What follows belongs to an exercise in optimizing a design on an open flow for small area; a production flow would make more cautious choices.
At most, simulation tests tie the RTL to the original design; equivalence was not proved.
The series may have gaps, and a smaller design here may also do less where the tests do not look.
For runs 5 and 6, only the layout was checked, not whether the RTL still works.
The clock port is modelled as an ideal driver; clocking choices that lean on that would not hold on a real chip.

==> flow/design.v <==
`timescale 1ps/1ps
module add #(
    parameter SIGN_BIT,
    parameter INT_BIT,
    parameter FLT_BIT
)
(
    din_a,
    din_b,
    dout
);
localparam DW = SIGN_BIT+INT_BIT+FLT_BIT;
input [DW-1:0] din_a;
input [DW-1:0] din_b;
output [DW:0] dout;
wire [DW:0] din_a_ext;
wire din_a_sign;
wire [DW:0] din_b_ext;
wire din_b_sign;
assign din_a_sign = din_a[DW-1];
assign din_b_sign = din_b[DW-1];
assign din_a_ext = {din_a_sign,din_a};
assign din_b_ext = {din_b_sign,din_b};
assign dout = din_a_ext+din_b_ext;
endmodule
`timescale 1ps/1ps
module mul #(
    parameter D_WIDTH1,
    parameter D_WIDTH2
)
(
    clk,
    n_rst,
    mul_a,
    mul_b,
    mul_out
);
    input clk;
    input n_rst;
    input [D_WIDTH1-1:0] mul_a;
    input [D_WIDTH2-1:0] mul_b;
    output [D_WIDTH1+D_WIDTH2-1-1:0] mul_out;
    wire [D_WIDTH1+D_WIDTH2-1-1:0] mul_zero;
    wire a_sign, b_sign;
    assign a_sign = mul_a[D_WIDTH1-1];  
    assign b_sign = mul_b[D_WIDTH2-1];  
    wire [D_WIDTH1-2:0] a_abs;          
    wire [D_WIDTH2-2:0] b_abs;          
    assign a_abs = (a_sign == 1'b1) ? ~mul_a[D_WIDTH1-2:0] + {{D_WIDTH1-2{1'b0}},1'b1} : mul_a[D_WIDTH1-2:0];
    assign b_abs = (b_sign == 1'b1) ? ~mul_b[D_WIDTH2-2:0] + {{D_WIDTH2-2{1'b0}},1'b1} : mul_b[D_WIDTH2-2:0];
    reg [D_WIDTH1+D_WIDTH2-2-1:0] mul_abs;                     
    always @(posedge clk or negedge n_rst) begin
        if (!n_rst) begin
            mul_abs <= {D_WIDTH1+D_WIDTH2-2{1'b0}};
        end
        else begin
            mul_abs <= a_abs * b_abs; 
        end
    end
    reg a_sign_d, b_sign_d;
    always @(posedge clk or negedge n_rst) begin
        if (!n_rst) begin
            a_sign_d <= 1'b0;
            b_sign_d <= 1'b0;
        end
        else begin
            a_sign_d <= a_sign;
            b_sign_d <= b_sign;
        end
    end
    wire [D_WIDTH1+D_WIDTH2-2-1:0] mul_abs_2s;
    assign mul_abs_2s = ~mul_abs + {{D_WIDTH1+D_WIDTH2-2-1{1'b0}},1'b1};
    assign mul_zero = (a_sign_d == b_sign_d) ? {1'b0,mul_abs} : {1'b1,mul_abs_2s};
    assign mul_out = (mul_zero[D_WIDTH1+D_WIDTH2-1-2:0] == {D_WIDTH1+D_WIDTH2-1-1{1'b0}}) ? {D_WIDTH1+D_WIDTH2-1{1'b0}} : mul_zero;
endmodule
`timescale 1ps/1ps
module alu_2 #(
    parameter DW_A = 24,
    parameter INT_A = 0,
    parameter DW_B = 24,
    parameter INT_B = 0,
    parameter DW_C = 24,
    parameter INT_C = 0
)
(
    clk,
    n_rst,
    din_a,
    din_b,
    din_c,
    dout
);
    parameter SIGN = 1;
    parameter D_WIDTH = 24;
    parameter FLT_A = DW_A - INT_A - SIGN;
    parameter FLT_B = DW_B - INT_B - SIGN;
    parameter FLT_C = DW_C - INT_C - SIGN;
    parameter EXT = INT_C - (INT_A + INT_B);
    input clk, n_rst;
    input [DW_A-1:0] din_a;
    input [DW_B-1:0] din_b;
    input [DW_C-1:0] din_c;
    output [DW_A+DW_B-1-1+EXT+1:0] dout;
    wire [DW_A+DW_B-1-1:0] mul_ab;  
mul #(
    .D_WIDTH1(DW_A),
    .D_WIDTH2(DW_B)
) u_multiple1
(
    .clk(clk),
    .n_rst(n_rst),
    .mul_a(din_a),  
    .mul_b(din_b),  
    .mul_out(mul_ab)  
);
wire [DW_A+DW_B-1-1:0] mul_ab_zero;
assign mul_ab_zero = (mul_ab[DW_A+DW_B-1-2:0] == {DW_A+DW_B-1-1{1'b0}}) ? {DW_A+DW_B-1{1'b0}} : mul_ab;
add #(
    .SIGN_BIT(SIGN),
    .INT_BIT(INT_C),
    .FLT_BIT(FLT_A+FLT_B)
) u_adder_c
(
    .din_a({din_c,{FLT_A+FLT_B-FLT_C{1'b0}}}), 
    .din_b({mul_ab_zero[DW_A+DW_B-1-1],{EXT{mul_ab_zero[DW_A+DW_B-1-1]}},mul_ab_zero[DW_A+DW_B-1-2:0]}), 
    .dout(dout) 
);
endmodule
`timescale 1ps/1ps
module alu_3 #(
    parameter DW_A = 24,
    parameter INT_A = 0,
    parameter DW_B = 24,
    parameter INT_B = 0,
    parameter DW_C = 24,
    parameter INT_C = 0
)
(
    clk,
    n_rst,
    din_a,
    din_b,
    din_c,
    dout
);
    parameter SIGN = 1;
    parameter D_WIDTH = 24;
    parameter FLT_A = DW_A - INT_A - SIGN;
    parameter FLT_B = DW_B - INT_B - SIGN;
    parameter FLT_C = DW_C - INT_C - SIGN;
    parameter EXT = INT_C - (INT_A + INT_B);
    input clk, n_rst;
    input [DW_A-1:0] din_a;
    input [DW_B-1:0] din_b;
    input [DW_C-1:0] din_c;
    output [DW_A+DW_B-1-1+EXT+1:0] dout;
    wire [DW_A+DW_B-1-1:0] mul_ab;  
mul #(
    .D_WIDTH1(DW_A),
    .D_WIDTH2(DW_B)
) u_multiple1
(
    .clk(clk),
    .n_rst(n_rst),
    .mul_a(din_a),  
    .mul_b(din_b),  
    .mul_out(mul_ab)  
);
wire [DW_A+DW_B-1-1:0] mul_ab_zero;
assign mul_ab_zero = (mul_ab[DW_A+DW_B-1-2:0] == {DW_A+DW_B-1-1{1'b0}}) ? {DW_A+DW_B-1{1'b0}} : mul_ab;
add #(
    .SIGN_BIT(SIGN),
    .INT_BIT(INT_C),
    .FLT_BIT(FLT_A+FLT_B)
) u_adder_c
(
    .din_a({din_c,{FLT_A+FLT_B-FLT_C{1'b0}}}), 
    .din_b(mul_ab_zero), 
    .dout(dout) 
);
endmodule
module div_d(
    clk,
    rst_n,
    M,
    Q,
    start,
    done,
    result_r,
    result_p
);
input clk,rst_n,start;
input signed [47:0] M,Q;
wire signed [47:0] si_M,si_Q;
output signed[47:0] result_r,result_p;
wire valid;
reg signed[97:0] total_Q;
reg [7:0] count;
output reg done;
wire r_done;
assign si_M=(valid==1'b1)?0:(M[47]==1)?~M+1:M;
assign si_Q=(valid==1'b1)?0:(Q[47]==1)?~Q+1:Q;
always @ (posedge clk or negedge rst_n)
begin
    if(!rst_n)
    begin   
        count <= 49;
    end
    else
    begin
        if (start ==1)
            count <= 49;
        else if(count<50 && count>0)
            count <= count-1'b1; 
    end
end
wire signed[97:0] a,sh_l;
always @ (posedge clk or negedge rst_n)
begin
    if(!rst_n)
    begin
        total_Q<=0;
    end
    else
        begin
        if(start==1)
        begin
            total_Q<={50'b0,si_Q};
        end
        else if (count<50 && count>0)
        begin
            if(a[97]==1'b1)
            begin
                total_Q<={sh_l[97:1],1'b0};
            end
            else
                total_Q<={a[97:1],1'b1};
        end
    end
end
assign sh_l={total_Q[96:0],1'b0};
assign a={sh_l[97:49]+(~si_M+1),sh_l[48:0]};
assign result_r=(count!=0)?0:
                ((Q[47]==0 && M[47]==0)||(Q[47]==0 && M[47]==1))?total_Q[96:49]:
                ((Q[47]==1 && M[47]==1)||(Q[47]==1 && M[47]==0))?~(total_Q[96:49])+1:0;
assign result_p=(count!=0)?0:
                ((Q[47]==1 && M[47]==1)||(Q[47]==0 && M[47]==0))?total_Q[47:0]:
                ((Q[47]==1 && M[47]==0)||(Q[47]==0 && M[47]==1))?~(total_Q[47:0])+1:0;
assign valid=(count!=0||start==1'b1)?1'b0:1'b1;
assign r_done = (count == 1) ? 1'b1 :1'b0;
always @ (posedge clk or negedge rst_n) begin
	if (!rst_n)
		done <= 1'b0;
	else
		done <= r_done;
end
endmodule 
`timescale 1ps/1ps
module K_alu #(
	parameter DW_1 = 48,
	parameter INT_1 = 0,
	parameter DW_2 = 48,
	parameter INT_2 = 0,
	parameter DW_B = 24,
	parameter INT_B = 0
)
(
	clk,
	n_rst,
	start,
	k1_up,
	k2_up,
	k_bottom,
	k_1,
	k_2,
	div_done
);
	parameter SIGN = 1;
	parameter D_WIDTH = 24;
	parameter FLT_1 = DW_1 - INT_1 - SIGN;  
	parameter FLT_2 = DW_2 - INT_2 - SIGN;  
	parameter FLT_B = DW_B - INT_B - SIGN;  
	input				clk, n_rst, start;
	input [DW_1-1:0]	k1_up;		 
	input [DW_2-1:0]	k2_up;		 
	input [DW_B-1:0]	k_bottom;	 
	output [D_WIDTH-1:0] k_1;		 
	output [D_WIDTH-1:0] k_2;		 
	output div_done;
	wire [47:0] t_k_bottom;		 
	wire [47:0] t_k_1;			 
	wire [47:0] t_k_2;			 
assign t_k_bottom = {k_bottom[23],{24{k_bottom[23]}},k_bottom[22:0]};
wire done_k1, done_k2;
div_d u_div_k_1(
    .clk(clk),
    .rst_n(n_rst),
    .M(t_k_bottom),
    .Q(k1_up),
    .start(start),
    .done(done_k1),
    .result_r(),
    .result_p(t_k_1)
);
div_d u_div_k_2(
    .clk(clk),
    .rst_n(n_rst),
    .M(t_k_bottom),
    .Q(k2_up),
    .start(start),
    .done(done_k2),
    .result_r(),
    .result_p(t_k_2)
);
wire [D_WIDTH-1:0] k_1_data;
assign k_1_data = {t_k_1[47],t_k_1[26:4]};
wire [D_WIDTH-1:0] k_2_data;
assign k_2_data = {t_k_2[47],t_k_2[23:1]};
assign k_1 = k_1_data;
assign k_2 = k_2_data;
assign div_done = ((done_k1 == 1'b1) && (done_k2 == 1'b1)) ? 1'b1 : 1'b0;
endmodule
`timescale 1ps/1ps
module K_bottom #(
    parameter DW_A = 24,
    parameter INT_A = 0,
    parameter DW_B = 24,
    parameter INT_B = 0,
    parameter DW_C = 24,
    parameter INT_C = 0,
    parameter DW_D = 24,
    parameter INT_D = 0,
    parameter DW_E = 24,
    parameter INT_E = 0,
    parameter INT_F = 0,
    parameter DW_F = 24
)
(
    clk,
    n_rst,
    h_1,
    p1_p,
    p2_p,
    p3_p,
    p4_p,
    r,
    k_bottom
);
    parameter SIGN = 1;
    parameter D_WIDTH = 24;
    parameter FLT_A = DW_A - INT_A - SIGN;
    parameter FLT_B = DW_B - INT_B - SIGN;
    parameter FLT_C = DW_C - INT_C - SIGN;
    parameter FLT_D = DW_D - INT_D - SIGN;
    parameter FLT_E = DW_E - INT_E - SIGN;
    parameter FLT_F = DW_F - INT_F - SIGN;
    input clk, n_rst;
    input [DW_A-1:0] h_1;
    input [DW_B-1:0] p1_p;
    input [DW_C-1:0] p2_p;
    input [DW_D-1:0] p3_p;
    input [DW_E-1:0] p4_p;
    input [DW_F-1:0] r;
    output [D_WIDTH-1:0] k_bottom;
    wire [DW_A+DW_B-2:0]mul_h1_p1_p;
    wire [DW_A+DW_D-1:0] add_mul_p3_p;  
    wire [70:0] mul_add_p3_p_h_1;   
mul #(
    .D_WIDTH1(DW_A),
    .D_WIDTH2(DW_B)
) u_multiple1
(
    .clk(clk),
    .n_rst(n_rst),
    .mul_a(h_1),  
    .mul_b(p1_p),  
    .mul_out(mul_h1_p1_p)  
);
add #(
    .SIGN_BIT(SIGN),
    .INT_BIT(0),
    .FLT_BIT(46)
) u_adder_h1_p1_p_p3_p
(
    .din_a(mul_h1_p1_p),  
    .din_b(~{p3_p,{23{1'b0}}}+1'b1),  
    .dout(add_mul_p3_p)  
);
mul #(
    .D_WIDTH1(48),
    .D_WIDTH2(DW_B)
) u_multiple2
(
    .clk(clk),
    .n_rst(n_rst),
    .mul_a(add_mul_p3_p),  
    .mul_b(h_1),  
    .mul_out(mul_add_p3_p_h_1)  
);
    wire [DW_A+DW_C-2:0]mul_h1_p2_p;
    wire [DW_A+DW_E-1:0] add_mul_p4_p;  
mul #(
    .D_WIDTH1(DW_A),
    .D_WIDTH2(DW_C)
) u_multiple3
(
    .clk(clk),
    .n_rst(n_rst),
    .mul_a(h_1),  
    .mul_b(p2_p),  
    .mul_out(mul_h1_p2_p)  
);
add #(
    .SIGN_BIT(SIGN),
    .INT_BIT(0),
    .FLT_BIT(46)
) u_adder_h1_p2_p_p4_p
(
    .din_a(mul_h1_p2_p),  
    .din_b(~{p4_p,{23{1'b0}}}+1'b1),  
    .dout(add_mul_p4_p)  
);
wire[71:0]alu_kb_1;
add #(
    .SIGN_BIT(SIGN),
    .INT_BIT(1),
    .FLT_BIT(69)
) u_adder_alu_kb_1
(
    .din_a(mul_add_p3_p_h_1),  
    .din_b(~{add_mul_p4_p,{23{1'b0}}}+1'b1),  
    .dout(alu_kb_1)  
);
wire [72:0]k_bot;
add #(
    .SIGN_BIT(SIGN),
    .INT_BIT(2),
    .FLT_BIT(69)
) u_adder_alu_kb_last
(
    .din_a(alu_kb_1),  
    .din_b({r[23],{2{r[23]}},r[22:0],{46{1'b0}}}),  
    .dout(k_bot)  
);
assign k_bottom = {k_bot[72],k_bot[68:46]};
endmodule
`timescale 1ps/1ps
module alu_x_vt_hat #(
    parameter DW_A = 24,
    parameter INT_A = 0,
    parameter DW_B = 24,
    parameter INT_B = 7,
    parameter DW_C = 24,
    parameter INT_C = 2,
    parameter DW_D = 24,
    parameter INT_D = 0,
    parameter DW_E = 24,
    parameter INT_E = 0,
    parameter DW_F = 24,
    parameter INT_F = 0,
    parameter DW_G = 5,
    parameter INT_G = 4    
)
(
    clk,
    n_rst,
    theta4,
    i_b,
    x_soc,
    theta5,
    a_4,
    x_rc,
    dt_cd_ri,
    x_vt_hat
);
    parameter SIGN = 1;
    parameter D_WIDTH = 24;
    parameter FLT_A = DW_A - INT_A - SIGN;
    parameter FLT_B = DW_B - INT_B - SIGN;
    parameter FLT_C = DW_C - INT_C - SIGN;
    parameter FLT_D = DW_D - INT_D - SIGN;
    parameter FLT_E = DW_E - INT_E - SIGN;
    parameter FLT_F = DW_F - INT_F - SIGN;
    parameter FLT_G = DW_G - INT_G - SIGN;
    input clk, n_rst;
    input [DW_A-1:0] theta4;
    input [DW_B-1:0] x_soc;
    input [DW_C-1:0] theta5;
    input [DW_D-1:0] a_4;
    input [DW_E-1:0] x_rc;
    input [DW_F-1:0] dt_cd_ri;
    input [DW_G-1:0] i_b;
    output [D_WIDTH-1:0] x_vt_hat;
    wire [DW_A + DW_B-2:0]mul_theta4_x_soc;
    wire [DW_A+DW_C-1:0] add_theta5;  
    wire [DW_D+DW_E-1-1:0] mul_a4_x_rc;   
    wire [27:0] mul_b2_ri_ib;
    wire [51:0] add_xrc_ib;  
    wire [55:0] r_x_vt_hat; 
mul #(
    .D_WIDTH1(DW_A),
    .D_WIDTH2(DW_B)
) u_multiple1
(
    .clk(clk),
    .n_rst(n_rst),
    .mul_a(theta4),  
    .mul_b(x_soc),  
    .mul_out(mul_theta4_x_soc)  
);
add #(
    .SIGN_BIT(SIGN),
    .INT_BIT(7),
    .FLT_BIT(FLT_A + FLT_B)
) u_adder_add_theta
(
    .din_a(mul_theta4_x_soc),  
    .din_b({theta5[DW_C-1],{5{theta5[DW_C-1]}},theta5[DW_C-2:0],{18{1'b0}}}),  
    .dout(add_theta5)  
);
mul #(
    .D_WIDTH1(DW_D),
    .D_WIDTH2(DW_E)
) u_multiple2
(
    .clk(clk),
    .n_rst(n_rst),
    .mul_a(a_4),  
    .mul_b(x_rc),  
    .mul_out(mul_a4_x_rc)  
);
mul #(
    .D_WIDTH1(DW_F),
    .D_WIDTH2(DW_G)
) u_multiple3
(
    .clk(clk),
    .n_rst(n_rst),
    .mul_a(dt_cd_ri),  
    .mul_b(i_b),  
    .mul_out(mul_b2_ri_ib)  
);
wire [51:0]sub_add_xrc_ib;
add #(
    .SIGN_BIT(SIGN),
    .INT_BIT(4),
    .FLT_BIT(46)
) u_adder_2
(
    .din_a({mul_b2_ri_ib,{23{1'b0}}}),  
    .din_b({mul_a4_x_rc[DW_D+DW_E-1-1],{4{mul_a4_x_rc[DW_D+DW_E-1-1]}},mul_a4_x_rc[DW_D+DW_E-1-2:0]}),  
    .dout(sub_add_xrc_ib)  
);
assign add_xrc_ib = ~(sub_add_xrc_ib) +1'b1;
add #(
    .SIGN_BIT(SIGN),
    .INT_BIT(8),
    .FLT_BIT(46)
) u_adder_x_vt_hat
(
    .din_a({add_theta5,{7{1'b0}}}),  
    .din_b({add_xrc_ib[51],{3{add_xrc_ib[51]}},{add_xrc_ib[50:0]}}),  
    .dout(r_x_vt_hat)  
);
assign x_vt_hat = {r_x_vt_hat[55],r_x_vt_hat[48:26]};
endmodule
`timescale 1ps/1ps
module alu_p_1to4 #(
    parameter DW_A = 24,
    parameter INT_A = 0,
    parameter DW_B = 24,
    parameter INT_B = 3,
    parameter DW_C = 24,
    parameter INT_C = 0,
    parameter DW_D = 24,
    parameter INT_D = 0,
    parameter DW_E = 24,
    parameter INT_E = 0,
    parameter DW_F = 24,
    parameter INT_F = 0,
    parameter DW_G = 24,
    parameter INT_G = 0
)
(
    clk,
    n_rst,
    p1_p,
    p3_p,
    p2_p,
    p4_p,
    k_1,
    k_2,
    h_1,
    p_1,
    p_2,
    p_3,
    p_4
);
    parameter SIGN = 1;
    parameter D_WIDTH = 24;
    parameter FLT_A = DW_A - INT_A - SIGN;
    parameter FLT_B = DW_B - INT_B - SIGN;
    parameter FLT_C = DW_C - INT_C - SIGN;
    parameter FLT_D = DW_D - INT_D - SIGN;
    parameter FLT_E = DW_E - INT_E - SIGN;
    parameter FLT_F = DW_F - INT_F - SIGN;
    parameter FLT_G = DW_G - INT_G - SIGN;
    input clk, n_rst;
    input [DW_A-1:0] p1_p;
    input [DW_B-1:0] k_1;
    input [DW_C-1:0] h_1;
    input [DW_D-1:0] p3_p;
    input [DW_E-1:0] p2_p;
    input [DW_F-1:0] p4_p;
    input [DW_G-1:0] k_2;
    output [D_WIDTH-1:0] p_1;
    output [D_WIDTH-1:0] p_2;
    output [D_WIDTH-1:0] p_3;
    output [D_WIDTH-1:0] p_4;
    wire [DW_C+DW_B-2:0]mul_kh1;
    wire [DW_C+DW_B+DW_A-3:0] mul_p1_p_kh1;  
    wire [DW_D+DW_B-1-1:0] mul_kh2_p3_p;   
mul #(
    .D_WIDTH1(DW_B),
    .D_WIDTH2(DW_C)
) u_multiple1
(
    .clk(clk),
    .n_rst(n_rst),
    .mul_a(k_1),  
    .mul_b(h_1),  
    .mul_out(mul_kh1)  
);
mul #(
    .D_WIDTH1(47),
    .D_WIDTH2(DW_A)
) u_multiple2
(
    .clk(clk),
    .n_rst(n_rst),
    .mul_a(mul_kh1),  
    .mul_b(p1_p),  
    .mul_out(mul_p1_p_kh1)  
);
mul #(
    .D_WIDTH1(DW_B),
    .D_WIDTH2(DW_A)
) u_multiple3
(
    .clk(clk),
    .n_rst(n_rst),
    .mul_a(~(k_1)+1'b1),  
    .mul_b(p3_p),  
    .mul_out(mul_kh2_p3_p)  
);
wire [70:0]add_kh1_kh2_p;
add #(
    .SIGN_BIT(SIGN),
    .INT_BIT(3),
    .FLT_BIT(66)
) u_adder_kh1_p1_p_p3_p
(
    .din_a(mul_p1_p_kh1),  
    .din_b({mul_kh2_p3_p[DW_B+DW_D-2],mul_kh2_p3_p[45:0],{23{1'b0}}}),  
    .dout(add_kh1_kh2_p)  
);
wire [71:0]r_p_1;
add #(
    .SIGN_BIT(SIGN),
    .INT_BIT(4),
    .FLT_BIT(66)
) u_adder_p1_p
(
    .din_a(~(add_kh1_kh2_p)+1'b1),  
    .din_b({p1_p[DW_A-1],{4{p1_p[DW_A-1]}},p1_p[22:0],{43{1'b0}}}),  
    .dout(r_p_1)  
);
assign p_1 = {r_p_1[71],r_p_1[65:43]};
    wire [DW_C+DW_B+DW_A-3:0] mul_kh1_p2_p;  
    wire [DW_D+DW_B-1-1:0] mul_kh2_p4_p;   
mul #(
    .D_WIDTH1(47),
    .D_WIDTH2(DW_A)
) u_multiple5
(
    .clk(clk),
    .n_rst(n_rst),
    .mul_a(mul_kh1),  
    .mul_b(p2_p),  
    .mul_out(mul_kh1_p2_p)  
);
mul #(
    .D_WIDTH1(DW_B),
    .D_WIDTH2(DW_A)
) u_multiple6
(
    .clk(clk),
    .n_rst(n_rst),
    .mul_a(~(k_1)+1'b1),  
    .mul_b(p4_p),  
    .mul_out(mul_kh2_p4_p)  
);
wire [70:0]add_p2_p_kh1_kh2_p;
add #(
    .SIGN_BIT(SIGN),
    .INT_BIT(3),
    .FLT_BIT(66)
) u_adder_kh1_p2_p_p4_p_p2
(
    .din_a(mul_kh1_p2_p),  
    .din_b({mul_kh2_p4_p[DW_B+DW_D-2],mul_kh2_p4_p[45:0],{23{1'b0}}}),  
    .dout(add_p2_p_kh1_kh2_p)  
);
wire [71:0]r_p_2;
add #(
    .SIGN_BIT(SIGN),
    .INT_BIT(4),
    .FLT_BIT(66)
) u_adder_p22222
(
    .din_a(~(add_p2_p_kh1_kh2_p)+1'b1),  
    .din_b({p2_p[DW_E-1],{4{p2_p[DW_E-1]}},p2_p[22:0],{43{1'b0}}}),  
    .dout(r_p_2)  
);
assign p_2 = {r_p_2[71],r_p_2[65:43]};
    wire [DW_C+DW_G-2:0]mul_kh3;
    wire [DW_C+DW_G+DW_A-3:0] mul_p1_p_kh3;  
    wire [DW_D+DW_G-1-1:0] mul_kh4_p3_p;   
mul #(
    .D_WIDTH1(DW_G),
    .D_WIDTH2(DW_C)
) u_multiple7
(
    .clk(clk),
    .n_rst(n_rst),
    .mul_a(k_2),  
    .mul_b(h_1),  
    .mul_out(mul_kh3)  
);
mul #(
    .D_WIDTH1(47),
    .D_WIDTH2(DW_A)
) u_multiple8
(
    .clk(clk),
    .n_rst(n_rst),
    .mul_a(mul_kh3),  
    .mul_b(p1_p),  
    .mul_out(mul_p1_p_kh3)  
);
mul #(
    .D_WIDTH1(DW_G),
    .D_WIDTH2(DW_A)
) u_multiple9
(
    .clk(clk),
    .n_rst(n_rst),
    .mul_a(~(k_2)+1'b1),  
    .mul_b(p3_p),  
    .mul_out(mul_kh4_p3_p)  
);
wire [70:0]add_kh3_kh4_p;
add #(
    .SIGN_BIT(SIGN),
    .INT_BIT(0),
    .FLT_BIT(69)
) u_adder_kh3_p1_p_p3_p
(
    .din_a(mul_p1_p_kh3),  
    .din_b({mul_kh4_p3_p[DW_G+DW_D-2],mul_kh4_p3_p[45:0],{23{1'b0}}}),  
    .dout(add_kh3_kh4_p)  
);
wire [71:0]r_p_3;
add #(
    .SIGN_BIT(SIGN),
    .INT_BIT(1),
    .FLT_BIT(69)
) u_adder_p3_p3
(
    .din_a(~(add_kh3_kh4_p)+1'b1),  
    .din_b({p3_p[DW_D-1],{1{p3_p[DW_D-1]}},p3_p[22:0],{46{1'b0}}}),  
    .dout(r_p_3)  
);
assign p_3 = {r_p_3[71],r_p_3[68:46]};
    wire [DW_C+DW_G+DW_E-3:0] mul_p2_p_kh3;  
    wire [DW_F+DW_G-1-1:0] mul_kh4_p4_p;   
mul #(
    .D_WIDTH1(47),
    .D_WIDTH2(DW_E)
) u_multiple11
(
    .clk(clk),
    .n_rst(n_rst),
    .mul_a(mul_kh3),  
    .mul_b(p2_p),  
    .mul_out(mul_p2_p_kh3)  
);
mul #(
    .D_WIDTH1(DW_G),
    .D_WIDTH2(DW_C)
) u_multiple12
(
    .clk(clk),
    .n_rst(n_rst),
    .mul_a(~(k_2)+1'b1),  
    .mul_b(p4_p),  
    .mul_out(mul_kh4_p4_p)  
);
wire [70:0]add_p4_kh3_kh4_p;
add #(
    .SIGN_BIT(SIGN),
    .INT_BIT(0),
    .FLT_BIT(69)
) u_adder_kh4_p1_p_p3_p
(
    .din_a(mul_p2_p_kh3),  
    .din_b({mul_kh4_p4_p[DW_G+DW_F-2],mul_kh4_p4_p[45:0],{23{1'b0}}}),  
    .dout(add_p4_kh3_kh4_p)  
);
wire [71:0]r_p_4;
add #(
    .SIGN_BIT(SIGN),
    .INT_BIT(1),
    .FLT_BIT(69)
) u_adder_p4_p_p
(
    .din_a(~(add_p4_kh3_kh4_p)+1'b1),  
    .din_b({p4_p[DW_F-1],{1{p4_p[DW_F-1]}},p4_p[22:0],{46{1'b0}}}),  
    .dout(r_p_4)  
);
assign p_4 = {r_p_4[71],r_p_4[68:46]};
endmodule
`timescale 1ps/1ps
module alu_xrc_p #(
    parameter DW_A = 24,
    parameter INT_A = 0,
    parameter DW_B = 24,
    parameter INT_B = 0,
    parameter DW_C = 24,
    parameter INT_C = 0,
    parameter DW_D = 5,
    parameter INT_D = 4,
    parameter DW_E = 24,
    parameter INT_E = 0
)
(
    clk,
    n_rst,
    bef_x_rc,
    i_b,
    a_4,
    b_2,
    x_rc_p
);
    parameter SIGN = 1;
    parameter D_WIDTH = 24;
    parameter FLT_A = DW_A - INT_A - SIGN;
    parameter FLT_B = DW_B - INT_B - SIGN;
    parameter FLT_C = DW_C - INT_C - SIGN;
    parameter FLT_D = DW_D - INT_D - SIGN;
    input clk, n_rst;
    input [DW_A-1:0] a_4;
    input [DW_B-1:0] bef_x_rc;
    input [DW_C-1:0] b_2;
    input [DW_D-1:0] i_b;
    output [D_WIDTH-1:0] x_rc_p;
    wire [DW_A+DW_B-1+4:0]add_x_rc_p;
    wire [DW_A+DW_B-1-1:0] mul_x_rc_a4;  
    wire [DW_C+DW_D-1-1:0] mul_b2_ib;   
mul #(
    .D_WIDTH1(DW_A),
    .D_WIDTH2(DW_B)
) u_multiple1
(
    .clk(clk),
    .n_rst(n_rst),
    .mul_a(bef_x_rc),  
    .mul_b(a_4),  
    .mul_out(mul_x_rc_a4)  
);
mul #(
    .D_WIDTH1(DW_C),
    .D_WIDTH2(DW_D)
) u_multiple2
(
    .clk(clk),
    .n_rst(n_rst),
    .mul_a(b_2),  
    .mul_b(i_b),  
    .mul_out(mul_b2_ib)  
);
add #(
    .SIGN_BIT(SIGN),
    .INT_BIT(4),
    .FLT_BIT(FLT_A + FLT_B)
) u_adder_x_rc_p
(
    .din_a({mul_b2_ib,{23{1'b0}}}),  
    .din_b({mul_x_rc_a4[DW_A+DW_B-1-1],{INT_D{mul_x_rc_a4[DW_A+DW_B-1-1]}},mul_x_rc_a4[DW_A+DW_B-1-2:DW_A+DW_B-1-2-(FLT_A+FLT_B-1)]}),  
    .dout(add_x_rc_p)  
);
assign x_rc_p = {add_x_rc_p[51],add_x_rc_p[45:23]};
endmodule
`timescale 1ps/1ps
module ekf_est (
    clk,
    n_rst,
    start,
    init,
    mode,    
    i_b,
    v_t,
    ready,
    ekf_vrc,
    ekf_soc,
    ekf_done
);
parameter SIGN = 1;
parameter INT_CASE1 = 0;
parameter FR_CASE1 = 23;
parameter INT_CASE2 = 2;
parameter FR_CASE2 = 21;
parameter INT_CASE3 = 7;
parameter FR_CASE3 = 16;
parameter D_WIDTH = 24;
parameter STATE_CNT = 4;
parameter IDLE      = 4'h0;
parameter LATENCY_1 = 4'h1; 
parameter LATENCY_2 = 4'h2;
parameter LATENCY_3 = 4'h3;
parameter LATENCY_4 = 4'h4;
parameter LATENCY_5 = 4'h5;
parameter DONE      = 4'h6;
parameter SOC_DONE  = 4'h7;
parameter INIT      = 4'h8;
parameter RI = 24'b0__0000_0110_0110_0110_0110_011;  
parameter RD = 24'b0__0000_1000_1011_0100_0011_100;  
parameter CD = 24'b0__0111_0101_0011_1111_1110_001;
parameter CB = 24'b0__0111_0111_0000_1000_1100_101;
parameter Q_1 = 24'b0__0000_0000_0000_0_1101_0001_10;  
parameter Q_4 = 24'b0__0000_0000_0000_0_1101_0001_10;
parameter R = 24'b0__0000_0000_0000_0_1101_0001_10;
parameter b_1_1000 = 24'b1__1111_0001_0111_1100_1100_111;
parameter b_2_1000 = 24'b0__0000_1110_0100_1111_0100_011;
parameter a_4_1000 = 24'b1__0101_1011_1110_1110_1111_110;  
parameter a_4_1000_2 = 24'b0__0110_1001_0001_1001_1011_000;  
parameter b_1_100 = 24'b1__1111_1110_1000_1100_0111_110;
parameter b_2_100 = 24'b0__0000_0001_0110_1110_0101_001;
parameter a_4_100 = 24'b0__1101_0101_1111_1110_0100_110;
parameter a_4_100_2 = 24'b0__1011_0010_1111_0111_0010_001;
parameter theta4_1 = 24'b0__0000_0110_1100_1000_1011_010;  
parameter theta4_2 = 24'b0__0000_0010_0011_1010_0010_100;  
parameter theta4_3 = 24'b0__0000_0011_1111_0111_1100_111;  
parameter theta5_1 = 24'b0_10_1110_1001_0010_0011_1010_0;  
parameter theta5_2 = 24'b0_11_0100_0100_0011_0010_1100_1;  
parameter theta5_3 = 24'b0_10_1001_1110_1001_1110_0001_1;  
parameter dt_cd_ri_1000 = 24'b0__0001_0100_1010_1110_1010_011;  
parameter dt_cd_ri_100 = 24'b0__0000_0111_1101_0100_0000_011;
input clk, n_rst;
input start;
input init;
input mode;
input [4:0] i_b;  
input [D_WIDTH-1:0] v_t;
output ready;
output [D_WIDTH-1:0] ekf_vrc;
output [D_WIDTH-1:0] ekf_soc;
output ekf_done;
wire [D_WIDTH-1:0] first_soc;
wire [D_WIDTH-1:0] first_vrc;
wire [D_WIDTH-1:0] first_soc_ch;
wire [D_WIDTH-1:0] first_soc_dis;
assign first_soc_ch = 24'b0_000_0001_0000_0000_0000_0000;  
assign first_soc_dis = {1'b0,7'h64,{16{1'b0}}};  
assign first_vrc = {D_WIDTH{1'b0}};  
parameter first_p1 = 24'b0__0000_0000_0000_0_1101_0001_10;  
parameter first_p2 = {D_WIDTH{1'b0}};  
parameter first_p3 = {D_WIDTH{1'b0}};  
parameter first_p4 = 24'b0__0000_0000_0000_0_1101_0001_10;  
reg [STATE_CNT-1:0] state, n_state;
always @(posedge clk or negedge n_rst) begin
    if (!n_rst) begin
        state <= IDLE;
    end
    else begin
        state <= n_state;
    end
end
reg [4:0] cnt_1, cnt_2;
reg [7:0] cnt_4;
reg [5:0] cnt_3;
wire div_done;
wire la1_done;
reg la2_done;
reg la3_done;
reg la4_done;
reg [4:0] i_b_r;
reg [D_WIDTH-1:0] v_t_r;
reg mode_r;
always @(posedge clk or negedge n_rst) begin
    if (!n_rst) begin
        i_b_r <= 5'h00;
        v_t_r <= {D_WIDTH{1'b0}};
        mode_r <= 1'b0;
    end
    else begin
        if ((state == IDLE) && (start == 1'b1)) begin
            i_b_r <= i_b;
            v_t_r <= v_t;
            mode_r <= mode;
        end
    end
end
assign first_soc = (mode_r == 1'b1) ? first_soc_ch : first_soc_dis;
always @(*)
    case(state)
        IDLE : n_state = (start == 1'b1) ? ((init == 1'b1) ? INIT : LATENCY_1) : state;
        INIT : n_state = SOC_DONE;
        LATENCY_1 : n_state = (la1_done == 1'b1) ? LATENCY_2 : state;
        LATENCY_2 : n_state = (la2_done == 1'b1) ? LATENCY_3 : state;
        LATENCY_3 : n_state = (la3_done == 1'b1) ? LATENCY_4 : state;  
        LATENCY_4 : n_state = (la4_done == 1'b1) ? SOC_DONE : state;
        SOC_DONE : n_state = DONE;
        DONE : n_state = IDLE;
        default : n_state = IDLE;
    endcase
    reg [D_WIDTH-1:0] x_soc_p_reg;
    reg [D_WIDTH-1:0] x_rc_p_reg;
    reg [D_WIDTH-1:0] p1_p_reg;
    reg [D_WIDTH-1:0] p2_p_reg;
    reg [D_WIDTH-1:0] p3_p_reg;
    reg [D_WIDTH-1:0] p4_p_reg;
    reg [D_WIDTH-1:0] x_vt_hat_reg;
    reg [47:0] k1_up_reg;
    reg [47:0] k2_up_reg;
    reg [D_WIDTH-1:0] k_bottom_reg;
    reg [D_WIDTH-1:0] k_1_reg;
    reg [D_WIDTH-1:0] k_2_reg;
    reg [D_WIDTH-1:0] x_soc_reg;
    reg [D_WIDTH-1:0] x_rc_reg;
    reg [D_WIDTH-1:0] p1_reg;
    reg [D_WIDTH-1:0] p2_reg;
    reg [D_WIDTH-1:0] p3_reg;
    reg [D_WIDTH-1:0] p4_reg;
    wire [D_WIDTH-1:0] p1_wire;
    wire [D_WIDTH-1:0] p2_wire;
    wire [D_WIDTH-1:0] p3_wire;
    wire [D_WIDTH-1:0] p4_wire;
    wire [D_WIDTH-1:0] x_rc_p_wire;
    wire [D_WIDTH-1:0] k_bottom_wire;
    wire [D_WIDTH-1:0] k_1_wire;
    wire [D_WIDTH-1:0] k_2_wire;
    wire [D_WIDTH-1:0] x_vt_hat_wire;
wire fast;
assign fast = (mode_r == 1'b1) ? (x_soc_reg[22:16] > 7'd70) : (x_soc_reg[D_WIDTH-2:D_WIDTH-3] == 2'b00);
wire [D_WIDTH-1:0] a_4;
assign a_4 = fast ? a_4_100 : a_4_1000;
wire [D_WIDTH-1:0] a_4_2;
assign a_4_2 = fast ? a_4_100_2 : a_4_1000_2;
wire [D_WIDTH-1:0] b_1;
assign b_1 = fast ? b_1_100 : b_1_1000;
wire [D_WIDTH-1:0] b_2;
assign b_2 = fast ? b_2_100 : b_2_1000;
wire [D_WIDTH-1:0] dt_cd_ri;
assign dt_cd_ri = fast ? dt_cd_ri_100 : dt_cd_ri_1000;
wire [D_WIDTH-1:0] theta4;
assign theta4 = (x_soc_reg[22:16] < 7'h14) ? theta4_1 : ((x_soc_reg[22:16] >= 7'h14) && (x_soc_reg[22:16] <= 7'h5f)) ? theta4_2 : theta4_3;
wire [D_WIDTH-1:0] theta5;
assign theta5 = (x_soc_reg[22:16] < 7'h14) ? theta5_1 : ((x_soc_reg[22:16] >= 7'h14) && (x_soc_reg[22:16] <= 7'h5f)) ? theta5_2 : theta5_3;
wire [D_WIDTH-1:0] h_1;
assign h_1 = theta4;
    wire [D_WIDTH:0] p1_p_wire_ext;              
    wire [D_WIDTH+D_WIDTH-1-1:0] p2_p_wire_ext;  
    wire [D_WIDTH+D_WIDTH-1-1:0] p3_p_wire_ext;  
    wire [47:0] p4_p_wire_ext;                  
    wire [31:0] x_soc_p_wire_ext;
    wire [47:0] k1_up_wire_ext;
    wire [47:0] k2_up_wire_ext;
    wire [47:0] x_soc_ext_1;
    wire [48:0] x_soc_ext_2;  
    wire [47:0] x_rc_ext_1;
    wire [48:0] x_rc_ext_2;
    wire [D_WIDTH-1:0] p1_p_wire;
    assign p1_p_wire = {p1_p_wire_ext[D_WIDTH],p1_p_wire_ext[D_WIDTH-2:0]};
    wire [D_WIDTH-1:0] p2_p_wire;
    assign p2_p_wire = p2_p_wire_ext[46:23];
    wire [D_WIDTH-1:0] p3_p_wire;
    assign p3_p_wire = p3_p_wire_ext[46:23];
    wire [D_WIDTH-1:0] p4_p_wire;
    assign p4_p_wire = {p4_p_wire_ext[47],p4_p_wire_ext[45:23]};
    wire [D_WIDTH-1:0] x_soc_p_wire;
    assign x_soc_p_wire = {x_soc_p_wire_ext[31],x_soc_p_wire_ext[29:7]};
    wire [47:0] k1_up_wire;
    assign k1_up_wire = {k1_up_wire_ext[47],k1_up_wire_ext[45:0],1'b0};
    wire [47:0] k2_up_wire;
    assign k2_up_wire = {k2_up_wire_ext[47],k2_up_wire_ext[45:0],1'b0};
    wire [D_WIDTH-1:0] x_soc_wire;
    assign x_soc_wire = {x_soc_ext_2[48],x_soc_ext_2[46:24]};
    wire [D_WIDTH-1:0] x_rc_wire;
    assign x_rc_wire = {x_rc_ext_2[48],x_rc_ext_2[42:20]};
always @(posedge clk or negedge n_rst) begin
    if (!n_rst) begin
        cnt_1 <= 5'h0;
    end
    else begin
        if (state == LATENCY_1) begin
            if (cnt_1 < 5'h0b)
                cnt_1 <= cnt_1 + 5'h1;
            else
                cnt_1 <= 5'h0;
        end
        else begin
            cnt_1 <= 5'h0;
        end
    end
end
assign la1_done = (cnt_1 == 5'h0a) ? 1'b1 : 1'b0;
always @(posedge clk or negedge n_rst) begin
    if (!n_rst) begin
        cnt_2 <= 5'h0;
        la2_done <= 1'b0;
    end
    else begin
        if (state == LATENCY_2) begin
            cnt_2 <= cnt_2 + 5'h1;
            if (cnt_2 == 5'h0a) 
                la2_done <= 1'b1;
            else
                la2_done <= 1'b0;
        end
        else begin
            cnt_2 <= 5'h0;
            la2_done <= 1'b0;
        end
    end
end
always @(posedge clk or negedge n_rst) begin
    if (!n_rst) begin
        cnt_3 <= 6'h00;
        la3_done <= 1'b0;
    end
    else begin
        if (state == LATENCY_3) begin
            cnt_3 <= cnt_3 + 6'h01;
            if (cnt_3 == 6'd50)
                la3_done <= 1'b1;
            else
                la3_done <= 1'b0;
        end
        else begin
            cnt_3 <= 6'h00;
            la3_done <= 1'b0;
        end
    end
end
always @(posedge clk or negedge n_rst) begin
    if (!n_rst) begin
        cnt_4 <= 8'h0;
        la4_done <= 1'b0;
    end
    else begin
        if (state == LATENCY_4) begin
            cnt_4 <= cnt_4 + 5'h1;
            if (cnt_4 == 8'h1f)
                la4_done <= 1'b1;
            else
                la4_done <= 1'b0;
        end
        else begin
            cnt_4 <= 5'h0;
            la4_done <= 1'b0;
        end
    end
end
always @(posedge clk or negedge n_rst) begin
    if (!n_rst) begin
        p1_p_reg <= {D_WIDTH{1'b0}};
        p2_p_reg <= {D_WIDTH{1'b0}};
        p3_p_reg <= {D_WIDTH{1'b0}};
        p4_p_reg <= {D_WIDTH{1'b0}};
    end
    else begin
        if (state == LATENCY_1) begin
            p1_p_reg <= p1_p_wire;
            p2_p_reg <= p2_p_wire;
            p3_p_reg <= p3_p_wire;
            p4_p_reg <= p4_p_wire;
        end
        else begin
            p1_p_reg <= p1_p_reg;
            p2_p_reg <= p2_p_reg;
            p3_p_reg <= p3_p_reg;
            p4_p_reg <= p4_p_reg;
        end
    end
end
always @(posedge clk or negedge n_rst) begin
    if (!n_rst) begin
        x_soc_p_reg <= {D_WIDTH{1'b0}};
    end
    else begin
        if (state == LATENCY_1) begin
            x_soc_p_reg <= x_soc_p_wire;
        end
        else begin
            x_soc_p_reg <= x_soc_p_reg;
        end
    end
end
always @(posedge clk or negedge n_rst) begin
    if (!n_rst) begin
        x_rc_p_reg <= {D_WIDTH{1'b0}};
    end
    else begin
        if (state == LATENCY_1) begin
            x_rc_p_reg <= x_rc_p_wire;
        end
        else begin
            x_rc_p_reg <= x_rc_p_reg;
        end
    end
end
always @(posedge clk or negedge n_rst) begin
    if (!n_rst) begin
        x_vt_hat_reg <= {D_WIDTH{1'b0}};
    end
    else begin
        if (state == LATENCY_1) begin
            x_vt_hat_reg <= x_vt_hat_wire;
        end
        else begin
            x_vt_hat_reg <= x_vt_hat_reg;
        end
    end
end
always @(posedge clk or negedge n_rst) begin
    if (!n_rst) begin
        k1_up_reg <= {D_WIDTH{1'b0}};
    end
    else begin
        if (state == LATENCY_2) begin
            k1_up_reg <= k1_up_wire;
        end
        else begin
            k1_up_reg <= k1_up_reg;
        end
    end
end
always @(posedge clk or negedge n_rst) begin
    if (!n_rst) begin
        k2_up_reg <= {D_WIDTH{1'b0}};
    end
    else begin
        if (state == LATENCY_2) begin
            k2_up_reg <= k2_up_wire;
        end
        else begin
            k2_up_reg <= k2_up_reg;
        end
    end
end
always @(posedge clk or negedge n_rst) begin
    if (!n_rst) begin
        k_bottom_reg <= {D_WIDTH{1'b0}};
    end
    else begin
        if (state == LATENCY_2) begin
            k_bottom_reg <= k_bottom_wire;
        end
        else begin
            k_bottom_reg <= k_bottom_reg;
        end
    end
end
always @(posedge clk or negedge n_rst) begin
    if (!n_rst) begin
        k_1_reg <= {D_WIDTH{1'b0}};
    end
    else begin
        if (state == LATENCY_3) begin
            k_1_reg <= (div_done == 1'b1) ? k_1_wire : k_1_reg;
        end
        else begin
            k_1_reg <= k_1_reg;
        end
    end
end
always @(posedge clk or negedge n_rst) begin
    if (!n_rst) begin
        k_2_reg <= {D_WIDTH{1'b0}};
    end
    else begin
        if (state == LATENCY_3) begin
            k_2_reg <= (div_done == 1'b1) ? k_2_wire : k_2_reg;
        end
        else begin
            k_2_reg <= k_2_reg;
        end
    end
end
always @(posedge clk or negedge n_rst) begin
    if (!n_rst) begin
        x_soc_reg <= {D_WIDTH{1'b0}};
    end
    else begin
        if (state == INIT) begin
            x_soc_reg <= first_soc;
        end
        else if (state == LATENCY_4) begin
            x_soc_reg <= x_soc_wire; 
        end
        else begin
            x_soc_reg <= x_soc_reg;
        end
    end
end
always @(posedge clk or negedge n_rst) begin
    if (!n_rst) begin
        x_rc_reg <= {D_WIDTH{1'b0}};
    end
    else begin
        if (state == INIT) begin
            x_rc_reg <= first_vrc;
        end
        else if (state == LATENCY_4) begin
            x_rc_reg <= x_rc_wire;
        end
        else begin
            x_rc_reg <= x_rc_reg;
        end
    end
end
always @(posedge clk or negedge n_rst) begin
    if (!n_rst) begin
        p1_reg <= {D_WIDTH{1'b0}};
        p2_reg <= {D_WIDTH{1'b0}};
        p3_reg <= {D_WIDTH{1'b0}};
        p4_reg <= {D_WIDTH{1'b0}};
    end
    else begin
        if (state == INIT) begin
            p1_reg <= first_p1;
            p2_reg <= first_p2;
            p3_reg <= first_p3;
            p4_reg <= first_p4;
        end
        else if (state == LATENCY_4) begin
            p1_reg <= p1_wire;
            p2_reg <= p2_wire;
            p3_reg <= p3_wire;
            p4_reg <= p4_wire;
        end
        else begin
            p1_reg <= p1_reg;
            p2_reg <= p2_reg;
            p3_reg <= p3_reg;
            p4_reg <= p4_reg;
        end
    end
end
alu_2 #(
        .DW_A(24),
        .INT_A(0),
        .DW_B(5),
        .INT_B(4),
        .DW_C(24),
        .INT_C(7)
    ) u_alu_2_x_soc_p (
        .clk(clk),
        .n_rst(n_rst),
        .din_a(b_1),
        .din_b(i_b_r),
        .din_c(x_soc_reg),
        .dout(x_soc_p_wire_ext)
    );
alu_xrc_p #(
    . DW_A(24),
    . INT_A(0),
    . DW_B(24),
    . INT_B(0),
    . DW_C(24),
    . INT_C(0),
    . DW_D(5),
    . INT_D(4),
    . DW_E(24),
    . INT_E(0)
) u_alu_xrc_p (
    .clk(clk),
    .n_rst(n_rst),
    .bef_x_rc(x_rc_reg),
    .i_b(i_b_r),
    .a_4(a_4),
    .b_2(b_2),
    .x_rc_p(x_rc_p_wire)
);
alu_3 #(
        .DW_A(24),
        .INT_A(0),
        .DW_B(24),
        .INT_B(0),
        .DW_C(24),
        .INT_C(0)
    ) u_alu_2_p4_p (
        .clk(clk),
        .n_rst(n_rst),
        .din_a(a_4_2),
        .din_b(p4_reg),
        .din_c(Q_4),
        .dout(p4_p_wire_ext)
);
add #(
    .SIGN_BIT(SIGN),
    .INT_BIT(INT_CASE1),  
    .FLT_BIT(FR_CASE1)    
) u_adder_p1_p (
    .din_a(p1_reg),
    .din_b(Q_1),
    .dout(p1_p_wire_ext)  
);
mul #(
    .D_WIDTH1(D_WIDTH),
    .D_WIDTH2(D_WIDTH)
) u_multiple_p2_p
(
    .clk(clk),
    .n_rst(n_rst),
    .mul_a(p2_reg),
    .mul_b(a_4), 
    .mul_out(p2_p_wire_ext)  
);
mul #(
    .D_WIDTH1(D_WIDTH),
    .D_WIDTH2(D_WIDTH)
) u_multiple_p3_p
(
    .clk(clk),
    .n_rst(n_rst),
    .mul_a(p3_reg),
    .mul_b(a_4), 
    .mul_out(p3_p_wire_ext)  
);
alu_x_vt_hat #(
    . DW_A (24),
    . INT_A(0),
    . DW_B(24),
    . INT_B(7),
    . DW_C(24),
    . INT_C(2),
    . DW_D(24),
    . INT_D(0),
    . DW_E(24),
    . INT_E(0),
    . DW_F(24),
    . INT_F(0),
    . DW_G(5),
    . INT_G(4)    
) u_alu_x_vt_hat (
    .clk(clk),
    .n_rst(n_rst),
    .theta4(theta4),
    .i_b(i_b_r),
    .x_soc(x_soc_reg),
    .theta5(theta5),
    .a_4(a_4),
    .x_rc(x_rc_reg),
    .dt_cd_ri(dt_cd_ri),
    .x_vt_hat(x_vt_hat_wire)
);
alu_3 #(
        .DW_A(24),
        .INT_A(0),
        .DW_B(24),
        .INT_B(0),
        .DW_C(24),
        .INT_C(0)
    ) u_alu_2_k1_up (
        .clk(clk),
        .n_rst(n_rst),
        .din_a(p1_p_reg),
        .din_b(h_1),
        .din_c(~p2_p_reg + 1'b1),
        .dout(k1_up_wire_ext)
    );
alu_3 #(
        .DW_A(24),
        .INT_A(0),
        .DW_B(24),
        .INT_B(0),
        .DW_C(24),
        .INT_C(0)
    ) u_alu_2_k2_up (
        .clk(clk),
        .n_rst(n_rst),
        .din_a(p3_p_reg),
        .din_b(h_1),
        .din_c(~p4_p_reg + 1'b1),
        .dout(k2_up_wire_ext)
    );
K_bottom #(
    .DW_A(24),
    .INT_A(0),
    .DW_B(24),
    .INT_B(0),
    .DW_C(24),
    .INT_C(0),
    .DW_D(24),
    .INT_D(0),
    .DW_E(24),
    .INT_E(0),
    .INT_F(0),
    .DW_F(24)
) u_k_bottom (
    .clk(clk),
    .n_rst(n_rst),
    .h_1(h_1),
    .p1_p(p1_p_reg),
    .p2_p(p2_p_reg),
    .p3_p(p3_p_reg),
    .p4_p(p4_p_reg),
    .r(R),
    .k_bottom(k_bottom_wire)
);
wire div_start;
assign div_start = ((state == LATENCY_3) && (cnt_3 == 6'h00)) ? 1'b1 : 1'b0;
K_alu #(
	.DW_1(48),
	.INT_1(0),
	.DW_2(48),
	.INT_2(0),
	.DW_B(24),
	.INT_B(0)
) u_K_alu (
	.clk(clk),
	.n_rst(n_rst),
	.start(div_start),
	.k1_up(k1_up_reg),
	.k2_up(k2_up_reg),
	.k_bottom(k_bottom_reg),
	.k_1(k_1_wire),
	.k_2(k_2_wire),
    .div_done(div_done)
);
wire [24:0] sub_hat;
add #(
    .SIGN_BIT(SIGN),
    .INT_BIT(3),
    .FLT_BIT(20)
) u_adder_sub_hat
(
    .din_a(v_t_r),  
    .din_b(~(x_vt_hat_reg) + 1'b1),  
    .dout(sub_hat)  
);
mul #(
    .D_WIDTH1(D_WIDTH),
    .D_WIDTH2(25)
) u_multiple_k_1_sub_hat
(
    .clk(clk),
    .n_rst(n_rst),
    .mul_a(k_1_reg),      
    .mul_b(sub_hat),      
    .mul_out(x_soc_ext_1)  
);
add #(
    .SIGN_BIT(SIGN),
    .INT_BIT(7),
    .FLT_BIT(40)
) u_adder_x_soc
(
    .din_a(x_soc_ext_1),  
    .din_b({x_soc_p_reg,{24{1'b0}}}),  
    .dout(x_soc_ext_2)  
);
mul #(
    .D_WIDTH1(D_WIDTH),
    .D_WIDTH2(25)
) u_multiple_k_2_sub_hat
(
    .clk(clk),
    .n_rst(n_rst),
    .mul_a(k_2_reg),      
    .mul_b(sub_hat),      
    .mul_out(x_rc_ext_1)  
);
add #(
    .SIGN_BIT(SIGN),
    .INT_BIT(4),
    .FLT_BIT(43)
) u_adder_x_rc
(
    .din_a(x_rc_ext_1),  
    .din_b({x_rc_p_reg[D_WIDTH-1],{4{x_rc_p_reg[D_WIDTH-1]}},x_rc_p_reg[D_WIDTH-2:0],{20{1'b0}}}),  
    .dout(x_rc_ext_2)  
);
alu_p_1to4 #(
    .DW_A(24),
    .INT_A(0),
    .DW_B(24),
    .INT_B(3),
    .DW_C(24),
    .INT_C(0),
    .DW_D(24),
    .INT_D(0),
    .DW_E(24),
    .INT_E(0),
    .DW_F(24),
    .INT_F(0),
    .DW_G(24),
    .INT_G(0)
) u_alu_p_1to4 (
    .clk(clk),
    .n_rst(n_rst),
    .p1_p(p1_p_reg),
    .p3_p(p3_p_reg),
    .p2_p(p2_p_reg),
    .p4_p(p4_p_reg),
    .k_1(k_1_reg),
    .k_2(k_2_reg),
    .h_1(h_1),
    .p_1(p1_wire),
    .p_2(p2_wire),
    .p_3(p3_wire),
    .p_4(p4_wire)
);
reg [D_WIDTH-1:0] ekf_soc_d;
reg [D_WIDTH-1:0] ekf_vrc_d;
always @(posedge clk or negedge n_rst) begin
    if (!n_rst) begin
        ekf_soc_d <= {D_WIDTH{1'b0}};
        ekf_vrc_d <= {D_WIDTH{1'b0}};
    end
    else begin
        if (state == SOC_DONE) begin
            ekf_soc_d <= x_soc_reg;
            ekf_vrc_d <= x_rc_reg;
        end
        else begin
            ekf_soc_d <= ekf_soc_d;
            ekf_vrc_d <= ekf_vrc_d;
        end
    end
end
assign ekf_soc = ekf_soc_d;
assign ekf_vrc = ekf_vrc_d;
assign ekf_done = (state == DONE) ? 1'b1 : 1'b0;
assign ready = (state == IDLE) ? 1'b1 : 1'b0;
endmodule
==> flow/run.sh <==
#!/bin/bash
# synth_recipe.tcl (not shown) runs the flow's synth.tcl, then flattens the netlist and writes it again
# the make line also repeats each setting of config.mk as NAME=value (left out here)
make -C /OpenROAD-flow-scripts/flow DESIGN_CONFIG=/design/flow/config.mk WORK_HOME=/design/flow/orfs CLKGATE_MAP_FILE= SYNTH_SCRIPT=/design/flow/synth_recipe.tcl finish
==> flow/config.mk <==
export PLATFORM = sky130hd
export DESIGN_NAME = ekf_est
export DESIGN_NICKNAME = ekf_est
export VERILOG_FILES = /design/flow/design.v
export SDC_FILE = /design/flow/constraint.sdc
export NUM_CORES = 8
export LEC_CHECK = 0
export CAP_MARGIN = 20
export CORE_MARGIN = 2
export CORE_UTILIZATION = 30
export PLACE_DENSITY = 0.45
export SLEW_MARGIN = 20
==> flow/constraint.sdc <==
create_clock -name core_clock -period 20.0 [get_ports {clk}]
set_input_delay 4.0000 -clock core_clock [delete_from_list [all_inputs] [get_ports {clk}]]
set_output_delay 4.0000 -clock core_clock [all_outputs]
set_load 0.01 [all_outputs]
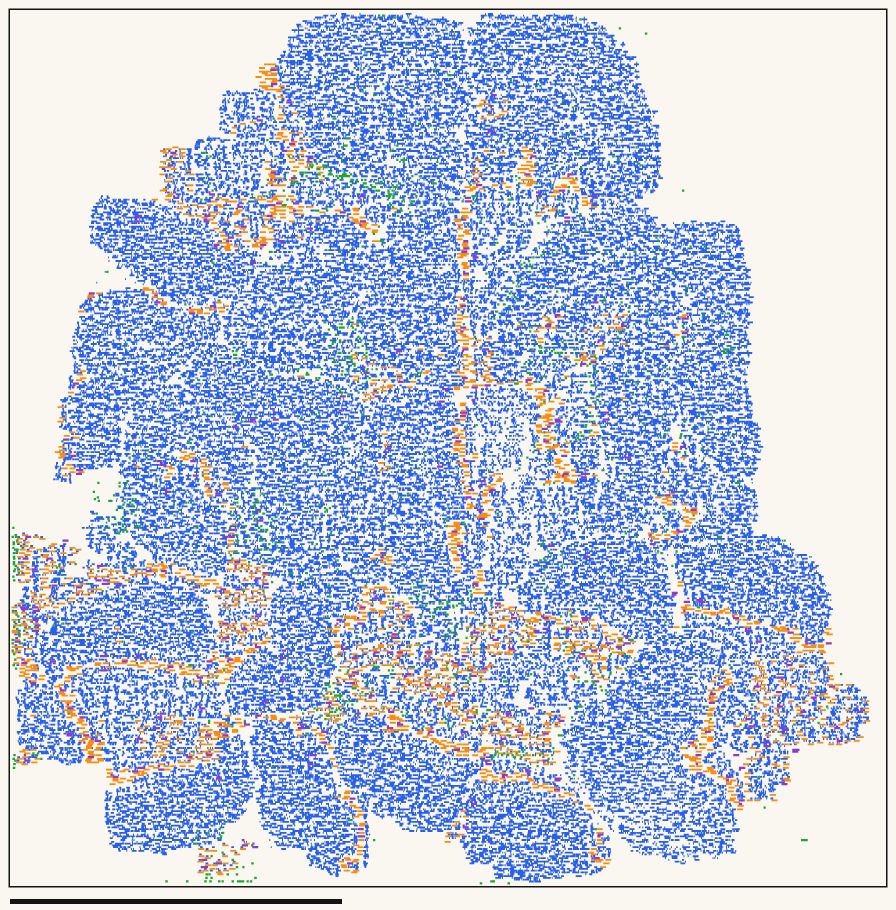
**Above:** run 1 (cells coloured by class).
Scale bar: 500 um.
class	colour	cells
remaining logic cells	blue	54806
remaining buffers and delay cells	green	1204
registers	orange	1953
clock drivers and dummy loads	purple	526

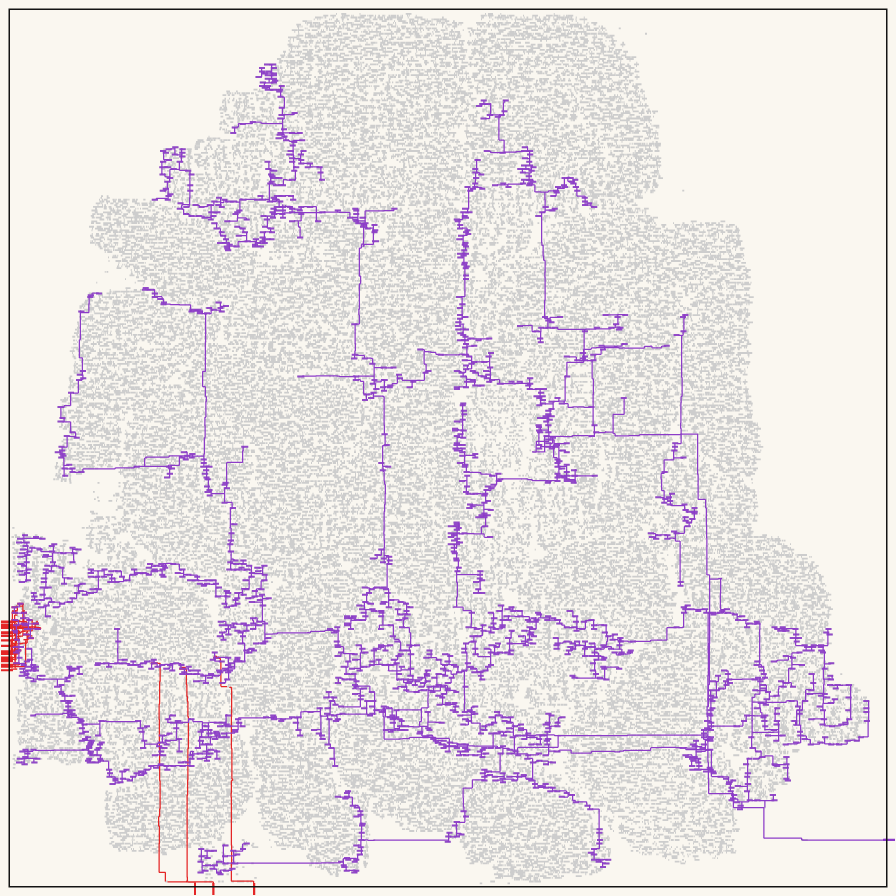
**Above:** run 1 (nets reached from selected ports).
port	colour	bits	direction	end cells	wire
`ekf_soc`	red	24	output	24	2230 um
`n_rst`	purple	1	input	1953	23.8 mm

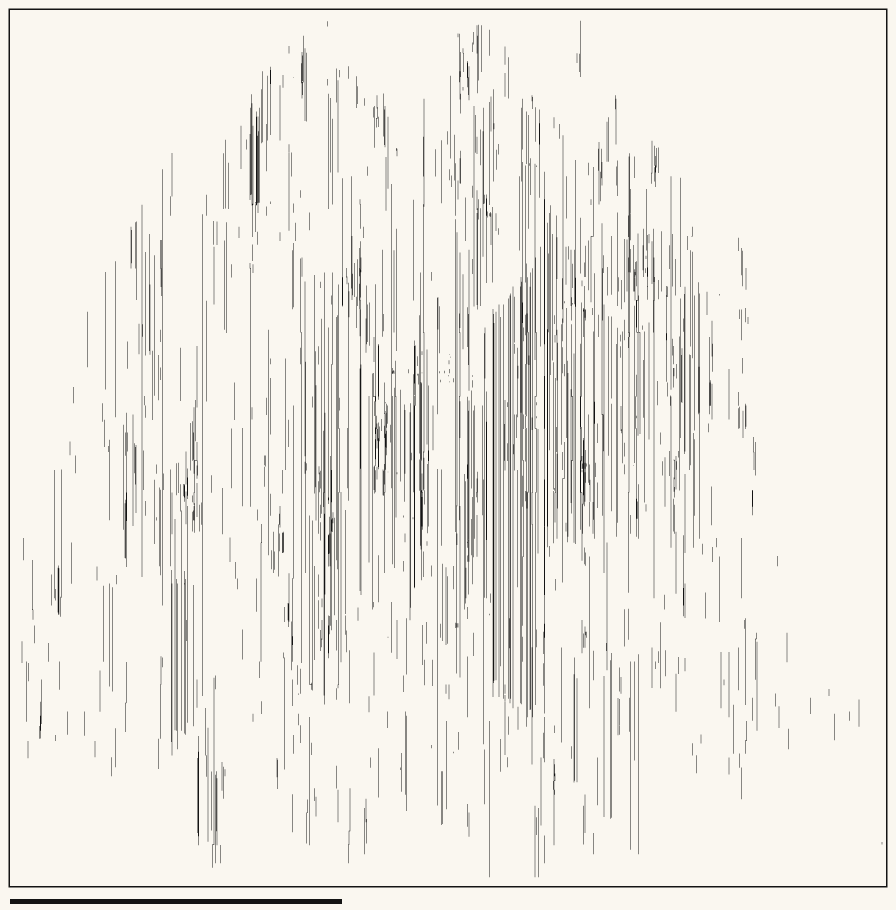
**Above:** run 1 (the metal 4 layer).
Scale bar: 500 um.
nets with wire on the layer	721
share of all routed wire	5.1%

==> impl_metrics.csv, run 1 <==
group,metric,value,unit
logic_synthesis,syn_area,0.520,mm^2
cts,ctsResizeCount,0,
detailed_routing,wl_met2,920000,um
outcome,outcome,"complete, no violations",
global_routing,grt_pass1_vias,423000,
layout,design_area,0.567,mm^2
logic_synthesis,synth_edf_count,0,
detailed_routing,wl_met1,880000,um
die,die_y,1320,um
critical_path,cp_data_arrival_time,17.07,ns
detailed_routing,wl,2030000,um
logic_synthesis,synth_fa_ha_area_share,51.7,%
critical_path,r2r_cells,51,
global_routing,grt_util_all_layers,23.3,%
layout,seq-cell-share,8.63,%
placed_design,post-place-ws,3.96,ns
detailed_routing,wl_met3,128000,um
logic_synthesis,yosys.area.top_type,"fa_1",
sta,hold_viol_final,0,
sta,slew_headroom,4.92,%
cts,clock_sinks,1953,
logic_synthesis,synth_area_leaders,"fa_1 (40%), ha_1 (12%), dfrtp_1 (9.4%)",
cts,cts_setup_buffers,0,
detailed_routing,drc,0,
layout,bufAreaShareNonClock,1.74,%
sta,skew,0.121,ns
detailed_routing,post_drt_wl_per_cell,24.8,um
detailed_routing,drtPass1Iterations,10,
logic_synthesis,synth_compound_area_share,7.85,%
detailed_routing,drtIter0Drc,29100,
cts,cts_tree,"done",
die,tap_cells,23000,
cts,clk_latency,1.14,ns
logic_synthesis,yosysMostFrequentCell,"inv_1",
cts,cts-root-buf,"clkbuf_16",
detailed_routing,ant_nets,0,
cts,clk_path_buf_depth,5,
logic_synthesis,avgSynthCellArea,8.85,um^2
layout,diodes,258,
worst_hold_path,holdPathEnd,"cnt_1[3]",
layout,fin_util,32.8,%
sta,setup_tns,0,ns
logic_synthesis,synth_top_family_by_area,"adder cells",
layout,drive_gt1_share,4.46,%
layout,final_common_cell,"inv_1",
logic_synthesis,netlist_instances,58800,
sta,tightestPinTransition,1.42,ns
layout,largest_class,"multi-input gates",
critical_path,crit_top_cell,"inv_1",
cts,clk_pin_slew,0.09,ns
die,dieArea,1.75,mm^2
placed_design,dp.cells,81000,
placed_design,dp_hpwl,1670000,um
logic_synthesis,seq_area_frac_synth,9.39,%
die,core-area,1.73,mm^2
sta,setup_ws,3.87,ns
worst_hold_path,hold_depth,1,
layout,inverters,12700,
critical_path,crit_slowest_cell,"o21ai_1",
critical_path,crit_path_end,"u_alu_p_1to4.u_multiple5.mul_abs[68]",
critical_path,cp_top_family,"compound AO/OA/AOI/OAI gates",
layout,multi_input_cells,42100,
die,io_pins,84,
detailed_routing,maxUsedRoutingLayer,"met5",
logic_synthesis,ys_types,119,
layout,clk_share,1.80,%
placed_design,gp_congestion,0.930,
critical_path,critPathRequiredTime,20.94,ns
detailed_routing,via_per_inst,4.93,
die,start_util,30.1,%
critical_path,cp-startpoint,"u_alu_p_1to4.u_multiple1.mul_abs[0]",
layout,n_clock_buffer,374,
sta,rsz0062_at_grt,"false",
worst_hold_path,hold_path_class,"flop to flop",
layout,top_regs,"u_K_alu.u_div_k_1.total_Q: 97 flops, u_K_alu.u_div_k_2.total_Q: 97 flops",
detailed_routing,vias,403000,
die,core.rowCount,483,
layout,seq_cell_count,1953,
critical_path,path_class,"flop to flop",
critical_path,start_kind,"flop",
layout,multi_input_area,0.420,mm^2
layout,final_cell_mix,"inv_1 (12700), fa_1 (10300), nand2_1 (8410), ha_1 (5057), nor2_1 (3621)",
layout,fill_cells,183000,
critical_path,rr_startpoint,"u_alu_p_1to4.u_multiple1.mul_abs[0]",
critical_path,r2r-end,"u_alu_p_1to4.u_multiple5.mul_abs[68]",
logic_synthesis,synthSimpleGateAreaFrac,14.0,%
cts,cts_made_buffers,294,
sta,final.period_utilization,80.7,%
**Run 1: clock nets**

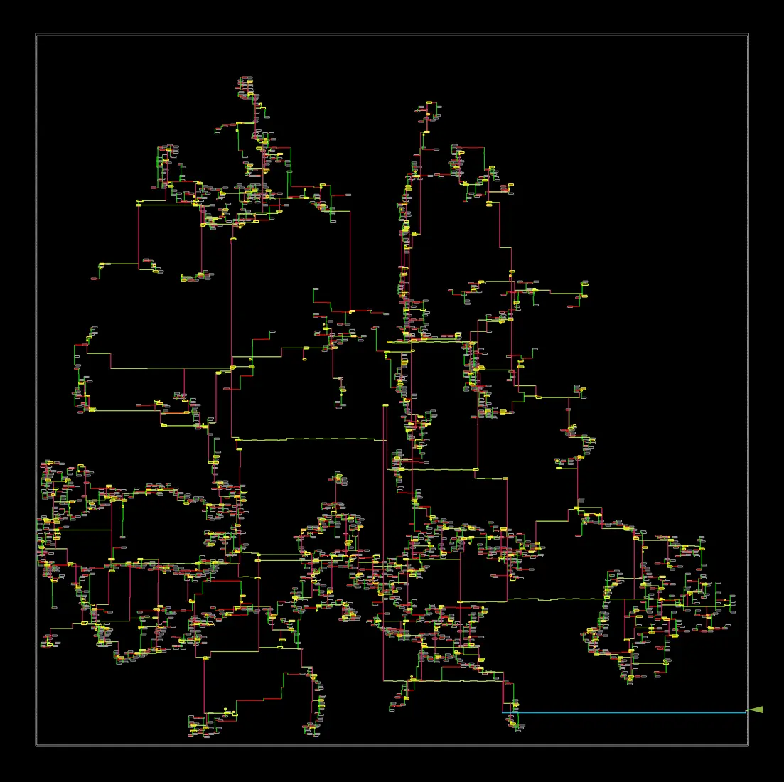

## Run 2: files that changed since run 1, shown whole
==> flow/design.v <==
`timescale 1ps/1ps
module ekf_est (
    clk,
    n_rst,
    start,
    init,
    mode,
    i_b,
    v_t,
    ready,
    ekf_vrc,
    ekf_soc,
    ekf_done
);
input clk, n_rst;
input start;
input init;
input mode;
input [4:0] i_b;
input [23:0] v_t;
output ready;
output [23:0] ekf_vrc;
output [23:0] ekf_soc;
output ekf_done;
localparam [23:0] TH4_1 = 24'h03645a, TH4_2 = 24'h011d14, TH4_3 = 24'h01fbe7;
localparam [23:0] TH5_1 = 24'h5d2474, TH5_2 = 24'h688659, TH5_3 = 24'h53d3c3;
localparam [23:0] A4_F = 24'h6aff26, A4_S = 24'hadf77e;
localparam [23:0] A42_F = 24'h597b91, A42_S = 24'h348cd8;
localparam [23:0] B1_F = 24'hff463e, B1_S = 24'hf8be67;
localparam [23:0] B2_F = 24'h00b729, B2_S = 24'h0727a3;
localparam [23:0] DT_F = 24'h03ea03, DT_S = 24'h0a5753;
localparam [23:0] QC = 24'h000346;       
localparam [23:0] SOC_CH = 24'h010000, SOC_DIS = 24'h640000;
localparam [4:0] S_IDLE = 5'd0, S_A = 5'd1, S_B = 5'd2, S_C = 5'd3, S_D = 5'd4,
                 S_E = 5'd5, S_F = 5'd6, S_G = 5'd7, S_H = 5'd8, S_I = 5'd9,
                 S_J = 5'd10, S_K = 5'd11, S_L = 5'd12, S_M = 5'd13, S_N = 5'd14,
                 S_O = 5'd15, S_P = 5'd16, S_INIT = 5'd17, S_DONE = 5'd18;
reg [4:0] st;
reg [6:0] c;
reg [6:0] lastc;
always @(*) begin
    case (st)
        S_A: lastc = 7'd56;
        S_B: lastc = 7'd51;
        S_C, S_G, S_J, S_K: lastc = 7'd47;
        S_D: lastc = 7'd73;
        S_E, S_F, S_H, S_I, S_L, S_M, S_O: lastc = 7'd48;
        S_N, S_P: lastc = 7'd71;
        S_INIT: lastc = 7'd23;
        default: lastc = 7'd0;
    endcase
end
wire last = (c == lastc);
wire accept = (st == S_IDLE) && start;
always @(posedge clk or negedge n_rst) begin
    if (!n_rst) begin
        st <= S_IDLE;
        c <= 7'd0;
    end else if (st == S_IDLE) begin
        c <= 7'd0;
        if (start) st <= init ? S_INIT : S_A;
    end else if (last) begin
        c <= 7'd0;
        if (st == S_P || st == S_INIT) st <= S_DONE;
        else if (st == S_DONE) st <= S_IDLE;
        else st <= st + 5'd1;
    end else begin
        c <= c + 7'd1;
    end
end
assign ready = (st == S_IDLE);
assign ekf_done = (st == S_DONE);
reg [23:0] XS, XR, P1, P2, P3, P4;
reg [24:0] VT;
reg [4:0] IBS;
reg FAST;
reg [1:0] BAND;
reg [48:0] D;
reg [23:0] K1, K2;
reg [23:0] ACCA, ACCB;
reg [4:0] MSACC;
reg NEGF;
assign ekf_soc = XS;
assign ekf_vrc = XR;
wire [6:0] xsi = XS[22:16];
wire [1:0] band_x = (xsi < 7'h14) ? 2'd0 : ((xsi <= 7'h5f) ? 2'd1 : 2'd2);
wire fast_x = mode ? (xsi > 7'd70) : (XS[22:21] == 2'b00);
wire [1:0] hb = (st >= S_M) ? band_x : BAND;
wire [23:0] TH4 = (hb == 2'd0) ? TH4_1 : ((hb == 2'd1) ? TH4_2 : TH4_3);
wire [23:0] TH5 = (BAND == 2'd0) ? TH5_1 : ((BAND == 2'd1) ? TH5_2 : TH5_3);
wire [23:0] A4 = FAST ? A4_F : A4_S;
wire [23:0] A42 = FAST ? A42_F : A42_S;
always @(posedge clk) begin
    if (accept) begin
        FAST <= init ? mode : fast_x;
        BAND <= band_x;
        IBS <= (i_b == 5'b10000) ? 5'd0 : i_b;
    end
end
reg [23:0] ca;
reg a_neg, sa_raw;
reg [6:0] da, ea;
always @(*) begin
    ca = TH4; a_neg = 1'b0; sa_raw = 1'b0; da = 7'd0; ea = 7'd23;
    case (st)
        S_A: begin sa_raw = XS[0]; da = 7'd7; ea = 7'd30; end
        S_B: begin ca = A4; sa_raw = P2[0]; end
        S_C: begin ca = A4; sa_raw = P3[0]; end
        S_D, S_E, S_M: begin sa_raw = P1[0]; end
        S_H: begin sa_raw = P3[0]; end
        S_O: begin sa_raw = P2[0]; end
        S_L: begin ca = (K1 == 24'h800000) ? 24'd0 : K1; sa_raw = VT[0]; ea = 7'd24; end
        S_N, S_P: begin ca = (K1 == 24'h800000) ? 24'd0 : K1; a_neg = 1'b1; sa_raw = D[0]; ea = 7'd48; end
        default: ;
    endcase
end
reg seen_a;
wire a_on = (c >= da) && (c <= ea);
wire a_msb = (c == ea);
wire sa = a_on & sa_raw & (~a_msb | seen_a);
wire suba = a_msb ^ a_neg;
wire [24:0] adda = ({25{sa}} & {ca[23], ca}) ^ {25{suba}};
wire [24:0] suma = {ACCA[23], ACCA} + adda + {24'd0, suba};
wire pa = suma[0];
always @(posedge clk) begin
    ACCA <= last ? 24'd0 : suma[24:1];
    seen_a <= last ? 1'b0 : (seen_a | (a_on & sa_raw & ~a_msb));
end
reg [23:0] cb;
reg b_neg, sb_raw;
reg [6:0] db, eb;
reg WREG;
wire divm = (st == S_G) || (st == S_J);
always @(*) begin
    cb = A4; b_neg = 1'b0; sb_raw = 1'b0; db = 7'd0; eb = 7'd23;
    case (st)
        S_A, S_B: begin sb_raw = XR[0]; end
        S_C: begin cb = A42; sb_raw = P4[0]; end
        S_D: begin cb = TH4; sb_raw = WREG; db = 7'd1; eb = 7'd49; end
        S_L: begin cb = (K2 == 24'h800000) ? 24'd0 : K2; sb_raw = VT[0]; eb = 7'd24; end
        S_N, S_P: begin cb = (K2 == 24'h800000) ? 24'd0 : K2; b_neg = 1'b1; sb_raw = D[0]; eb = 7'd48; end
        S_G, S_J: begin cb = K2; end
        default: ;
    endcase
end
reg seen_b;
wire b_on = (c >= db) && (c <= eb);
wire b_msb = (c == eb);
wire sb = divm | (b_on & sb_raw & (~b_msb | seen_b));
wire subb = divm ? ~(ACCB[23] ^ K2[23]) : (b_msb ^ b_neg);
wire [24:0] addb = ({25{sb}} & {cb[23], cb}) ^ {25{subb}};
wire [24:0] ainb = divm ? {ACCB, D[47]} : {ACCB[23], ACCB};
wire [24:0] sumb = ainb + addb + {24'd0, subb};
wire pb = sumb[0];
wire kbzero = (K2 == 24'd0);
wire qbit = ~sumb[24] | kbzero;
always @(posedge clk) begin
    ACCB <= last ? 24'd0 : (divm ? sumb[23:0] : sumb[24:1]);
    seen_b <= last ? 1'b0 : (seen_b | (b_on & sb_raw & ~b_msb));
end
reg ms_on;
reg [6:0] kms;
reg [23:0] msc;
always @(*) begin
    ms_on = 1'b0; kms = c - 7'd23; msc = B1_F;
    case (st)
        S_A: begin ms_on = (c >= 7'd23) && (c <= 7'd46); msc = FAST ? DT_F : DT_S; end
        S_B: begin ms_on = (c >= 7'd23) && (c <= 7'd46); msc = FAST ? B2_F : B2_S; end
        S_C: begin ms_on = (c <= 7'd23); kms = c; msc = FAST ? B1_F : B1_S; end
        default: ;
    endcase
end
wire ms_bit = ms_on & msc[kms[4:0]];
wire subs = ms_on & (kms[4:0] == 5'd23);
wire [5:0] adds = ({6{ms_bit}} & {IBS[4], IBS}) ^ {6{subs}};
wire [5:0] sums = {MSACC[4], MSACC} + adds + {5'd0, subs};
wire ps = sums[0];
always @(posedge clk) MSACC <= last ? 5'd0 : sums[5:1];
function cbit;
    input [23:0] k;
    input [6:0] cc;
    input [6:0] off;
    reg [6:0] t;
    begin
        t = cc - off;
        cbit = (cc >= off) && (t <= 7'd23) && k[t[4:0]];
    end
endfunction
reg f1_x, f1_sm, f2_x, f3_x;
always @(*) begin
    f1_x = 1'b0; f1_sm = 1'b0;
    case (st)
        S_D: f1_x = P3[0];
        S_E: f1_x = P2[0];
        S_H: f1_x = P4[0];
        S_M: begin f1_x = P3[0]; f1_sm = 1'b1; end
        S_O: begin f1_x = P4[0]; f1_sm = 1'b1; end
        default: ;
    endcase
    f2_x = P2[0];
    f3_x = P4[0];
end
reg f1_seen, f1_hold, f2_seen, f2_hold, f3_seen, f3_hold;
wire f1_out = (c < 7'd23) ? 1'b0 : (c < 7'd46) ? (f1_x ^ f1_seen) :
              (c == 7'd46) ? (((f1_sm ? (f1_x & f1_seen) : f1_x)) ^ f1_seen) : f1_hold;
wire f2_out = (c < 7'd23) ? 1'b0 : (c < 7'd46) ? (f2_x ^ f2_seen) :
              (c == 7'd46) ? ((f2_x & f2_seen) ^ f2_seen) : f2_hold;
wire f3_out = (c < 7'd47) ? 1'b0 : (c < 7'd70) ? (f3_x ^ f3_seen) :
              (c == 7'd70) ? (f3_x ^ f3_seen) : f3_hold;
always @(posedge clk) begin
    f1_seen <= last ? 1'b0 : (f1_seen | ((c >= 7'd23) && (c < 7'd46) && f1_x));
    f2_seen <= last ? 1'b0 : (f2_seen | ((c >= 7'd23) && (c < 7'd46) && f2_x));
    f3_seen <= last ? 1'b0 : (f3_seen | ((c >= 7'd47) && (c < 7'd70) && f3_x));
    if (c == 7'd46) f1_hold <= f1_out;
    if (c == 7'd46) f2_hold <= f2_out;
    if (c == 7'd70) f3_hold <= f3_out;
end
reg x1, y1, i1, x2, y2, i2, x3, y3, i3, x4, y4, i4, act4;
reg cy1, cy2, cy3, cy4;
wire s1, s2, s3, s4;
reg nseen;
wire vn_act = (c >= 7'd26) && (c <= 7'd48);
wire vn_out = s3 ^ nseen;
wire dn_out = D[0] ^ (NEGF & nseen);
always @(*) begin
    x1 = 1'b0; y1 = 1'b0; i1 = 1'b0;
    x2 = 1'b0; y2 = 1'b0; i2 = 1'b0;
    x3 = 1'b0; y3 = 1'b0; i3 = 1'b0;
    x4 = 1'b0; y4 = 1'b0; i4 = 1'b0; act4 = 1'b1;
    case (st)
        S_A: begin
            x1 = pa; y1 = cbit(TH5, c, 7'd25);
            x2 = s1; y2 = pb; i2 = 1'b1;
            x3 = s2; y3 = ps; i3 = 1'b1;
            x4 = VT[0]; y4 = vn_out; act4 = vn_act || (c == 7'd55) || (c == 7'd56);
        end
        S_B: begin x1 = pb; y1 = ps; end
        S_C: begin
            x1 = pb; y1 = cbit(QC, c, 7'd23);
            x2 = (c >= 7'd7) & XS[0]; y2 = ps;
            x3 = P1[0]; y3 = cbit(QC, c, 7'd0);
        end
        S_D: begin
            x1 = pa; y1 = f1_out;
            x2 = s1; y2 = f2_out;
            x3 = pb; y3 = cbit(QC, c, 7'd47);
            x4 = s3; y4 = f3_out; i4 = 1'b1;
        end
        S_E, S_H, S_M, S_O: begin x1 = pa; y1 = f1_out; end
        S_L: begin
            x1 = pa; y1 = (c >= 7'd24) & XS[0];
            x2 = pb; y2 = (c >= 7'd20) & XR[0];
        end
        S_N: begin
            x1 = pa; y1 = (c >= 7'd43) & P1[0];
            x2 = pb; y2 = (c >= 7'd46) & P3[0];
        end
        S_P: begin
            x1 = pa; y1 = (c >= 7'd43) & P2[0];
            x2 = pb; y2 = (c >= 7'd46) & P4[0];
        end
        default: ;
    endcase
end
wire c1 = (c == 7'd0) ? i1 : cy1;
wire c2 = (c == 7'd0) ? i2 : cy2;
wire c3 = (c == 7'd0) ? i3 : cy3;
wire c4 = (c == 7'd0) ? i4 : cy4;
wire y1e = y1 ^ i1, y2e = y2 ^ i2, y3e = y3 ^ i3, y4e = y4 ^ i4;
assign s1 = x1 ^ y1e ^ c1;
assign s2 = x2 ^ y2e ^ c2;
assign s3 = x3 ^ y3e ^ c3;
assign s4 = x4 ^ y4e ^ c4;
reg sdel;
always @(posedge clk) begin
    cy1 <= (x1 & y1e) | (x1 & c1) | (y1e & c1);
    cy2 <= (x2 & y2e) | (x2 & c2) | (y2e & c2);
    cy3 <= (x3 & y3e) | (x3 & c3) | (y3e & c3);
    cy4 <= act4 ? ((x4 & y4e) | (x4 & c4) | (y4e & c4)) : c4;
    sdel <= s1;
    WREG <= s2;
    if (last) nseen <= 1'b0;
    else if (st == S_A) begin
        if (vn_act) nseen <= nseen | s3;
    end else if (c <= 7'd47) nseen <= nseen | D[0];
end
function win;
    input [6:0] cc;
    input [6:0] lo;
    input [6:0] hi;
    begin
        win = (cc >= lo) && (cc <= hi);
    end
endfunction
reg shXS, shXR, shP1, shP2, shP3, shP4, shVT, shK1, shK2;
reg inXS, inXR, inP1, inP2, inP3, inP4, inVT, inK1, inK2, inD;
always @(*) begin
    shXS = 1'b0; shXR = 1'b0; shP1 = 1'b0; shP2 = 1'b0; shP3 = 1'b0; shP4 = 1'b0;
    shVT = 1'b0; shK1 = 1'b0; shK2 = 1'b0;
    inXS = XS[0]; inXR = XR[0]; inP1 = P1[0]; inP2 = P2[0]; inP3 = P3[0]; inP4 = P4[0];
    inVT = s4; inK1 = dn_out; inK2 = dn_out; inD = D[0];
    case (st)
        S_INIT: begin
            shXS = 1'b1; shXR = 1'b1; shP1 = 1'b1; shP2 = 1'b1; shP3 = 1'b1; shP4 = 1'b1;
            inXS = cbit(FAST ? SOC_CH : SOC_DIS, c, 7'd0);
            inXR = 1'b0; inP2 = 1'b0; inP3 = 1'b0;
            inP1 = cbit(QC, c, 7'd0); inP4 = cbit(QC, c, 7'd0);
        end
        S_A: begin
            shXS = win(c, 7'd7, 7'd30);
            shXR = win(c, 7'd0, 7'd23);
            shVT = act4;
        end
        S_B: begin
            shXR = win(c, 7'd0, 7'd45) || (c == 7'd51); inXR = s1;
            shP2 = win(c, 7'd0, 7'd46); inP2 = pa;
        end
        S_C: begin
            shP3 = win(c, 7'd0, 7'd46); inP3 = pa;
            shP4 = win(c, 7'd0, 7'd45) || (c == 7'd47); inP4 = s1;
            shXS = win(c, 7'd7, 7'd29) || (c == 7'd31); inXS = s2;
            shP1 = win(c, 7'd0, 7'd22) || (c == 7'd24); inP1 = s3;
        end
        S_D: begin
            shP1 = win(c, 7'd0, 7'd23);
            shP3 = win(c, 7'd23, 7'd46);
            shP2 = win(c, 7'd23, 7'd46);
            shP4 = win(c, 7'd47, 7'd70);
            shK2 = win(c, 7'd47, 7'd69) || (c == 7'd73); inK2 = s4;
        end
        S_E: begin
            shP1 = win(c, 7'd0, 7'd23);
            shP2 = win(c, 7'd23, 7'd46);
            inD = (c == 7'd0) ? 1'b0 : (c == 7'd47) ? s1 : sdel;
        end
        S_F, S_I: inD = dn_out;
        S_H: begin
            shP3 = win(c, 7'd0, 7'd23);
            shP4 = win(c, 7'd23, 7'd46);
            inD = (c == 7'd0) ? 1'b0 : (c == 7'd47) ? s1 : sdel;
            shK1 = win(c, 7'd4, 7'd26) || (c == 7'd47);
        end
        S_K: shK2 = win(c, 7'd1, 7'd23) || (c == 7'd47);
        S_L: begin
            shVT = win(c, 7'd0, 7'd24);
            shXS = win(c, 7'd24, 7'd46) || (c == 7'd48); inXS = s1;
            shXR = win(c, 7'd20, 7'd42) || (c == 7'd48); inXR = s2;
        end
        S_M: begin
            shP1 = win(c, 7'd0, 7'd23);
            shP3 = win(c, 7'd23, 7'd46);
            inD = s1;
        end
        S_N: begin
            shP1 = win(c, 7'd43, 7'd65) || (c == 7'd71); inP1 = s1;
            shP3 = win(c, 7'd46, 7'd68) || (c == 7'd71); inP3 = s2;
        end
        S_O: begin
            shP2 = win(c, 7'd0, 7'd23);
            shP4 = win(c, 7'd23, 7'd46);
            inD = s1;
        end
        S_P: begin
            shP2 = win(c, 7'd43, 7'd65) || (c == 7'd71); inP2 = s1;
            shP4 = win(c, 7'd46, 7'd68) || (c == 7'd71); inP4 = s2;
        end
        default: ;
    endcase
end
always @(posedge clk) begin
    if (shXS) XS <= {inXS, XS[23:1]};
    if (shXR) XR <= {inXR, XR[23:1]};
    if (shP1) P1 <= {inP1, P1[23:1]};
    if (shP2) P2 <= {inP2, P2[23:1]};
    if (shP3) P3 <= {inP3, P3[23:1]};
    if (shP4) P4 <= {inP4, P4[23:1]};
    if (shK1) K1 <= {inK1, K1[23:1]};
    if (shK2) K2 <= {inK2, K2[23:1]};
    if (accept) VT <= {v_t[23], v_t};
    else if (shVT) VT <= {inVT, VT[24:1]};
    if (divm) D <= {D[47:0], qbit};
    else D <= {inD, D[48:1]};
    if ((st == S_E || st == S_H) && (c == 7'd47)) NEGF <= s1;
    else if (divm && last) NEGF <= NEGF ^ K2[23];
end
endmodule
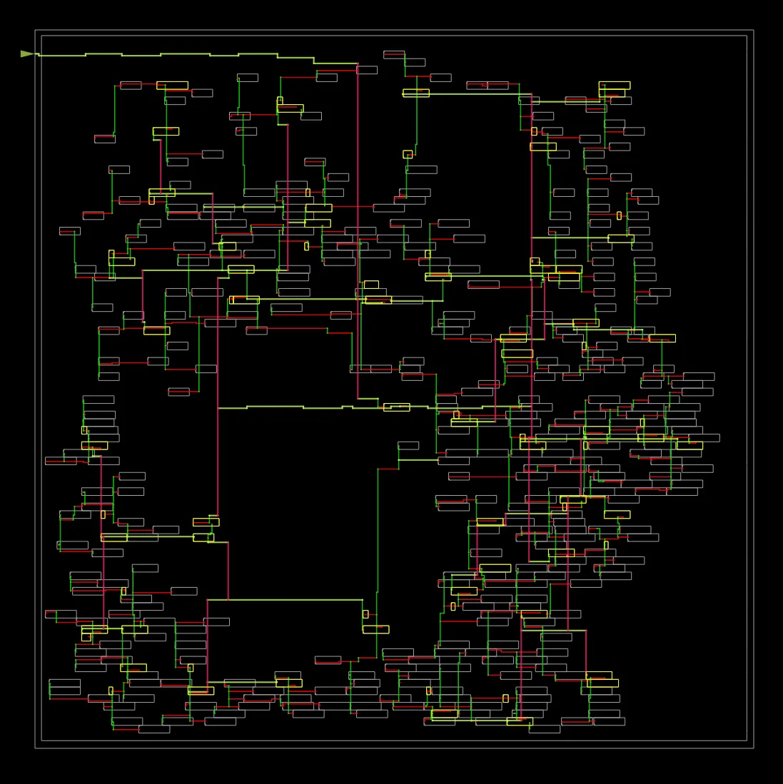
**Above:** run 2 (clock nets).
seq_cells: 355
Clock Sinks: 355
CTS Buf Count: 44

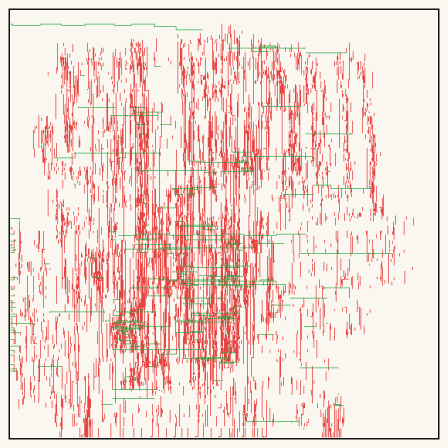
**Above:** run 2 (wiring by layer).
Two of the layers only.
layer	colour	wire length
M2	red	23.4 mm
M3	green	2450 um

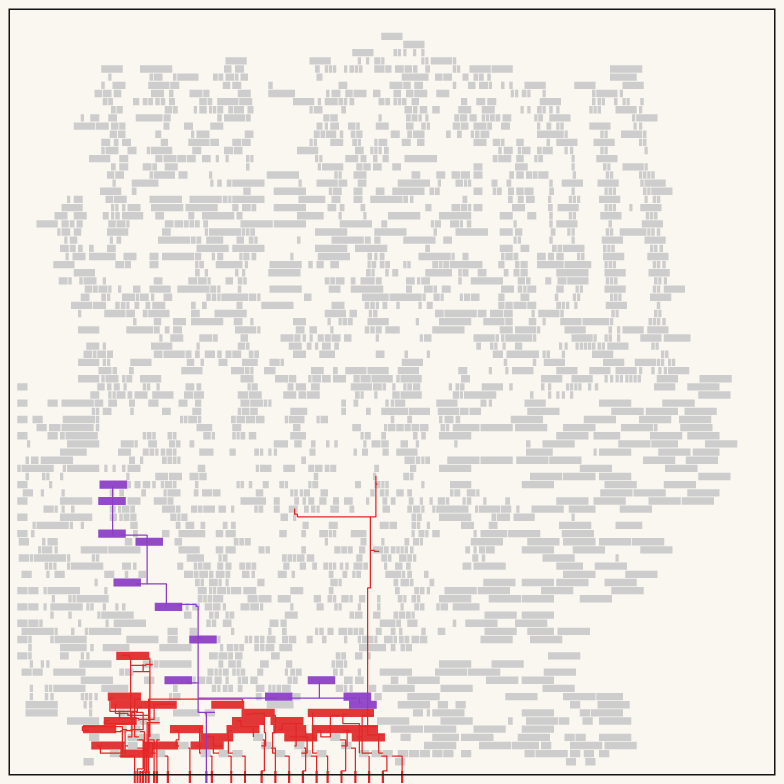
**Above:** run 2 (nets reached from selected ports).
port	colour	bits	direction	end cells	wire
`ekf_soc`	red	24	output	24	876 um
`n_rst`	purple	1	input	12	189 um

==> run 2 against run 1 <==
  * Register-to-register slack better by 7.9 ns
  * Die area is 96% lower
  * Via count is 96% lower
  * Flip-flop and latch count is 1598 lower
  * Sequential share of layout area is 34 points higher
  * Critical path type unchanged
==> impl_metrics.csv, run 2 <==
group,metric,value,unit
outcome,outcome,"complete, no violations",
critical_path,crit_path_end,"VT[24]",
layout,top_regs,"D: 49 flops, VT: 25 flops",
layout,seq-cell-share,42.7,%
sta,hold_viol_final,0,
sta,slew_headroom,41.8,%
critical_path,path_class,"flop to flop",
cts,cts-root-buf,"clkbuf_16",
logic_synthesis,avgSynthCellArea,9.52,um^2
logic_synthesis,seq_area_frac_synth,50.1,%
detailed_routing,vias,14900,
detailed_routing,wl_met1,25000,um
critical_path,start_kind,"flop",
critical_path,crit_top_cell,"fa_1",
logic_synthesis,synth_edf_count,229,
worst_hold_path,holdPathEnd,"P4[11]",
logic_synthesis,synth_fa_ha_area_share,5.97,%
sta,tightestPinTransition,0.869,ns
logic_synthesis,synth_top_family_by_area,"simple AND/OR/NAND/NOR gates",
placed_design,post-place-ws,11.95,ns
cts,cts_setup_buffers,0,
placed_design,gp_congestion,0.903,
detailed_routing,via_per_inst,5.09,
layout,final_cell_mix,"nand2_1 (445), edfxtp_1 (229), nor2_1 (152), a21oi_1 (125), dfxtp_1 (114)",
detailed_routing,drc,0,
cts,cts_tree,"done",
layout,fill_cells,6375,
die,tap_cells,846,
global_routing,grt_pass1_vias,14300,
detailed_routing,wl_met3,2450,um
logic_synthesis,yosysMostFrequentCell,"nand2_1",
logic_synthesis,netlist_instances,1985,
critical_path,cp_data_arrival_time,8.52,ns
layout,clk_share,6.62,%
critical_path,r2r_cells,23,
sta,final.period_utilization,41.0,%
worst_hold_path,hold_depth,0,
sta,skew,0.0200,ns
die,die_y,255,um
detailed_routing,maxUsedRoutingLayer,"met4",
critical_path,cp-startpoint,"st[1]",
placed_design,dp_hpwl,36300,um
critical_path,cp_top_family,"adder cells",
worst_hold_path,hold_path_class,"flop to flop",
layout,drive_gt1_share,6.94,%
detailed_routing,ant_nets,0,
logic_synthesis,synth_compound_area_share,15.0,%
die,start_util,30.2,%
layout,final_common_cell,"nand2_1",
die,core.rowCount,92,
placed_design,dp.cells,2841,
logic_synthesis,yosys.area.top_type,"edfxtp_1",
critical_path,rr_startpoint,"st[1]",
die,core-area,0.0626,mm^2
layout,multi_input_cells,1478,
logic_synthesis,ys_types,90,
detailed_routing,drtIter0Drc,1024,
layout,n_clock_buffer,56,
sta,setup_tns,0,ns
layout,diodes,0,
global_routing,grt_util_all_layers,16.1,%
die,dieArea,0.0650,mm^2
sta,setup_ws,11.80,ns
detailed_routing,wl,52300,um
critical_path,critPathRequiredTime,20.32,ns
logic_synthesis,synth_area_leaders,"edfxtp_1 (36%), dfxtp_1 (12%), nand2_1 (8.8%)",
layout,inverters,43,
cts,clk_path_buf_depth,3,
sta,rsz0062_at_grt,"false",
detailed_routing,wl_met2,23400,um
**Run 2: the metal 4 layer**

Scale bar: 100 um.
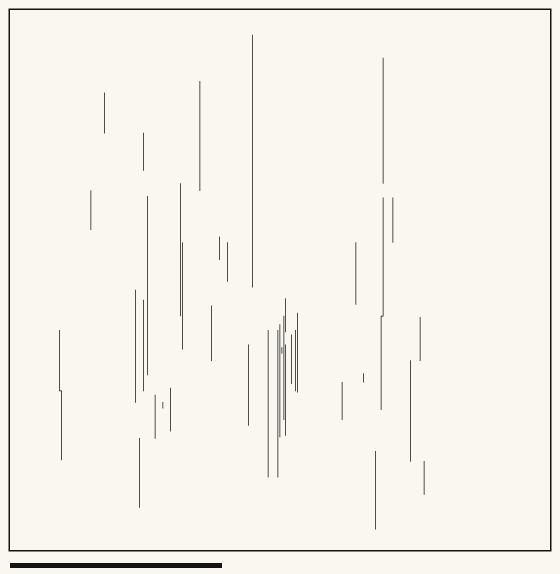

## Run 3: what changed since run 2
--- a/flow/design.v
+++ b/flow/design.v
@@ -46,3 +46,4 @@
         S_D: lastc = 7'd73;
-        S_E, S_F, S_H, S_I, S_L, S_M, S_O: lastc = 7'd48;
+        S_E, S_F, S_H, S_I, S_M, S_O: lastc = 7'd47;
+        S_L: lastc = 7'd48;
         S_N, S_P: lastc = 7'd71;
@@ -77,3 +78,3 @@
 reg [1:0] BAND;
-reg [48:0] D;
+reg [47:0] D;
 reg [23:0] K1, K2;
@@ -83,2 +84,4 @@
 assign ekf_soc = XS;
+wire K1Z = (K1 == 24'h800000);
+wire K2Z = (K2 == 24'h800000);
 assign ekf_vrc = XR;
@@ -89,3 +92,2 @@
 wire [23:0] TH4 = (hb == 2'd0) ? TH4_1 : ((hb == 2'd1) ? TH4_2 : TH4_3);
-wire [23:0] TH5 = (BAND == 2'd0) ? TH5_1 : ((BAND == 2'd1) ? TH5_2 : TH5_3);
 wire [23:0] A4 = FAST ? A4_F : A4_S;
@@ -100,8 +102,8 @@
 reg [23:0] ca;
-reg a_neg, sa_raw;
-reg [6:0] da, ea;
+reg a_neg, sa_raw, a_on, a_msb;
 always @(*) begin
-    ca = TH4; a_neg = 1'b0; sa_raw = 1'b0; da = 7'd0; ea = 7'd23;
+    ca = TH4; a_neg = 1'b0; sa_raw = 1'b0;
+    a_on = (c <= 7'd23); a_msb = (c == 7'd23);
     case (st)
-        S_A: begin sa_raw = XS[0]; da = 7'd7; ea = 7'd30; end
+        S_A: begin sa_raw = XS[0]; a_on = (c >= 7'd7) && (c <= 7'd30); a_msb = (c == 7'd30); end
         S_B: begin ca = A4; sa_raw = P2[0]; end
@@ -111,4 +113,4 @@
         S_O: begin sa_raw = P2[0]; end
-        S_L: begin ca = (K1 == 24'h800000) ? 24'd0 : K1; sa_raw = VT[0]; ea = 7'd24; end
-        S_N, S_P: begin ca = (K1 == 24'h800000) ? 24'd0 : K1; a_neg = 1'b1; sa_raw = D[0]; ea = 7'd48; end
+        S_L: begin ca = K1Z ? 24'd0 : K1; sa_raw = VT[0]; a_on = (c <= 7'd24); a_msb = (c == 7'd24); end
+        S_N, S_P: begin ca = K1Z ? 24'd0 : K1; a_neg = 1'b1; sa_raw = D[0]; a_on = (c <= 7'd47); a_msb = (c == 7'd47); end
         default: ;
@@ -117,4 +119,2 @@
 reg seen_a;
-wire a_on = (c >= da) && (c <= ea);
-wire a_msb = (c == ea);
 wire sa = a_on & sa_raw & (~a_msb | seen_a);
@@ -122,3 +122,13 @@
 wire [24:0] adda = ({25{sa}} & {ca[23], ca}) ^ {25{suba}};
-wire [24:0] suma = {ACCA[23], ACCA} + adda + {24'd0, suba};
+wire [24:0] aina = {ACCA[23], ACCA};
+reg [24:0] suma;
+reg cya;
+integer ia;
+always @(*) begin
+    cya = suba;
+    for (ia = 0; ia < 25; ia = ia + 1) begin
+        suma[ia] = aina[ia] ^ adda[ia] ^ cya;
+        cya = (aina[ia] & adda[ia]) | (aina[ia] & cya) | (adda[ia] & cya);
+    end
+end
 wire pa = suma[0];
@@ -129,4 +139,3 @@
 reg [23:0] cb;
-reg b_neg, sb_raw;
-reg [6:0] db, eb;
+reg b_neg, sb_raw, b_on, b_msb;
 reg WREG;
@@ -134,3 +143,4 @@
 always @(*) begin
-    cb = A4; b_neg = 1'b0; sb_raw = 1'b0; db = 7'd0; eb = 7'd23;
+    cb = A4; b_neg = 1'b0; sb_raw = 1'b0;
+    b_on = (c <= 7'd23); b_msb = (c == 7'd23);
     case (st)
@@ -138,5 +148,5 @@
         S_C: begin cb = A42; sb_raw = P4[0]; end
-        S_D: begin cb = TH4; sb_raw = WREG; db = 7'd1; eb = 7'd49; end
-        S_L: begin cb = (K2 == 24'h800000) ? 24'd0 : K2; sb_raw = VT[0]; eb = 7'd24; end
-        S_N, S_P: begin cb = (K2 == 24'h800000) ? 24'd0 : K2; b_neg = 1'b1; sb_raw = D[0]; eb = 7'd48; end
+        S_D: begin cb = TH4; sb_raw = WREG; b_on = (c >= 7'd1) && (c <= 7'd49); b_msb = (c == 7'd49); end
+        S_L: begin cb = K2Z ? 24'd0 : K2; sb_raw = VT[0]; b_on = (c <= 7'd24); b_msb = (c == 7'd24); end
+        S_N, S_P: begin cb = K2Z ? 24'd0 : K2; b_neg = 1'b1; sb_raw = D[0]; b_on = (c <= 7'd47); b_msb = (c == 7'd47); end
         S_G, S_J: begin cb = K2; end
@@ -146,4 +156,2 @@
 reg seen_b;
-wire b_on = (c >= db) && (c <= eb);
-wire b_msb = (c == eb);
 wire sb = divm | (b_on & sb_raw & (~b_msb | seen_b));
@@ -152,3 +160,12 @@
 wire [24:0] ainb = divm ? {ACCB, D[47]} : {ACCB[23], ACCB};
-wire [24:0] sumb = ainb + addb + {24'd0, subb};
+reg [24:0] sumb;
+reg cyb;
+integer ib;
+always @(*) begin
+    cyb = subb;
+    for (ib = 0; ib < 25; ib = ib + 1) begin
+        sumb[ib] = ainb[ib] ^ addb[ib] ^ cyb;
+        cyb = (ainb[ib] & addb[ib]) | (ainb[ib] & cyb) | (addb[ib] & cyb);
+    end
+end
 wire pb = sumb[0];
@@ -160,11 +177,22 @@
 end
-reg ms_on;
-reg [6:0] kms;
-reg [23:0] msc;
+function cbit;
+    input [23:0] k;
+    input [6:0] cc;
+    input [6:0] off;
+    integer i;
+    reg r;
+    begin
+        r = 1'b0;
+        for (i = 0; i < 24; i = i + 1)
+            if (k[i]) r = r | (cc == off + i);
+        cbit = r;
+    end
+endfunction
+reg ms_bit, subs;
 always @(*) begin
-    ms_on = 1'b0; kms = c - 7'd23; msc = B1_F;
+    ms_bit = 1'b0; subs = 1'b0;
     case (st)
-        S_A: begin ms_on = (c >= 7'd23) && (c <= 7'd46); msc = FAST ? DT_F : DT_S; end
-        S_B: begin ms_on = (c >= 7'd23) && (c <= 7'd46); msc = FAST ? B2_F : B2_S; end
-        S_C: begin ms_on = (c <= 7'd23); kms = c; msc = FAST ? B1_F : B1_S; end
+        S_A: begin ms_bit = FAST ? cbit(DT_F, c, 7'd23) : cbit(DT_S, c, 7'd23); end
+        S_B: begin ms_bit = FAST ? cbit(B2_F, c, 7'd23) : cbit(B2_S, c, 7'd23); end
+        S_C: begin ms_bit = FAST ? cbit(B1_F, c, 7'd0) : cbit(B1_S, c, 7'd0); subs = (c == 7'd23); end
         default: ;
@@ -172,18 +200,16 @@
 end
-wire ms_bit = ms_on & msc[kms[4:0]];
-wire subs = ms_on & (kms[4:0] == 5'd23);
 wire [5:0] adds = ({6{ms_bit}} & {IBS[4], IBS}) ^ {6{subs}};
-wire [5:0] sums = {MSACC[4], MSACC} + adds + {5'd0, subs};
+wire [5:0] ains = {MSACC[4], MSACC};
+reg [5:0] sums;
+reg cys;
+integer is;
+always @(*) begin
+    cys = subs;
+    for (is = 0; is < 6; is = is + 1) begin
+        sums[is] = ains[is] ^ adds[is] ^ cys;
+        cys = (ains[is] & adds[is]) | (ains[is] & cys) | (adds[is] & cys);
+    end
+end
 wire ps = sums[0];
 always @(posedge clk) MSACC <= last ? 5'd0 : sums[5:1];
-function cbit;
-    input [23:0] k;
-    input [6:0] cc;
-    input [6:0] off;
-    reg [6:0] t;
-    begin
-        t = cc - off;
-        cbit = (cc >= off) && (t <= 7'd23) && k[t[4:0]];
-    end
-endfunction
 reg f1_x, f1_sm, f2_x, f3_x;
@@ -231,3 +257,3 @@
         S_A: begin
-            x1 = pa; y1 = cbit(TH5, c, 7'd25);
+            x1 = pa; y1 = (BAND == 2'd0) ? cbit(TH5_1, c, 7'd25) : (BAND == 2'd1) ? cbit(TH5_2, c, 7'd25) : cbit(TH5_3, c, 7'd25);
             x2 = s1; y2 = pb; i2 = 1'b1;
@@ -304,3 +330,3 @@
             shXS = 1'b1; shXR = 1'b1; shP1 = 1'b1; shP2 = 1'b1; shP3 = 1'b1; shP4 = 1'b1;
-            inXS = cbit(FAST ? SOC_CH : SOC_DIS, c, 7'd0);
+            inXS = FAST ? cbit(SOC_CH, c, 7'd0) : cbit(SOC_DIS, c, 7'd0);
             inXR = 1'b0; inP2 = 1'b0; inP3 = 1'b0;
@@ -380,4 +406,4 @@
     else if (shVT) VT <= {inVT, VT[24:1]};
-    if (divm) D <= {D[47:0], qbit};
-    else D <= {inD, D[48:1]};
+    if (divm) D <= {D[46:0], qbit};
+    else D <= {inD, D[47:1]};
     if ((st == S_E || st == S_H) && (c == 7'd47)) NEGF <= s1;
--- a/flow/config.mk
+++ b/flow/config.mk
@@ -7,2 +7,3 @@
 export LEC_CHECK = 0
+export ABC_AREA = 1
 export CAP_MARGIN = 20
@@ -10,2 +11,3 @@
 export CORE_UTILIZATION = 30
+export CTS_BUF_LIST = sky130_fd_sc_hd__clkbuf_4
 export PLACE_DENSITY = 0.45
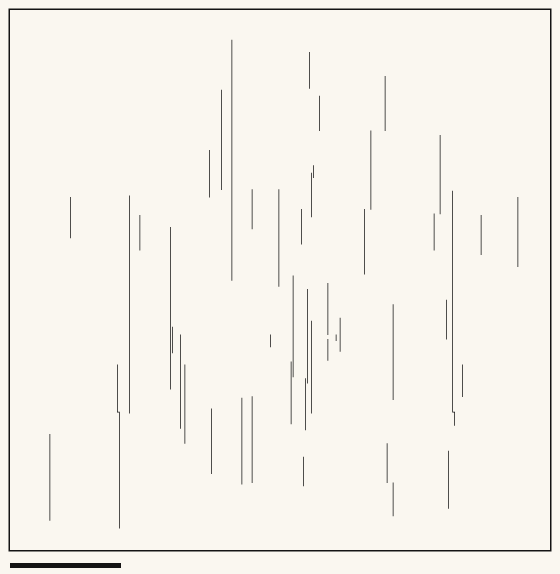
**Above:** run 3 (the metal 4 layer).
Scale bar: 50 um.
longest straight run	108 um
wire length on this layer	1500 um
share of all routed wire	3.3%
nets with wire on the layer	29
main direction	vertical

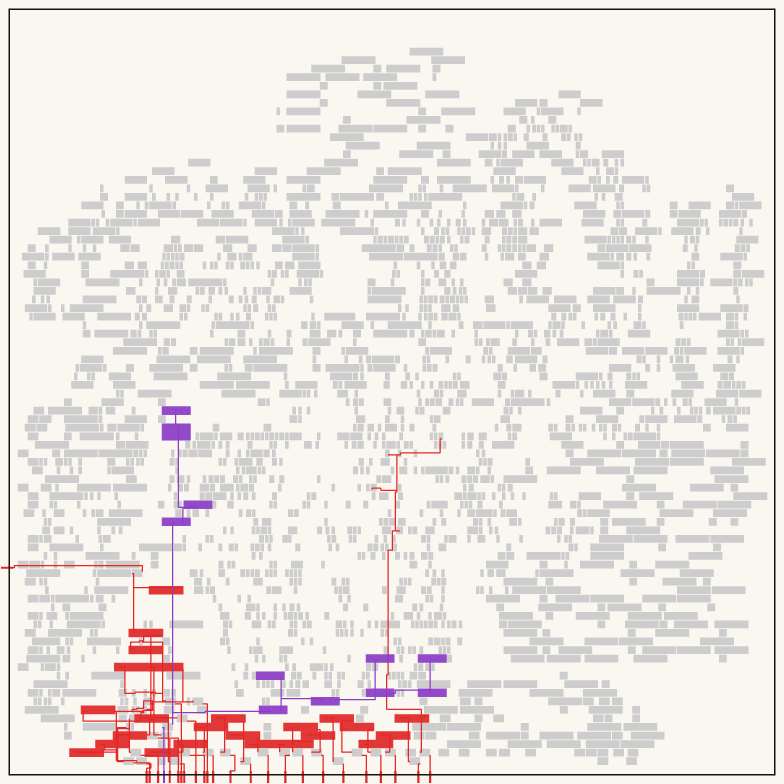
**Above:** run 3 (nets reached from selected ports).
port	colour	bits	direction	end cells	wire
`n_rst`	purple	1	input	12	230 um
`ekf_soc`	red	24	output	24	902 um

==> run 3 against run 2 <==
  * Still clean
  * Design area decreased by 8.9%
  * Synthesized cell count is 8.6% lower
  * Non-clock buffer count is 24 lower
  * Clock skew grew 0.061 ns
  * Register-to-register slack worse by 4.7 ns
  * First-iteration DRC count is 2.5% lower
  * Flip-flop and latch count fell by 1
  * Wire length is 13% lower
==> impl_metrics.csv, run 3 <==
group,metric,value,unit
global_routing,grt_pass1_vias,13100,
layout,largest_reg_flops,48,
critical_path,r2r-end,"ACCB[23]",
detailed_routing,wl_met1,21400,um
sta,setup_ws,7.06,ns
worst_hold_path,hold_depth,0,
layout,drive_gt1_share,11.3,%
detailed_routing,vias,13000,
outcome,outcome,"complete, no violations",
cts,cts_made_buffers,101,
critical_path,crit_path_end,"ACCB[23]",
sta,hold_viol_final,0,
worst_hold_path,holdPathEnd,"P1[16]",
logic_synthesis,avgSynthCellArea,9.45,um^2
critical_path,rr_startpoint,"c[5]",
layout,fill_cells,5853,
detailed_routing,wl_met3,3010,um
layout,final_common_cell,"nand2_1",
die,core-area,0.0565,mm^2
sta,rsz0062_at_grt,"false",
critical_path,path_buf_inv,6,
critical_path,path_class,"flop to flop",
placed_design,postPlaceCellArea,0.0187,mm^2
layout,clk_share,6.98,%
sta,setup_tns,0,ns
sta,skew,0.0805,ns
detailed_routing,wl_met2,19700,um
placed_design,dp.cells,2604,
logic_synthesis,synth_edf_count,229,
cts,clk_path_buf_depth,3,
logic_synthesis,synth_compound_area_share,7.98,%
die,core.rowCount,87,
detailed_routing,maxUsedRoutingLayer,"met4",
logic_synthesis,yosysMostFrequentCell,"nand2_1",
global_routing,top_usage_layer,"met2",
placed_design,dp_hpwl,32800,um
logic_synthesis,ys_types,56,
global_routing,grt_util_all_layers,15.6,%
logic_synthesis,syn_area,0.0171,mm^2
placed_design,post-place-ws,7.14,ns
logic_synthesis,synth_area_leaders,"edfxtp_1 (40%), dfxtp_1 (13%), nand2_1 (11%)",
layout,diodes,5,
placed_design,gp_congestion,0.944,
cts,cts_tree,"done",
layout,top_regs,"D: 48 flops, VT: 25 flops",
critical_path,critPathRequiredTime,20.75,ns
critical_path,cp_top_family,"adder cells",
critical_path,cp_data_arrival_time,13.70,ns
cts,cts_setup_buffers,0,
die,dieArea,0.0591,mm^2
worst_hold_path,hold_path_class,"flop to flop",
die,tap_cells,756,
sta,tightestPinTransition,0.903,ns
critical_path,r2r_cells,43,
detailed_routing,post_drt_wl_per_cell,16.3,um
layout,nets,2054,
cts,cts-root-buf,"clkbuf_4",
detailed_routing,ant_nets,0,
logic_synthesis,netlist_instances,1815,
logic_synthesis,seq_area_frac_synth,55.1,%
layout,seq_cell_count,354,
sta,setup_violations,0,
die,die_y,243,um
logic_synthesis,synth_fa_ha_area_share,7.41,%
critical_path,start_kind,"flop",
layout,inverters,201,
logic_synthesis,synth_top_family_by_area,"simple AND/OR/NAND/NOR gates",
layout,final_cell_mix,"nand2_1 (479), edfxtp_1 (229), nor2_1 (207), inv_1 (187), clkbuf_4 (159)",
sta,final.period_utilization,64.7,%
global_routing,grt_max_degree,100,
sta,slew_headroom,39.8,%
critical_path,cp-startpoint,"c[5]",
detailed_routing,drtIter0Drc,998,
layout,multi_input_cells,1199,
critical_path,crit_top_cell,"fa_1",
logic_synthesis,yosys.area.top_type,"edfxtp_1",
layout,seq-cell-share,46.8,%
die,start_util,30.3,%
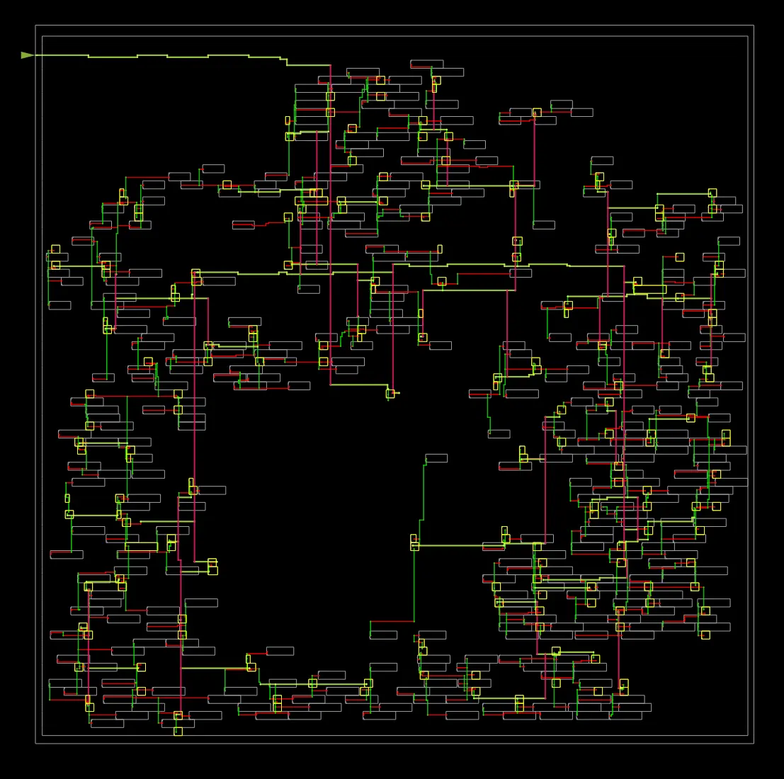
**Above:** run 3 (clock nets).
clock buffers: 159
Clock Sinks: 354
clk latency of the worst-skew pair: 0.86 ns

**Run 3: wiring by layer**

Two of the layers only.
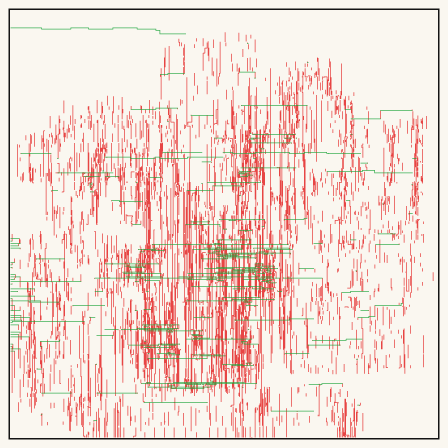

## Run 4: what changed since run 3
--- a/flow/config.mk
+++ b/flow/config.mk
@@ -10,5 +10,5 @@
 export CORE_MARGIN = 2
-export CORE_UTILIZATION = 30
-export CTS_BUF_LIST = sky130_fd_sc_hd__clkbuf_4
-export PLACE_DENSITY = 0.45
+export CORE_UTILIZATION = 60
+export CTS_BUF_LIST = sky130_fd_sc_hd__clkbuf_2 sky130_fd_sc_hd__clkbuf_4 sky130_fd_sc_hd__clkbuf_8
+export PLACE_DENSITY = 0.7
 export SLEW_MARGIN = 20
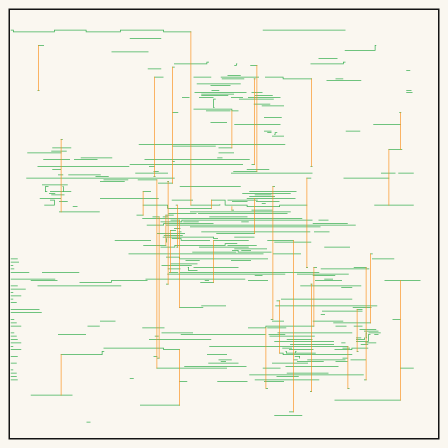
**Above:** run 4 (wiring by layer).
Two of the layers only.
layer	colour	wire length
M4	orange	1140 um
M3	green	3730 um

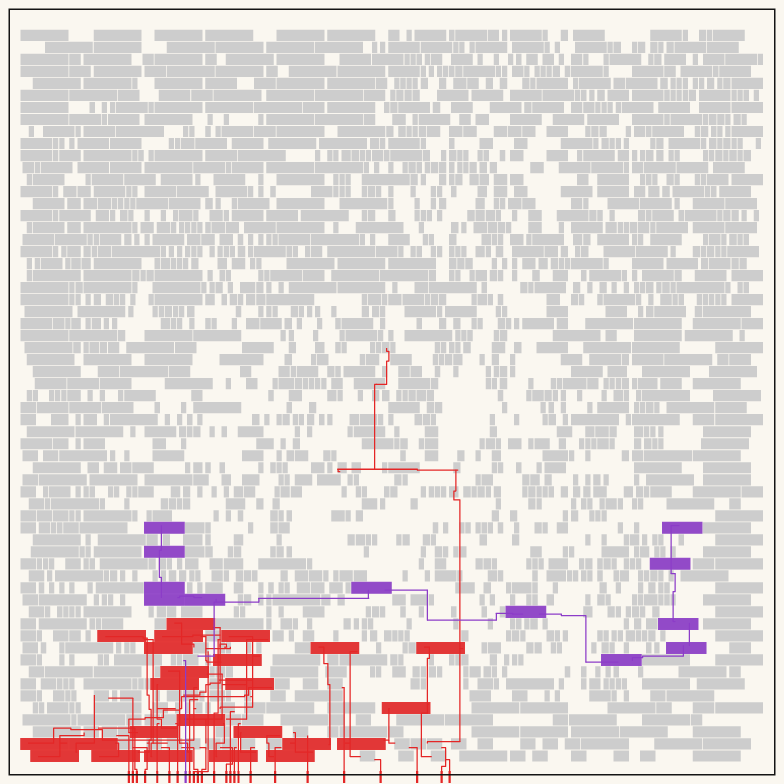
**Above:** run 4 (nets reached from selected ports).
port	colour	bits	direction	end cells	wire
`ekf_soc`	red	24	output	24	985 um
`n_rst`	purple	1	input	12	218 um

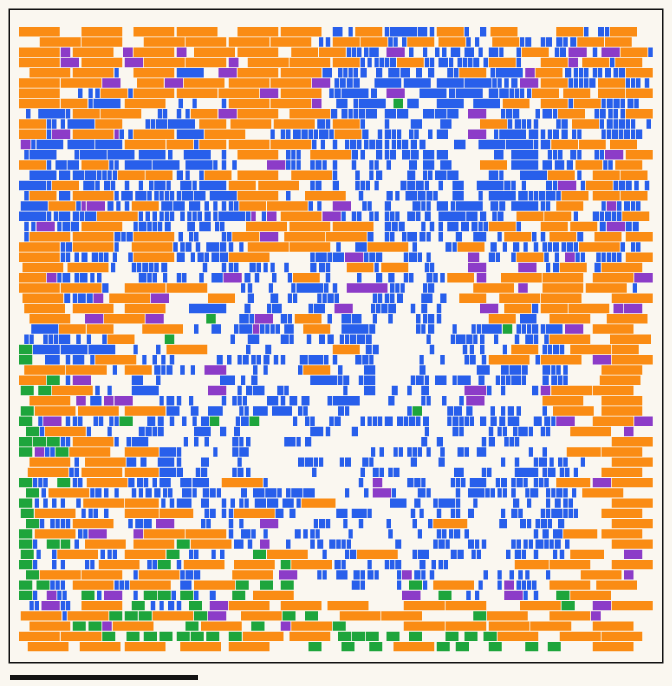
**Above:** run 4 (cells coloured by class).
Scale bar: 50 um.
class	colour	cells
remaining buffers and delay cells	green	92
remaining logic cells	blue	1400
clock drivers and dummy loads	purple	99
registers	orange	354

==> run 4 against run 3 <==
  * Still clean
  * Count of clock-buffer cells in the layout is 69 lower
  * First-iteration DRC count is 46% higher
  * Die area is 49% lower
  * Register-to-register slack worse by 0.35 ns
  * Synthesized area stayed put
  * Critical endpoint unchanged
  * Largest cell class unchanged
  * Highest routed layer is now met5
==> impl_metrics.csv, run 4 <==
group,metric,value,unit
layout,final_common_cell,"nand2_1",
worst_hold_path,hold_path_class,"flop to flop",
detailed_routing,wl_met3,3730,um
layout,fill_cells,2174,
layout,nets,2004,
cts,clk_path_buf_depth,3,
layout,diodes,0,
placed_design,dp_hpwl,31400,um
cts,clock_sinks,354,
critical_path,start_kind,"flop",
logic_synthesis,seq_area_frac_synth,55.1,%
logic_synthesis,synth_edf_count,229,
die,start_util,61.4,%
placed_design,post-place-ws,6.84,ns
sta,final.period_utilization,66.5,%
detailed_routing,maxUsedRoutingLayer,"met5",
die,core-area,0.0279,mm^2
die,dieArea,0.0299,mm^2
sta,hold_viol_final,0,
sta,rsz0062_at_grt,"false",
layout,largest_reg_flops,48,
outcome,outcome,"complete, no violations",
critical_path,crit_path_end,"ACCB[23]",
placed_design,gp_congestion,1.02,
die,tap_cells,378,
placed_design,dp.cells,2224,
layout,inverters,201,
logic_synthesis,synth_area_leaders,"edfxtp_1 (40%), dfxtp_1 (13%), nand2_1 (11%)",
detailed_routing,wl_met1,18600,um
layout,seq-cell-share,48.7,%
critical_path,path_class,"flop to flop",
critical_path,cp_top_family,"adder cells",
critical_path,rr_startpoint,"st[0]",
placed_design,postPlaceCellArea,0.0182,mm^2
logic_synthesis,synth_fa_ha_area_share,7.41,%
critical_path,cp_data_arrival_time,13.79,ns
logic_synthesis,avgSynthCellArea,9.45,um^2
sta,setup_violations,0,
logic_synthesis,synth_top_family_by_area,"simple AND/OR/NAND/NOR gates",
die,die_y,173,um
global_routing,grt_pass1_vias,13100,
**Run 4: clock nets**

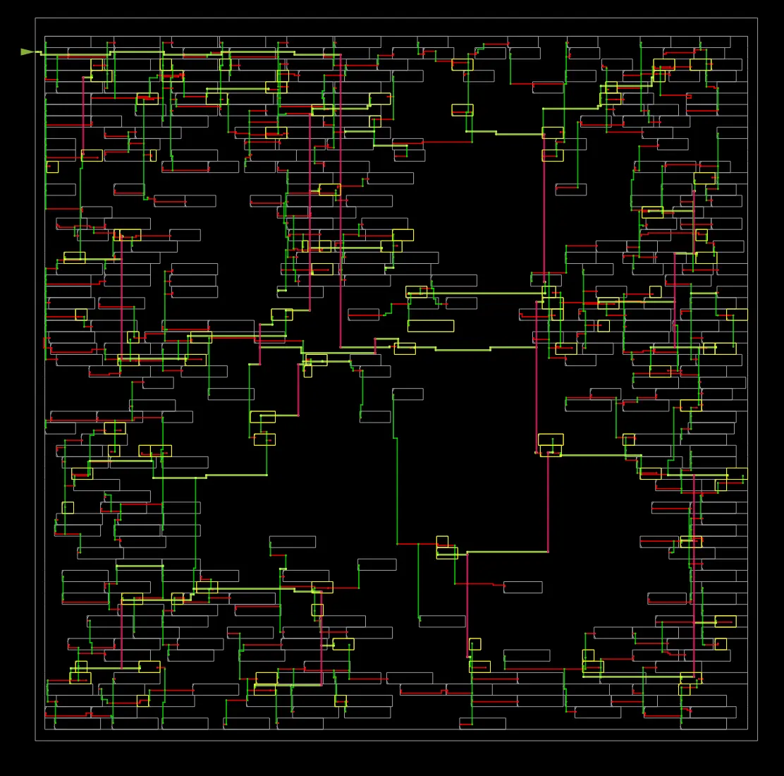

## Run 5: what changed since run 4
--- a/flow/design.v
+++ b/flow/design.v
@@ -44,3 +44,4 @@
         S_B: lastc = 7'd51;
-        S_C, S_G, S_J, S_K: lastc = 7'd47;
+        S_C, S_K: lastc = 7'd47;
+        S_G, S_J: lastc = 7'd48;
         S_D: lastc = 7'd73;
@@ -80,3 +81,4 @@
 reg [23:0] K1, K2;
-reg [23:0] ACCA, ACCB;
+reg [23:0] ACCA;
+reg [24:0] ACCB;
 reg [4:0] MSACC;
@@ -157,5 +159,5 @@
 wire sb = divm | (b_on & sb_raw & (~b_msb | seen_b));
-wire subb = divm ? ~(ACCB[23] ^ K2[23]) : (b_msb ^ b_neg);
+wire subb = divm ? ~(ACCB[24] ^ K2[23]) : (b_msb ^ b_neg);
 wire [24:0] addb = ({25{sb}} & {cb[23], cb}) ^ {25{subb}};
-wire [24:0] ainb = divm ? {ACCB, D[47]} : {ACCB[23], ACCB};
+wire [24:0] ainb = ACCB;
 reg [24:0] sumb;
@@ -174,3 +176,3 @@
 always @(posedge clk) begin
-    ACCB <= last ? 24'd0 : (divm ? sumb[23:0] : sumb[24:1]);
+    ACCB <= last ? 25'd0 : (divm ? {sumb[23:0], D[47]} : {sumb[24], sumb[24:1]});
     seen_b <= last ? 1'b0 : (seen_b | (b_on & sb_raw & ~b_msb));
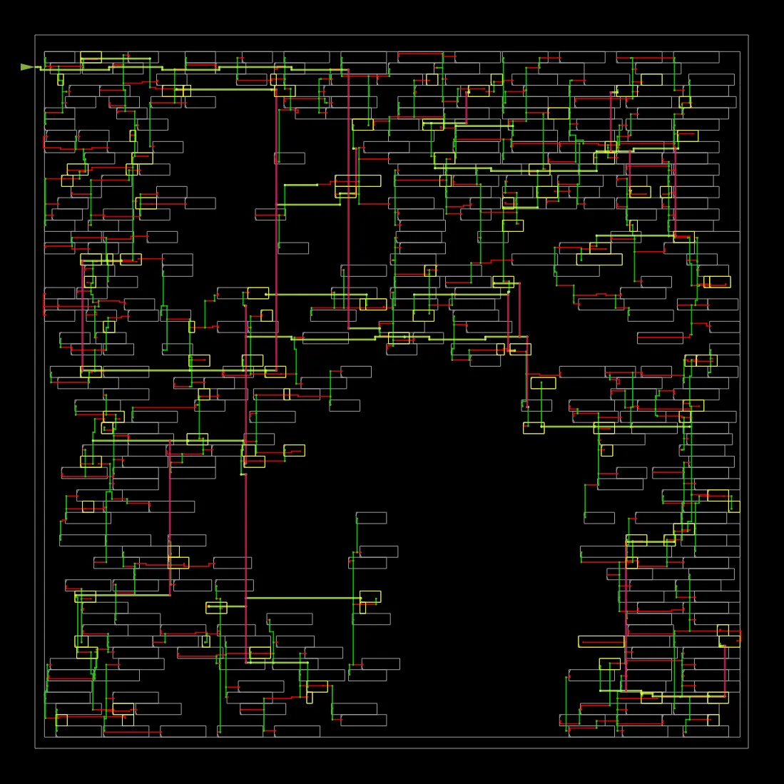
**Above:** run 5 (clock nets).
final clock skew: 0.0489 ns

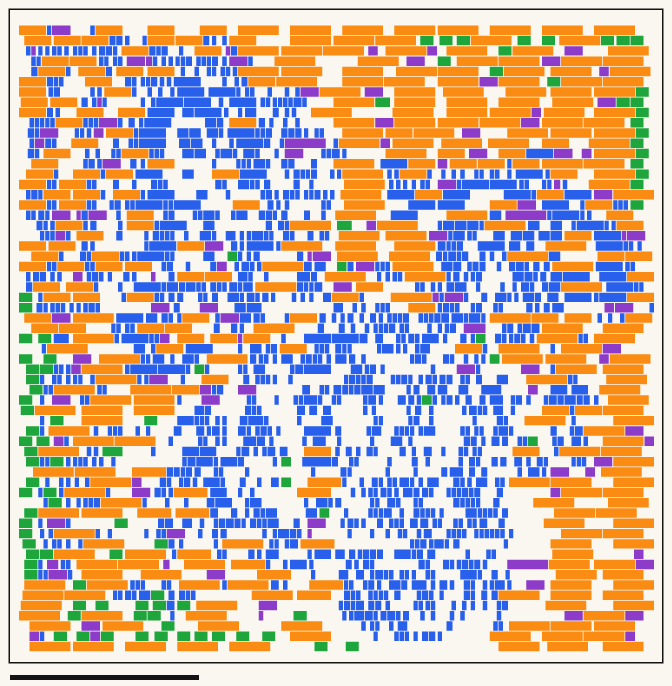
**Above:** run 5 (cells coloured by class).
Scale bar: 50 um.
class	colour	cells
remaining buffers and delay cells	green	96
registers	orange	355
remaining logic cells	blue	1392
clock drivers and dummy loads	purple	106

==> run 5 against run 4 <==
  * Critical endpoint is now ACCA[22]
  * Still clean
  * Core utilization increased by 0.089 points
  * Flip-flop and latch count grew 1
  * Count of clock-buffer cells in the layout is 5 lower
  * Worst setup slack gained 0.51 ns
  * Critical path type unchanged
  * Clock skew grew 0.018 ns
  * Largest cell class unchanged
  * Sequential share of layout area about the same
  * Die area shrank 0.43%
  * Wire length is 9.2% lower
==> impl_metrics.csv, run 5 <==
group,metric,value,unit
critical_path,cp_top_family,"adder cells",
worst_hold_path,hold_path_class,"flop to flop",
layout,design_area,0.0194,mm^2
die,core-area,0.0279,mm^2
logic_synthesis,synth_fa_ha_area_share,7.59,%
die,die_y,173,um
critical_path,start_kind,"flop",
critical_path,crit_path_end,"ACCA[22]",
logic_synthesis,synth_edf_count,229,
critical_path,cp_num_cells,39,
critical_path,path_class,"flop to flop",
sta,rsz0062_at_grt,"false",
placed_design,gp_congestion,1.06,
global_routing,use_met2,40.1,%
logic_synthesis,avgSynthCellArea,9.46,um^2
detailed_routing,post_drt_wl_per_cell,17.0,um
global_routing,grt_max_degree,79,
cts,cts_hold_repair.buffers,0,
layout,n_clock_buffer,85,
cts,clock_sinks,355,
sta,slew_headroom,34.4,%
detailed_routing,wl_met2,17200,um
global_routing,grt_pass1_vias,12400,
logic_synthesis,synth_top_family_by_area,"simple AND/OR/NAND/NOR gates",
placed_design,postPlaceCellArea,0.0182,mm^2
detailed_routing,via_per_inst,5.46,
die,start_util,61.1,%
detailed_routing,maxUsedRoutingLayer,"met4",
global_routing,overflow,0,
worst_hold_path,hold_depth,0,
layout,inverters,226,
global_routing,grt_pass1_wl,64400,um
layout,multi_input_area_share,33.4,%
logic_synthesis,ys.flop_type,"edfxtp_1",
sta,slew_violations,0,
critical_path,critPathCaptureType,"flop",
layout,seq_cell_count,355,
detailed_routing,wl_met3,3380,um
critical_path,rr_startpoint,"st[0]",
placed_design,post-place-ws,7.30,ns
global_routing,grt_util_all_layers,26.7,%
cts,cts_tree,"done",
global_routing,antenna_found_initial,0,
worst_hold_path,hp-start,"P3[21]",
layout,nets,2005,
placed_design,dp_hpwl,28100,um
cts,clk_path_buf_depth,3,
layout,largest_reg_flops,48,
critical_path,cp_data_arrival_time,13.23,ns
placed_design,dp.cells,2219,
sta,tightestPinTransition,0.977,ns
layout,final_common_cell,"nand2_1",
layout,seq-cell-share,48.7,%
layout,top_regs,"D: 48 flops, ACCB: 25 flops, VT: 25 flops",
logic_synthesis,synth_top_area_share,40.3,%
detailed_routing,wl_met1,17600,um
logic_synthesis,synth_area_leaders,"edfxtp_1 (40%), dfxtp_1 (13%), nand2_1 (11%)",
sta,final.period_utilization,63.9,%
logic_synthesis,seq_area_frac_synth,55.4,%
outcome,outcome,"complete, no violations",
sta,setup_violations,0,
sta,hold_viol_final,0,
die,tap_cells,378,
sta,whs,0.411,ns
layout,fill_cells,2210,
critical_path,critPathMaxStageDelay,0.59,ns
logic_synthesis,ys_async_sr_fraction,3.38,%
die,dieArea,0.0298,mm^2
layout,diodes,0,
global_routing,globalRouteMet1Util,38.5,%
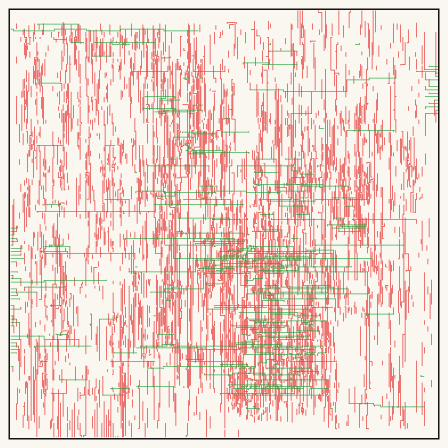
**Above:** run 5 (wiring by layer).
Two of the layers only.
layer	colour	wire length
M3	green	3380 um
M2	red	17200 um

**Run 5: the metal 4 layer**

Scale bar: 50 um.
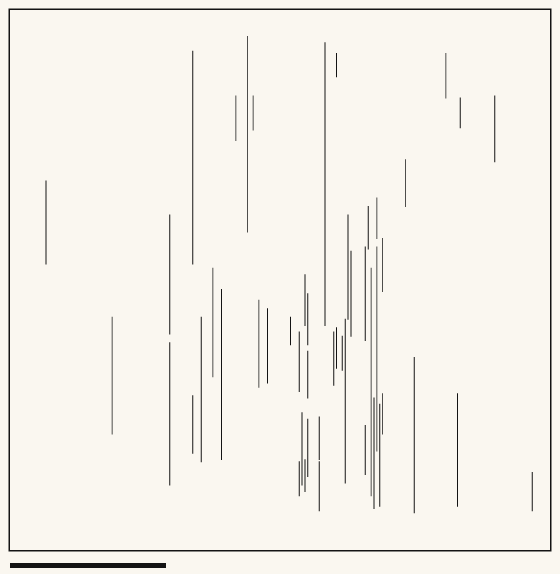

## Run 6: what changed since run 5
==> flow/flow/run.sh (new file) <==
#!/bin/bash
set -euo pipefail
export CTS_ARGS="-sink_clustering_enable -repair_clock_nets -dont_use_dummy_load -buf_list {sky130_fd_sc_hd__clkbuf_2 sky130_fd_sc_hd__clkbuf_4 sky130_fd_sc_hd__clkbuf_8}"
bash standard.sh > standard_flow.log 2>&1
==> flow/standard.sh (new file) <==
#!/bin/bash
# synth_recipe.tcl (not shown) runs the flow's synth.tcl, then flattens the netlist and writes it again
# the make line also repeats each setting of config.mk as NAME=value (left out here)
make -C /OpenROAD-flow-scripts/flow DESIGN_CONFIG=/design/flow/config.mk WORK_HOME=/design/flow/orfs CLKGATE_MAP_FILE= SYNTH_SCRIPT=/design/flow/synth_recipe.tcl "${@:-finish}"
removed: flow/run.sh
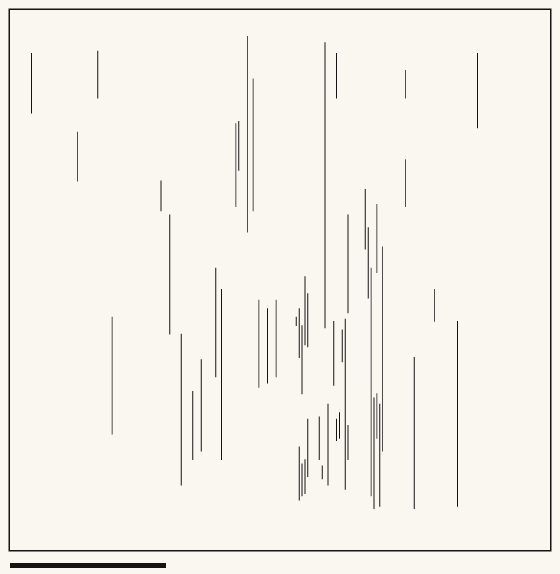
**Above:** run 6 (the metal 4 layer).
Scale bar: 50 um.
share of all routed wire	3.6%
nets with wire on the layer	42

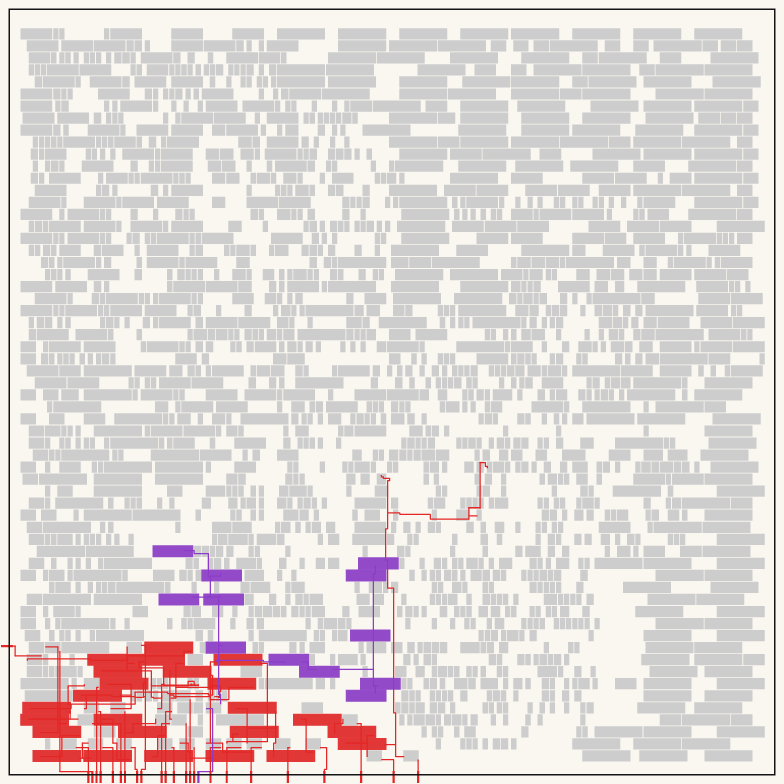
**Above:** run 6 (nets reached from selected ports).
port	colour	bits	direction	end cells	wire
`ekf_soc`	red	24	output	24	891 um
`n_rst`	purple	1	input	12	133 um

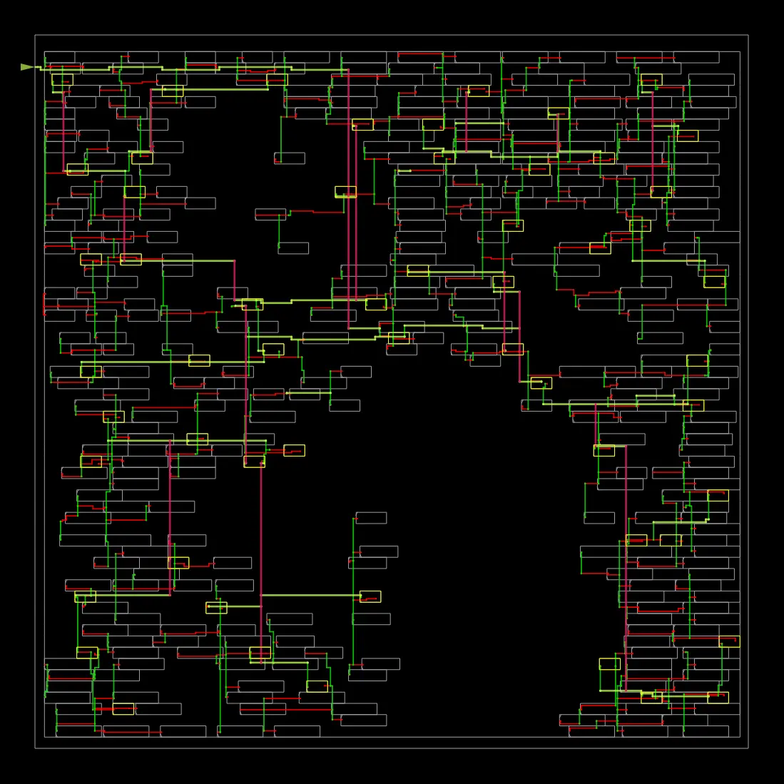
**Above:** run 6 (clock nets).
CTS Buf Count: 56

==> run 6 against run 5 <==
  * Clock skew up 0.028 ns
  * Worst setup slack better by 0.039 ns
  * Wire length down 0.81%
  * Design area down 2.3%
  * Die area unchanged
  * Fmax up 0.31%
  * Sequential share of layout area up 1.1 points
  * Critical path depth unchanged
==> impl_metrics.csv, run 6 <==
group,metric,value,unit
layout,seq-cell-share,49.9,%
detailed_routing,wl_met3,3470,um
outcome,outcome,"complete, no violations",
layout,n_clock_buffer,56,
layout,diodes,0,
critical_path,path_class,"flop to flop",
layout,seq_cell_count,355,
logic_synthesis,synthSimpleGateAreaFrac,20.0,%
layout,multi_input_area_share,34.2,%
die,tap_cells,378,
logic_synthesis,avgSynthCellArea,9.46,um^2
sta,fmax,0.0785,GHz
worst_hold_path,hold_depth,0,
global_routing,grt_max_degree,79,
placed_design,post-place-ws,7.30,ns
cts,cts_hold_repair.buffers,0,
layout,nets,2004,
critical_path,critPathCaptureType,"flop",
global_routing,overflow,0,
detailed_routing,wl_met1,17300,um
critical_path,critPathMaxStageDelay,0.57,ns
sta,slew_violations,0,
layout,inverters,226,
critical_path,start_kind,"flop",
logic_synthesis,synth_top_family_by_area,"simple AND/OR/NAND/NOR gates",
sta,hold_viol_final,0,
logic_synthesis,synth_edf_count,229,
global_routing,use_met2,40.0,%
logic_synthesis,synth_top_area_share,40.3,%
worst_hold_path,hold_path_class,"flop to flop",
sta,whs,0.395,ns
cts,cts_tree,"done",
layout,fill_cells,2258,
logic_synthesis,syn_area,0.0171,mm^2
logic_synthesis,synth_fa_ha_area_share,7.59,%
global_routing,globalRouteMet1Util,38.4,%
detailed_routing,via_per_inst,5.58,
critical_path,cp_top_family,"adder cells",
layout,design_area,0.0190,mm^2
critical_path,cp_data_arrival_time,13.19,ns
placed_design,postPlaceCellArea,0.0182,mm^2
cts,clock_sinks,355,
critical_path,rr_startpoint,"st[0]",
global_routing,grt_pass1_wl,64100,um
global_routing,grt_util_all_layers,26.6,%
layout,largest_reg_flops,48,
detailed_routing,maxUsedRoutingLayer,"met4",
layout,top_regs,"D: 48 flops, ACCB: 25 flops, VT: 25 flops",
placed_design,gp_congestion,1.06,
sta,setup_ws,7.26,ns
global_routing,antenna_found_initial,0,
sta,tightestPinTransition,1.01,ns
sta,skew,0.0770,ns
critical_path,cp_num_cells,39,
critical_path,crit_path_end,"ACCA[22]",
placed_design,dp.cells,2219,
die,start_util,61.1,%
global_routing,grt_pass1_vias,12400,
sta,rsz0062_at_grt,"false",
die,dieArea,0.0298,mm^2
placed_design,dp_hpwl,28100,um
worst_hold_path,hp-start,"P3[21]",
sta,final_period_minus_worst_setup_slack,12.74,ns
sta,final.period_utilization,63.7,%
logic_synthesis,ys_async_sr_fraction,3.38,%
sta,setup_violations,0,
logic_synthesis,ys.flop_type,"edfxtp_1",
sta,slew_headroom,32.2,%
die,core-area,0.0279,mm^2
logic_synthesis,synth_area_leaders,"edfxtp_1 (40%), dfxtp_1 (13%), nand2_1 (11%)",
layout,final_common_cell,"nand2_1",
**Run 6: cells coloured by class**

Scale bar: 50 um.
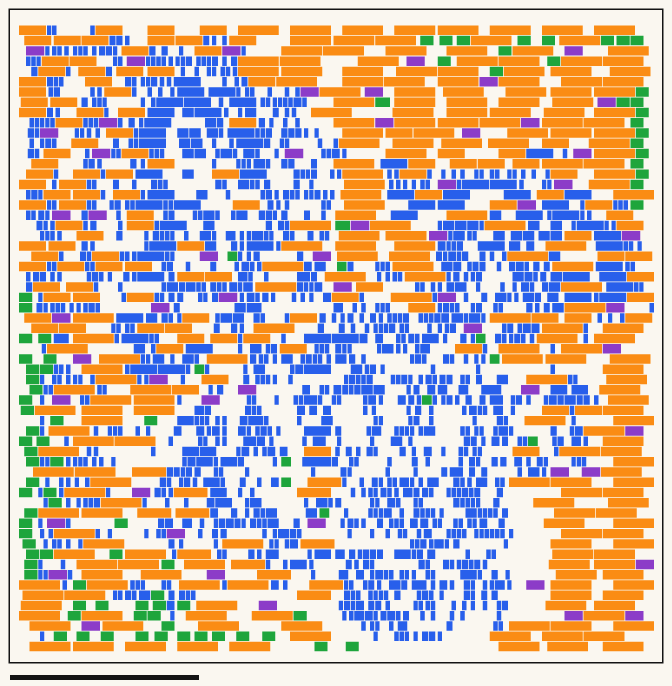

==> run 7: a larger rewrite; changed files in full <==
==> flow/design.v <==
`timescale 1ps/1ps
module ekf_est (
    clk,
    n_rst,
    start,
    init,
    mode,
    i_b,
    v_t,
    ready,
    ekf_vrc,
    ekf_soc,
    ekf_done
);
input clk, n_rst;
input start;
input init;
input mode;
input [4:0] i_b;
input [23:0] v_t;
output ready;
output [23:0] ekf_vrc;
output [23:0] ekf_soc;
output ekf_done;
localparam [23:0] TH4_1 = 24'h03645a, TH4_2 = 24'h011d14, TH4_3 = 24'h01fbe7;
localparam [23:0] TH5_1 = 24'h5d2474, TH5_2 = 24'h688659, TH5_3 = 24'h53d3c3;
localparam [23:0] A4_F = 24'h6aff26, A4_S = 24'hadf77e;
localparam [23:0] A42_F = 24'h597b91, A42_S = 24'h348cd8;
localparam [23:0] B1_F = 24'hff463e, B1_S = 24'hf8be67;
localparam [23:0] B2_F = 24'h00b729, B2_S = 24'h0727a3;
localparam [23:0] DT_F = 24'h03ea03, DT_S = 24'h0a5753;
localparam [23:0] QC = 24'h000346;       
localparam [23:0] SOC_CH = 24'h010000, SOC_DIS = 24'h640000;
reg [4:0] ph;
always @(posedge clk or negedge n_rst) begin
    if (!n_rst) ph <= 5'd0;
    else ph <= (ph == 5'd23) ? 5'd0 : ph + 5'd1;
end
localparam [1:0] M_IDLE = 2'd0, M_WAIT = 2'd1, M_RUN = 2'd2, M_DONE = 2'd3;
reg [1:0] md;
reg [5:0] fr;
reg INITF, MODE;
wire accept = (md == M_IDLE) && start;
always @(posedge clk or negedge n_rst) begin
    if (!n_rst) begin
        md <= M_IDLE;
        fr <= 6'd0;
    end else begin
        case (md)
            M_IDLE: begin
                fr <= 6'd0;
                if (start) md <= (ph == 5'd23) ? M_RUN : M_WAIT;
            end
            M_WAIT: begin
                fr <= 6'd0;
                if (ph == 5'd23) md <= M_RUN;
            end
            M_RUN: begin
                if (ph == 5'd23) begin
                    fr <= fr + 6'd1;
                    if (INITF || (fr == 6'd37)) md <= M_DONE;
                end
            end
            default: md <= M_IDLE;
        endcase
    end
end
always @(posedge clk) begin
    if (accept) begin
        INITF <= init;
        MODE <= mode;
    end
end
assign ready = (md == M_IDLE);
assign ekf_done = (md == M_DONE);
wire run = (md == M_RUN);
wire filt = run & ~INITF;
wire ini = run & INITF;
wire [10:0] tt = {fr, ph};
wire [10:0] tf = {filt ? fr : 6'h3f, ph};
function [10:0] T;
    input integer x;
    begin
        T = ((x / 24) << 5) + (x % 24);
    end
endfunction
function tin;
    input [10:0] tv;
    input integer a;
    input integer b;
    integer fa, pa, fb, pb;
    begin
        fa = a / 24; pa = a % 24; fb = b / 24; pb = b % 24;
        if (fa == fb)
            tin = (tv[10:5] == fa) && (tv[4:0] >= pa) && (tv[4:0] <= pb);
        else
            tin = ((tv[10:5] == fa) && (tv[4:0] >= pa)) || ((tv[10:5] > fa) && (tv[10:5] < fb)) ||
                  ((tv[10:5] == fb) && (tv[4:0] <= pb));
    end
endfunction
function tat;
    input [10:0] tv;
    input integer a;
    begin
        tat = (tv[10:5] == a / 24) && (tv[4:0] == a % 24);
    end
endfunction
function cbit;
    input [10:0] tv;
    input [23:0] k;
    input integer off;
    integer i;
    reg r;
    begin
        r = 1'b0;
        for (i = 0; i < 24; i = i + 1)
            if (k[i]) r = r | tat(tv, off + i);
        cbit = r;
    end
endfunction
reg [23:0] XS, XR, P1, P2, P3, P4;      
reg [24:0] VT;
reg [4:0] IBS;
reg FAST;
reg [1:0] BAND;
reg [47:0] D;
reg [23:0] K1, K2;
reg [23:0] ACCA;
reg [24:0] ACCB;
reg [4:0] MSACC;
reg NEGF;
assign ekf_soc = XS;
assign ekf_vrc = XR;
always @(posedge clk) begin
    if (accept) IBS <= (i_b == 5'b10000) ? 5'd0 : i_b;
end
wire [6:0] xsi = XS[22:16];
wire [1:0] band_x = (xsi < 7'h14) ? 2'd0 : ((xsi <= 7'h5f) ? 2'd1 : 2'd2);
wire fast_x = MODE ? (xsi > 7'd70) : (XS[22:21] == 2'b00);
wire t0 = tat(tf, 0);
wire t624 = tat(tf, 624);
wire [1:0] hb = (t0 | t624) ? band_x : BAND;
wire fe = t0 ? fast_x : FAST;
wire [23:0] TH4 = (hb == 2'd0) ? TH4_1 : ((hb == 2'd1) ? TH4_2 : TH4_3);
wire [23:0] A4 = fe ? A4_F : A4_S;
wire [23:0] A42 = FAST ? A42_F : A42_S;
always @(posedge clk) begin
    if (t0) FAST <= fast_x;
    if (t0 | t624) BAND <= band_x;
end
wire K1Z = (K1 == 24'h800000);
wire K2Z = (K2 == 24'h800000);
wire a_k = tin(tf, 576, 600) | tin(tf, 677, 724) | tin(tf, 821, 868);
wire a_neg = tin(tf, 677, 724) | tin(tf, 821, 868);
wire a_a4 = tin(tf, 48, 71);
wire a_a42 = tin(tf, 96, 119);
wire [23:0] ca = a_k ? (K1Z ? 24'd0 : K1) : (a_a4 ? A4 : (a_a42 ? A42 : TH4));
wire a_on = tin(tf, 0, 23) | tin(tf, 48, 71) | tin(tf, 96, 119) | tin(tf, 144, 167) | tin(tf, 192, 215) |
            tin(tf, 360, 383) | tin(tf, 576, 600) | tin(tf, 624, 647) | tin(tf, 677, 724) |
            tin(tf, 768, 791) | tin(tf, 821, 868);
wire a_msb = tat(tf, 23) | tat(tf, 71) | tat(tf, 119) | tat(tf, 167) | tat(tf, 215) | tat(tf, 383) | tat(tf, 600) |
             tat(tf, 647) | tat(tf, 724) | tat(tf, 791) | tat(tf, 868);
wire clra = ~filt | tat(tf, 47) | tat(tf, 95) | tat(tf, 143) | tat(tf, 191) | tat(tf, 359) | tat(tf, 575) |
            tat(tf, 623) | tat(tf, 676) | tat(tf, 767) | tat(tf, 820);
reg sa_raw;
always @(*) begin
    sa_raw = P1[0];
    if (tin(tf, 0, 23)) sa_raw = XS[0];
    else if (tin(tf, 48, 71) | tin(tf, 360, 383)) sa_raw = P3[0];
    else if (tin(tf, 96, 119)) sa_raw = P4[0];
    else if (tin(tf, 576, 600)) sa_raw = VT[0];
    else if (tin(tf, 677, 724) | tin(tf, 821, 868)) sa_raw = D[44];
    else if (tin(tf, 768, 791)) sa_raw = P2[0];
end
reg seen_a;
wire sa = a_on & sa_raw & (~a_msb | seen_a);
wire suba = a_msb ^ a_neg;
wire [24:0] adda = ({25{sa}} & {ca[23], ca}) ^ {25{suba}};
wire [24:0] aina = {ACCA[23], ACCA};
reg [24:0] suma;
reg cya;
integer ia;
always @(*) begin
    cya = suba;
    for (ia = 0; ia < 25; ia = ia + 1) begin
        suma[ia] = aina[ia] ^ adda[ia] ^ cya;
        cya = (aina[ia] & adda[ia]) | (aina[ia] & cya) | (adda[ia] & cya);
    end
end
wire pa = suma[0];
reg par;
always @(posedge clk) begin
    ACCA <= clra ? 24'd0 : suma[24:1];
    seen_a <= clra ? 1'b0 : (seen_a | (a_on & sa_raw & ~a_msb));
    par <= pa;
end
wire divm = tin(tf, 289, 337) | tin(tf, 457, 505);
wire b_k = tin(tf, 580, 604) | tin(tf, 674, 721) | tin(tf, 818, 865);
wire b_neg = tin(tf, 674, 721) | tin(tf, 818, 865);
wire b_th = tin(tf, 146, 194);
wire [23:0] cb = divm ? K2 : (b_k ? (K2Z ? 24'd0 : K2) : (b_th ? TH4 : A4));
wire b_on = tin(tf, 0, 23) | tin(tf, 48, 71) | tin(tf, 146, 194) | tin(tf, 580, 604) | tin(tf, 674, 721) |
            tin(tf, 818, 865);
wire b_msb = tat(tf, 23) | tat(tf, 71) | tat(tf, 194) | tat(tf, 604) | tat(tf, 721) | tat(tf, 865);
wire clrb = ~filt | tat(tf, 47) | tat(tf, 144) | tat(tf, 288) | tat(tf, 456) | tat(tf, 579) | tat(tf, 673) |
            tat(tf, 817);
reg s2, WREG;
reg sb_raw;
always @(*) begin
    sb_raw = D[47];
    if (tin(tf, 0, 23)) sb_raw = P2[0];
    else if (tin(tf, 48, 71)) sb_raw = XR[0];
    else if (tin(tf, 146, 194)) sb_raw = WREG;
    else if (tin(tf, 580, 604)) sb_raw = VT[21];
end
reg seen_b;
wire sb = divm | (b_on & sb_raw & (~b_msb | seen_b));
wire subb = divm ? ~(ACCB[24] ^ K2[23]) : (b_msb ^ b_neg);
wire [24:0] addb = ({25{sb}} & {cb[23], cb}) ^ {25{subb}};
reg [24:0] sumb;
reg cyb;
integer ib;
always @(*) begin
    cyb = subb;
    for (ib = 0; ib < 25; ib = ib + 1) begin
        sumb[ib] = ACCB[ib] ^ addb[ib] ^ cyb;
        cyb = (ACCB[ib] & addb[ib]) | (ACCB[ib] & cyb) | (addb[ib] & cyb);
    end
end
wire pb = sumb[0];
wire kbzero = (K2 == 24'd0);
wire qbit = ~sumb[24] | kbzero;
reg pbr, pbsign;
always @(posedge clk) begin
    ACCB <= clrb ? 25'd0 : (divm ? {sumb[23:0], D[47]} : {sumb[24], sumb[24:1]});
    seen_b <= clrb ? 1'b0 : (seen_b | (b_on & sb_raw & ~b_msb));
    pbr <= pb;
    if (tat(tf, 95)) pbsign <= pb;
end
wire ms_bit = FAST ? (cbit(tf, DT_F, 16) | cbit(tf, B2_F, 72) | cbit(tf, B1_F, 113))
                   : (cbit(tf, DT_S, 16) | cbit(tf, B2_S, 72) | cbit(tf, B1_S, 113));
wire subs = tat(tf, 136);
wire clrs = ~filt | tat(tf, 47) | tat(tf, 95) | tat(tf, 143);
wire [5:0] adds = ({6{ms_bit}} & {IBS[4], IBS}) ^ {6{subs}};
wire [5:0] ains = {MSACC[4], MSACC};
reg [5:0] sums;
reg cys;
integer is;
always @(*) begin
    cys = subs;
    for (is = 0; is < 6; is = is + 1) begin
        sums[is] = ains[is] ^ adds[is] ^ cys;
        cys = (ains[is] & adds[is]) | (ains[is] & cys) | (adds[is] & cys);
    end
end
wire ps = sums[0];
always @(posedge clk) MSACC <= clrs ? 5'd0 : sums[5:1];
wire f1_act = filt & ((fr == 6'd7) | (fr == 6'd9) | (fr == 6'd16) | (fr == 6'd27) | (fr == 6'd33));
wire f1_sm = (fr == 6'd27) | (fr == 6'd33);
reg f1_x;
always @(*) begin
    f1_x = P4[0];
    if ((fr == 6'd7) | (fr == 6'd27)) f1_x = P3[0];
    else if (fr == 6'd9) f1_x = P2[0];
end
wire f2_act = filt & (fr == 6'd7);
wire f3_act = filt & (fr == 6'd8);
wire phl = (ph == 5'd23);
reg f1_seen, f1_hold, f2_seen, f2_hold, f3_seen, f3_hold;
wire f1_y = (phl & f1_sm) ? (f1_x & f1_seen) : f1_x;
wire f1_out = f1_act ? (f1_y ^ f1_seen) : f1_hold;
wire f2_y = phl ? (P2[0] & f2_seen) : P2[0];
wire f2_out = f2_act ? (f2_y ^ f2_seen) : f2_hold;
wire f3_out = f3_act ? (P4[0] ^ f3_seen) : f3_hold;
always @(posedge clk) begin
    f1_seen <= f1_act & (f1_seen | f1_x);
    f2_seen <= f2_act & (f2_seen | P2[0]);
    f3_seen <= f3_act & (f3_seen | P4[0]);
    if (f1_act & phl) f1_hold <= f1_out;
    if (f2_act & phl) f2_hold <= f2_out;
    if (f3_act & phl) f3_hold <= f3_out;
end
reg x1, y1, i1, x2, y2, i2, x3, y3, i3, x4, y4, i4;
reg cy1, cy2, cy3, cy4;
wire s1, s3, s4;
reg nseen;
reg parS, yh1, yh2, hold1, hold2;
wire sk = (tin(tf, 216, 240) | tin(tf, 384, 408) | tin(tf, 648, 672) | tin(tf, 792, 816)) ? s1 : par;
reg sdel;
wire vn_upd = tin(tf, 74, 96);
wire vn_act = vn_upd | tat(tf, 103) | tat(tf, 104);
wire vn_keep = tin(tf, 74, 104);
wire vn_out = s2 ^ nseen;
wire dn_act = tin(tf, 241, 288) | tin(tf, 338, 385) | tin(tf, 409, 456) | tin(tf, 506, 553);
wire dn_out = D[0] ^ (NEGF & nseen);
wire etap = tin(tf, 55, 102) ? D[41] : (tat(tf, 103) ? D[40] : (tat(tf, 104) ? D[39] : 1'b0));
wire pbv = tin(tf, 96, 104) ? pbsign : pb;
always @(*) begin
    x1 = 1'b0; y1 = 1'b0;
    x2 = 1'b0; y2 = 1'b0; i2 = 1'b0;
    x3 = 1'b0; y3 = 1'b0;
    x4 = 1'b0; y4 = 1'b0; i4 = 1'b0;
    if (tin(tf, 0, 47)) begin x1 = pa; y1 = cbit(tf, BAND == 2'd0 ? TH5_1 : (BAND == 2'd1 ? TH5_2 : TH5_3), 18); end
    else if (tin(tf, 72, 95)) begin x1 = pbr; y1 = ps; end
    else if (tin(tf, 120, 143)) begin x1 = par; y1 = cbit(tf, QC, 120); end
    else if (tin(tf, 145, 193)) begin x1 = tat(tf, 193) ? parS : par; y1 = tin(tf, 168, 193) & f1_out; end
    else if (tin(tf, 216, 240) | tin(tf, 384, 408) | tin(tf, 648, 672) | tin(tf, 792, 816)) begin x1 = par; y1 = f1_out; end
    else if (tin(tf, 600, 623)) begin x1 = pa; y1 = XS[0]; end
    else if (tin(tf, 720, 748)) begin x1 = pa; y1 = tin(tf, 720, 743) ? P1[0] : yh1; end
    else if (tin(tf, 864, 892)) begin x1 = pa; y1 = tin(tf, 864, 887) ? P2[0] : yh1; end
    if (tin(tf, 0, 47)) begin x2 = s1; y2 = ps; i2 = 1'b1; end
    else if (tin(tf, 48, 104)) begin x2 = etap; y2 = pbv; i2 = 1'b1; end
    else if (tin(tf, 120, 143)) begin x2 = XS[0]; y2 = ps; end
    else if (tin(tf, 145, 193)) begin x2 = s1; y2 = tin(tf, 168, 193) & f2_out; end
    else if (tin(tf, 600, 628)) begin x2 = pb; y2 = tin(tf, 600, 623) ? XR[0] : yh2; end
    else if (tin(tf, 720, 745)) begin x2 = pb; y2 = tin(tf, 720, 743) ? P3[0] : yh2; end
    else if (tin(tf, 864, 889)) begin x2 = pb; y2 = tin(tf, 864, 887) ? P4[0] : yh2; end
    if (tin(tf, 0, 23)) begin x3 = P1[0]; y3 = cbit(tf, QC, 0); end
    else if (tin(tf, 146, 218)) begin x3 = pb; y3 = cbit(tf, QC, 192); end
    if (tin(tf, 74, 104)) begin x4 = VT[0]; y4 = vn_out; end
    else if (tin(tf, 146, 218)) begin x4 = s3; y4 = tin(tf, 192, 218) & f3_out; i4 = 1'b1; end
end
wire st1 = tat(tf, 0) | tat(tf, 72) | tat(tf, 120) | tat(tf, 145) | tat(tf, 216) | tat(tf, 384) | tat(tf, 600) |
           tat(tf, 648) | tat(tf, 720) | tat(tf, 792) | tat(tf, 864);
wire st2 = tat(tf, 0) | tat(tf, 48) | tat(tf, 120) | tat(tf, 145) | tat(tf, 600) | tat(tf, 720) | tat(tf, 864);
wire st3 = tat(tf, 0) | tat(tf, 146);
wire st4 = tat(tf, 74) | tat(tf, 146);
wire c1 = st1 ? 1'b0 : cy1;
wire c2 = st2 ? i2 : cy2;
wire c3 = st3 ? 1'b0 : cy3;
wire c4 = st4 ? i4 : cy4;
wire y1e = y1, y2e = y2 ^ i2, y3e = y3, y4e = y4 ^ i4;
assign s1 = x1 ^ y1e ^ c1;
always @(*) s2 = x2 ^ y2e ^ c2;
assign s3 = x3 ^ y3e ^ c3;
assign s4 = x4 ^ y4e ^ c4;
wire m1 = (x1 & y1e) | (x1 & c1) | (y1e & c1);
wire m2 = (x2 & y2e) | (x2 & c2) | (y2e & c2);
wire m3 = (x3 & y3e) | (x3 & c3) | (y3e & c3);
wire m4 = (x4 & y4e) | (x4 & c4) | (y4e & c4);
wire act4 = ~tin(tf, 74, 104) | vn_act;
wire xrp_sg = pb ^ ps ^ m1;                  
wire xsp_sg = XS[0] ^ ps ^ m2;               
wire p1p_sg = P1[0] & ~c3;                   
wire xsn_sg = suma[1] ^ XS[0] ^ m1;          
always @(posedge clk) begin
    cy1 <= m1;
    cy2 <= m2;
    cy3 <= m3;
    cy4 <= act4 ? m4 : c4;
    sdel <= sk;
    WREG <= s2;
    if (tat(tf, 192)) parS <= par;
    if (tat(tf, 743)) yh1 <= P1[0];
    if (tat(tf, 887)) yh1 <= P2[0];
    if (tat(tf, 623) | tat(tf, 743) | tat(tf, 887)) yh2 <= y2;
    if (tat(tf, 748) | tat(tf, 892)) hold1 <= s1;
    if (tat(tf, 628) | tat(tf, 745) | tat(tf, 889)) hold2 <= s2;
    if (vn_keep) begin
        if (vn_upd) nseen <= nseen | s2;
    end else if (dn_act) nseen <= nseen | D[0];
    else nseen <= 1'b0;
end
reg wXS, wXR, wP1, wP2, wP3, wP4;
reg dXS, dXR, dP1, dP2, dP3, dP4;
always @(*) begin
    wXS = 1'b0; wXR = 1'b0; wP1 = 1'b0; wP2 = 1'b0; wP3 = 1'b0; wP4 = 1'b0;
    dXS = s2; dXR = s1; dP1 = s1; dP2 = s1; dP3 = s2; dP4 = s2;
    if (ini) begin
        wXS = 1'b1; wXR = 1'b1; wP1 = 1'b1; wP2 = 1'b1; wP3 = 1'b1; wP4 = 1'b1;
        dXS = MODE ? SOC_CH[ph] : SOC_DIS[ph];
        dXR = 1'b0; dP2 = 1'b0; dP3 = 1'b0;
        dP1 = QC[ph]; dP4 = QC[ph];
    end
    if (tin(tf, 120, 143)) begin wXS = 1'b1; dXS = tat(tf, 143) ? xsp_sg : s2; end
    if (tin(tf, 600, 623)) begin wXS = 1'b1; dXS = tat(tf, 623) ? xsn_sg : s1; end
    if (tin(tf, 72, 95)) begin wXR = 1'b1; dXR = tat(tf, 95) ? xrp_sg : s1; end
    if (tin(tf, 600, 622)) begin wXR = 1'b1; dXR = s2; end
    if (tat(tf, 647)) begin wXR = 1'b1; dXR = hold2; end
    if (tin(tf, 0, 23)) begin wP1 = 1'b1; dP1 = tat(tf, 23) ? p1p_sg : s3; end
    if (tin(tf, 720, 742)) begin wP1 = 1'b1; dP1 = s1; end
    if (tat(tf, 767)) begin wP1 = 1'b1; dP1 = hold1; end
    if (tin(tf, 24, 47)) begin wP2 = 1'b1; dP2 = pbr; end
    if (tin(tf, 864, 886)) begin wP2 = 1'b1; dP2 = s1; end
    if (tat(tf, 911)) begin wP2 = 1'b1; dP2 = hold1; end
    if (tin(tf, 72, 95)) begin wP3 = 1'b1; dP3 = par; end
    if (tin(tf, 720, 742)) begin wP3 = 1'b1; dP3 = s2; end
    if (tat(tf, 767)) begin wP3 = 1'b1; dP3 = hold2; end
    if (tin(tf, 120, 143)) begin wP4 = 1'b1; dP4 = s1; end
    if (tin(tf, 864, 886)) begin wP4 = 1'b1; dP4 = s2; end
    if (tat(tf, 911)) begin wP4 = 1'b1; dP4 = hold2; end
end
wire shVT = vn_act | tin(tf, 576, 604);
wire inVT = tin(tf, 576, 604) ? VT[0] : s4;
wire shK1 = tin(tf, 342, 364) | tat(tf, 385);
wire shK2 = tin(tf, 192, 214) | tat(tf, 218) | tin(tf, 507, 529) | tat(tf, 553);
wire inK2 = tin(tf, 192, 218) ? s4 : dn_out;
reg inD;
always @(*) begin
    inD = D[0];
    if (tin(tf, 0, 47)) inD = s2;
    else if (tin(tf, 193, 240) | tin(tf, 361, 408)) inD = (tat(tf, 193) | tat(tf, 361)) ? 1'b0 : ((tat(tf, 240) | tat(tf, 408)) ? sk : sdel);
    else if (tin(tf, 241, 288) | tin(tf, 409, 456)) inD = dn_out;
    else if (tin(tf, 625, 672) | tin(tf, 769, 816)) inD = sk;
end
always @(posedge clk) begin
    XS <= {wXS ? dXS : XS[0], XS[23:1]};
    XR <= {wXR ? dXR : XR[0], XR[23:1]};
    P1 <= {wP1 ? dP1 : P1[0], P1[23:1]};
    P2 <= {wP2 ? dP2 : P2[0], P2[23:1]};
    P3 <= {wP3 ? dP3 : P3[0], P3[23:1]};
    P4 <= {wP4 ? dP4 : P4[0], P4[23:1]};
    if (shK1) K1 <= {dn_out, K1[23:1]};
    if (shK2) K2 <= {inK2, K2[23:1]};
    if (accept) VT <= {v_t[23], v_t};
    else if (shVT) VT <= {inVT, VT[24:1]};
    if (divm) D <= {D[46:0], qbit};
    else D <= {inD, D[47:1]};
    if (tat(tf, 240) | tat(tf, 408)) NEGF <= sk;
    else if (tat(tf, 337) | tat(tf, 505)) NEGF <= NEGF ^ K2[23];
end
endmodule
==> flow/flow/run.sh <==
#!/bin/bash
# The standard layout, with two changes: the port buffers are the smallest
# buffer cell, and clock tree synthesis adds no dummy loads.
set -euo pipefail
export BUFFER_PORTS_ARGS="-buffer_cell sky130_fd_sc_hd__buf_1"
export CTS_ARGS="-sink_clustering_enable -repair_clock_nets -dont_use_dummy_load -buf_list {sky130_fd_sc_hd__clkbuf_2 sky130_fd_sc_hd__clkbuf_4 sky130_fd_sc_hd__clkbuf_8}"
bash standard.sh > standard_flow.log 2>&1
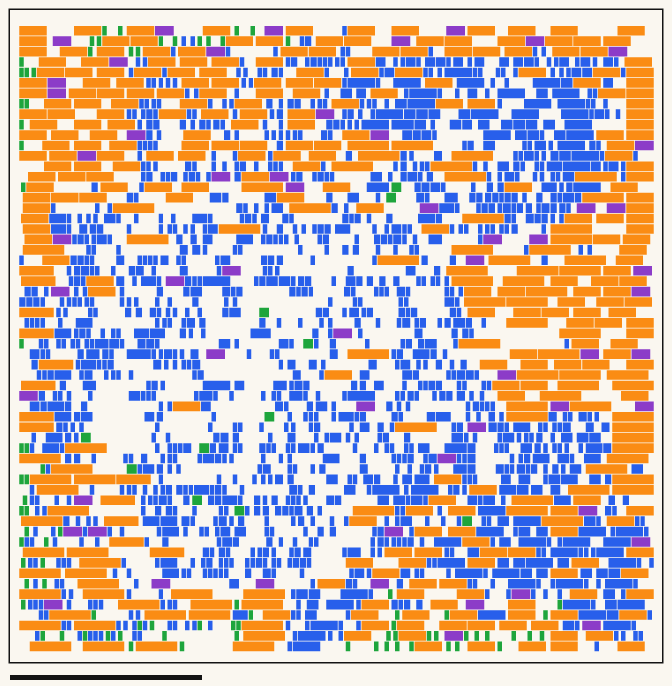
**Above:** run 7 (cells coloured by class).
Scale bar: 50 um.
class	colour	cells
registers	orange	366
remaining buffers and delay cells	green	94
remaining logic cells	blue	1453
clock-net drivers	purple	56

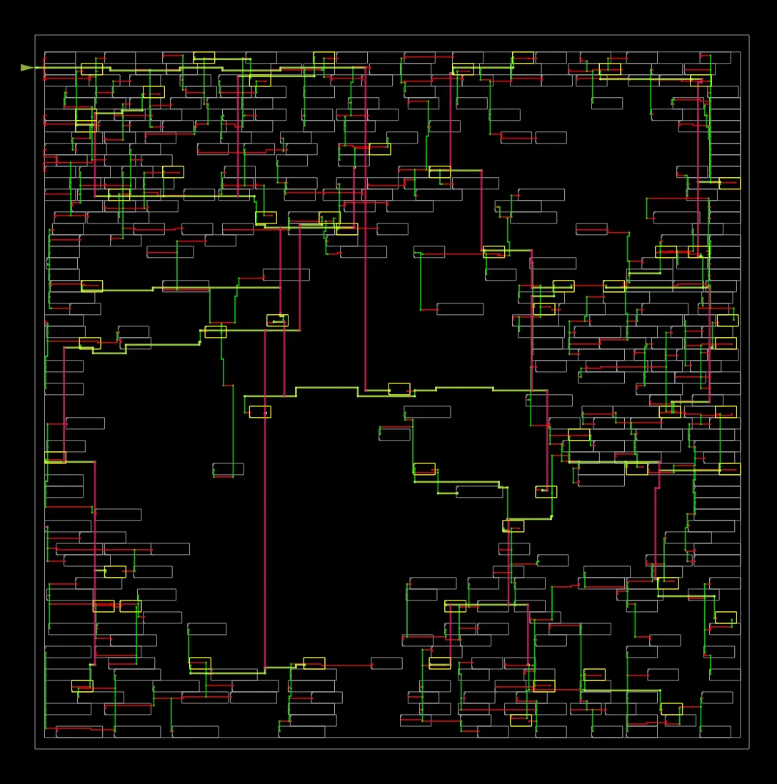
**Above:** run 7 (clock nets).
clk latency of the worst-skew pair: 0.60 ns
Clock Sinks: 366
final clock skew: 0.0326 ns

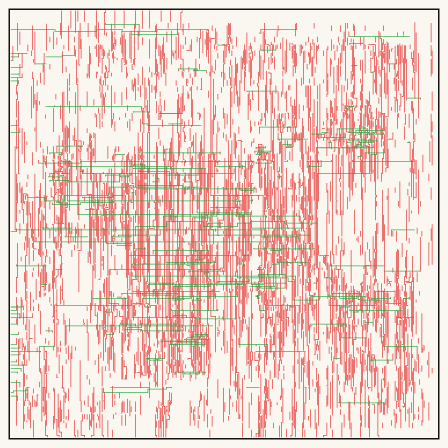
**Above:** run 7 (wiring by layer).
Two of the layers only.
layer	colour	wire length
M2	red	18900 um
M3	green	3170 um

==> run 7 against run 6 <==
  * Via count is 1.5% higher
  * Synthesized cell count is 3.5% higher
  * Final cell count is 1.5% higher
  * Count of clock-buffer cells in the layout stayed put
  * Wire length is 7.0% higher
  * Critical endpoint is now ACCB[23]
  * Largest cell class unchanged
==> impl_metrics.csv, run 7 <==
group,metric,value,unit
logic_synthesis,ys_warn_count,1,
sta,hold_viol_final,0,
placed_design,postPlaceCellArea,0.0171,mm^2
worst_hold_path,hold_path_class,"flop to flop",
sta,setup_ws,6.80,ns
critical_path,cp_top_family,"adder cells",
logic_synthesis,synthSimpleGateAreaFrac,20.9,%
sta,whs,0.319,ns
layout,seq-cell-share,46.4,%
sta,final_period_minus_worst_setup_slack,13.20,ns
sta,slew_headroom,32.3,%
placed_design,post-place-ws,6.85,ns
critical_path,rr_startpoint,"md[0]",
layout,top_regs,"D: 48 flops, ACCB: 25 flops, VT: 25 flops",
sta,tightestPinTransition,1.01,ns
global_routing,grt_pass1_vias,12900,
critical_path,critPathMaxStageDelay,0.74,ns
critical_path,crit_path_end,"ACCB[23]",
cts,cts_setup_buffers,0,
global_routing,globalRouteMet1Util,40.4,%
layout,multi_input_area_share,39.4,%
layout,fill_cells,2236,
sta,final.period_utilization,66.0,%
sta,rsz0062_at_grt,"false",
sta,slew_violations,0,
logic_synthesis,ys.flop_type,"dfxtp_1",
worst_hold_path,hp-start,"P4[13]",
cts,cts_made_buffers,56,
global_routing,grt_pass1_wl,67200,um
layout,seq_cell_count,366,
die,start_util,61.1,%
layout,largest_reg_flops,48,
cts,cts_hold_repair.buffers,0,
logic_synthesis,synth_area_leaders,"dfxtp_1 (32%), edfxtp_1 (17%), nand2_1 (9.8%)",
logic_synthesis,ys_async_sr_fraction,3.55,%
layout,n_clock_buffer,56,
die,core-area,0.0270,mm^2
sta,setup_violations,0,
die,dieArea,0.0289,mm^2
global_routing,grt_max_degree,83,
logic_synthesis,synth_top_family_by_area,"simple AND/OR/NAND/NOR gates",
critical_path,cp_data_arrival_time,13.69,ns
layout,diodes,1,
critical_path,cp_num_cells,42,
placed_design,gp_congestion,1.01,
logic_synthesis,syn_area,0.0165,mm^2
detailed_routing,wl_met1,18100,um
logic_synthesis,yosysMostFrequentCell,"nand2_1",
sta,fmax,0.0758,GHz
global_routing,antenna_found_initial,1,
layout,nets,2075,
critical_path,critPathCaptureType,"flop",
detailed_routing,wl_met3,3170,um
global_routing,grt_util_all_layers,29.9,%
placed_design,dp_hpwl,31700,um
detailed_routing,maxUsedRoutingLayer,"met4",
outcome,outcome,"complete, no violations",
global_routing,overflow,0,
logic_synthesis,avgSynthCellArea,8.85,um^2
die,tap_cells,341,
**Run 7: nets reached from selected ports**

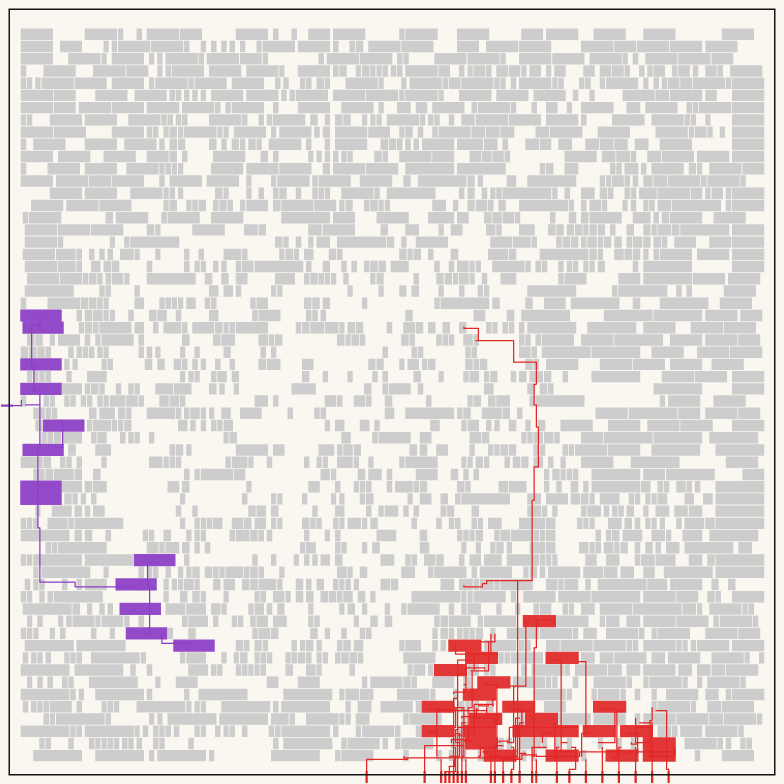

## Run 8: what changed since run 7
==> flow/run.sh (new file) <==
#!/bin/bash
# synth_recipe.tcl (not shown) runs the flow's synth.tcl, then flattens the netlist and writes it again
# the make line also repeats each setting of config.mk as NAME=value (left out here)
make -C /OpenROAD-flow-scripts/flow DESIGN_CONFIG=/design/flow/config.mk WORK_HOME=/design/flow/orfs CLKGATE_MAP_FILE= SYNTH_SCRIPT=/design/flow/synth_recipe.tcl finish
removed: flow/flow/run.sh
removed: flow/standard.sh
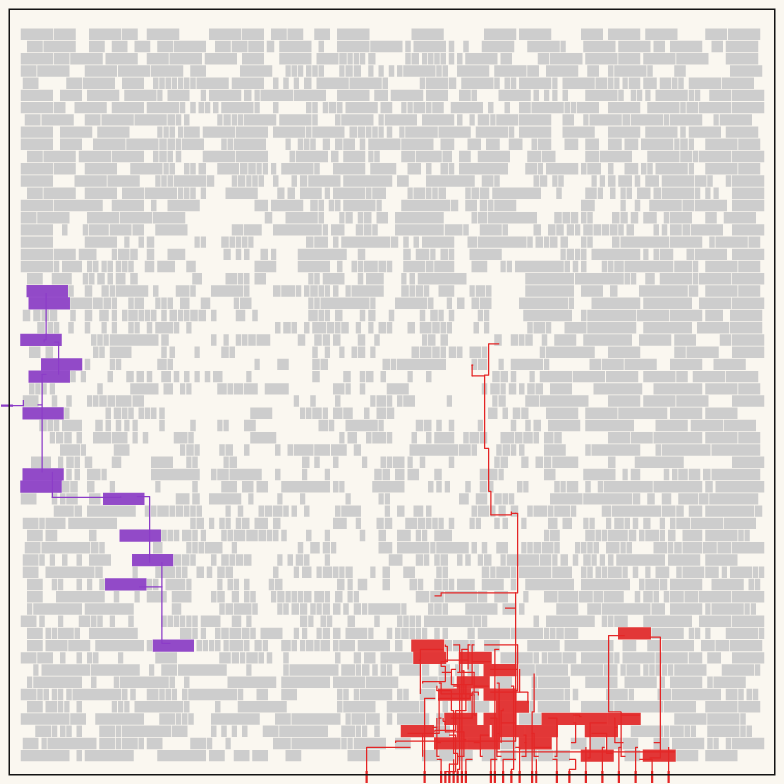
**Above:** run 8 (nets reached from selected ports).
port	colour	bits	direction	end cells	wire
`n_rst`	purple	1	input	13	110 um
`ekf_soc`	red	24	output	24	870 um

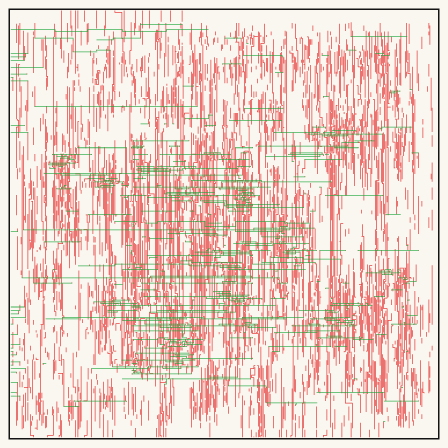
**Above:** run 8 (wiring by layer).
Two of the layers only.
layer	colour	wire length
M3	green	3770 um
M2	red	20.0 mm

==> run 8 against run 7 <==
  * Design area up 5.9%
  * Sequential share of layout area down 2.6 points
  * First-iteration DRC count up 37%
  * Fmax down 3.9%
  * Final cell count up 2.0%
  * Die area unchanged
  * Clock skew down 0.0061 ns
  * Synthesized area unchanged
==> impl_metrics.csv, run 8 <==
group,metric,value,unit
global_routing,globalRouteMet1Util,39.8,%
sta,rsz0062_at_grt,"false",
die,tap_cells,341,
sta,slew_violations,0,
logic_synthesis,synthSimpleGateAreaFrac,20.9,%
logic_synthesis,ys.flop_type,"dfxtp_1",
placed_design,dp_hpwl,31600,um
placed_design,post-place-ws,6.50,ns
logic_synthesis,ys_warn_count,1,
layout,seq_cell_count,366,
sta,skew,0.0265,ns
global_routing,grt_max_degree,83,
cts,clk_latency,0.61,ns
layout,multi_input_area_share,37.2,%
logic_synthesis,synth_area_leaders,"dfxtp_1 (32%), edfxtp_1 (17%), nand2_1 (9.8%)",
die,core-area,0.0270,mm^2
logic_synthesis,synth_top_family_by_area,"simple AND/OR/NAND/NOR gates",
worst_hold_path,hold_path_class,"flop to flop",
detailed_routing,maxUsedRoutingLayer,"met4",
critical_path,crit_path_end,"D[0]",
detailed_routing,wl_met1,17900,um
global_routing,grt_pass1_wl,68200,um
layout,diodes,1,
global_routing,overflow,0,
critical_path,critPathMaxStageDelay,0.62,ns
layout,top_regs,"D: 48 flops, ACCB: 25 flops, VT: 25 flops",
critical_path,rr_startpoint,"md[0]",
sta,whs,0.318,ns
sta,final_period_minus_worst_setup_slack,13.74,ns
sta,setup_violations,0,
critical_path,critPathCaptureType,"flop",
layout,largest_reg_flops,48,
die,start_util,61.1,%
outcome,outcome,"complete, no violations",
die,dieArea,0.0289,mm^2
critical_path,cp_num_cells,45,
global_routing,grt_util_all_layers,30.4,%
sta,setup_ws,6.26,ns
critical_path,cp_data_arrival_time,14.23,ns
critical_path,cp_top_family,"adder cells",
layout,fill_cells,2138,
cts,clock_sinks,366,
layout,n_clock_buffer,81,
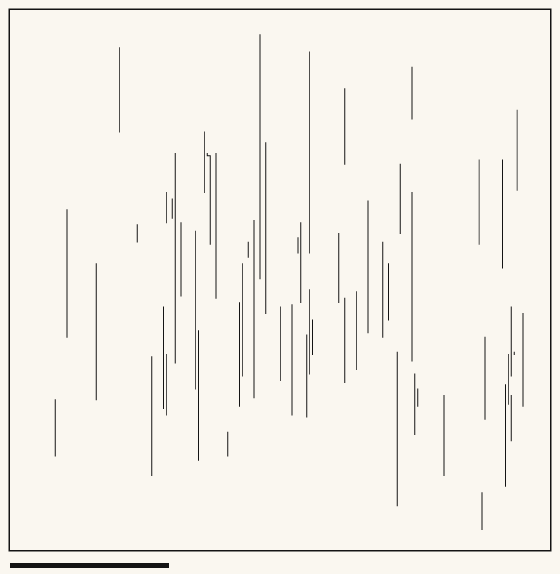
**Above:** run 8 (the metal 4 layer).
Scale bar: 50 um.
nets with wire on the layer	45
main direction	vertical

**Run 8: cells coloured by class**

Scale bar: 50 um.
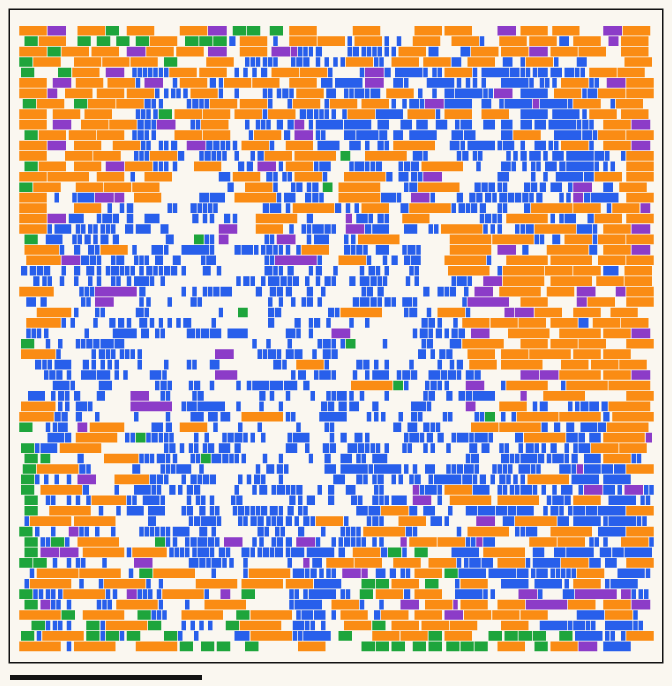

## Run 9: what changed since run 8
==> flow/flow/run.sh (new file) <==
#!/bin/bash
# The standard layout, with two changes: the port buffers are the smallest
# buffer cell, and clock tree synthesis adds no dummy loads and uses larger clusters.
set -euo pipefail
export BUFFER_PORTS_ARGS="-buffer_cell sky130_fd_sc_hd__buf_1"
export CTS_ARGS="-sink_clustering_enable -repair_clock_nets -dont_use_dummy_load -sink_clustering_size 30 -sink_clustering_max_diameter 150 -buf_list {sky130_fd_sc_hd__clkbuf_4 sky130_fd_sc_hd__clkbuf_8 sky130_fd_sc_hd__clkbuf_16}"
bash standard.sh > standard_flow.log 2>&1
==> flow/standard.sh (new file) <==
#!/bin/bash
# synth_recipe.tcl (not shown) runs the flow's synth.tcl, then flattens the netlist and writes it again
# the make line also repeats each setting of config.mk as NAME=value (left out here)
make -C /OpenROAD-flow-scripts/flow DESIGN_CONFIG=/design/flow/config.mk WORK_HOME=/design/flow/orfs CLKGATE_MAP_FILE= SYNTH_SCRIPT=/design/flow/synth_recipe.tcl "${@:-finish}"
removed: flow/run.sh
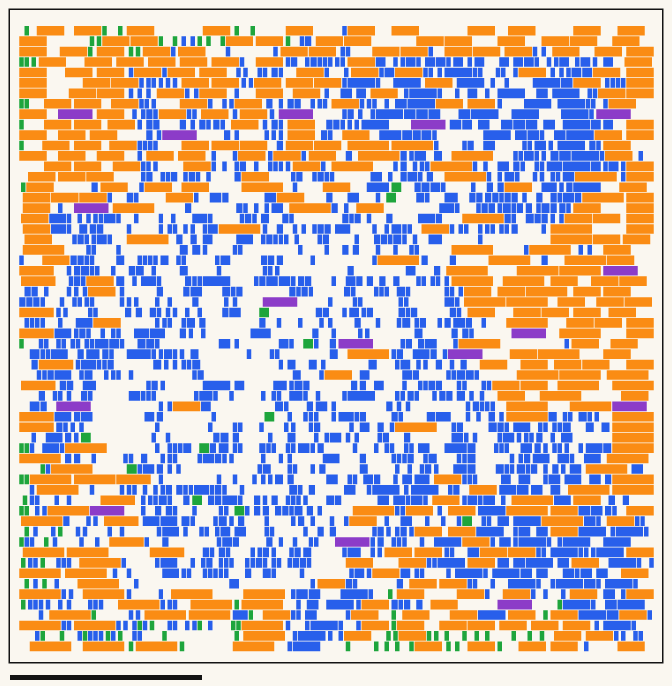
**Above:** run 9 (cells coloured by class).
Scale bar: 50 um.
class	colour	cells
registers	orange	366
remaining buffers and delay cells	green	94
remaining logic cells	blue	1453
clock-net drivers	purple	16

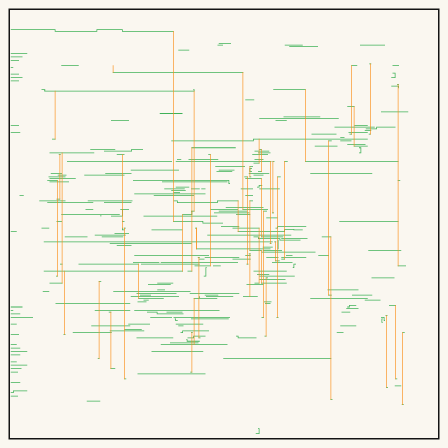
**Above:** run 9 (wiring by layer).
Two of the layers only.
layer	colour	wire length
M3	green	2750 um
M4	orange	1450 um

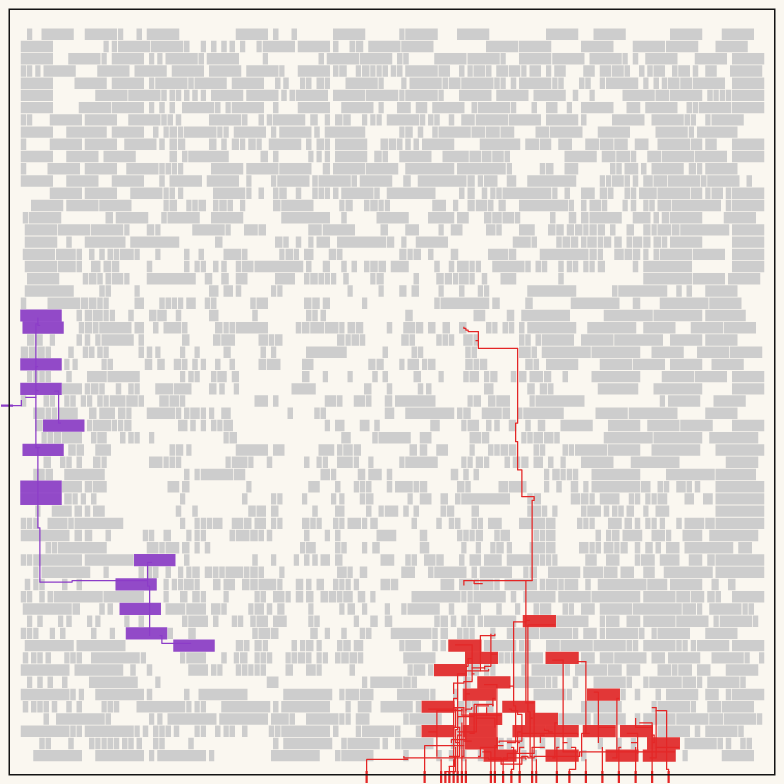
**Above:** run 9 (nets reached from selected ports).
port	colour	bits	direction	end cells	wire
`ekf_soc`	red	24	output	24	857 um
`n_rst`	purple	1	input	13	128 um

==> run 9 against run 8 <==
  * Count of clock-buffer cells in the layout down 65
  * Synthesized area unchanged
  * Non-clock buffer count unchanged
  * Sequential share of layout area up 3.6 points
  * Via count down 3.1%
  * Worst hold slack worse by 0.0046 ns
==> impl_metrics.csv, run 9 <==
group,metric,value,unit
global_routing,grt_pass1_wl,66600,um
sta,final_period_minus_worst_setup_slack,13.19,ns
detailed_routing,drtIter0Drc,1128,
global_routing,overflow,0,
sta,tightestPinTransition,1.00,ns
layout,final_cell_mix,"nand2_1 (430), dfxtp_1 (262), inv_1 (224), nor2_1 (192), o21ai_0 (101)",
sta,setup_violations,0,
placed_design,dp_hpwl,31700,um
logic_synthesis,ys.flop_type,"dfxtp_1",
sta,whs,0.314,ns
cts,clock_sinks,366,
worst_hold_path,hold_path_class,"flop to flop",
layout,fill_cells,2317,
layout,n_all_buffers,94,
placed_design,post-place-ws,6.85,ns
sta,fmax,0.0758,GHz
sta,rsz0062_at_grt,"false",
layout,seq_cell_count,366,
logic_synthesis,synth_top_family_by_area,"simple AND/OR/NAND/NOR gates",
die,start_util,61.1,%
layout,largest-register,"D",
die,core-area,0.0270,mm^2
layout,multi_input_area_share,40.2,%
layout,design_area,0.0175,mm^2
layout,diodes,0,
critical_path,crit_slowest_cell,"nor2_8",
detailed_routing,ant_nets,0,
die,dieArea,0.0289,mm^2
layout,inverters,251,
cts,ctsResizeCount,0,
critical_path,start_kind,"flop",
sta,skew,0.0814,ns
critical_path,cp_data_arrival_time,13.62,ns
critical_path,r2r-end,"ACCB[23]",
critical_path,critPathMaxStageDelay,0.73,ns
sta,setup_ws,6.81,ns
critical_path,crit_path_end,"ACCB[23]",
cts,clk_latency,0.53,ns
global_routing,globalRouteMet1Util,41.2,%
critical_path,cp_top_family,"adder cells",
critical_path,critPathCaptureType,"flop",
cts,cts_made_buffers,16,
cts,htreeDepth,1,
outcome,outcome,"complete, no violations",
logic_synthesis,avgSynthCellArea,8.85,um^2
logic_synthesis,synthSimpleGateAreaFrac,20.9,%
layout,n_clock_buffer,16,
global_routing,grt_util_all_layers,29.4,%
detailed_routing,wl_met1,18200,um
logic_synthesis,synth_common_cells,"nand2_1 (430), dfxtp_1 (262), inv_1 (224), nor2_1 (192), o21ai_0 (101)",
sta,slew_violations,0,
critical_path,rr_startpoint,"ph[1]",
detailed_routing,maxUsedRoutingLayer,"met5",
placed_design,postPlaceCellArea,0.0171,mm^2
die,tap_cells,341,
critical_path,cp_num_cells,43,
global_routing,grt_max_degree,83,
logic_synthesis,synth_area_leaders,"dfxtp_1 (32%), edfxtp_1 (17%), nand2_1 (9.8%)",
layout,top_regs,"D: 48 flops, ACCB: 25 flops, VT: 25 flops",
layout,largest_reg_flops,48,
logic_synthesis,ys_warn_count,1,
**Run 9: the metal 4 layer**

Scale bar: 50 um.
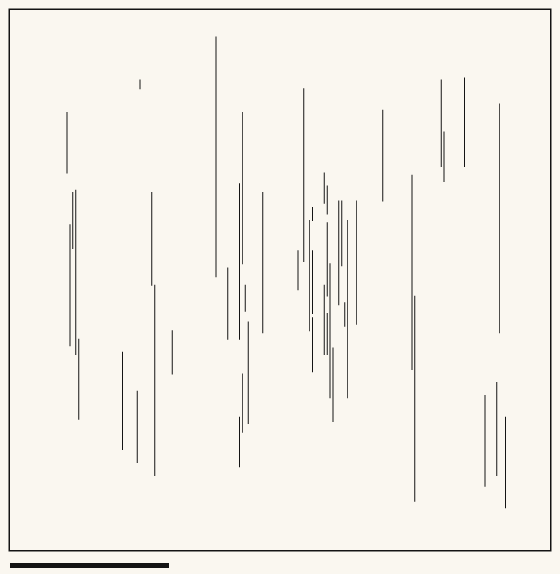

## Run 10: what changed since run 9
==> flow/flow/run.sh (replaced) <==
#!/bin/bash
# The standard layout, with two changes: the port buffers are the smallest
# buffer cell, and clock tree synthesis adds no dummy loads and uses larger clusters.
set -euo pipefail
export BUFFER_PORTS_ARGS="-buffer_cell sky130_fd_sc_hd__buf_1"
export CTS_ARGS="-sink_clustering_enable -repair_clock_nets -dont_use_dummy_load -sink_clustering_size 20 -sink_clustering_max_diameter 100 -buf_list {sky130_fd_sc_hd__clkbuf_8 sky130_fd_sc_hd__clkbuf_16}"
bash standard.sh > standard_flow.log 2>&1
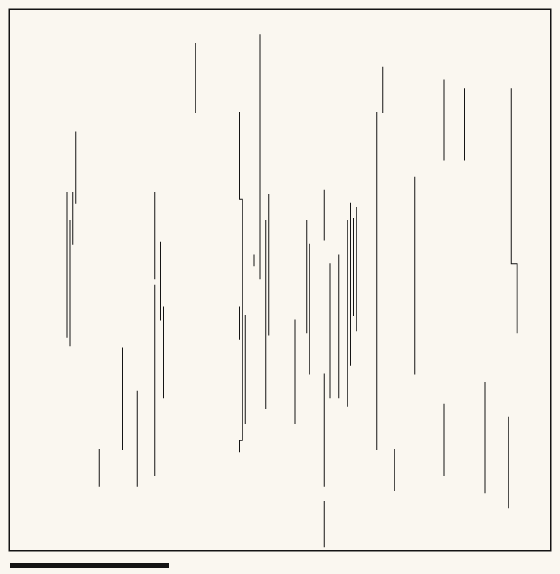
**Above:** run 10 (the metal 4 layer).
Scale bar: 50 um.
wire length on this layer	1540 um
nets with wire on the layer	32
share of all routed wire	3.7%
longest straight run	106 um
main direction	vertical

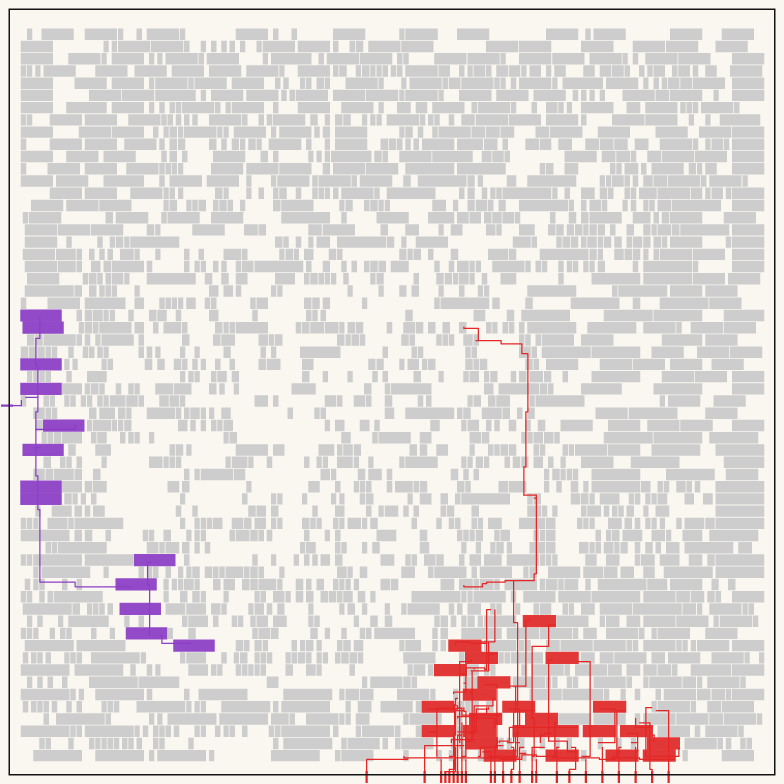
**Above:** run 10 (nets reached from selected ports).
port	colour	bits	direction	end cells	wire
`ekf_soc`	red	24	output	24	865 um
`n_rst`	purple	1	input	13	126 um

==> run 10 against run 9 <==
  * Fmax shrank 0.18%
  * Core utilization rose by 0.56 points
  * Critical path type unchanged
  * Final cell count up 0.31%
  * Critical endpoint unchanged
  * Synthesized area stayed put
  * Worst hold slack got worse by 0.0012 ns
  * Design area grew 0.87%
  * Synthesized cell count unchanged
==> impl_metrics.csv, run 10 <==
group,metric,value,unit
die,dieArea,0.0289,mm^2
outcome,outcome,"complete, no violations",
critical_path,cp_data_arrival_time,13.65,ns
sta,final_period_minus_worst_setup_slack,13.22,ns
critical_path,r2r-end,"ACCB[23]",
placed_design,dp_hpwl,31700,um
global_routing,grt_util_all_layers,29.7,%
die,tap_cells,341,
cts,ctsResizeCount,0,
layout,fill_cells,2269,
placed_design,post-place-ws,6.85,ns
layout,nets,2041,
die,core-area,0.0270,mm^2
detailed_routing,wl_met1,17900,um
sta,tightestPinTransition,1.02,ns
detailed_routing,via_per_inst,5.59,
logic_synthesis,synth_area_leaders,"dfxtp_1 (32%), edfxtp_1 (17%), nand2_1 (9.8%)",
critical_path,critPathCaptureType,"flop",
placed_design,postPlaceCellArea,0.0171,mm^2
critical_path,cp_num_cells,42,
sta,fmax,0.0757,GHz
die,start_util,61.1,%
layout,n_clock_buffer,22,
detailed_routing,vias,12700,
global_routing,globalRouteMet1Util,40.5,%
layout,multi_input_cells,1202,
logic_synthesis,synth_common_cells,"nand2_1 (430), dfxtp_1 (262), inv_1 (224), nor2_1 (192), o21ai_0 (101)",
sta,rsz0062_at_grt,"false",
logic_synthesis,synthSimpleGateAreaFrac,20.9,%
layout,syn_to_final_growth,6.93,%
logic_synthesis,synth_xor_xnor_area_share,3.27,%
critical_path,rr_startpoint,"md[0]",
logic_synthesis,ys_warn_count,1,
critical_path,start_kind,"flop",
layout,multi_input_area_share,39.9,%
global_routing,grt_pass1_vias,12600,
sta,whs,0.313,ns
detailed_routing,maxUsedRoutingLayer,"met4",
cts,cts_tree,"done",
critical_path,r2r_cells,42,
cts,cts-root-buf,"clkbuf_16",
placed_design,dp.cells,2254,
layout,diodes,1,
layout,final_cell_mix,"nand2_1 (430), dfxtp_1 (262), inv_1 (224), nor2_1 (192), o21ai_0 (101)",
sta,skew,0.0242,ns
sta,hold_viol_final,0,
critical_path,crit_top_cell,"fa_1",
global_routing,overflow,0,
layout,n_all_buffers,94,
layout,largest_reg_flops,48,
global_routing,grt_max_degree,83,
logic_synthesis,ys.flop_type,"dfxtp_1",
die,core.rowCount,60,
layout,inverters,251,
cts,htreeDepth,1,
critical_path,critPathMaxStageDelay,0.75,ns
layout,top_regs,"D: 48 flops, ACCB: 25 flops, VT: 25 flops",
layout,design_area,0.0177,mm^2
critical_path,cp_top_family,"adder cells",
sta,slew_headroom,31.6,%
detailed_routing,drtPass1Iterations,6,
critical_path,crit_slowest_cell,"nor2_8",
placed_design,gp_congestion,1.01,
sta,slew_violations,0,
logic_synthesis,avgSynthCellArea,8.85,um^2
logic_synthesis,synth_top_family_by_area,"simple AND/OR/NAND/NOR gates",
critical_path,crit_path_end,"ACCB[23]",
detailed_routing,drtIter0Drc,1265,
layout,largest-register,"D",
sta,setup_violations,0,
cts,clock_sinks,366,
cts,cts_made_buffers,22,
detailed_routing,ant_nets,0,
global_routing,grt_pass1_wl,66900,um
worst_hold_path,hold_path_class,"flop to flop",
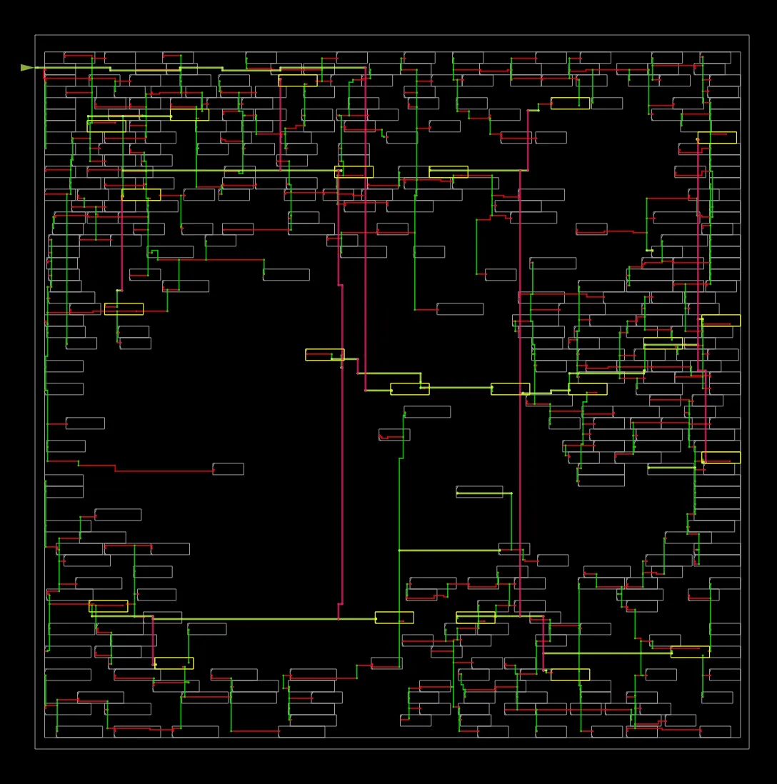
**Above:** run 10 (clock nets).
clk latency of the worst-skew pair: 0.53 ns
seq_cells: 366

**Run 10: cells coloured by class**

Scale bar: 50 um.
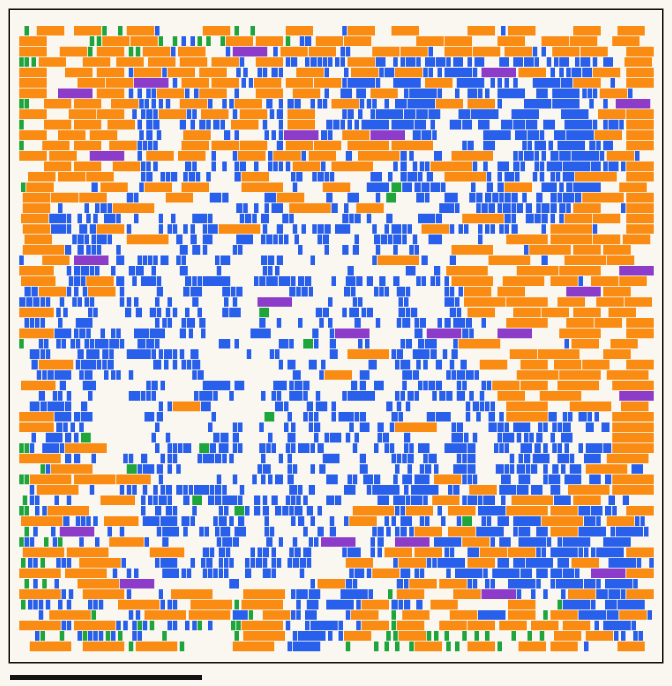

## Run 11: what changed since run 10
==> flow/flow/run.sh (replaced) <==
#!/bin/bash
# The standard layout, with two changes: the port buffers are the smallest
# buffer cell, and clock tree synthesis adds no dummy loads and uses larger clusters.
set -euo pipefail
export BUFFER_PORTS_ARGS="-buffer_cell sky130_fd_sc_hd__buf_1"
export CTS_ARGS="-sink_clustering_enable -repair_clock_nets -dont_use_dummy_load -sink_clustering_size 15 -sink_clustering_max_diameter 80 -buf_list {sky130_fd_sc_hd__clkbuf_8}"
bash standard.sh > standard_flow.log 2>&1
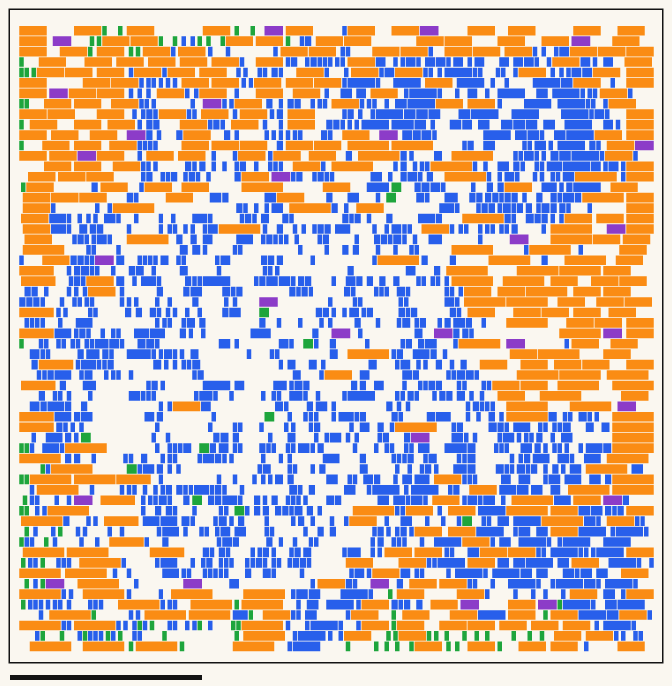
**Above:** run 11 (cells coloured by class).
Scale bar: 50 um.
class	colour	cells
registers	orange	366
clock-net drivers	purple	28
remaining logic cells	blue	1453
remaining buffers and delay cells	green	94

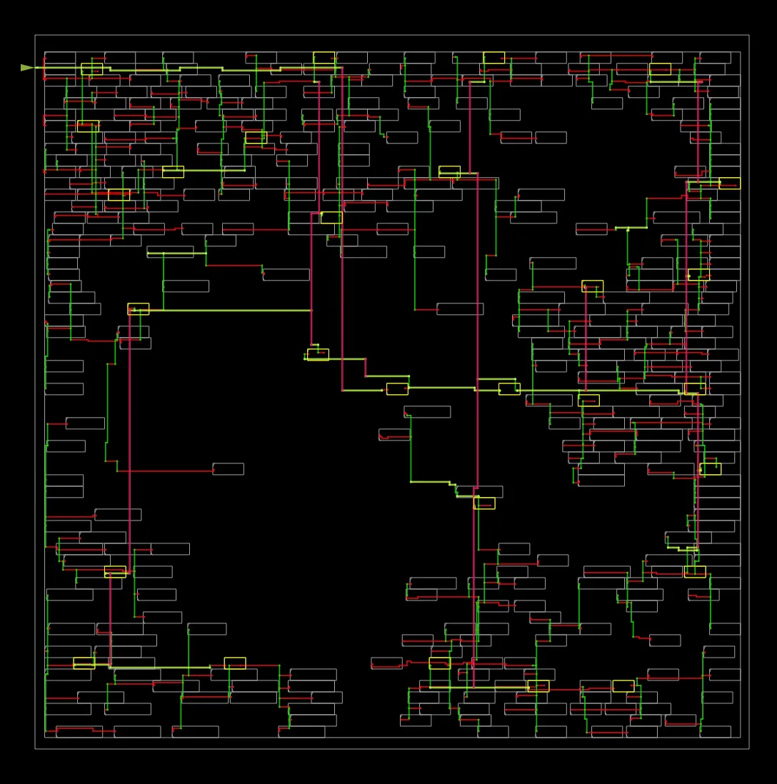
**Above:** run 11 (clock nets).
final clock skew: 0.0620 ns
CTS Buf Count: 28
clk latency of the worst-skew pair: 0.61 ns

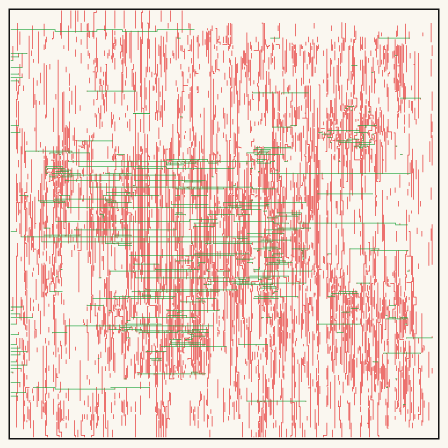
**Above:** run 11 (wiring by layer).
Two of the layers only.
layer	colour	wire length
M3	green	2830 um
M2	red	18600 um

==> run 11 against run 10 <==
  * Synthesized cell count unchanged
  * Register-to-register slack got worse by 0.02 ns
  * Design area fell by 0.93%
  * Highest routed layer unchanged
  * Wire length is 1.0% lower
  * First-iteration DRC count fell by 9.6%
  * Clock skew rose by 0.038 ns
  * Non-clock buffer count is the same
  * Core utilization is 0.61 points lower
==> impl_metrics.csv, run 11 <==
group,metric,value,unit
outcome,outcome,"complete, no violations",
detailed_routing,wl_met1,18200,um
logic_synthesis,synth_xor_xnor_area_share,3.27,%
logic_synthesis,ys.flop_type,"dfxtp_1",
placed_design,post-place-ws,6.85,ns
die,tap_cells,341,
layout,nets,2047,
layout,top_regs,"D: 48 flops, ACCB: 25 flops, VT: 25 flops",
layout,syn_to_final_growth,5.94,%
logic_synthesis,ys_warn_count,1,
critical_path,r2r_cells,42,
detailed_routing,maxUsedRoutingLayer,"met4",
global_routing,grt_max_degree,83,
layout,fill_cells,2314,
logic_synthesis,avgSynthCellArea,8.85,um^2
global_routing,grt_util_all_layers,29.4,%
sta,hold_viol_final,0,
detailed_routing,drtPass1Iterations,7,
logic_synthesis,synth_top_family_by_area,"simple AND/OR/NAND/NOR gates",
global_routing,globalRouteMet1Util,40.2,%
sta,fmax,0.0756,GHz
layout,largest-register,"D",
die,dieArea,0.0289,mm^2
critical_path,crit_path_end,"ACCB[23]",
layout,final_cell_mix,"nand2_1 (430), dfxtp_1 (262), inv_1 (224), nor2_1 (192), o21ai_0 (101)",
sta,slew_violations,0,
worst_hold_path,hold_path_class,"flop to flop",
critical_path,critPathCaptureType,"flop",
critical_path,rr_startpoint,"md[0]",
critical_path,crit_slowest_cell,"nor2_8",
cts,cts_tree,"done",
die,core-area,0.0270,mm^2
placed_design,dp.cells,2254,
die,start_util,61.1,%
sta,setup_violations,0,
layout,n_clock_buffer,28,
layout,diodes,1,
detailed_routing,wl,41400,um
logic_synthesis,synth_common_cells,"nand2_1 (430), dfxtp_1 (262), inv_1 (224), nor2_1 (192), o21ai_0 (101)",
layout,multi_input_cells,1202,
placed_design,gp_congestion,1.01,
global_routing,grt_pass1_vias,12600,
placed_design,postPlaceCellArea,0.0171,mm^2
layout,multi_input_area_share,40.3,%
critical_path,cp_num_cells,42,
critical_path,cp_top_family,"adder cells",
critical_path,cp_data_arrival_time,13.71,ns
cts,cts-root-buf,"clkbuf_8",
layout,inverters,251,
sta,whs,0.285,ns
sta,rsz0062_at_grt,"false",
layout,largest_reg_flops,48,
sta,tightestPinTransition,1.02,ns
cts,clock_sinks,366,
critical_path,crit_top_cell,"fa_1",
cts,ctsResizeCount,0,
layout,seq_cell_count,366,
sta,final_period_minus_worst_setup_slack,13.23,ns
global_routing,grt_pass1_wl,66300,um
detailed_routing,via_per_inst,5.57,
die,core.rowCount,60,
cts,htreeDepth,1,
sta,slew_headroom,31.3,%
critical_path,start_kind,"flop",
critical_path,r2r-end,"ACCB[23]",
**Run 11: the metal 4 layer**

Scale bar: 50 um.
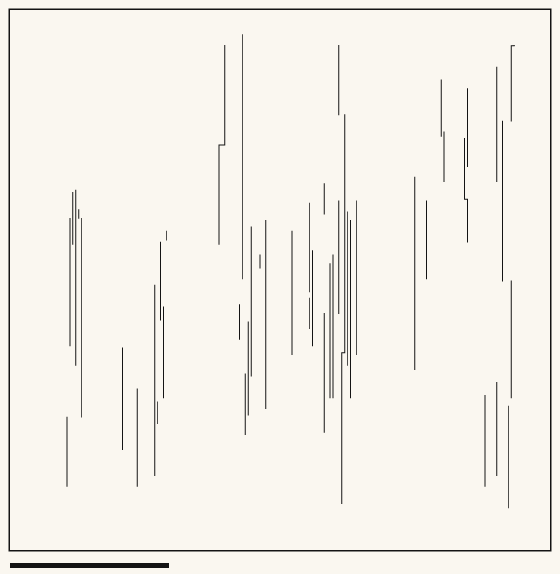

## Run 12: what changed since run 11
--- a/flow/config.mk
+++ b/flow/config.mk
@@ -10,5 +10,5 @@
 export CORE_MARGIN = 2
-export CORE_UTILIZATION = 60
+export CORE_UTILIZATION = 75
 export CTS_BUF_LIST = sky130_fd_sc_hd__clkbuf_2 sky130_fd_sc_hd__clkbuf_4 sky130_fd_sc_hd__clkbuf_8
-export PLACE_DENSITY = 0.7
+export PLACE_DENSITY = 0.85
 export SLEW_MARGIN = 20
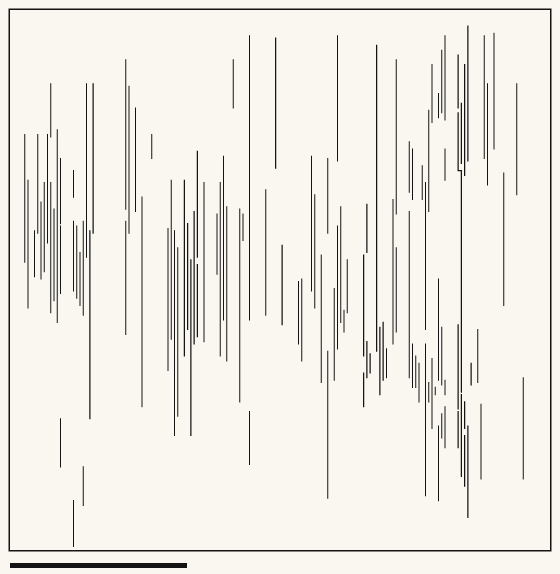
**Above:** run 12 (the metal 4 layer).
Scale bar: 50 um.
share of all routed wire	7.0%
wire length on this layer	3320 um

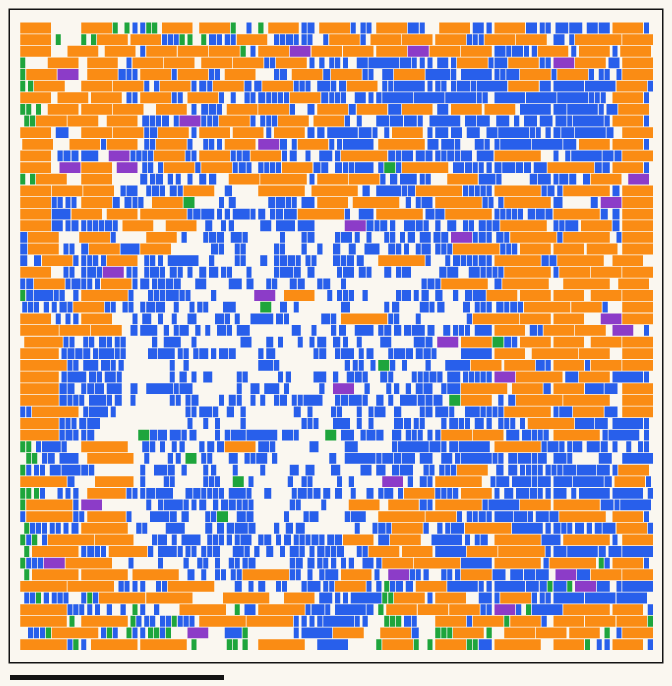
**Above:** run 12 (cells coloured by class).
Scale bar: 50 um.
class	colour	cells
remaining logic cells	blue	1453
clock-net drivers	purple	28
registers	orange	366
remaining buffers and delay cells	green	94

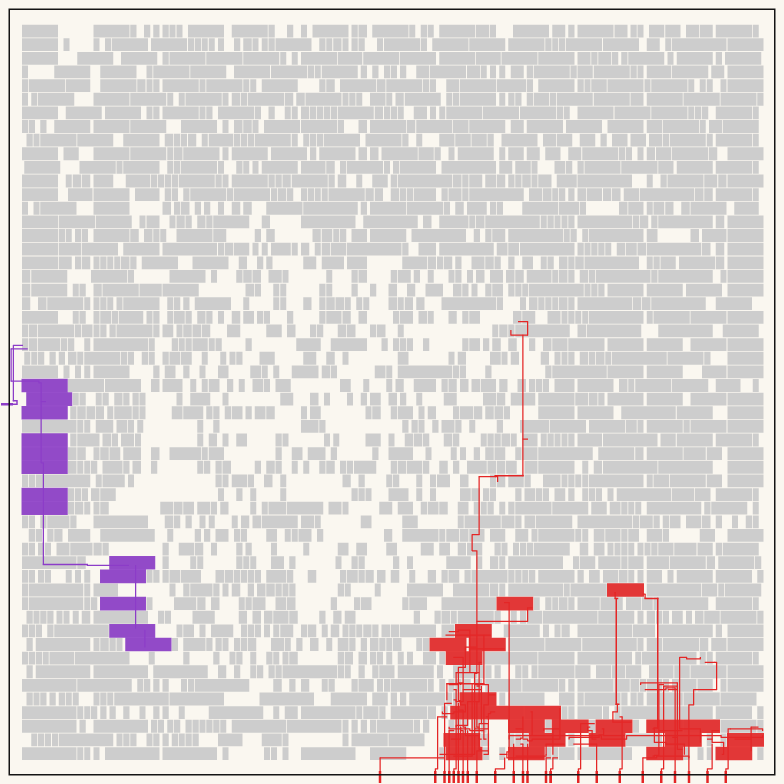
**Above:** run 12 (nets reached from selected ports).
port	colour	bits	direction	end cells	wire
`ekf_soc`	red	24	output	24	943 um
`n_rst`	purple	1	input	13	102 um

==> run 12 against run 11 <==
  * Still clean on timing, DRC and antenna
  * Final cell count decreased by 2.7%
  * Core utilization up 15 points
  * Wire length up 14%
  * Die area decreased by 20%
  * Synthesized area did not move
  * Fmax is 4.5% lower
  * Flip-flop and latch count is the same
  * Worst setup slack got worse by 0.63 ns
  * Synthesized cell count did not move
  * Register-to-register slack worse by 0.63 ns
  * Worst hold slack better by 0.035 ns
  * Critical endpoint is now ACCB[24]
  * Largest cell class unchanged
==> impl_metrics.csv, run 12 <==
group,metric,value,unit
layout,inverters,251,
critical_path,r2r-end,"ACCB[24]",
logic_synthesis,synth_common_cells,"nand2_1 (430), dfxtp_1 (262), inv_1 (224), nor2_1 (192), o21ai_0 (101)",
die,core-area,0.0218,mm^2
sta,rsz0062_at_grt,"false",
die,start_util,76.0,%
layout,final_cell_mix,"nand2_1 (430), dfxtp_1 (262), inv_1 (224), nor2_1 (192), o21ai_0 (101)",
sta,fmax,0.0721,GHz
critical_path,r2r_cells,42,
layout,top_regs,"D: 48 flops, ACCB: 25 flops, VT: 25 flops",
global_routing,grt_max_degree,83,
placed_design,gp_congestion,1.08,
critical_path,crit_slowest_cell,"a21oi_4",
placed_design,io_buffers,83,
global_routing,grt_pass1_vias,13800,
layout,seq_cell_count,366,
cts,cts-root-buf,"clkbuf_8",
layout,n_clock_buffer,28,
die,tap_cells,280,
critical_path,start_kind,"flop",
job,max_cap_violations,0,
placed_design,post-place-ws,6.42,ns
global_routing,grt_util_all_layers,40.9,%
placed_design,dp.cells,2193,
cts,cts_made_buffers,28,
global_routing,grt_pass1_wl,74900,um
critical_path,crit_path_end,"ACCB[24]",
layout,bufAreaShareNonClock,2.26,%
layout,largest-register,"D",
layout,syn_to_final_growth,5.47,%
logic_synthesis,synth_fa_ha_area_share,7.84,%
critical_path,cp_top_family,"adder cells",
detailed_routing,drtPass1Iterations,8,
layout,nets,2047,
cts,ctsResizeCount,0,
detailed_routing,maxUsedRoutingLayer,"met5",
layout,fill_cells,1313,
layout,largest_reg_flops,48,
cts,cts_tree,"done",
sta,hold_viol_final,0,
detailed_routing,wl,47300,um
critical_path,cp_num_cells,42,
sta,slew_headroom,32.9,%
logic_synthesis,synth_xor_xnor_area_share,3.27,%
layout,multi_input_area_share,40.4,%
sta,slew_violations,0,
critical_path,rr_startpoint,"md[0]",
logic_synthesis,syn_area,0.0165,mm^2
sta,skew,0.0341,ns
worst_hold_path,hold_path_class,"flop to flop",
critical_path,cp_data_arrival_time,14.35,ns
sta,whs,0.320,ns
critical_path,critPathCaptureType,"flop",
layout,multi_input_cells,1202,
logic_synthesis,synth_top_family_by_area,"simple AND/OR/NAND/NOR gates",
logic_synthesis,ys_warn_count,1,
detailed_routing,wl_met2,22000,um
outcome,outcome,"complete, no violations",
sta,final_period_minus_worst_setup_slack,13.86,ns
detailed_routing,wl_met3,4820,um
cts,clk_latency,0.61,ns
cts,htreeDepth,1,
die,core.rowCount,54,
sta,tightestPinTransition,1.00,ns
detailed_routing,via_per_inst,6.22,
cts,clock_sinks,366,
die,dieArea,0.0232,mm^2
layout,diodes,1,
detailed_routing,wl_met1,17100,um
logic_synthesis,avgSynthCellArea,8.85,um^2
global_routing,globalRouteMet1Util,51.4,%
logic_synthesis,yosysMostFrequentCell,"nand2_1",
placed_design,postPlaceCellArea,0.0170,mm^2
logic_synthesis,ys.flop_type,"dfxtp_1",
## Run 13: what changed since run 12
--- a/flow/config.mk
+++ b/flow/config.mk
@@ -8,7 +8,7 @@
 export ABC_AREA = 1
-export CAP_MARGIN = 20
+export CAP_MARGIN = 0
 export CORE_MARGIN = 2
-export CORE_UTILIZATION = 75
+export CORE_UTILIZATION = 60
 export CTS_BUF_LIST = sky130_fd_sc_hd__clkbuf_2 sky130_fd_sc_hd__clkbuf_4 sky130_fd_sc_hd__clkbuf_8
-export PLACE_DENSITY = 0.85
-export SLEW_MARGIN = 20
+export PLACE_DENSITY = 0.7
+export SLEW_MARGIN = 0
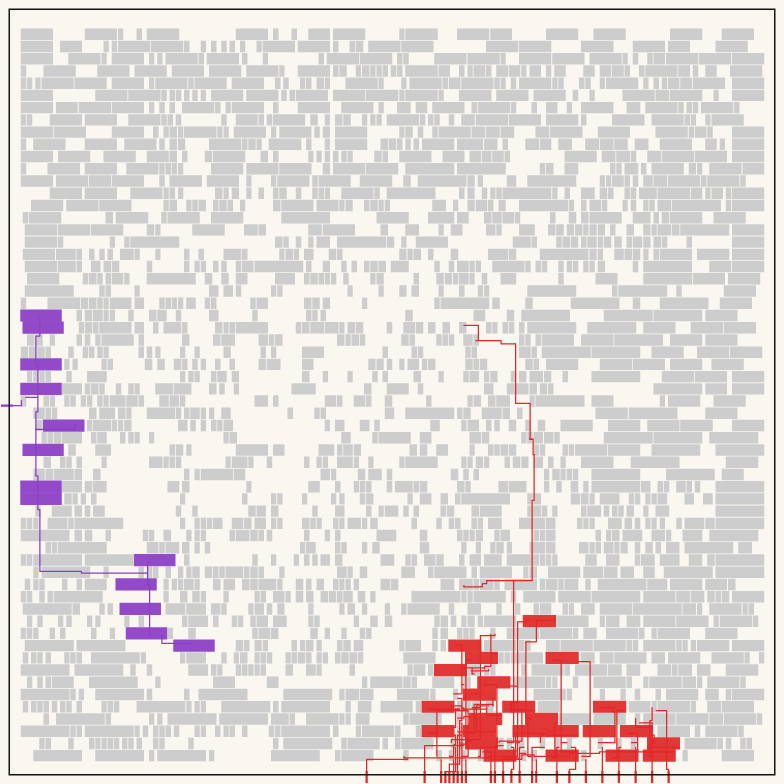
**Above:** run 13 (nets reached from selected ports).
port	colour	bits	direction	end cells	wire
`ekf_soc`	red	24	output	24	859 um
`n_rst`	purple	1	input	13	127 um

==> run 13 against run 12 <==
  * Critical endpoint is now ACCB[23]
  * First-iteration DRC count decreased by 32%
  * Die area grew 24%
  * Global-route usage shrank 12 points
  * Still clean on timing, DRC and antenna
  * Highest routed layer is now met4
  * Clock skew increased by 0.028 ns
  * Via count fell by 7.9%
  * Worst hold slack got worse by 0.035 ns
  * Synthesized cell count is the same
  * Design area is 0.44% higher
==> impl_metrics.csv, run 13 <==
group,metric,value,unit
outcome,outcome,"complete, no violations",
cts,clk_path_buf_depth,3,
sta,setup_ws,6.77,ns
logic_synthesis,syn_area,0.0165,mm^2
logic_synthesis,synth_edf_count,91,
layout,final_common_cell,"nand2_1",
global_routing,grt_pass1_vias,12600,
layout,fill_cells,2314,
sta,rsz0062_at_grt,"false",
critical_path,start_kind,"flop",
logic_synthesis,yosys.area.top_type,"dfxtp_1",
placed_design,dp.cells,2254,
layout,nets,2047,
global_routing,grt_max_degree,83,
sta,slew_violations,0,
worst_hold_path,hold_path_class,"flop to flop",
cts,cts_hold_repair.buffers,0,
critical_path,crit_path_end,"ACCB[23]",
critical_path,cp_data_arrival_time,13.71,ns
logic_synthesis,synth_top_family_by_area,"simple AND/OR/NAND/NOR gates",
layout,instances_no_fill,2283,
placed_design,io_buffers,83,
sta,final_period_minus_worst_setup_slack,13.23,ns
layout,final_cell_mix,"nand2_1 (430), dfxtp_1 (262), inv_1 (224), nor2_1 (192), o21ai_0 (101)",
critical_path,r2r-end,"ACCB[23]",
global_routing,grt_pass1_wl,66300,um
layout,top_regs,"D: 48 flops, ACCB: 25 flops, VT: 25 flops",
cts,htreeDepth,1,
detailed_routing,via_per_inst,5.57,
layout,largest_reg_flops,48,
layout,seq_cell_count,366,
layout,bufAreaShareNonClock,2.25,%
critical_path,crit_top_cell,"fa_1",
detailed_routing,wl_met3,2830,um
sta,whs,0.285,ns
placed_design,post-place-ws,6.85,ns
logic_synthesis,synth_common_cells,"nand2_1 (430), dfxtp_1 (262), inv_1 (224), nor2_1 (192), o21ai_0 (101)",
layout,diodes,1,
die,core-area,0.0270,mm^2
cts,cts_setup_buffers,0,
detailed_routing,wl,41400,um
detailed_routing,wl_met2,18600,um
critical_path,path_class,"flop to flop",
logic_synthesis,synthSimpleGateAreaFrac,20.9,%
cts,cts-root-buf,"clkbuf_8",
layout,register_area,0.00830,mm^2
global_routing,antenna_found_initial,1,
cts,clk_latency,0.61,ns
cts,cts_tree,"done",
layout,drive_gt1_share,7.11,%
global_routing,grt_util_all_layers,29.4,%
layout,n_clock_buffer,28,
critical_path,critPathMaxStageDelay,0.75,ns
die,io_pins,84,
layout,multi_input_cells,1202,
layout,multi_input_area_share,40.3,%
cts,cts_made_buffers,28,
global_routing,globalRouteMet1Util,40.2,%
critical_path,worst-path-max-fanout,82,
logic_synthesis,avgSynthCellArea,8.85,um^2
cts,ctsResizeCount,0,
critical_path,cp_num_cells,42,
sta,slew_headroom,31.3,%
critical_path,crit_slowest_cell,"nor2_8",
layout,seq-cell-share,47.4,%
die,start_util,61.1,%
detailed_routing,drtPass1Iterations,7,
die,dieArea,0.0289,mm^2
logic_synthesis,synth_xor_xnor_area_share,3.27,%
job,max_cap_violations,0,
die,die_w,170,um
placed_design,gp_congestion,1.01,
logic_synthesis,ys_async_sr_fraction,3.55,%
sta,fmax,0.0756,GHz
critical_path,r2r_slack,6.77,ns
critical_path,critPathCaptureType,"flop",
critical_path,rr_startpoint,"md[0]",
logic_synthesis,ys.flop_type,"dfxtp_1",
cts,clock_sinks,366,
die,core.rowCount,60,
sta,tightestPinTransition,1.02,ns
detailed_routing,maxUsedRoutingLayer,"met4",
layout,largest-register,"D",
logic_synthesis,synth_fa_ha_area_share,7.84,%
logic_synthesis,yosysMostFrequentCell,"nand2_1",
critical_path,path_buf_inv,5,
sta,hold_viol_final,0,
sta,skew,0.0620,ns
layout,syn_to_final_growth,5.94,%
layout,inverters,251,
detailed_routing,wl_met1,18200,um
critical_path,r2r_cells,42,
logic_synthesis,ys_warn_count,1,
die,tap_cells,341,
critical_path,cp_top_family,"adder cells",
placed_design,postPlaceCellArea,0.0171,mm^2
## Run 14: what changed since run 13
==> flow/flow/run.sh (replaced) <==
#!/bin/bash
# The standard layout, with two changes: the port buffers are the smallest
# buffer cell, and clock tree synthesis adds no dummy loads and uses larger clusters.
set -euo pipefail
export BUFFER_PORTS_ARGS="-buffer_cell sky130_fd_sc_hd__buf_1"
export CTS_ARGS="-sink_clustering_enable -repair_clock_nets -dont_use_dummy_load -sink_clustering_size 12 -sink_clustering_max_diameter 70 -buf_list {sky130_fd_sc_hd__clkbuf_4 sky130_fd_sc_hd__clkbuf_8}"
bash standard.sh > standard_flow.log 2>&1
--- a/flow/config.mk
+++ b/flow/config.mk
@@ -8,3 +8,3 @@
 export ABC_AREA = 1
-export CAP_MARGIN = 0
+export CAP_MARGIN = 20
 export CORE_MARGIN = 2
@@ -13,2 +13,2 @@
 export PLACE_DENSITY = 0.7
-export SLEW_MARGIN = 0
+export SLEW_MARGIN = 20
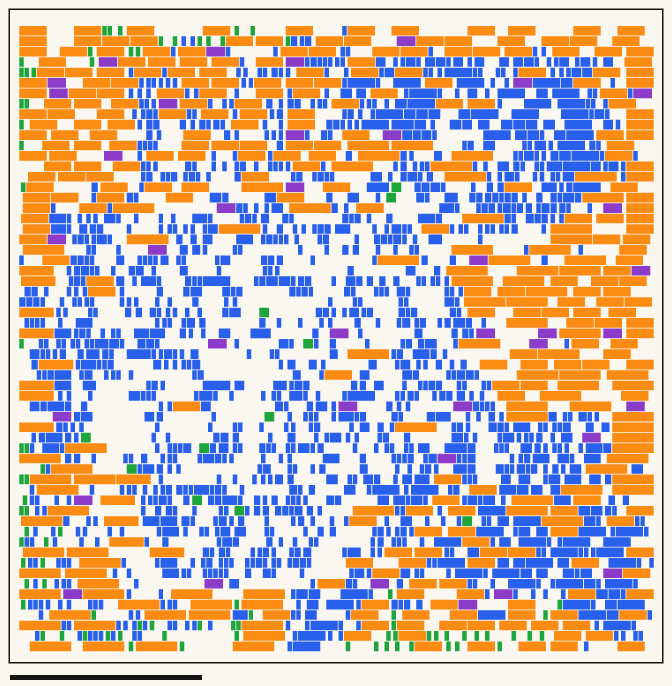
**Above:** run 14 (cells coloured by class).
Scale bar: 50 um.
class	colour	cells
registers	orange	366
remaining logic cells	blue	1453
clock-net drivers	purple	38
remaining buffers and delay cells	green	94

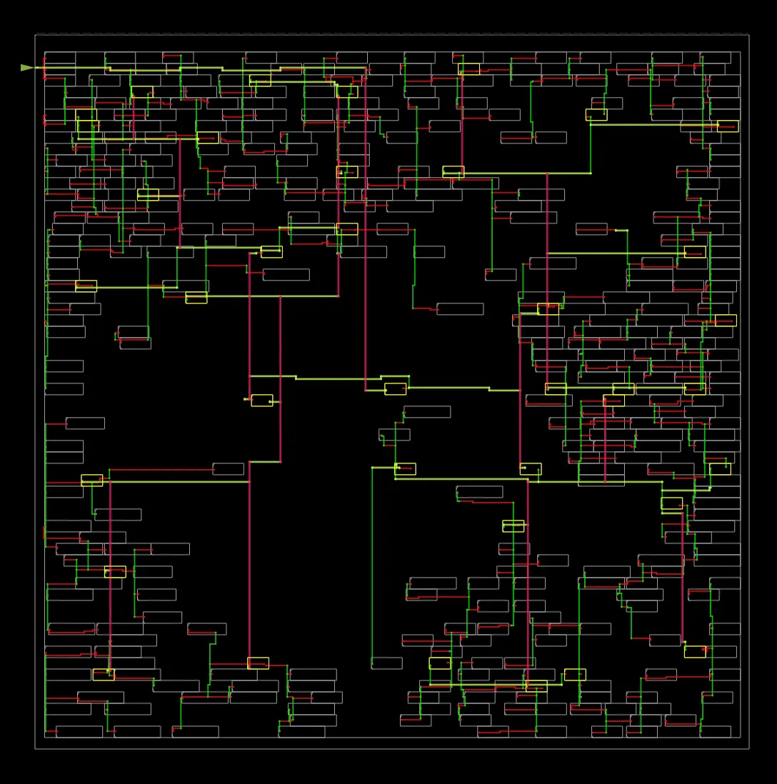
**Above:** run 14 (clock nets).
clk latency of the worst-skew pair: 0.56 ns
clock buffers: 38
final clock skew: 0.0385 ns
CTS Buf Count: 38

==> run 14 against run 13 <==
  * Worst hold slack gained 0.030 ns
  * Critical path depth is the same
  * Global-route usage grew 0.33 points
  * Critical endpoint unchanged
==> impl_metrics.csv, run 14 <==
group,metric,value,unit
layout,inverters,251,
critical_path,crit_slowest_cell,"nor2_8",
cts,cts_hold_repair.buffers,0,
die,tap_cells,341,
detailed_routing,wl_met3,3080,um
critical_path,cp_data_arrival_time,13.68,ns
critical_path,crit_top_cell,"fa_1",
layout,drive_gt1_share,7.59,%
logic_synthesis,synth_edf_count,91,
detailed_routing,maxUsedRoutingLayer,"met4",
layout,top_regs,"D: 48 flops, ACCB: 25 flops, VT: 25 flops",
logic_synthesis,synth_fa_ha_area_share,7.84,%
die,core.rowCount,60,
logic_synthesis,synth_common_cells,"nand2_1 (430), dfxtp_1 (262), inv_1 (224), nor2_1 (192), o21ai_0 (101)",
layout,register_area,0.00830,mm^2
sta,slew_violations,0,
detailed_routing,wl_met2,18600,um
global_routing,globalRouteMet1Util,40.1,%
logic_synthesis,yosys.area.top_type,"dfxtp_1",
global_routing,grt_pass1_vias,12800,
logic_synthesis,ys_async_sr_fraction,3.55,%
critical_path,start_kind,"flop",
critical_path,critPathCaptureType,"flop",
layout,instances_no_fill,2293,
layout,largest-register,"D",
layout,seq_cell_count,366,
sta,rsz0062_at_grt,"false",
logic_synthesis,synth_xor_xnor_area_share,3.27,%
placed_design,io_buffers,83,
logic_synthesis,yosysMostFrequentCell,"nand2_1",
critical_path,critPathMaxStageDelay,0.76,ns
die,core-area,0.0270,mm^2
die,die_w,170,um
critical_path,r2r_cells,42,
layout,final_common_cell,"nand2_1",
critical_path,path_buf_inv,5,
logic_synthesis,avgSynthCellArea,8.85,um^2
sta,hold_viol_final,0,
placed_design,post-place-ws,6.85,ns
layout,seq-cell-share,47.1,%
cts,cts_setup_buffers,0,
logic_synthesis,syn_area,0.0165,mm^2
cts,ctsResizeCount,0,
job,max_cap_violations,0,
critical_path,r2r_slack,6.78,ns
critical_path,rr_startpoint,"md[0]",
die,dieArea,0.0289,mm^2
global_routing,grt_util_all_layers,29.7,%
outcome,outcome,"complete, no violations",
sta,setup_ws,6.78,ns
critical_path,cp_top_family,"adder cells",
critical_path,cp_num_cells,42,
sta,whs,0.315,ns
critical_path,crit_path_end,"ACCB[23]",
cts,cts_tree,"done",
placed_design,postPlaceCellArea,0.0171,mm^2
logic_synthesis,synth_top_family_by_area,"simple AND/OR/NAND/NOR gates",
sta,fmax,0.0756,GHz
cts,htreeDepth,2,
layout,multi_input_cells,1202,
critical_path,worst-path-max-fanout,82,
layout,nets,2057,
detailed_routing,wl_met1,18100,um
layout,diodes,1,
global_routing,grt_max_degree,83,
cts,cts-root-buf,"clkbuf_8",
layout,bufAreaShareNonClock,2.23,%
placed_design,dp.cells,2254,
layout,syn_to_final_growth,6.77,%
cts,clock_sinks,366,
sta,final_period_minus_worst_setup_slack,13.22,ns
logic_synthesis,synth_area_leaders,"dfxtp_1 (32%), edfxtp_1 (17%), nand2_1 (9.8%)",
critical_path,r2r-end,"ACCB[23]",
worst_hold_path,hold_path_class,"flop to flop",
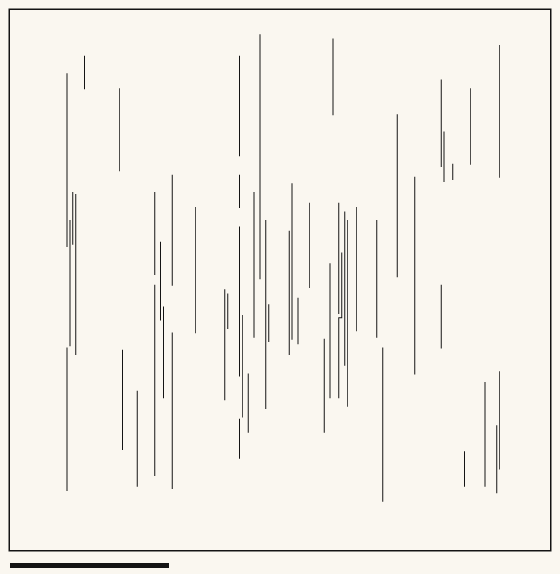
**Above:** run 14 (the metal 4 layer).
Scale bar: 50 um.
wire length on this layer	1830 um
main direction	vertical
longest straight run	76.8 um

**Run 14: wiring by layer**

Two of the layers only.
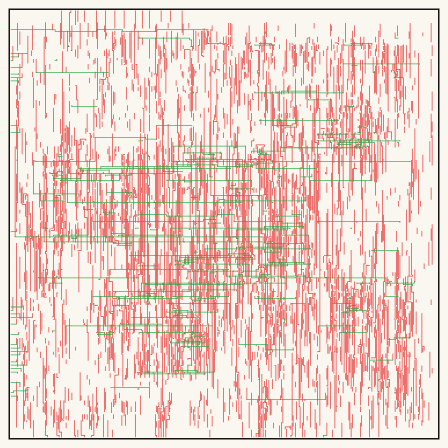

## Run 15: what changed since run 14
==> flow/flow/run.sh (replaced) <==
#!/bin/bash
# The standard layout, with two changes: the port buffers are the smallest
# buffer cell, and clock tree synthesis adds no dummy loads and uses larger clusters.
set -euo pipefail
export BUFFER_PORTS_ARGS="-buffer_cell sky130_fd_sc_hd__buf_1"
export CTS_ARGS="-sink_clustering_enable -repair_clock_nets -dont_use_dummy_load -sink_clustering_size 10 -sink_clustering_max_diameter 60 -buf_list {sky130_fd_sc_hd__clkbuf_4}"
bash standard.sh > standard_flow.log 2>&1
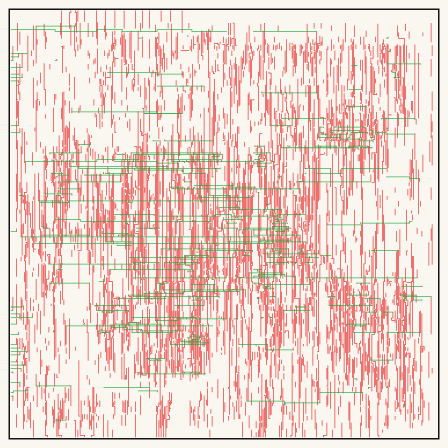
**Above:** run 15 (wiring by layer).
Two of the layers only.
layer	colour	wire length
M2	red	18600 um
M3	green	3120 um

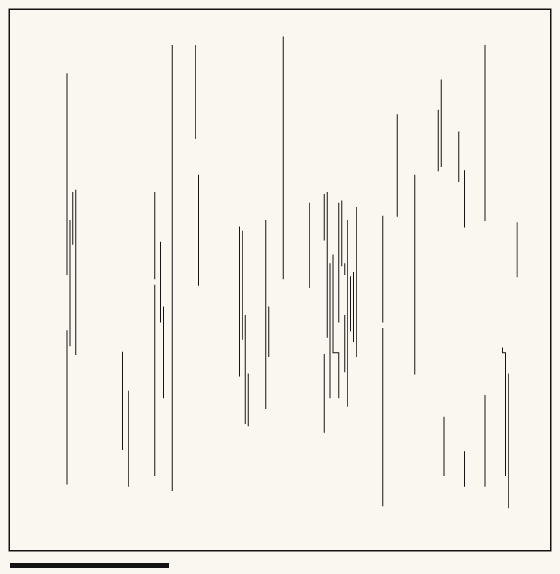
**Above:** run 15 (the metal 4 layer).
Scale bar: 50 um.
main direction	vertical
wire length on this layer	1810 um
share of all routed wire	4.3%
longest straight run	140 um
nets with wire on the layer	42

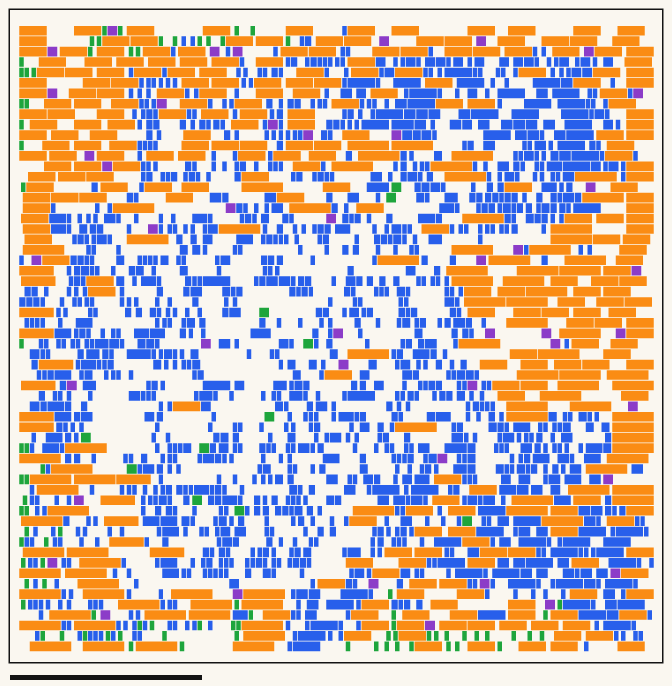
**Above:** run 15 (cells coloured by class).
Scale bar: 50 um.
class	colour	cells
remaining logic cells	blue	1453
remaining buffers and delay cells	green	94
clock-net drivers	purple	44
registers	orange	366

==> run 15 against run 14 <==
  * Register-to-register slack got worse by 0.04 ns
  * Largest cell class unchanged
  * Synthesized area did not move
  * Highest routed layer unchanged
  * Synthesized cell count did not move
  * Count of clock-buffer cells in the layout rose by 6
  * Wire length barely moved
  * Worst hold slack got worse by 0.019 ns
  * First-iteration DRC count fell by 5.3%
  * Clock skew rose by 0.044 ns
==> impl_metrics.csv, run 15 <==
group,metric,value,unit
outcome,outcome,"complete, no violations",
detailed_routing,wl_met2,18600,um
layout,inverters,251,
critical_path,r2r_slack,6.73,ns
placed_design,post-place-ws,6.85,ns
layout,nets,2063,
logic_synthesis,yosysMostFrequentCell,"nand2_1",
layout,final_common_cell,"nand2_1",
logic_synthesis,ys_async_sr_fraction,3.55,%
layout,multi_input_cells,1202,
die,core-area,0.0270,mm^2
sta,slew_violations,0,
sta,hold_viol_final,0,
worst_hold_path,hold_path_class,"flop to flop",
layout,diodes,2,
logic_synthesis,synth_top_family_by_area,"simple AND/OR/NAND/NOR gates",
cts,ctsResizeCount,0,
layout,syn_to_final_growth,5.62,%
logic_synthesis,synth_edf_count,91,
cts,clk_latency,0.74,ns
global_routing,grt_util_all_layers,29.7,%
cts,clock_sinks,366,
critical_path,start_kind,"flop",
sta,fmax,0.0754,GHz
logic_synthesis,synth_fa_ha_area_share,7.84,%
cts,cts_made_buffers,44,
global_routing,grt_pass1_vias,12800,
detailed_routing,wl_met1,18100,um
critical_path,rr_startpoint,"md[0]",
logic_synthesis,yosys.area.top_type,"dfxtp_1",
critical_path,worst-path-max-fanout,82,
layout,drive_gt1_share,7.87,%
logic_synthesis,synth_common_cells,"nand2_1 (430), dfxtp_1 (262), inv_1 (224), nor2_1 (192), o21ai_0 (101)",
critical_path,r2r-end,"ACCB[23]",
layout,register_area,0.00830,mm^2
logic_synthesis,avgSynthCellArea,8.85,um^2
sta,skew,0.0820,ns
layout,seq-cell-share,47.6,%
layout,instances_no_fill,2300,
critical_path,crit_top_cell,"fa_1",
layout,largest-register,"D",
sta,setup_ws,6.73,ns
die,core.rowCount,60,
critical_path,path_buf_inv,5,
placed_design,postPlaceCellArea,0.0171,mm^2
critical_path,cp_data_arrival_time,13.85,ns
critical_path,crit_slowest_cell,"nor2_8",
placed_design,dp.cells,2254,
sta,final_period_minus_worst_setup_slack,13.27,ns
logic_synthesis,syn_area,0.0165,mm^2
die,die_w,170,um
**Run 15: nets reached from selected ports**

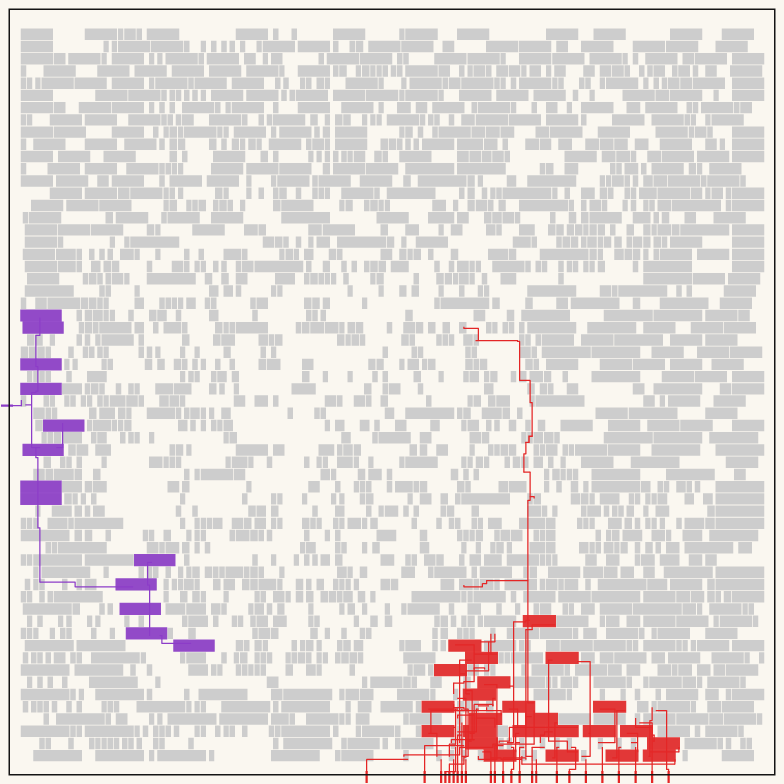

## Run 16: what changed since run 15
==> flow/flow/run.sh (replaced) <==
#!/bin/bash
# The standard layout, with three changes: the port buffers are the smallest
# buffer cell, clock tree synthesis adds no dummy loads and uses larger clusters,
# and after placement sizing the resizer recovers area on paths with slack.
set -euo pipefail
export BUFFER_PORTS_ARGS="-buffer_cell sky130_fd_sc_hd__buf_1"
export CTS_ARGS="-sink_clustering_enable -repair_clock_nets -dont_use_dummy_load -sink_clustering_size 15 -sink_clustering_max_diameter 80 -buf_list {sky130_fd_sc_hd__clkbuf_8}"
export POST_RESIZE_TCL="$PWD/flow/recover.tcl"
bash standard.sh > standard_flow.log 2>&1
==> flow/flow/recover.tcl (new file) <==
# After placement sizing: with the large setup slack, let the resizer shrink
# cells on paths that have slack to spare (area recovery).
estimate_parasitics -placement
repair_timing -recover_power 100 -verbose
--- a/flow/config.mk
+++ b/flow/config.mk
@@ -12,2 +12,3 @@
 export CTS_BUF_LIST = sky130_fd_sc_hd__clkbuf_2 sky130_fd_sc_hd__clkbuf_4 sky130_fd_sc_hd__clkbuf_8
+export GPL_TIMING_DRIVEN = 0
 export PLACE_DENSITY = 0.7
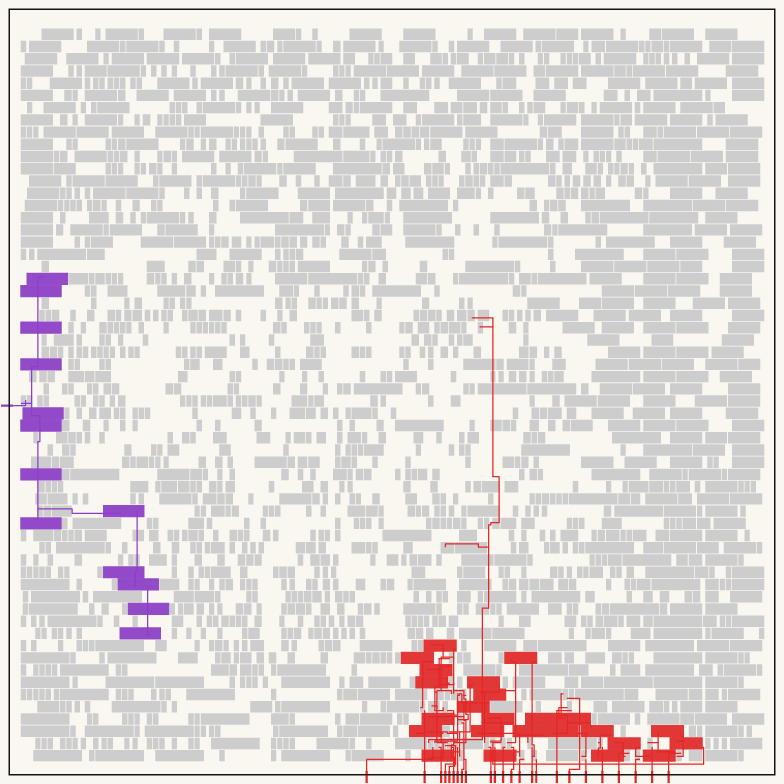
**Above:** run 16 (nets reached from selected ports).
port	colour	bits	direction	end cells	wire
`n_rst`	purple	1	input	13	114 um
`ekf_soc`	red	24	output	24	755 um

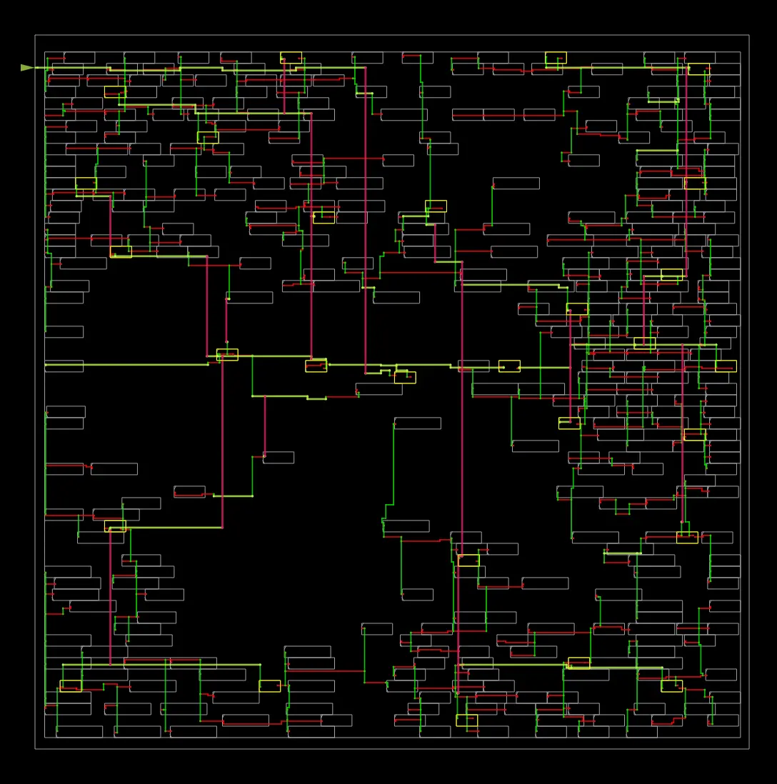
**Above:** run 16 (clock nets).
CTS Buf Count: 28
clock buffers: 28
clk latency of the worst-skew pair: 0.63 ns
final clock skew: 0.0711 ns

==> run 16 against run 15 <==
  * Fmax is 11% lower
  * Sequential share of layout area shrank 0.27 points
  * Flip-flop and latch count unchanged
  * Die area stayed put
  * First-iteration DRC count rose by 18%
  * Design area grew 0.57%
  * Via count increased by 1.5%
  * Final cell count rose by 1.0%
  * Clock skew down 0.011 ns
  * Critical path type unchanged
  * Highest routed layer unchanged
==> impl_metrics.csv, run 16 <==
group,metric,value,unit
outcome,outcome,"complete, no violations",
layout,drive_gt1_share,5.60,%
sta,setup_violations,0,
placed_design,dp_hpwl,32900,um
critical_path,cp_num_cells,47,
layout,largest-register,"D",
layout,syn_to_final_growth,6.22,%
detailed_routing,wl,43100,um
sta,slew_violations,0,
die,die_w,170,um
layout,instances_no_fill,2324,
die,die_y,170,um
critical_path,crit_path_end,"ACCB[23]",
logic_synthesis,ys_warn_count,1,
critical_path,rr_startpoint,"md[0]",
sta,setup_ws,5.15,ns
layout,fin_util,64.9,%
worst_hold_path,hold_depth,0,
die,core.rowCount,60,
layout,multi_input_area_share,39.6,%
worst_hold_path,hp-start,"P1[13]",
critical_path,worst-path-max-fanout,10,
logic_synthesis,synth_area_leaders,"dfxtp_1 (32%), edfxtp_1 (17%), nand2_1 (9.8%)",
sta,final_period_minus_worst_setup_slack,14.85,ns
layout,bufAreaShareNonClock,3.09,%
die,core-area,0.0270,mm^2
placed_design,io_buffers,83,
detailed_routing,wl_met1,18900,um
layout,design_area,0.0176,mm^2
layout,final_cell_mix,"nand2_1 (437), dfxtp_1 (262), inv_1 (226), nor2_1 (199), o21ai_0 (104)",
die,io_pins,84,
logic_synthesis,synth_top_family_by_area,"simple AND/OR/NAND/NOR gates",
logic_synthesis,seq_area_frac_synth,50.2,%
placed_design,dp.cells,2296,
detailed_routing,wl_met3,3250,um
critical_path,r2r_cells,47,
critical_path,r2r_slack,5.15,ns
critical_path,crit_top_cell,"fa_1",
placed_design,postPlaceCellArea,0.0172,mm^2
logic_synthesis,synthSimpleGateAreaFrac,20.9,%
logic_synthesis,yosys.area.top_type,"dfxtp_1",
layout,largest_reg_flops,48,
logic_synthesis,yosysMostFrequentCell,"nand2_1",
cts,clock_sinks,366,
cts,cts_hold_repair.buffers,0,
global_routing,use_met2,48.5,%
sta,hold_viol_final,0,
cts,ctsResizeCount,0,
cts,htreeDepth,1,
layout,inverters,251,
logic_synthesis,synth_fa_ha_area_share,7.84,%
layout,seq-cell-share,47.3,%
layout,nets,2089,
sta,slew_headroom,21.4,%
critical_path,crit_slowest_cell,"nor3_1",
logic_synthesis,synth_xor_xnor_area_share,3.27,%
placed_design,gp_congestion,1.04,
layout,final_common_cell,"nand2_1",
logic_synthesis,syn_area,0.0165,mm^2
global_routing,grt_util_met3,3.60,%
layout,multi_input_cells,1202,
global_routing,grt_util_all_layers,30.4,%
sta,fmax,0.0673,GHz
worst_hold_path,holdPathEnd,"P1[12]",
detailed_routing,drtIter0Drc,1278,
layout,diodes,0,
detailed_routing,via_per_inst,5.61,
detailed_routing,post_drt_wl_per_cell,18.6,um
layout,fill_cells,2292,
critical_path,cp_data_arrival_time,15.35,ns
detailed_routing,wl_met2,19400,um
die,dieArea,0.0289,mm^2
critical_path,r2r-end,"ACCB[23]",
critical_path,critPathCaptureType,"flop",
logic_synthesis,synth_common_cells,"nand2_1 (430), dfxtp_1 (262), inv_1 (224), nor2_1 (192), o21ai_0 (101)",
sta,tightestPinTransition,1.17,ns
detailed_routing,maxUsedRoutingLayer,"met4",
detailed_routing,drtPass1Iterations,6,
global_routing,top_usage_layer,"met2",
layout,seq_cell_count,366,
logic_synthesis,ys_async_sr_fraction,3.55,%
critical_path,critPathRequiredTime,20.50,ns
global_routing,grt_pass1_vias,12700,
placed_design,post-place-ws,5.28,ns
layout,largest_class,"registers",
logic_synthesis,synth_edf_count,91,
logic_synthesis,avgSynthCellArea,8.85,um^2
critical_path,start_kind,"flop",
worst_hold_path,hold_path_class,"flop to flop",
layout,register_area,0.00830,mm^2
critical_path,path_buf_inv,8,
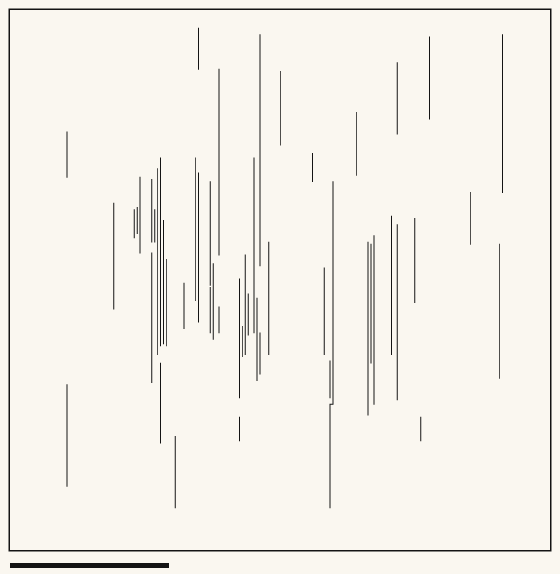
**Above:** run 16 (the metal 4 layer).
Scale bar: 50 um.
share of all routed wire	3.7%
nets with wire on the layer	39
main direction	vertical

**Run 16: wiring by layer**

Two of the layers only.
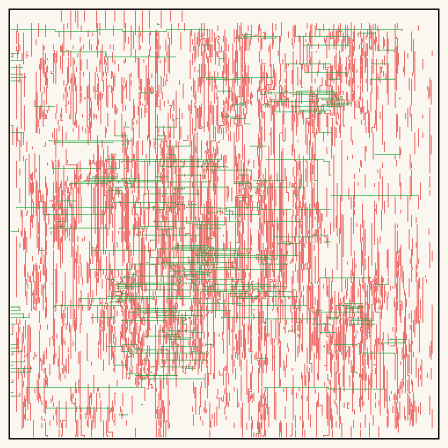

## Run 17: what changed since run 16
--- a/flow/config.mk
+++ b/flow/config.mk
@@ -12,3 +12,2 @@
 export CTS_BUF_LIST = sky130_fd_sc_hd__clkbuf_2 sky130_fd_sc_hd__clkbuf_4 sky130_fd_sc_hd__clkbuf_8
-export GPL_TIMING_DRIVEN = 0
 export PLACE_DENSITY = 0.7
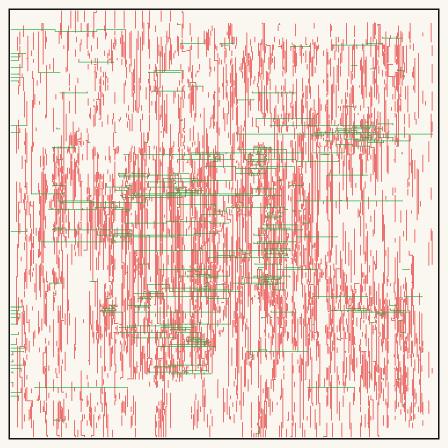
**Above:** run 17 (wiring by layer).
Two of the layers only.
layer	colour	wire length
M3	green	2630 um
M2	red	19300 um

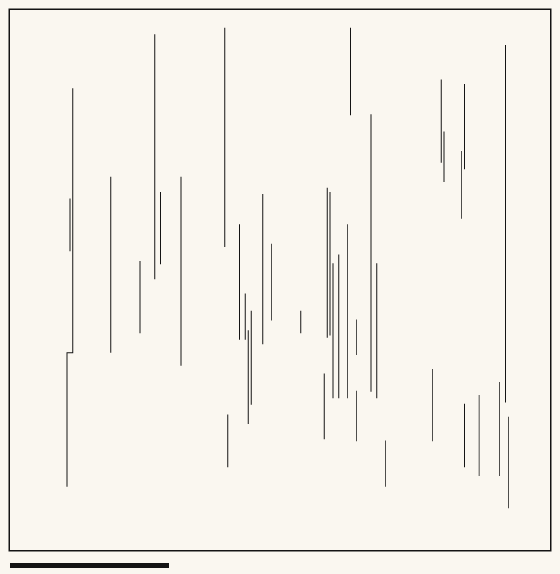
**Above:** run 17 (the metal 4 layer).
Scale bar: 50 um.
nets with wire on the layer	32
share of all routed wire	3.4%
longest straight run	112 um
main direction	vertical
wire length on this layer	1430 um

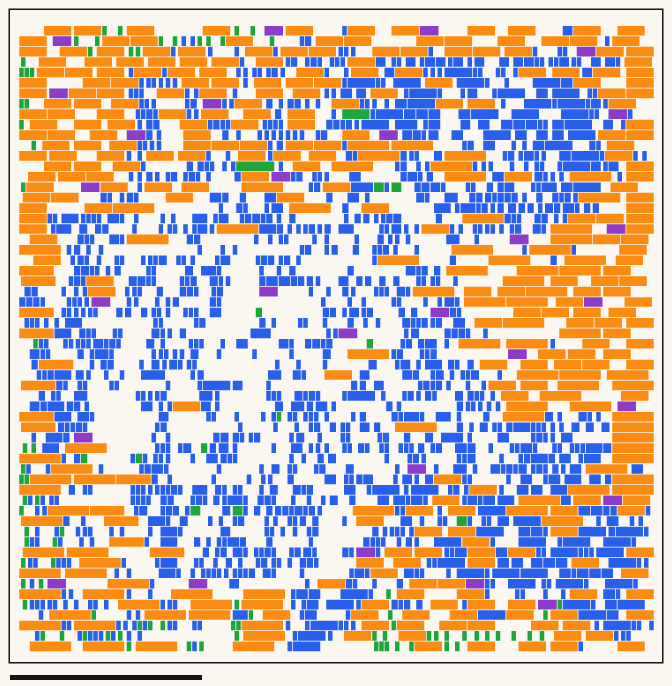
**Above:** run 17 (cells coloured by class).
Scale bar: 50 um.
class	colour	cells
remaining buffers and delay cells	green	96
remaining logic cells	blue	1453
registers	orange	366
clock-net drivers	purple	28

==> run 17 against run 16 <==
  * Clock skew fell by 0.0052 ns
  * Global-route usage is 0.80 points lower
  * Non-clock buffer count decreased by 40
  * Sequential share of layout area increased by 0.32 points
  * Wire length down 3.1%
  * Design area fell by 0.67%
  * Largest cell class unchanged
==> impl_metrics.csv, run 17 <==
group,metric,value,unit
outcome,outcome,"complete, no violations",
detailed_routing,wl,41800,um
sta,setup_violations,0,
sta,hold_viol_final,0,
logic_synthesis,ys_async_sr_fraction,3.55,%
die,core-area,0.0270,mm^2
layout,inverters,251,
cts,ctsResizeCount,0,
layout,largest_reg_flops,48,
detailed_routing,maxUsedRoutingLayer,"met4",
layout,register_area,0.00830,mm^2
placed_design,post-place-ws,3.14,ns
layout,design_area,0.0174,mm^2
detailed_routing,wl_met1,18500,um
detailed_routing,drtPass1Iterations,8,
critical_path,path_buf_inv,5,
worst_hold_path,holdPathEnd,"P4[12]",
logic_synthesis,yosys.area.top_type,"dfxtp_1",
placed_design,dp.cells,2254,
global_routing,grt_util_all_layers,29.6,%
logic_synthesis,seq_area_frac_synth,50.2,%
sta,setup_ws,5.66,ns
critical_path,critPathCaptureType,"flop",
layout,bufAreaShareNonClock,2.44,%
layout,multi_input_area_share,39.9,%
layout,syn_to_final_growth,5.50,%
worst_hold_path,hold_path_class,"flop to flop",
sta,slew_headroom,29.8,%
cts,cts_made_buffers,28,
logic_synthesis,yosysMostFrequentCell,"nand2_1",
logic_synthesis,synth_fa_ha_area_share,7.84,%
worst_hold_path,hp-start,"P4[13]",
layout,final_common_cell,"nand2_1",
logic_synthesis,synth_area_leaders,"dfxtp_1 (32%), edfxtp_1 (17%), nand2_1 (9.8%)",
global_routing,top_usage_layer,"met2",
detailed_routing,post_drt_wl_per_cell,18.3,um
layout,largest-register,"D",
die,core.rowCount,60,
placed_design,dp_hpwl,31700,um
detailed_routing,wl_met3,2630,um
critical_path,r2r-end,"ACCA[22]",
sta,slew_violations,0,
die,io_pins,84,
die,dieArea,0.0289,mm^2
critical_path,crit_top_cell,"fa_1",
layout,seq-cell-share,47.6,%
critical_path,cp_num_cells,40,
layout,largest_class,"registers",
critical_path,worst-path-max-fanout,19,
layout,instances_no_fill,2284,
logic_synthesis,avgSynthCellArea,8.85,um^2
detailed_routing,wl_met2,19300,um
critical_path,critPathRequiredTime,20.48,ns
global_routing,grt_pass1_vias,12600,
die,die_y,170,um
sta,final_period_minus_worst_setup_slack,14.34,ns
sta,fmax,0.0697,GHz
critical_path,crit_slowest_cell,"nor2_1",
critical_path,r2r_cells,40,
layout,fin_util,64.5,%
cts,clock_sinks,366,
placed_design,gp_congestion,1.01,
**Run 17: clock nets**

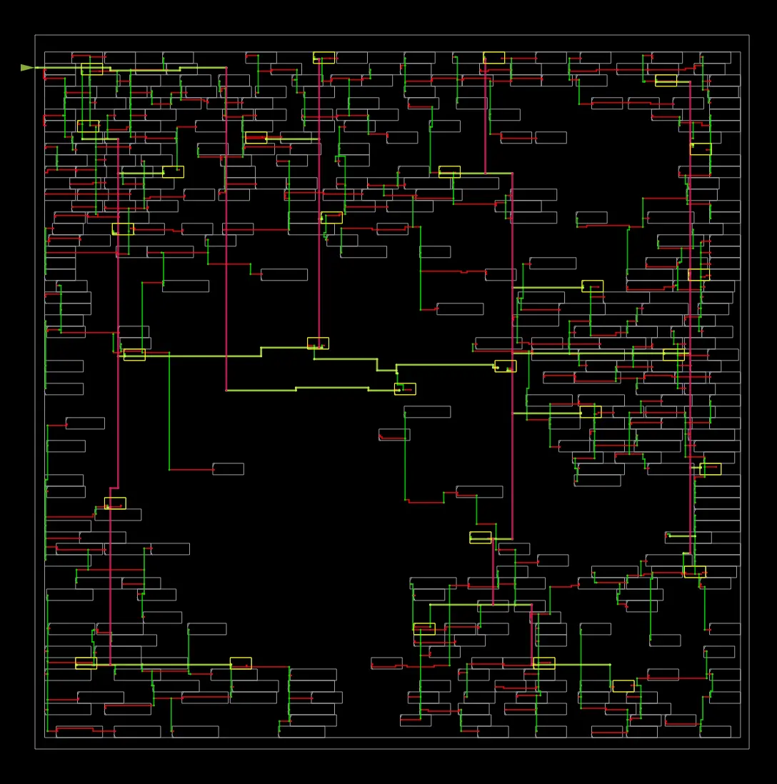

## Run 18: what changed since run 17
--- a/flow/flow/run.sh
+++ b/flow/flow/run.sh
@@ -8,2 +8,3 @@
 export POST_RESIZE_TCL="$PWD/flow/recover.tcl"
+export POST_CTS_TCL="$PWD/flow/recover_cts.tcl"
 bash standard.sh > standard_flow.log 2>&1
==> flow/flow/recover_cts.tcl (new file) <==
# After clock tree synthesis: recover area again on paths with slack.
estimate_parasitics -placement
repair_timing -recover_power 100 -verbose
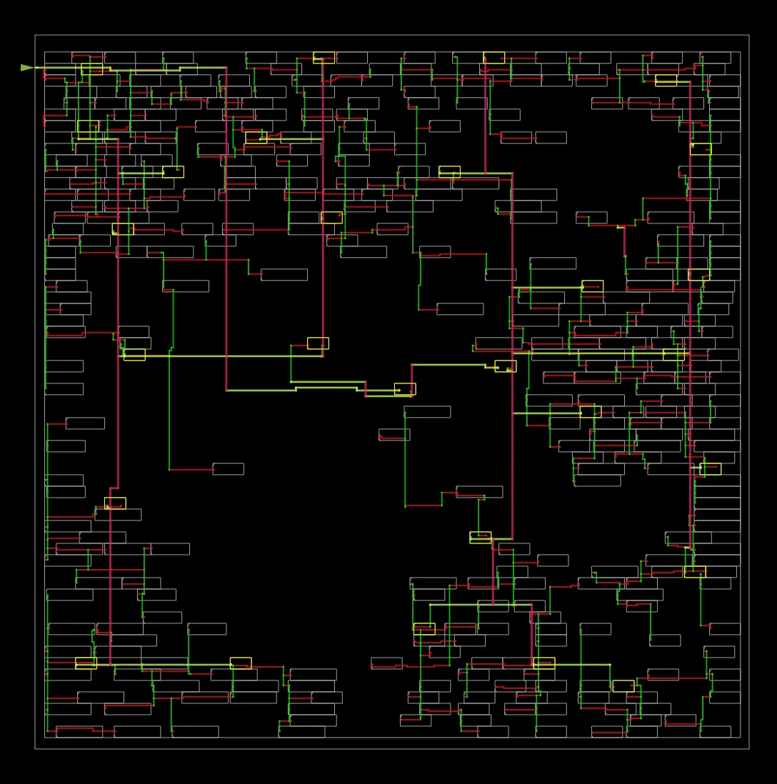
**Above:** run 18 (clock nets).
final clock skew: 0.0661 ns

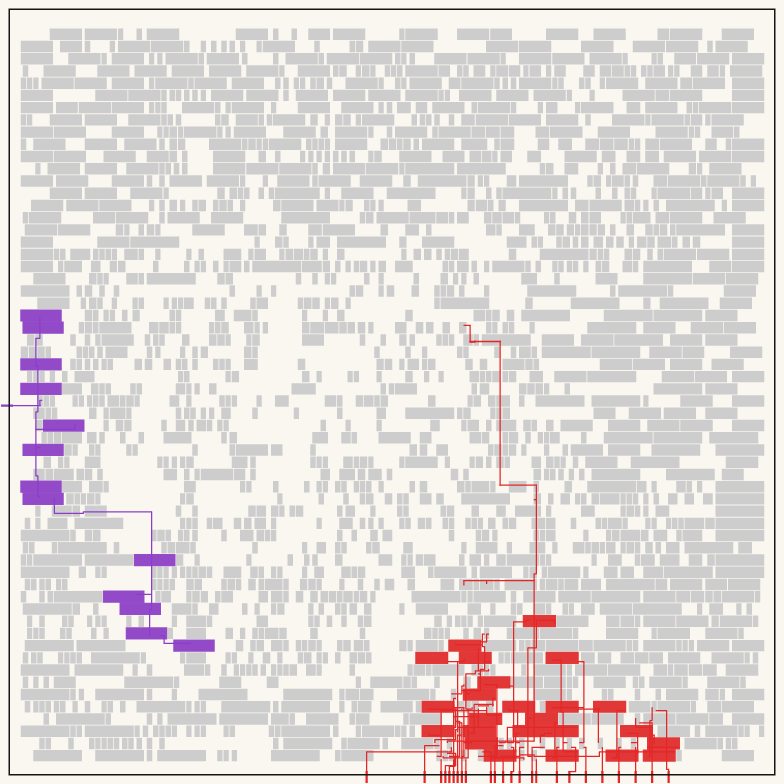
**Above:** run 18 (nets reached from selected ports).
port	colour	bits	direction	end cells	wire
`n_rst`	purple	1	input	13	126 um
`ekf_soc`	red	24	output	24	856 um

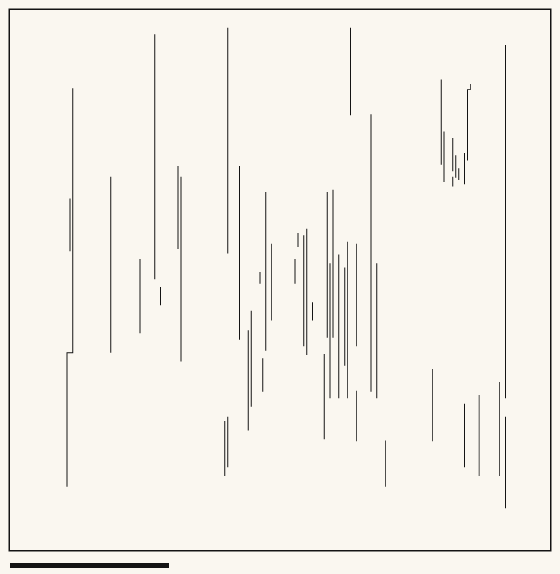
**Above:** run 18 (the metal 4 layer).
Scale bar: 50 um.
main direction	vertical
wire length on this layer	1620 um
longest straight run	111 um

==> run 18 against run 17 <==
  * Fmax is 0.95% lower
  * Wire length is 0.12% lower
  * Via count is 0.72% higher
  * Critical path depth is 5 higher
  * Die area stayed put
  * Worst hold slack better by 0.0029 ns
  * Highest routed layer unchanged
==> impl_metrics.csv, run 18 <==
group,metric,value,unit
die,tap_cells,341,
global_routing,grt_pass1_vias,12600,
layout,inverters,251,
worst_hold_path,hold_path_class,"flop to flop",
layout,seq-cell-share,47.6,%
global_routing,grt_util_all_layers,29.6,%
critical_path,cp_top_family,"adder cells",
layout,fill_cells,2349,
layout,final_cell_mix,"nand2_1 (437), dfxtp_1 (262), inv_1 (228), nor2_1 (200), o21ai_0 (106)",
layout,multi_input_area,0.00694,mm^2
die,core.rowCount,60,
logic_synthesis,ys_warn_count,1,
placed_design,dp_hpwl,31700,um
critical_path,critPathMaxStageDelay,0.74,ns
critical_path,crit_path_end,"ACCB[23]",
critical_path,r2r-end,"ACCB[23]",
placed_design,gp_congestion,1.01,
global_routing,use_met2,48.7,%
job,max_cap_violations,0,
critical_path,crit_top_cell,"fa_1",
layout,bufAreaShareNonClock,2.44,%
layout,register_area,0.00830,mm^2
die,die_y,170,um
worst_hold_path,hp-start,"P4[13]",
critical_path,r2r_slack,5.52,ns
critical_path,path_buf_inv,6,
detailed_routing,wl,41800,um
cts,clock_sinks,366,
global_routing,top_usage_layer,"met2",
logic_synthesis,ys_async_sr_fraction,3.55,%
outcome,outcome,"complete, no violations",
logic_synthesis,synthSimpleGateAreaFrac,20.9,%
critical_path,critPathCaptureType,"flop",
sta,setup_violations,0,
critical_path,worst-path-max-fanout,12,
detailed_routing,post_drt_wl_per_cell,18.3,um
sta,final_period_minus_worst_setup_slack,14.48,ns
critical_path,crit_slowest_cell,"nor2_1",
layout,largest-register,"D",
logic_synthesis,yosysMostFrequentCell,"nand2_1",
worst_hold_path,holdPathEnd,"P4[12]",
detailed_routing,drtPass1Iterations,6,
placed_design,post-place-ws,3.14,ns
detailed_routing,wl_met3,2730,um
layout,top_regs,"D: 48 flops, ACCB: 25 flops, VT: 25 flops",
die,dieArea,0.0289,mm^2
critical_path,cp_num_cells,45,
logic_synthesis,seq_area_frac_synth,50.2,%
logic_synthesis,synth_fa_ha_area_share,7.84,%
sta,hold_viol_final,0,
critical_path,critPathRequiredTime,20.49,ns
logic_synthesis,synth_compound_area_share,10.4,%
logic_synthesis,synth_area_leaders,"dfxtp_1 (32%), edfxtp_1 (17%), nand2_1 (9.8%)",
detailed_routing,via_per_inst,5.63,
layout,n_all_buffers,96,
detailed_routing,wl_met1,18300,um
worst_hold_path,hold_depth,0,
logic_synthesis,synth_top_family_by_area,"simple AND/OR/NAND/NOR gates",
layout,design_area,0.0174,mm^2
layout,fin_util,64.5,%
placed_design,postPlaceCellArea,0.0170,mm^2
sta,slew_violations,0,
layout,multi_input_area_share,39.8,%
sta,slew_headroom,29.5,%
logic_synthesis,avgSynthCellArea,8.85,um^2
placed_design,dp.cells,2254,
detailed_routing,wl_met2,19100,um
detailed_routing,ant_nets,0,
logic_synthesis,yosys.area.top_type,"dfxtp_1",
die,io_pins,84,
layout,largest_reg_flops,48,
layout,largest_class,"registers",
layout,multi_input_cells,1202,
sta,fmax,0.0691,GHz
layout,drive_gt1_share,5.61,%
sta,setup_ws,5.52,ns
layout,syn_to_final_growth,5.44,%
critical_path,r2r_cells,45,
logic_synthesis,ys.flop_type,"dfxtp_1",
layout,instances_no_fill,2284,
layout,nets,2049,
logic_synthesis,syn_area,0.0165,mm^2
logic_synthesis,synth_common_cells,"nand2_1 (430), dfxtp_1 (262), inv_1 (224), nor2_1 (192), o21ai_0 (101)",
detailed_routing,maxUsedRoutingLayer,"met4",
sta,rsz0062_at_grt,"false",
layout,final_common_cell,"nand2_1",
die,core-area,0.0270,mm^2

==> static timing again, ports no longer ideal <==
No port has a modelled driver above. Below, the same layouts with a new extraction and two added sets of constraints.
Step 1 assumes that a clkbuf_16 drives the clock port and a buf_2 every other input.
Step 2 times the ports against the registers' clock, not the clock port: input delays grow and output delays shrink by t, the midpoint of the rising clock arrivals with the driver on.
Slacks: no drivers / after step 1 / after step 2; pairs: no drivers / after step 1.
run | t, ns | setup slack, ns | hold WS [ns] | worst setup path at the end | worst slew at a driven data input, ns
run 1 | 1.300 | 3.868 / 3.868 / 3.868 | 0.450 / 0.450 / 0.450 | register to register | 0.14
run 2 | 0.633 | 11.801 / 11.801 / 11.801 | 0.414 / 0.414 / 0.414 | register to register | 0.05
run 3 | 0.871 | 7.056 / 7.056 / 7.056 | 0.397 / 0.397 / 0.397 | register to register | 0.04
run 4 | 0.639 | 6.706 / 6.706 / 6.706 | 0.417 / 0.417 / 0.417 | register to register | 0.04
run 5 | 0.631 | 7.220 / 7.220 / 7.220 | 0.411 / 0.411 / 0.411 | register to register | 0.04
run 6 | 0.599 | 7.260 / 7.260 / 7.260 | 0.395 / 0.395 / 0.395 | register to register | 0.05
run 7 | 0.627 | 6.802 / 6.802 / 6.802 | 0.319 / 0.319 / 0.319 | register to register | 0.03
run 8 | 0.641 | 6.260 / 6.260 / 6.260 | 0.318 / 0.318 / 0.318 | register to register | 0.04
run 9 | 0.543 | 6.808 / 6.808 / 6.808 | 0.314 / 0.314 / 0.314 | register to register | 0.03
run 10 | 0.571 | 6.784 / 6.784 / 6.784 | 0.313 / 0.313 / 0.313 | register to register | 0.04
run 11 | 0.625 | 6.767 / 6.767 / 6.767 | 0.285 / 0.285 / 0.285 | register to register | 0.04
run 12 | 0.639 | 6.138 / 6.138 / 6.138 | 0.320 / 0.320 / 0.320 | register to register | 0.04
run 13 | 0.625 | 6.767 / 6.767 / 6.767 | 0.285 / 0.285 / 0.285 | register to register | 0.04
run 14 | 0.589 | 6.776 / 6.776 / 6.776 | 0.315 / 0.315 / 0.315 | register to register | 0.04
run 15 | 0.745 | 6.733 / 6.733 / 6.733 | 0.296 / 0.296 / 0.296 | register to register | 0.04
run 16 | 0.643 | 5.151 / 5.151 / 5.151 | 0.327 / 0.327 / 0.327 | register to register | 0.04
run 17 | 0.633 | 5.656 / 5.656 / 5.656 | 0.282 / 0.282 / 0.282 | register to register | 0.03
run 18 | 0.640 | 5.518 / 5.518 / 5.518 | 0.284 / 0.284 / 0.284 | register to register | 0.03
After both steps every run listed still meets setup and hold.
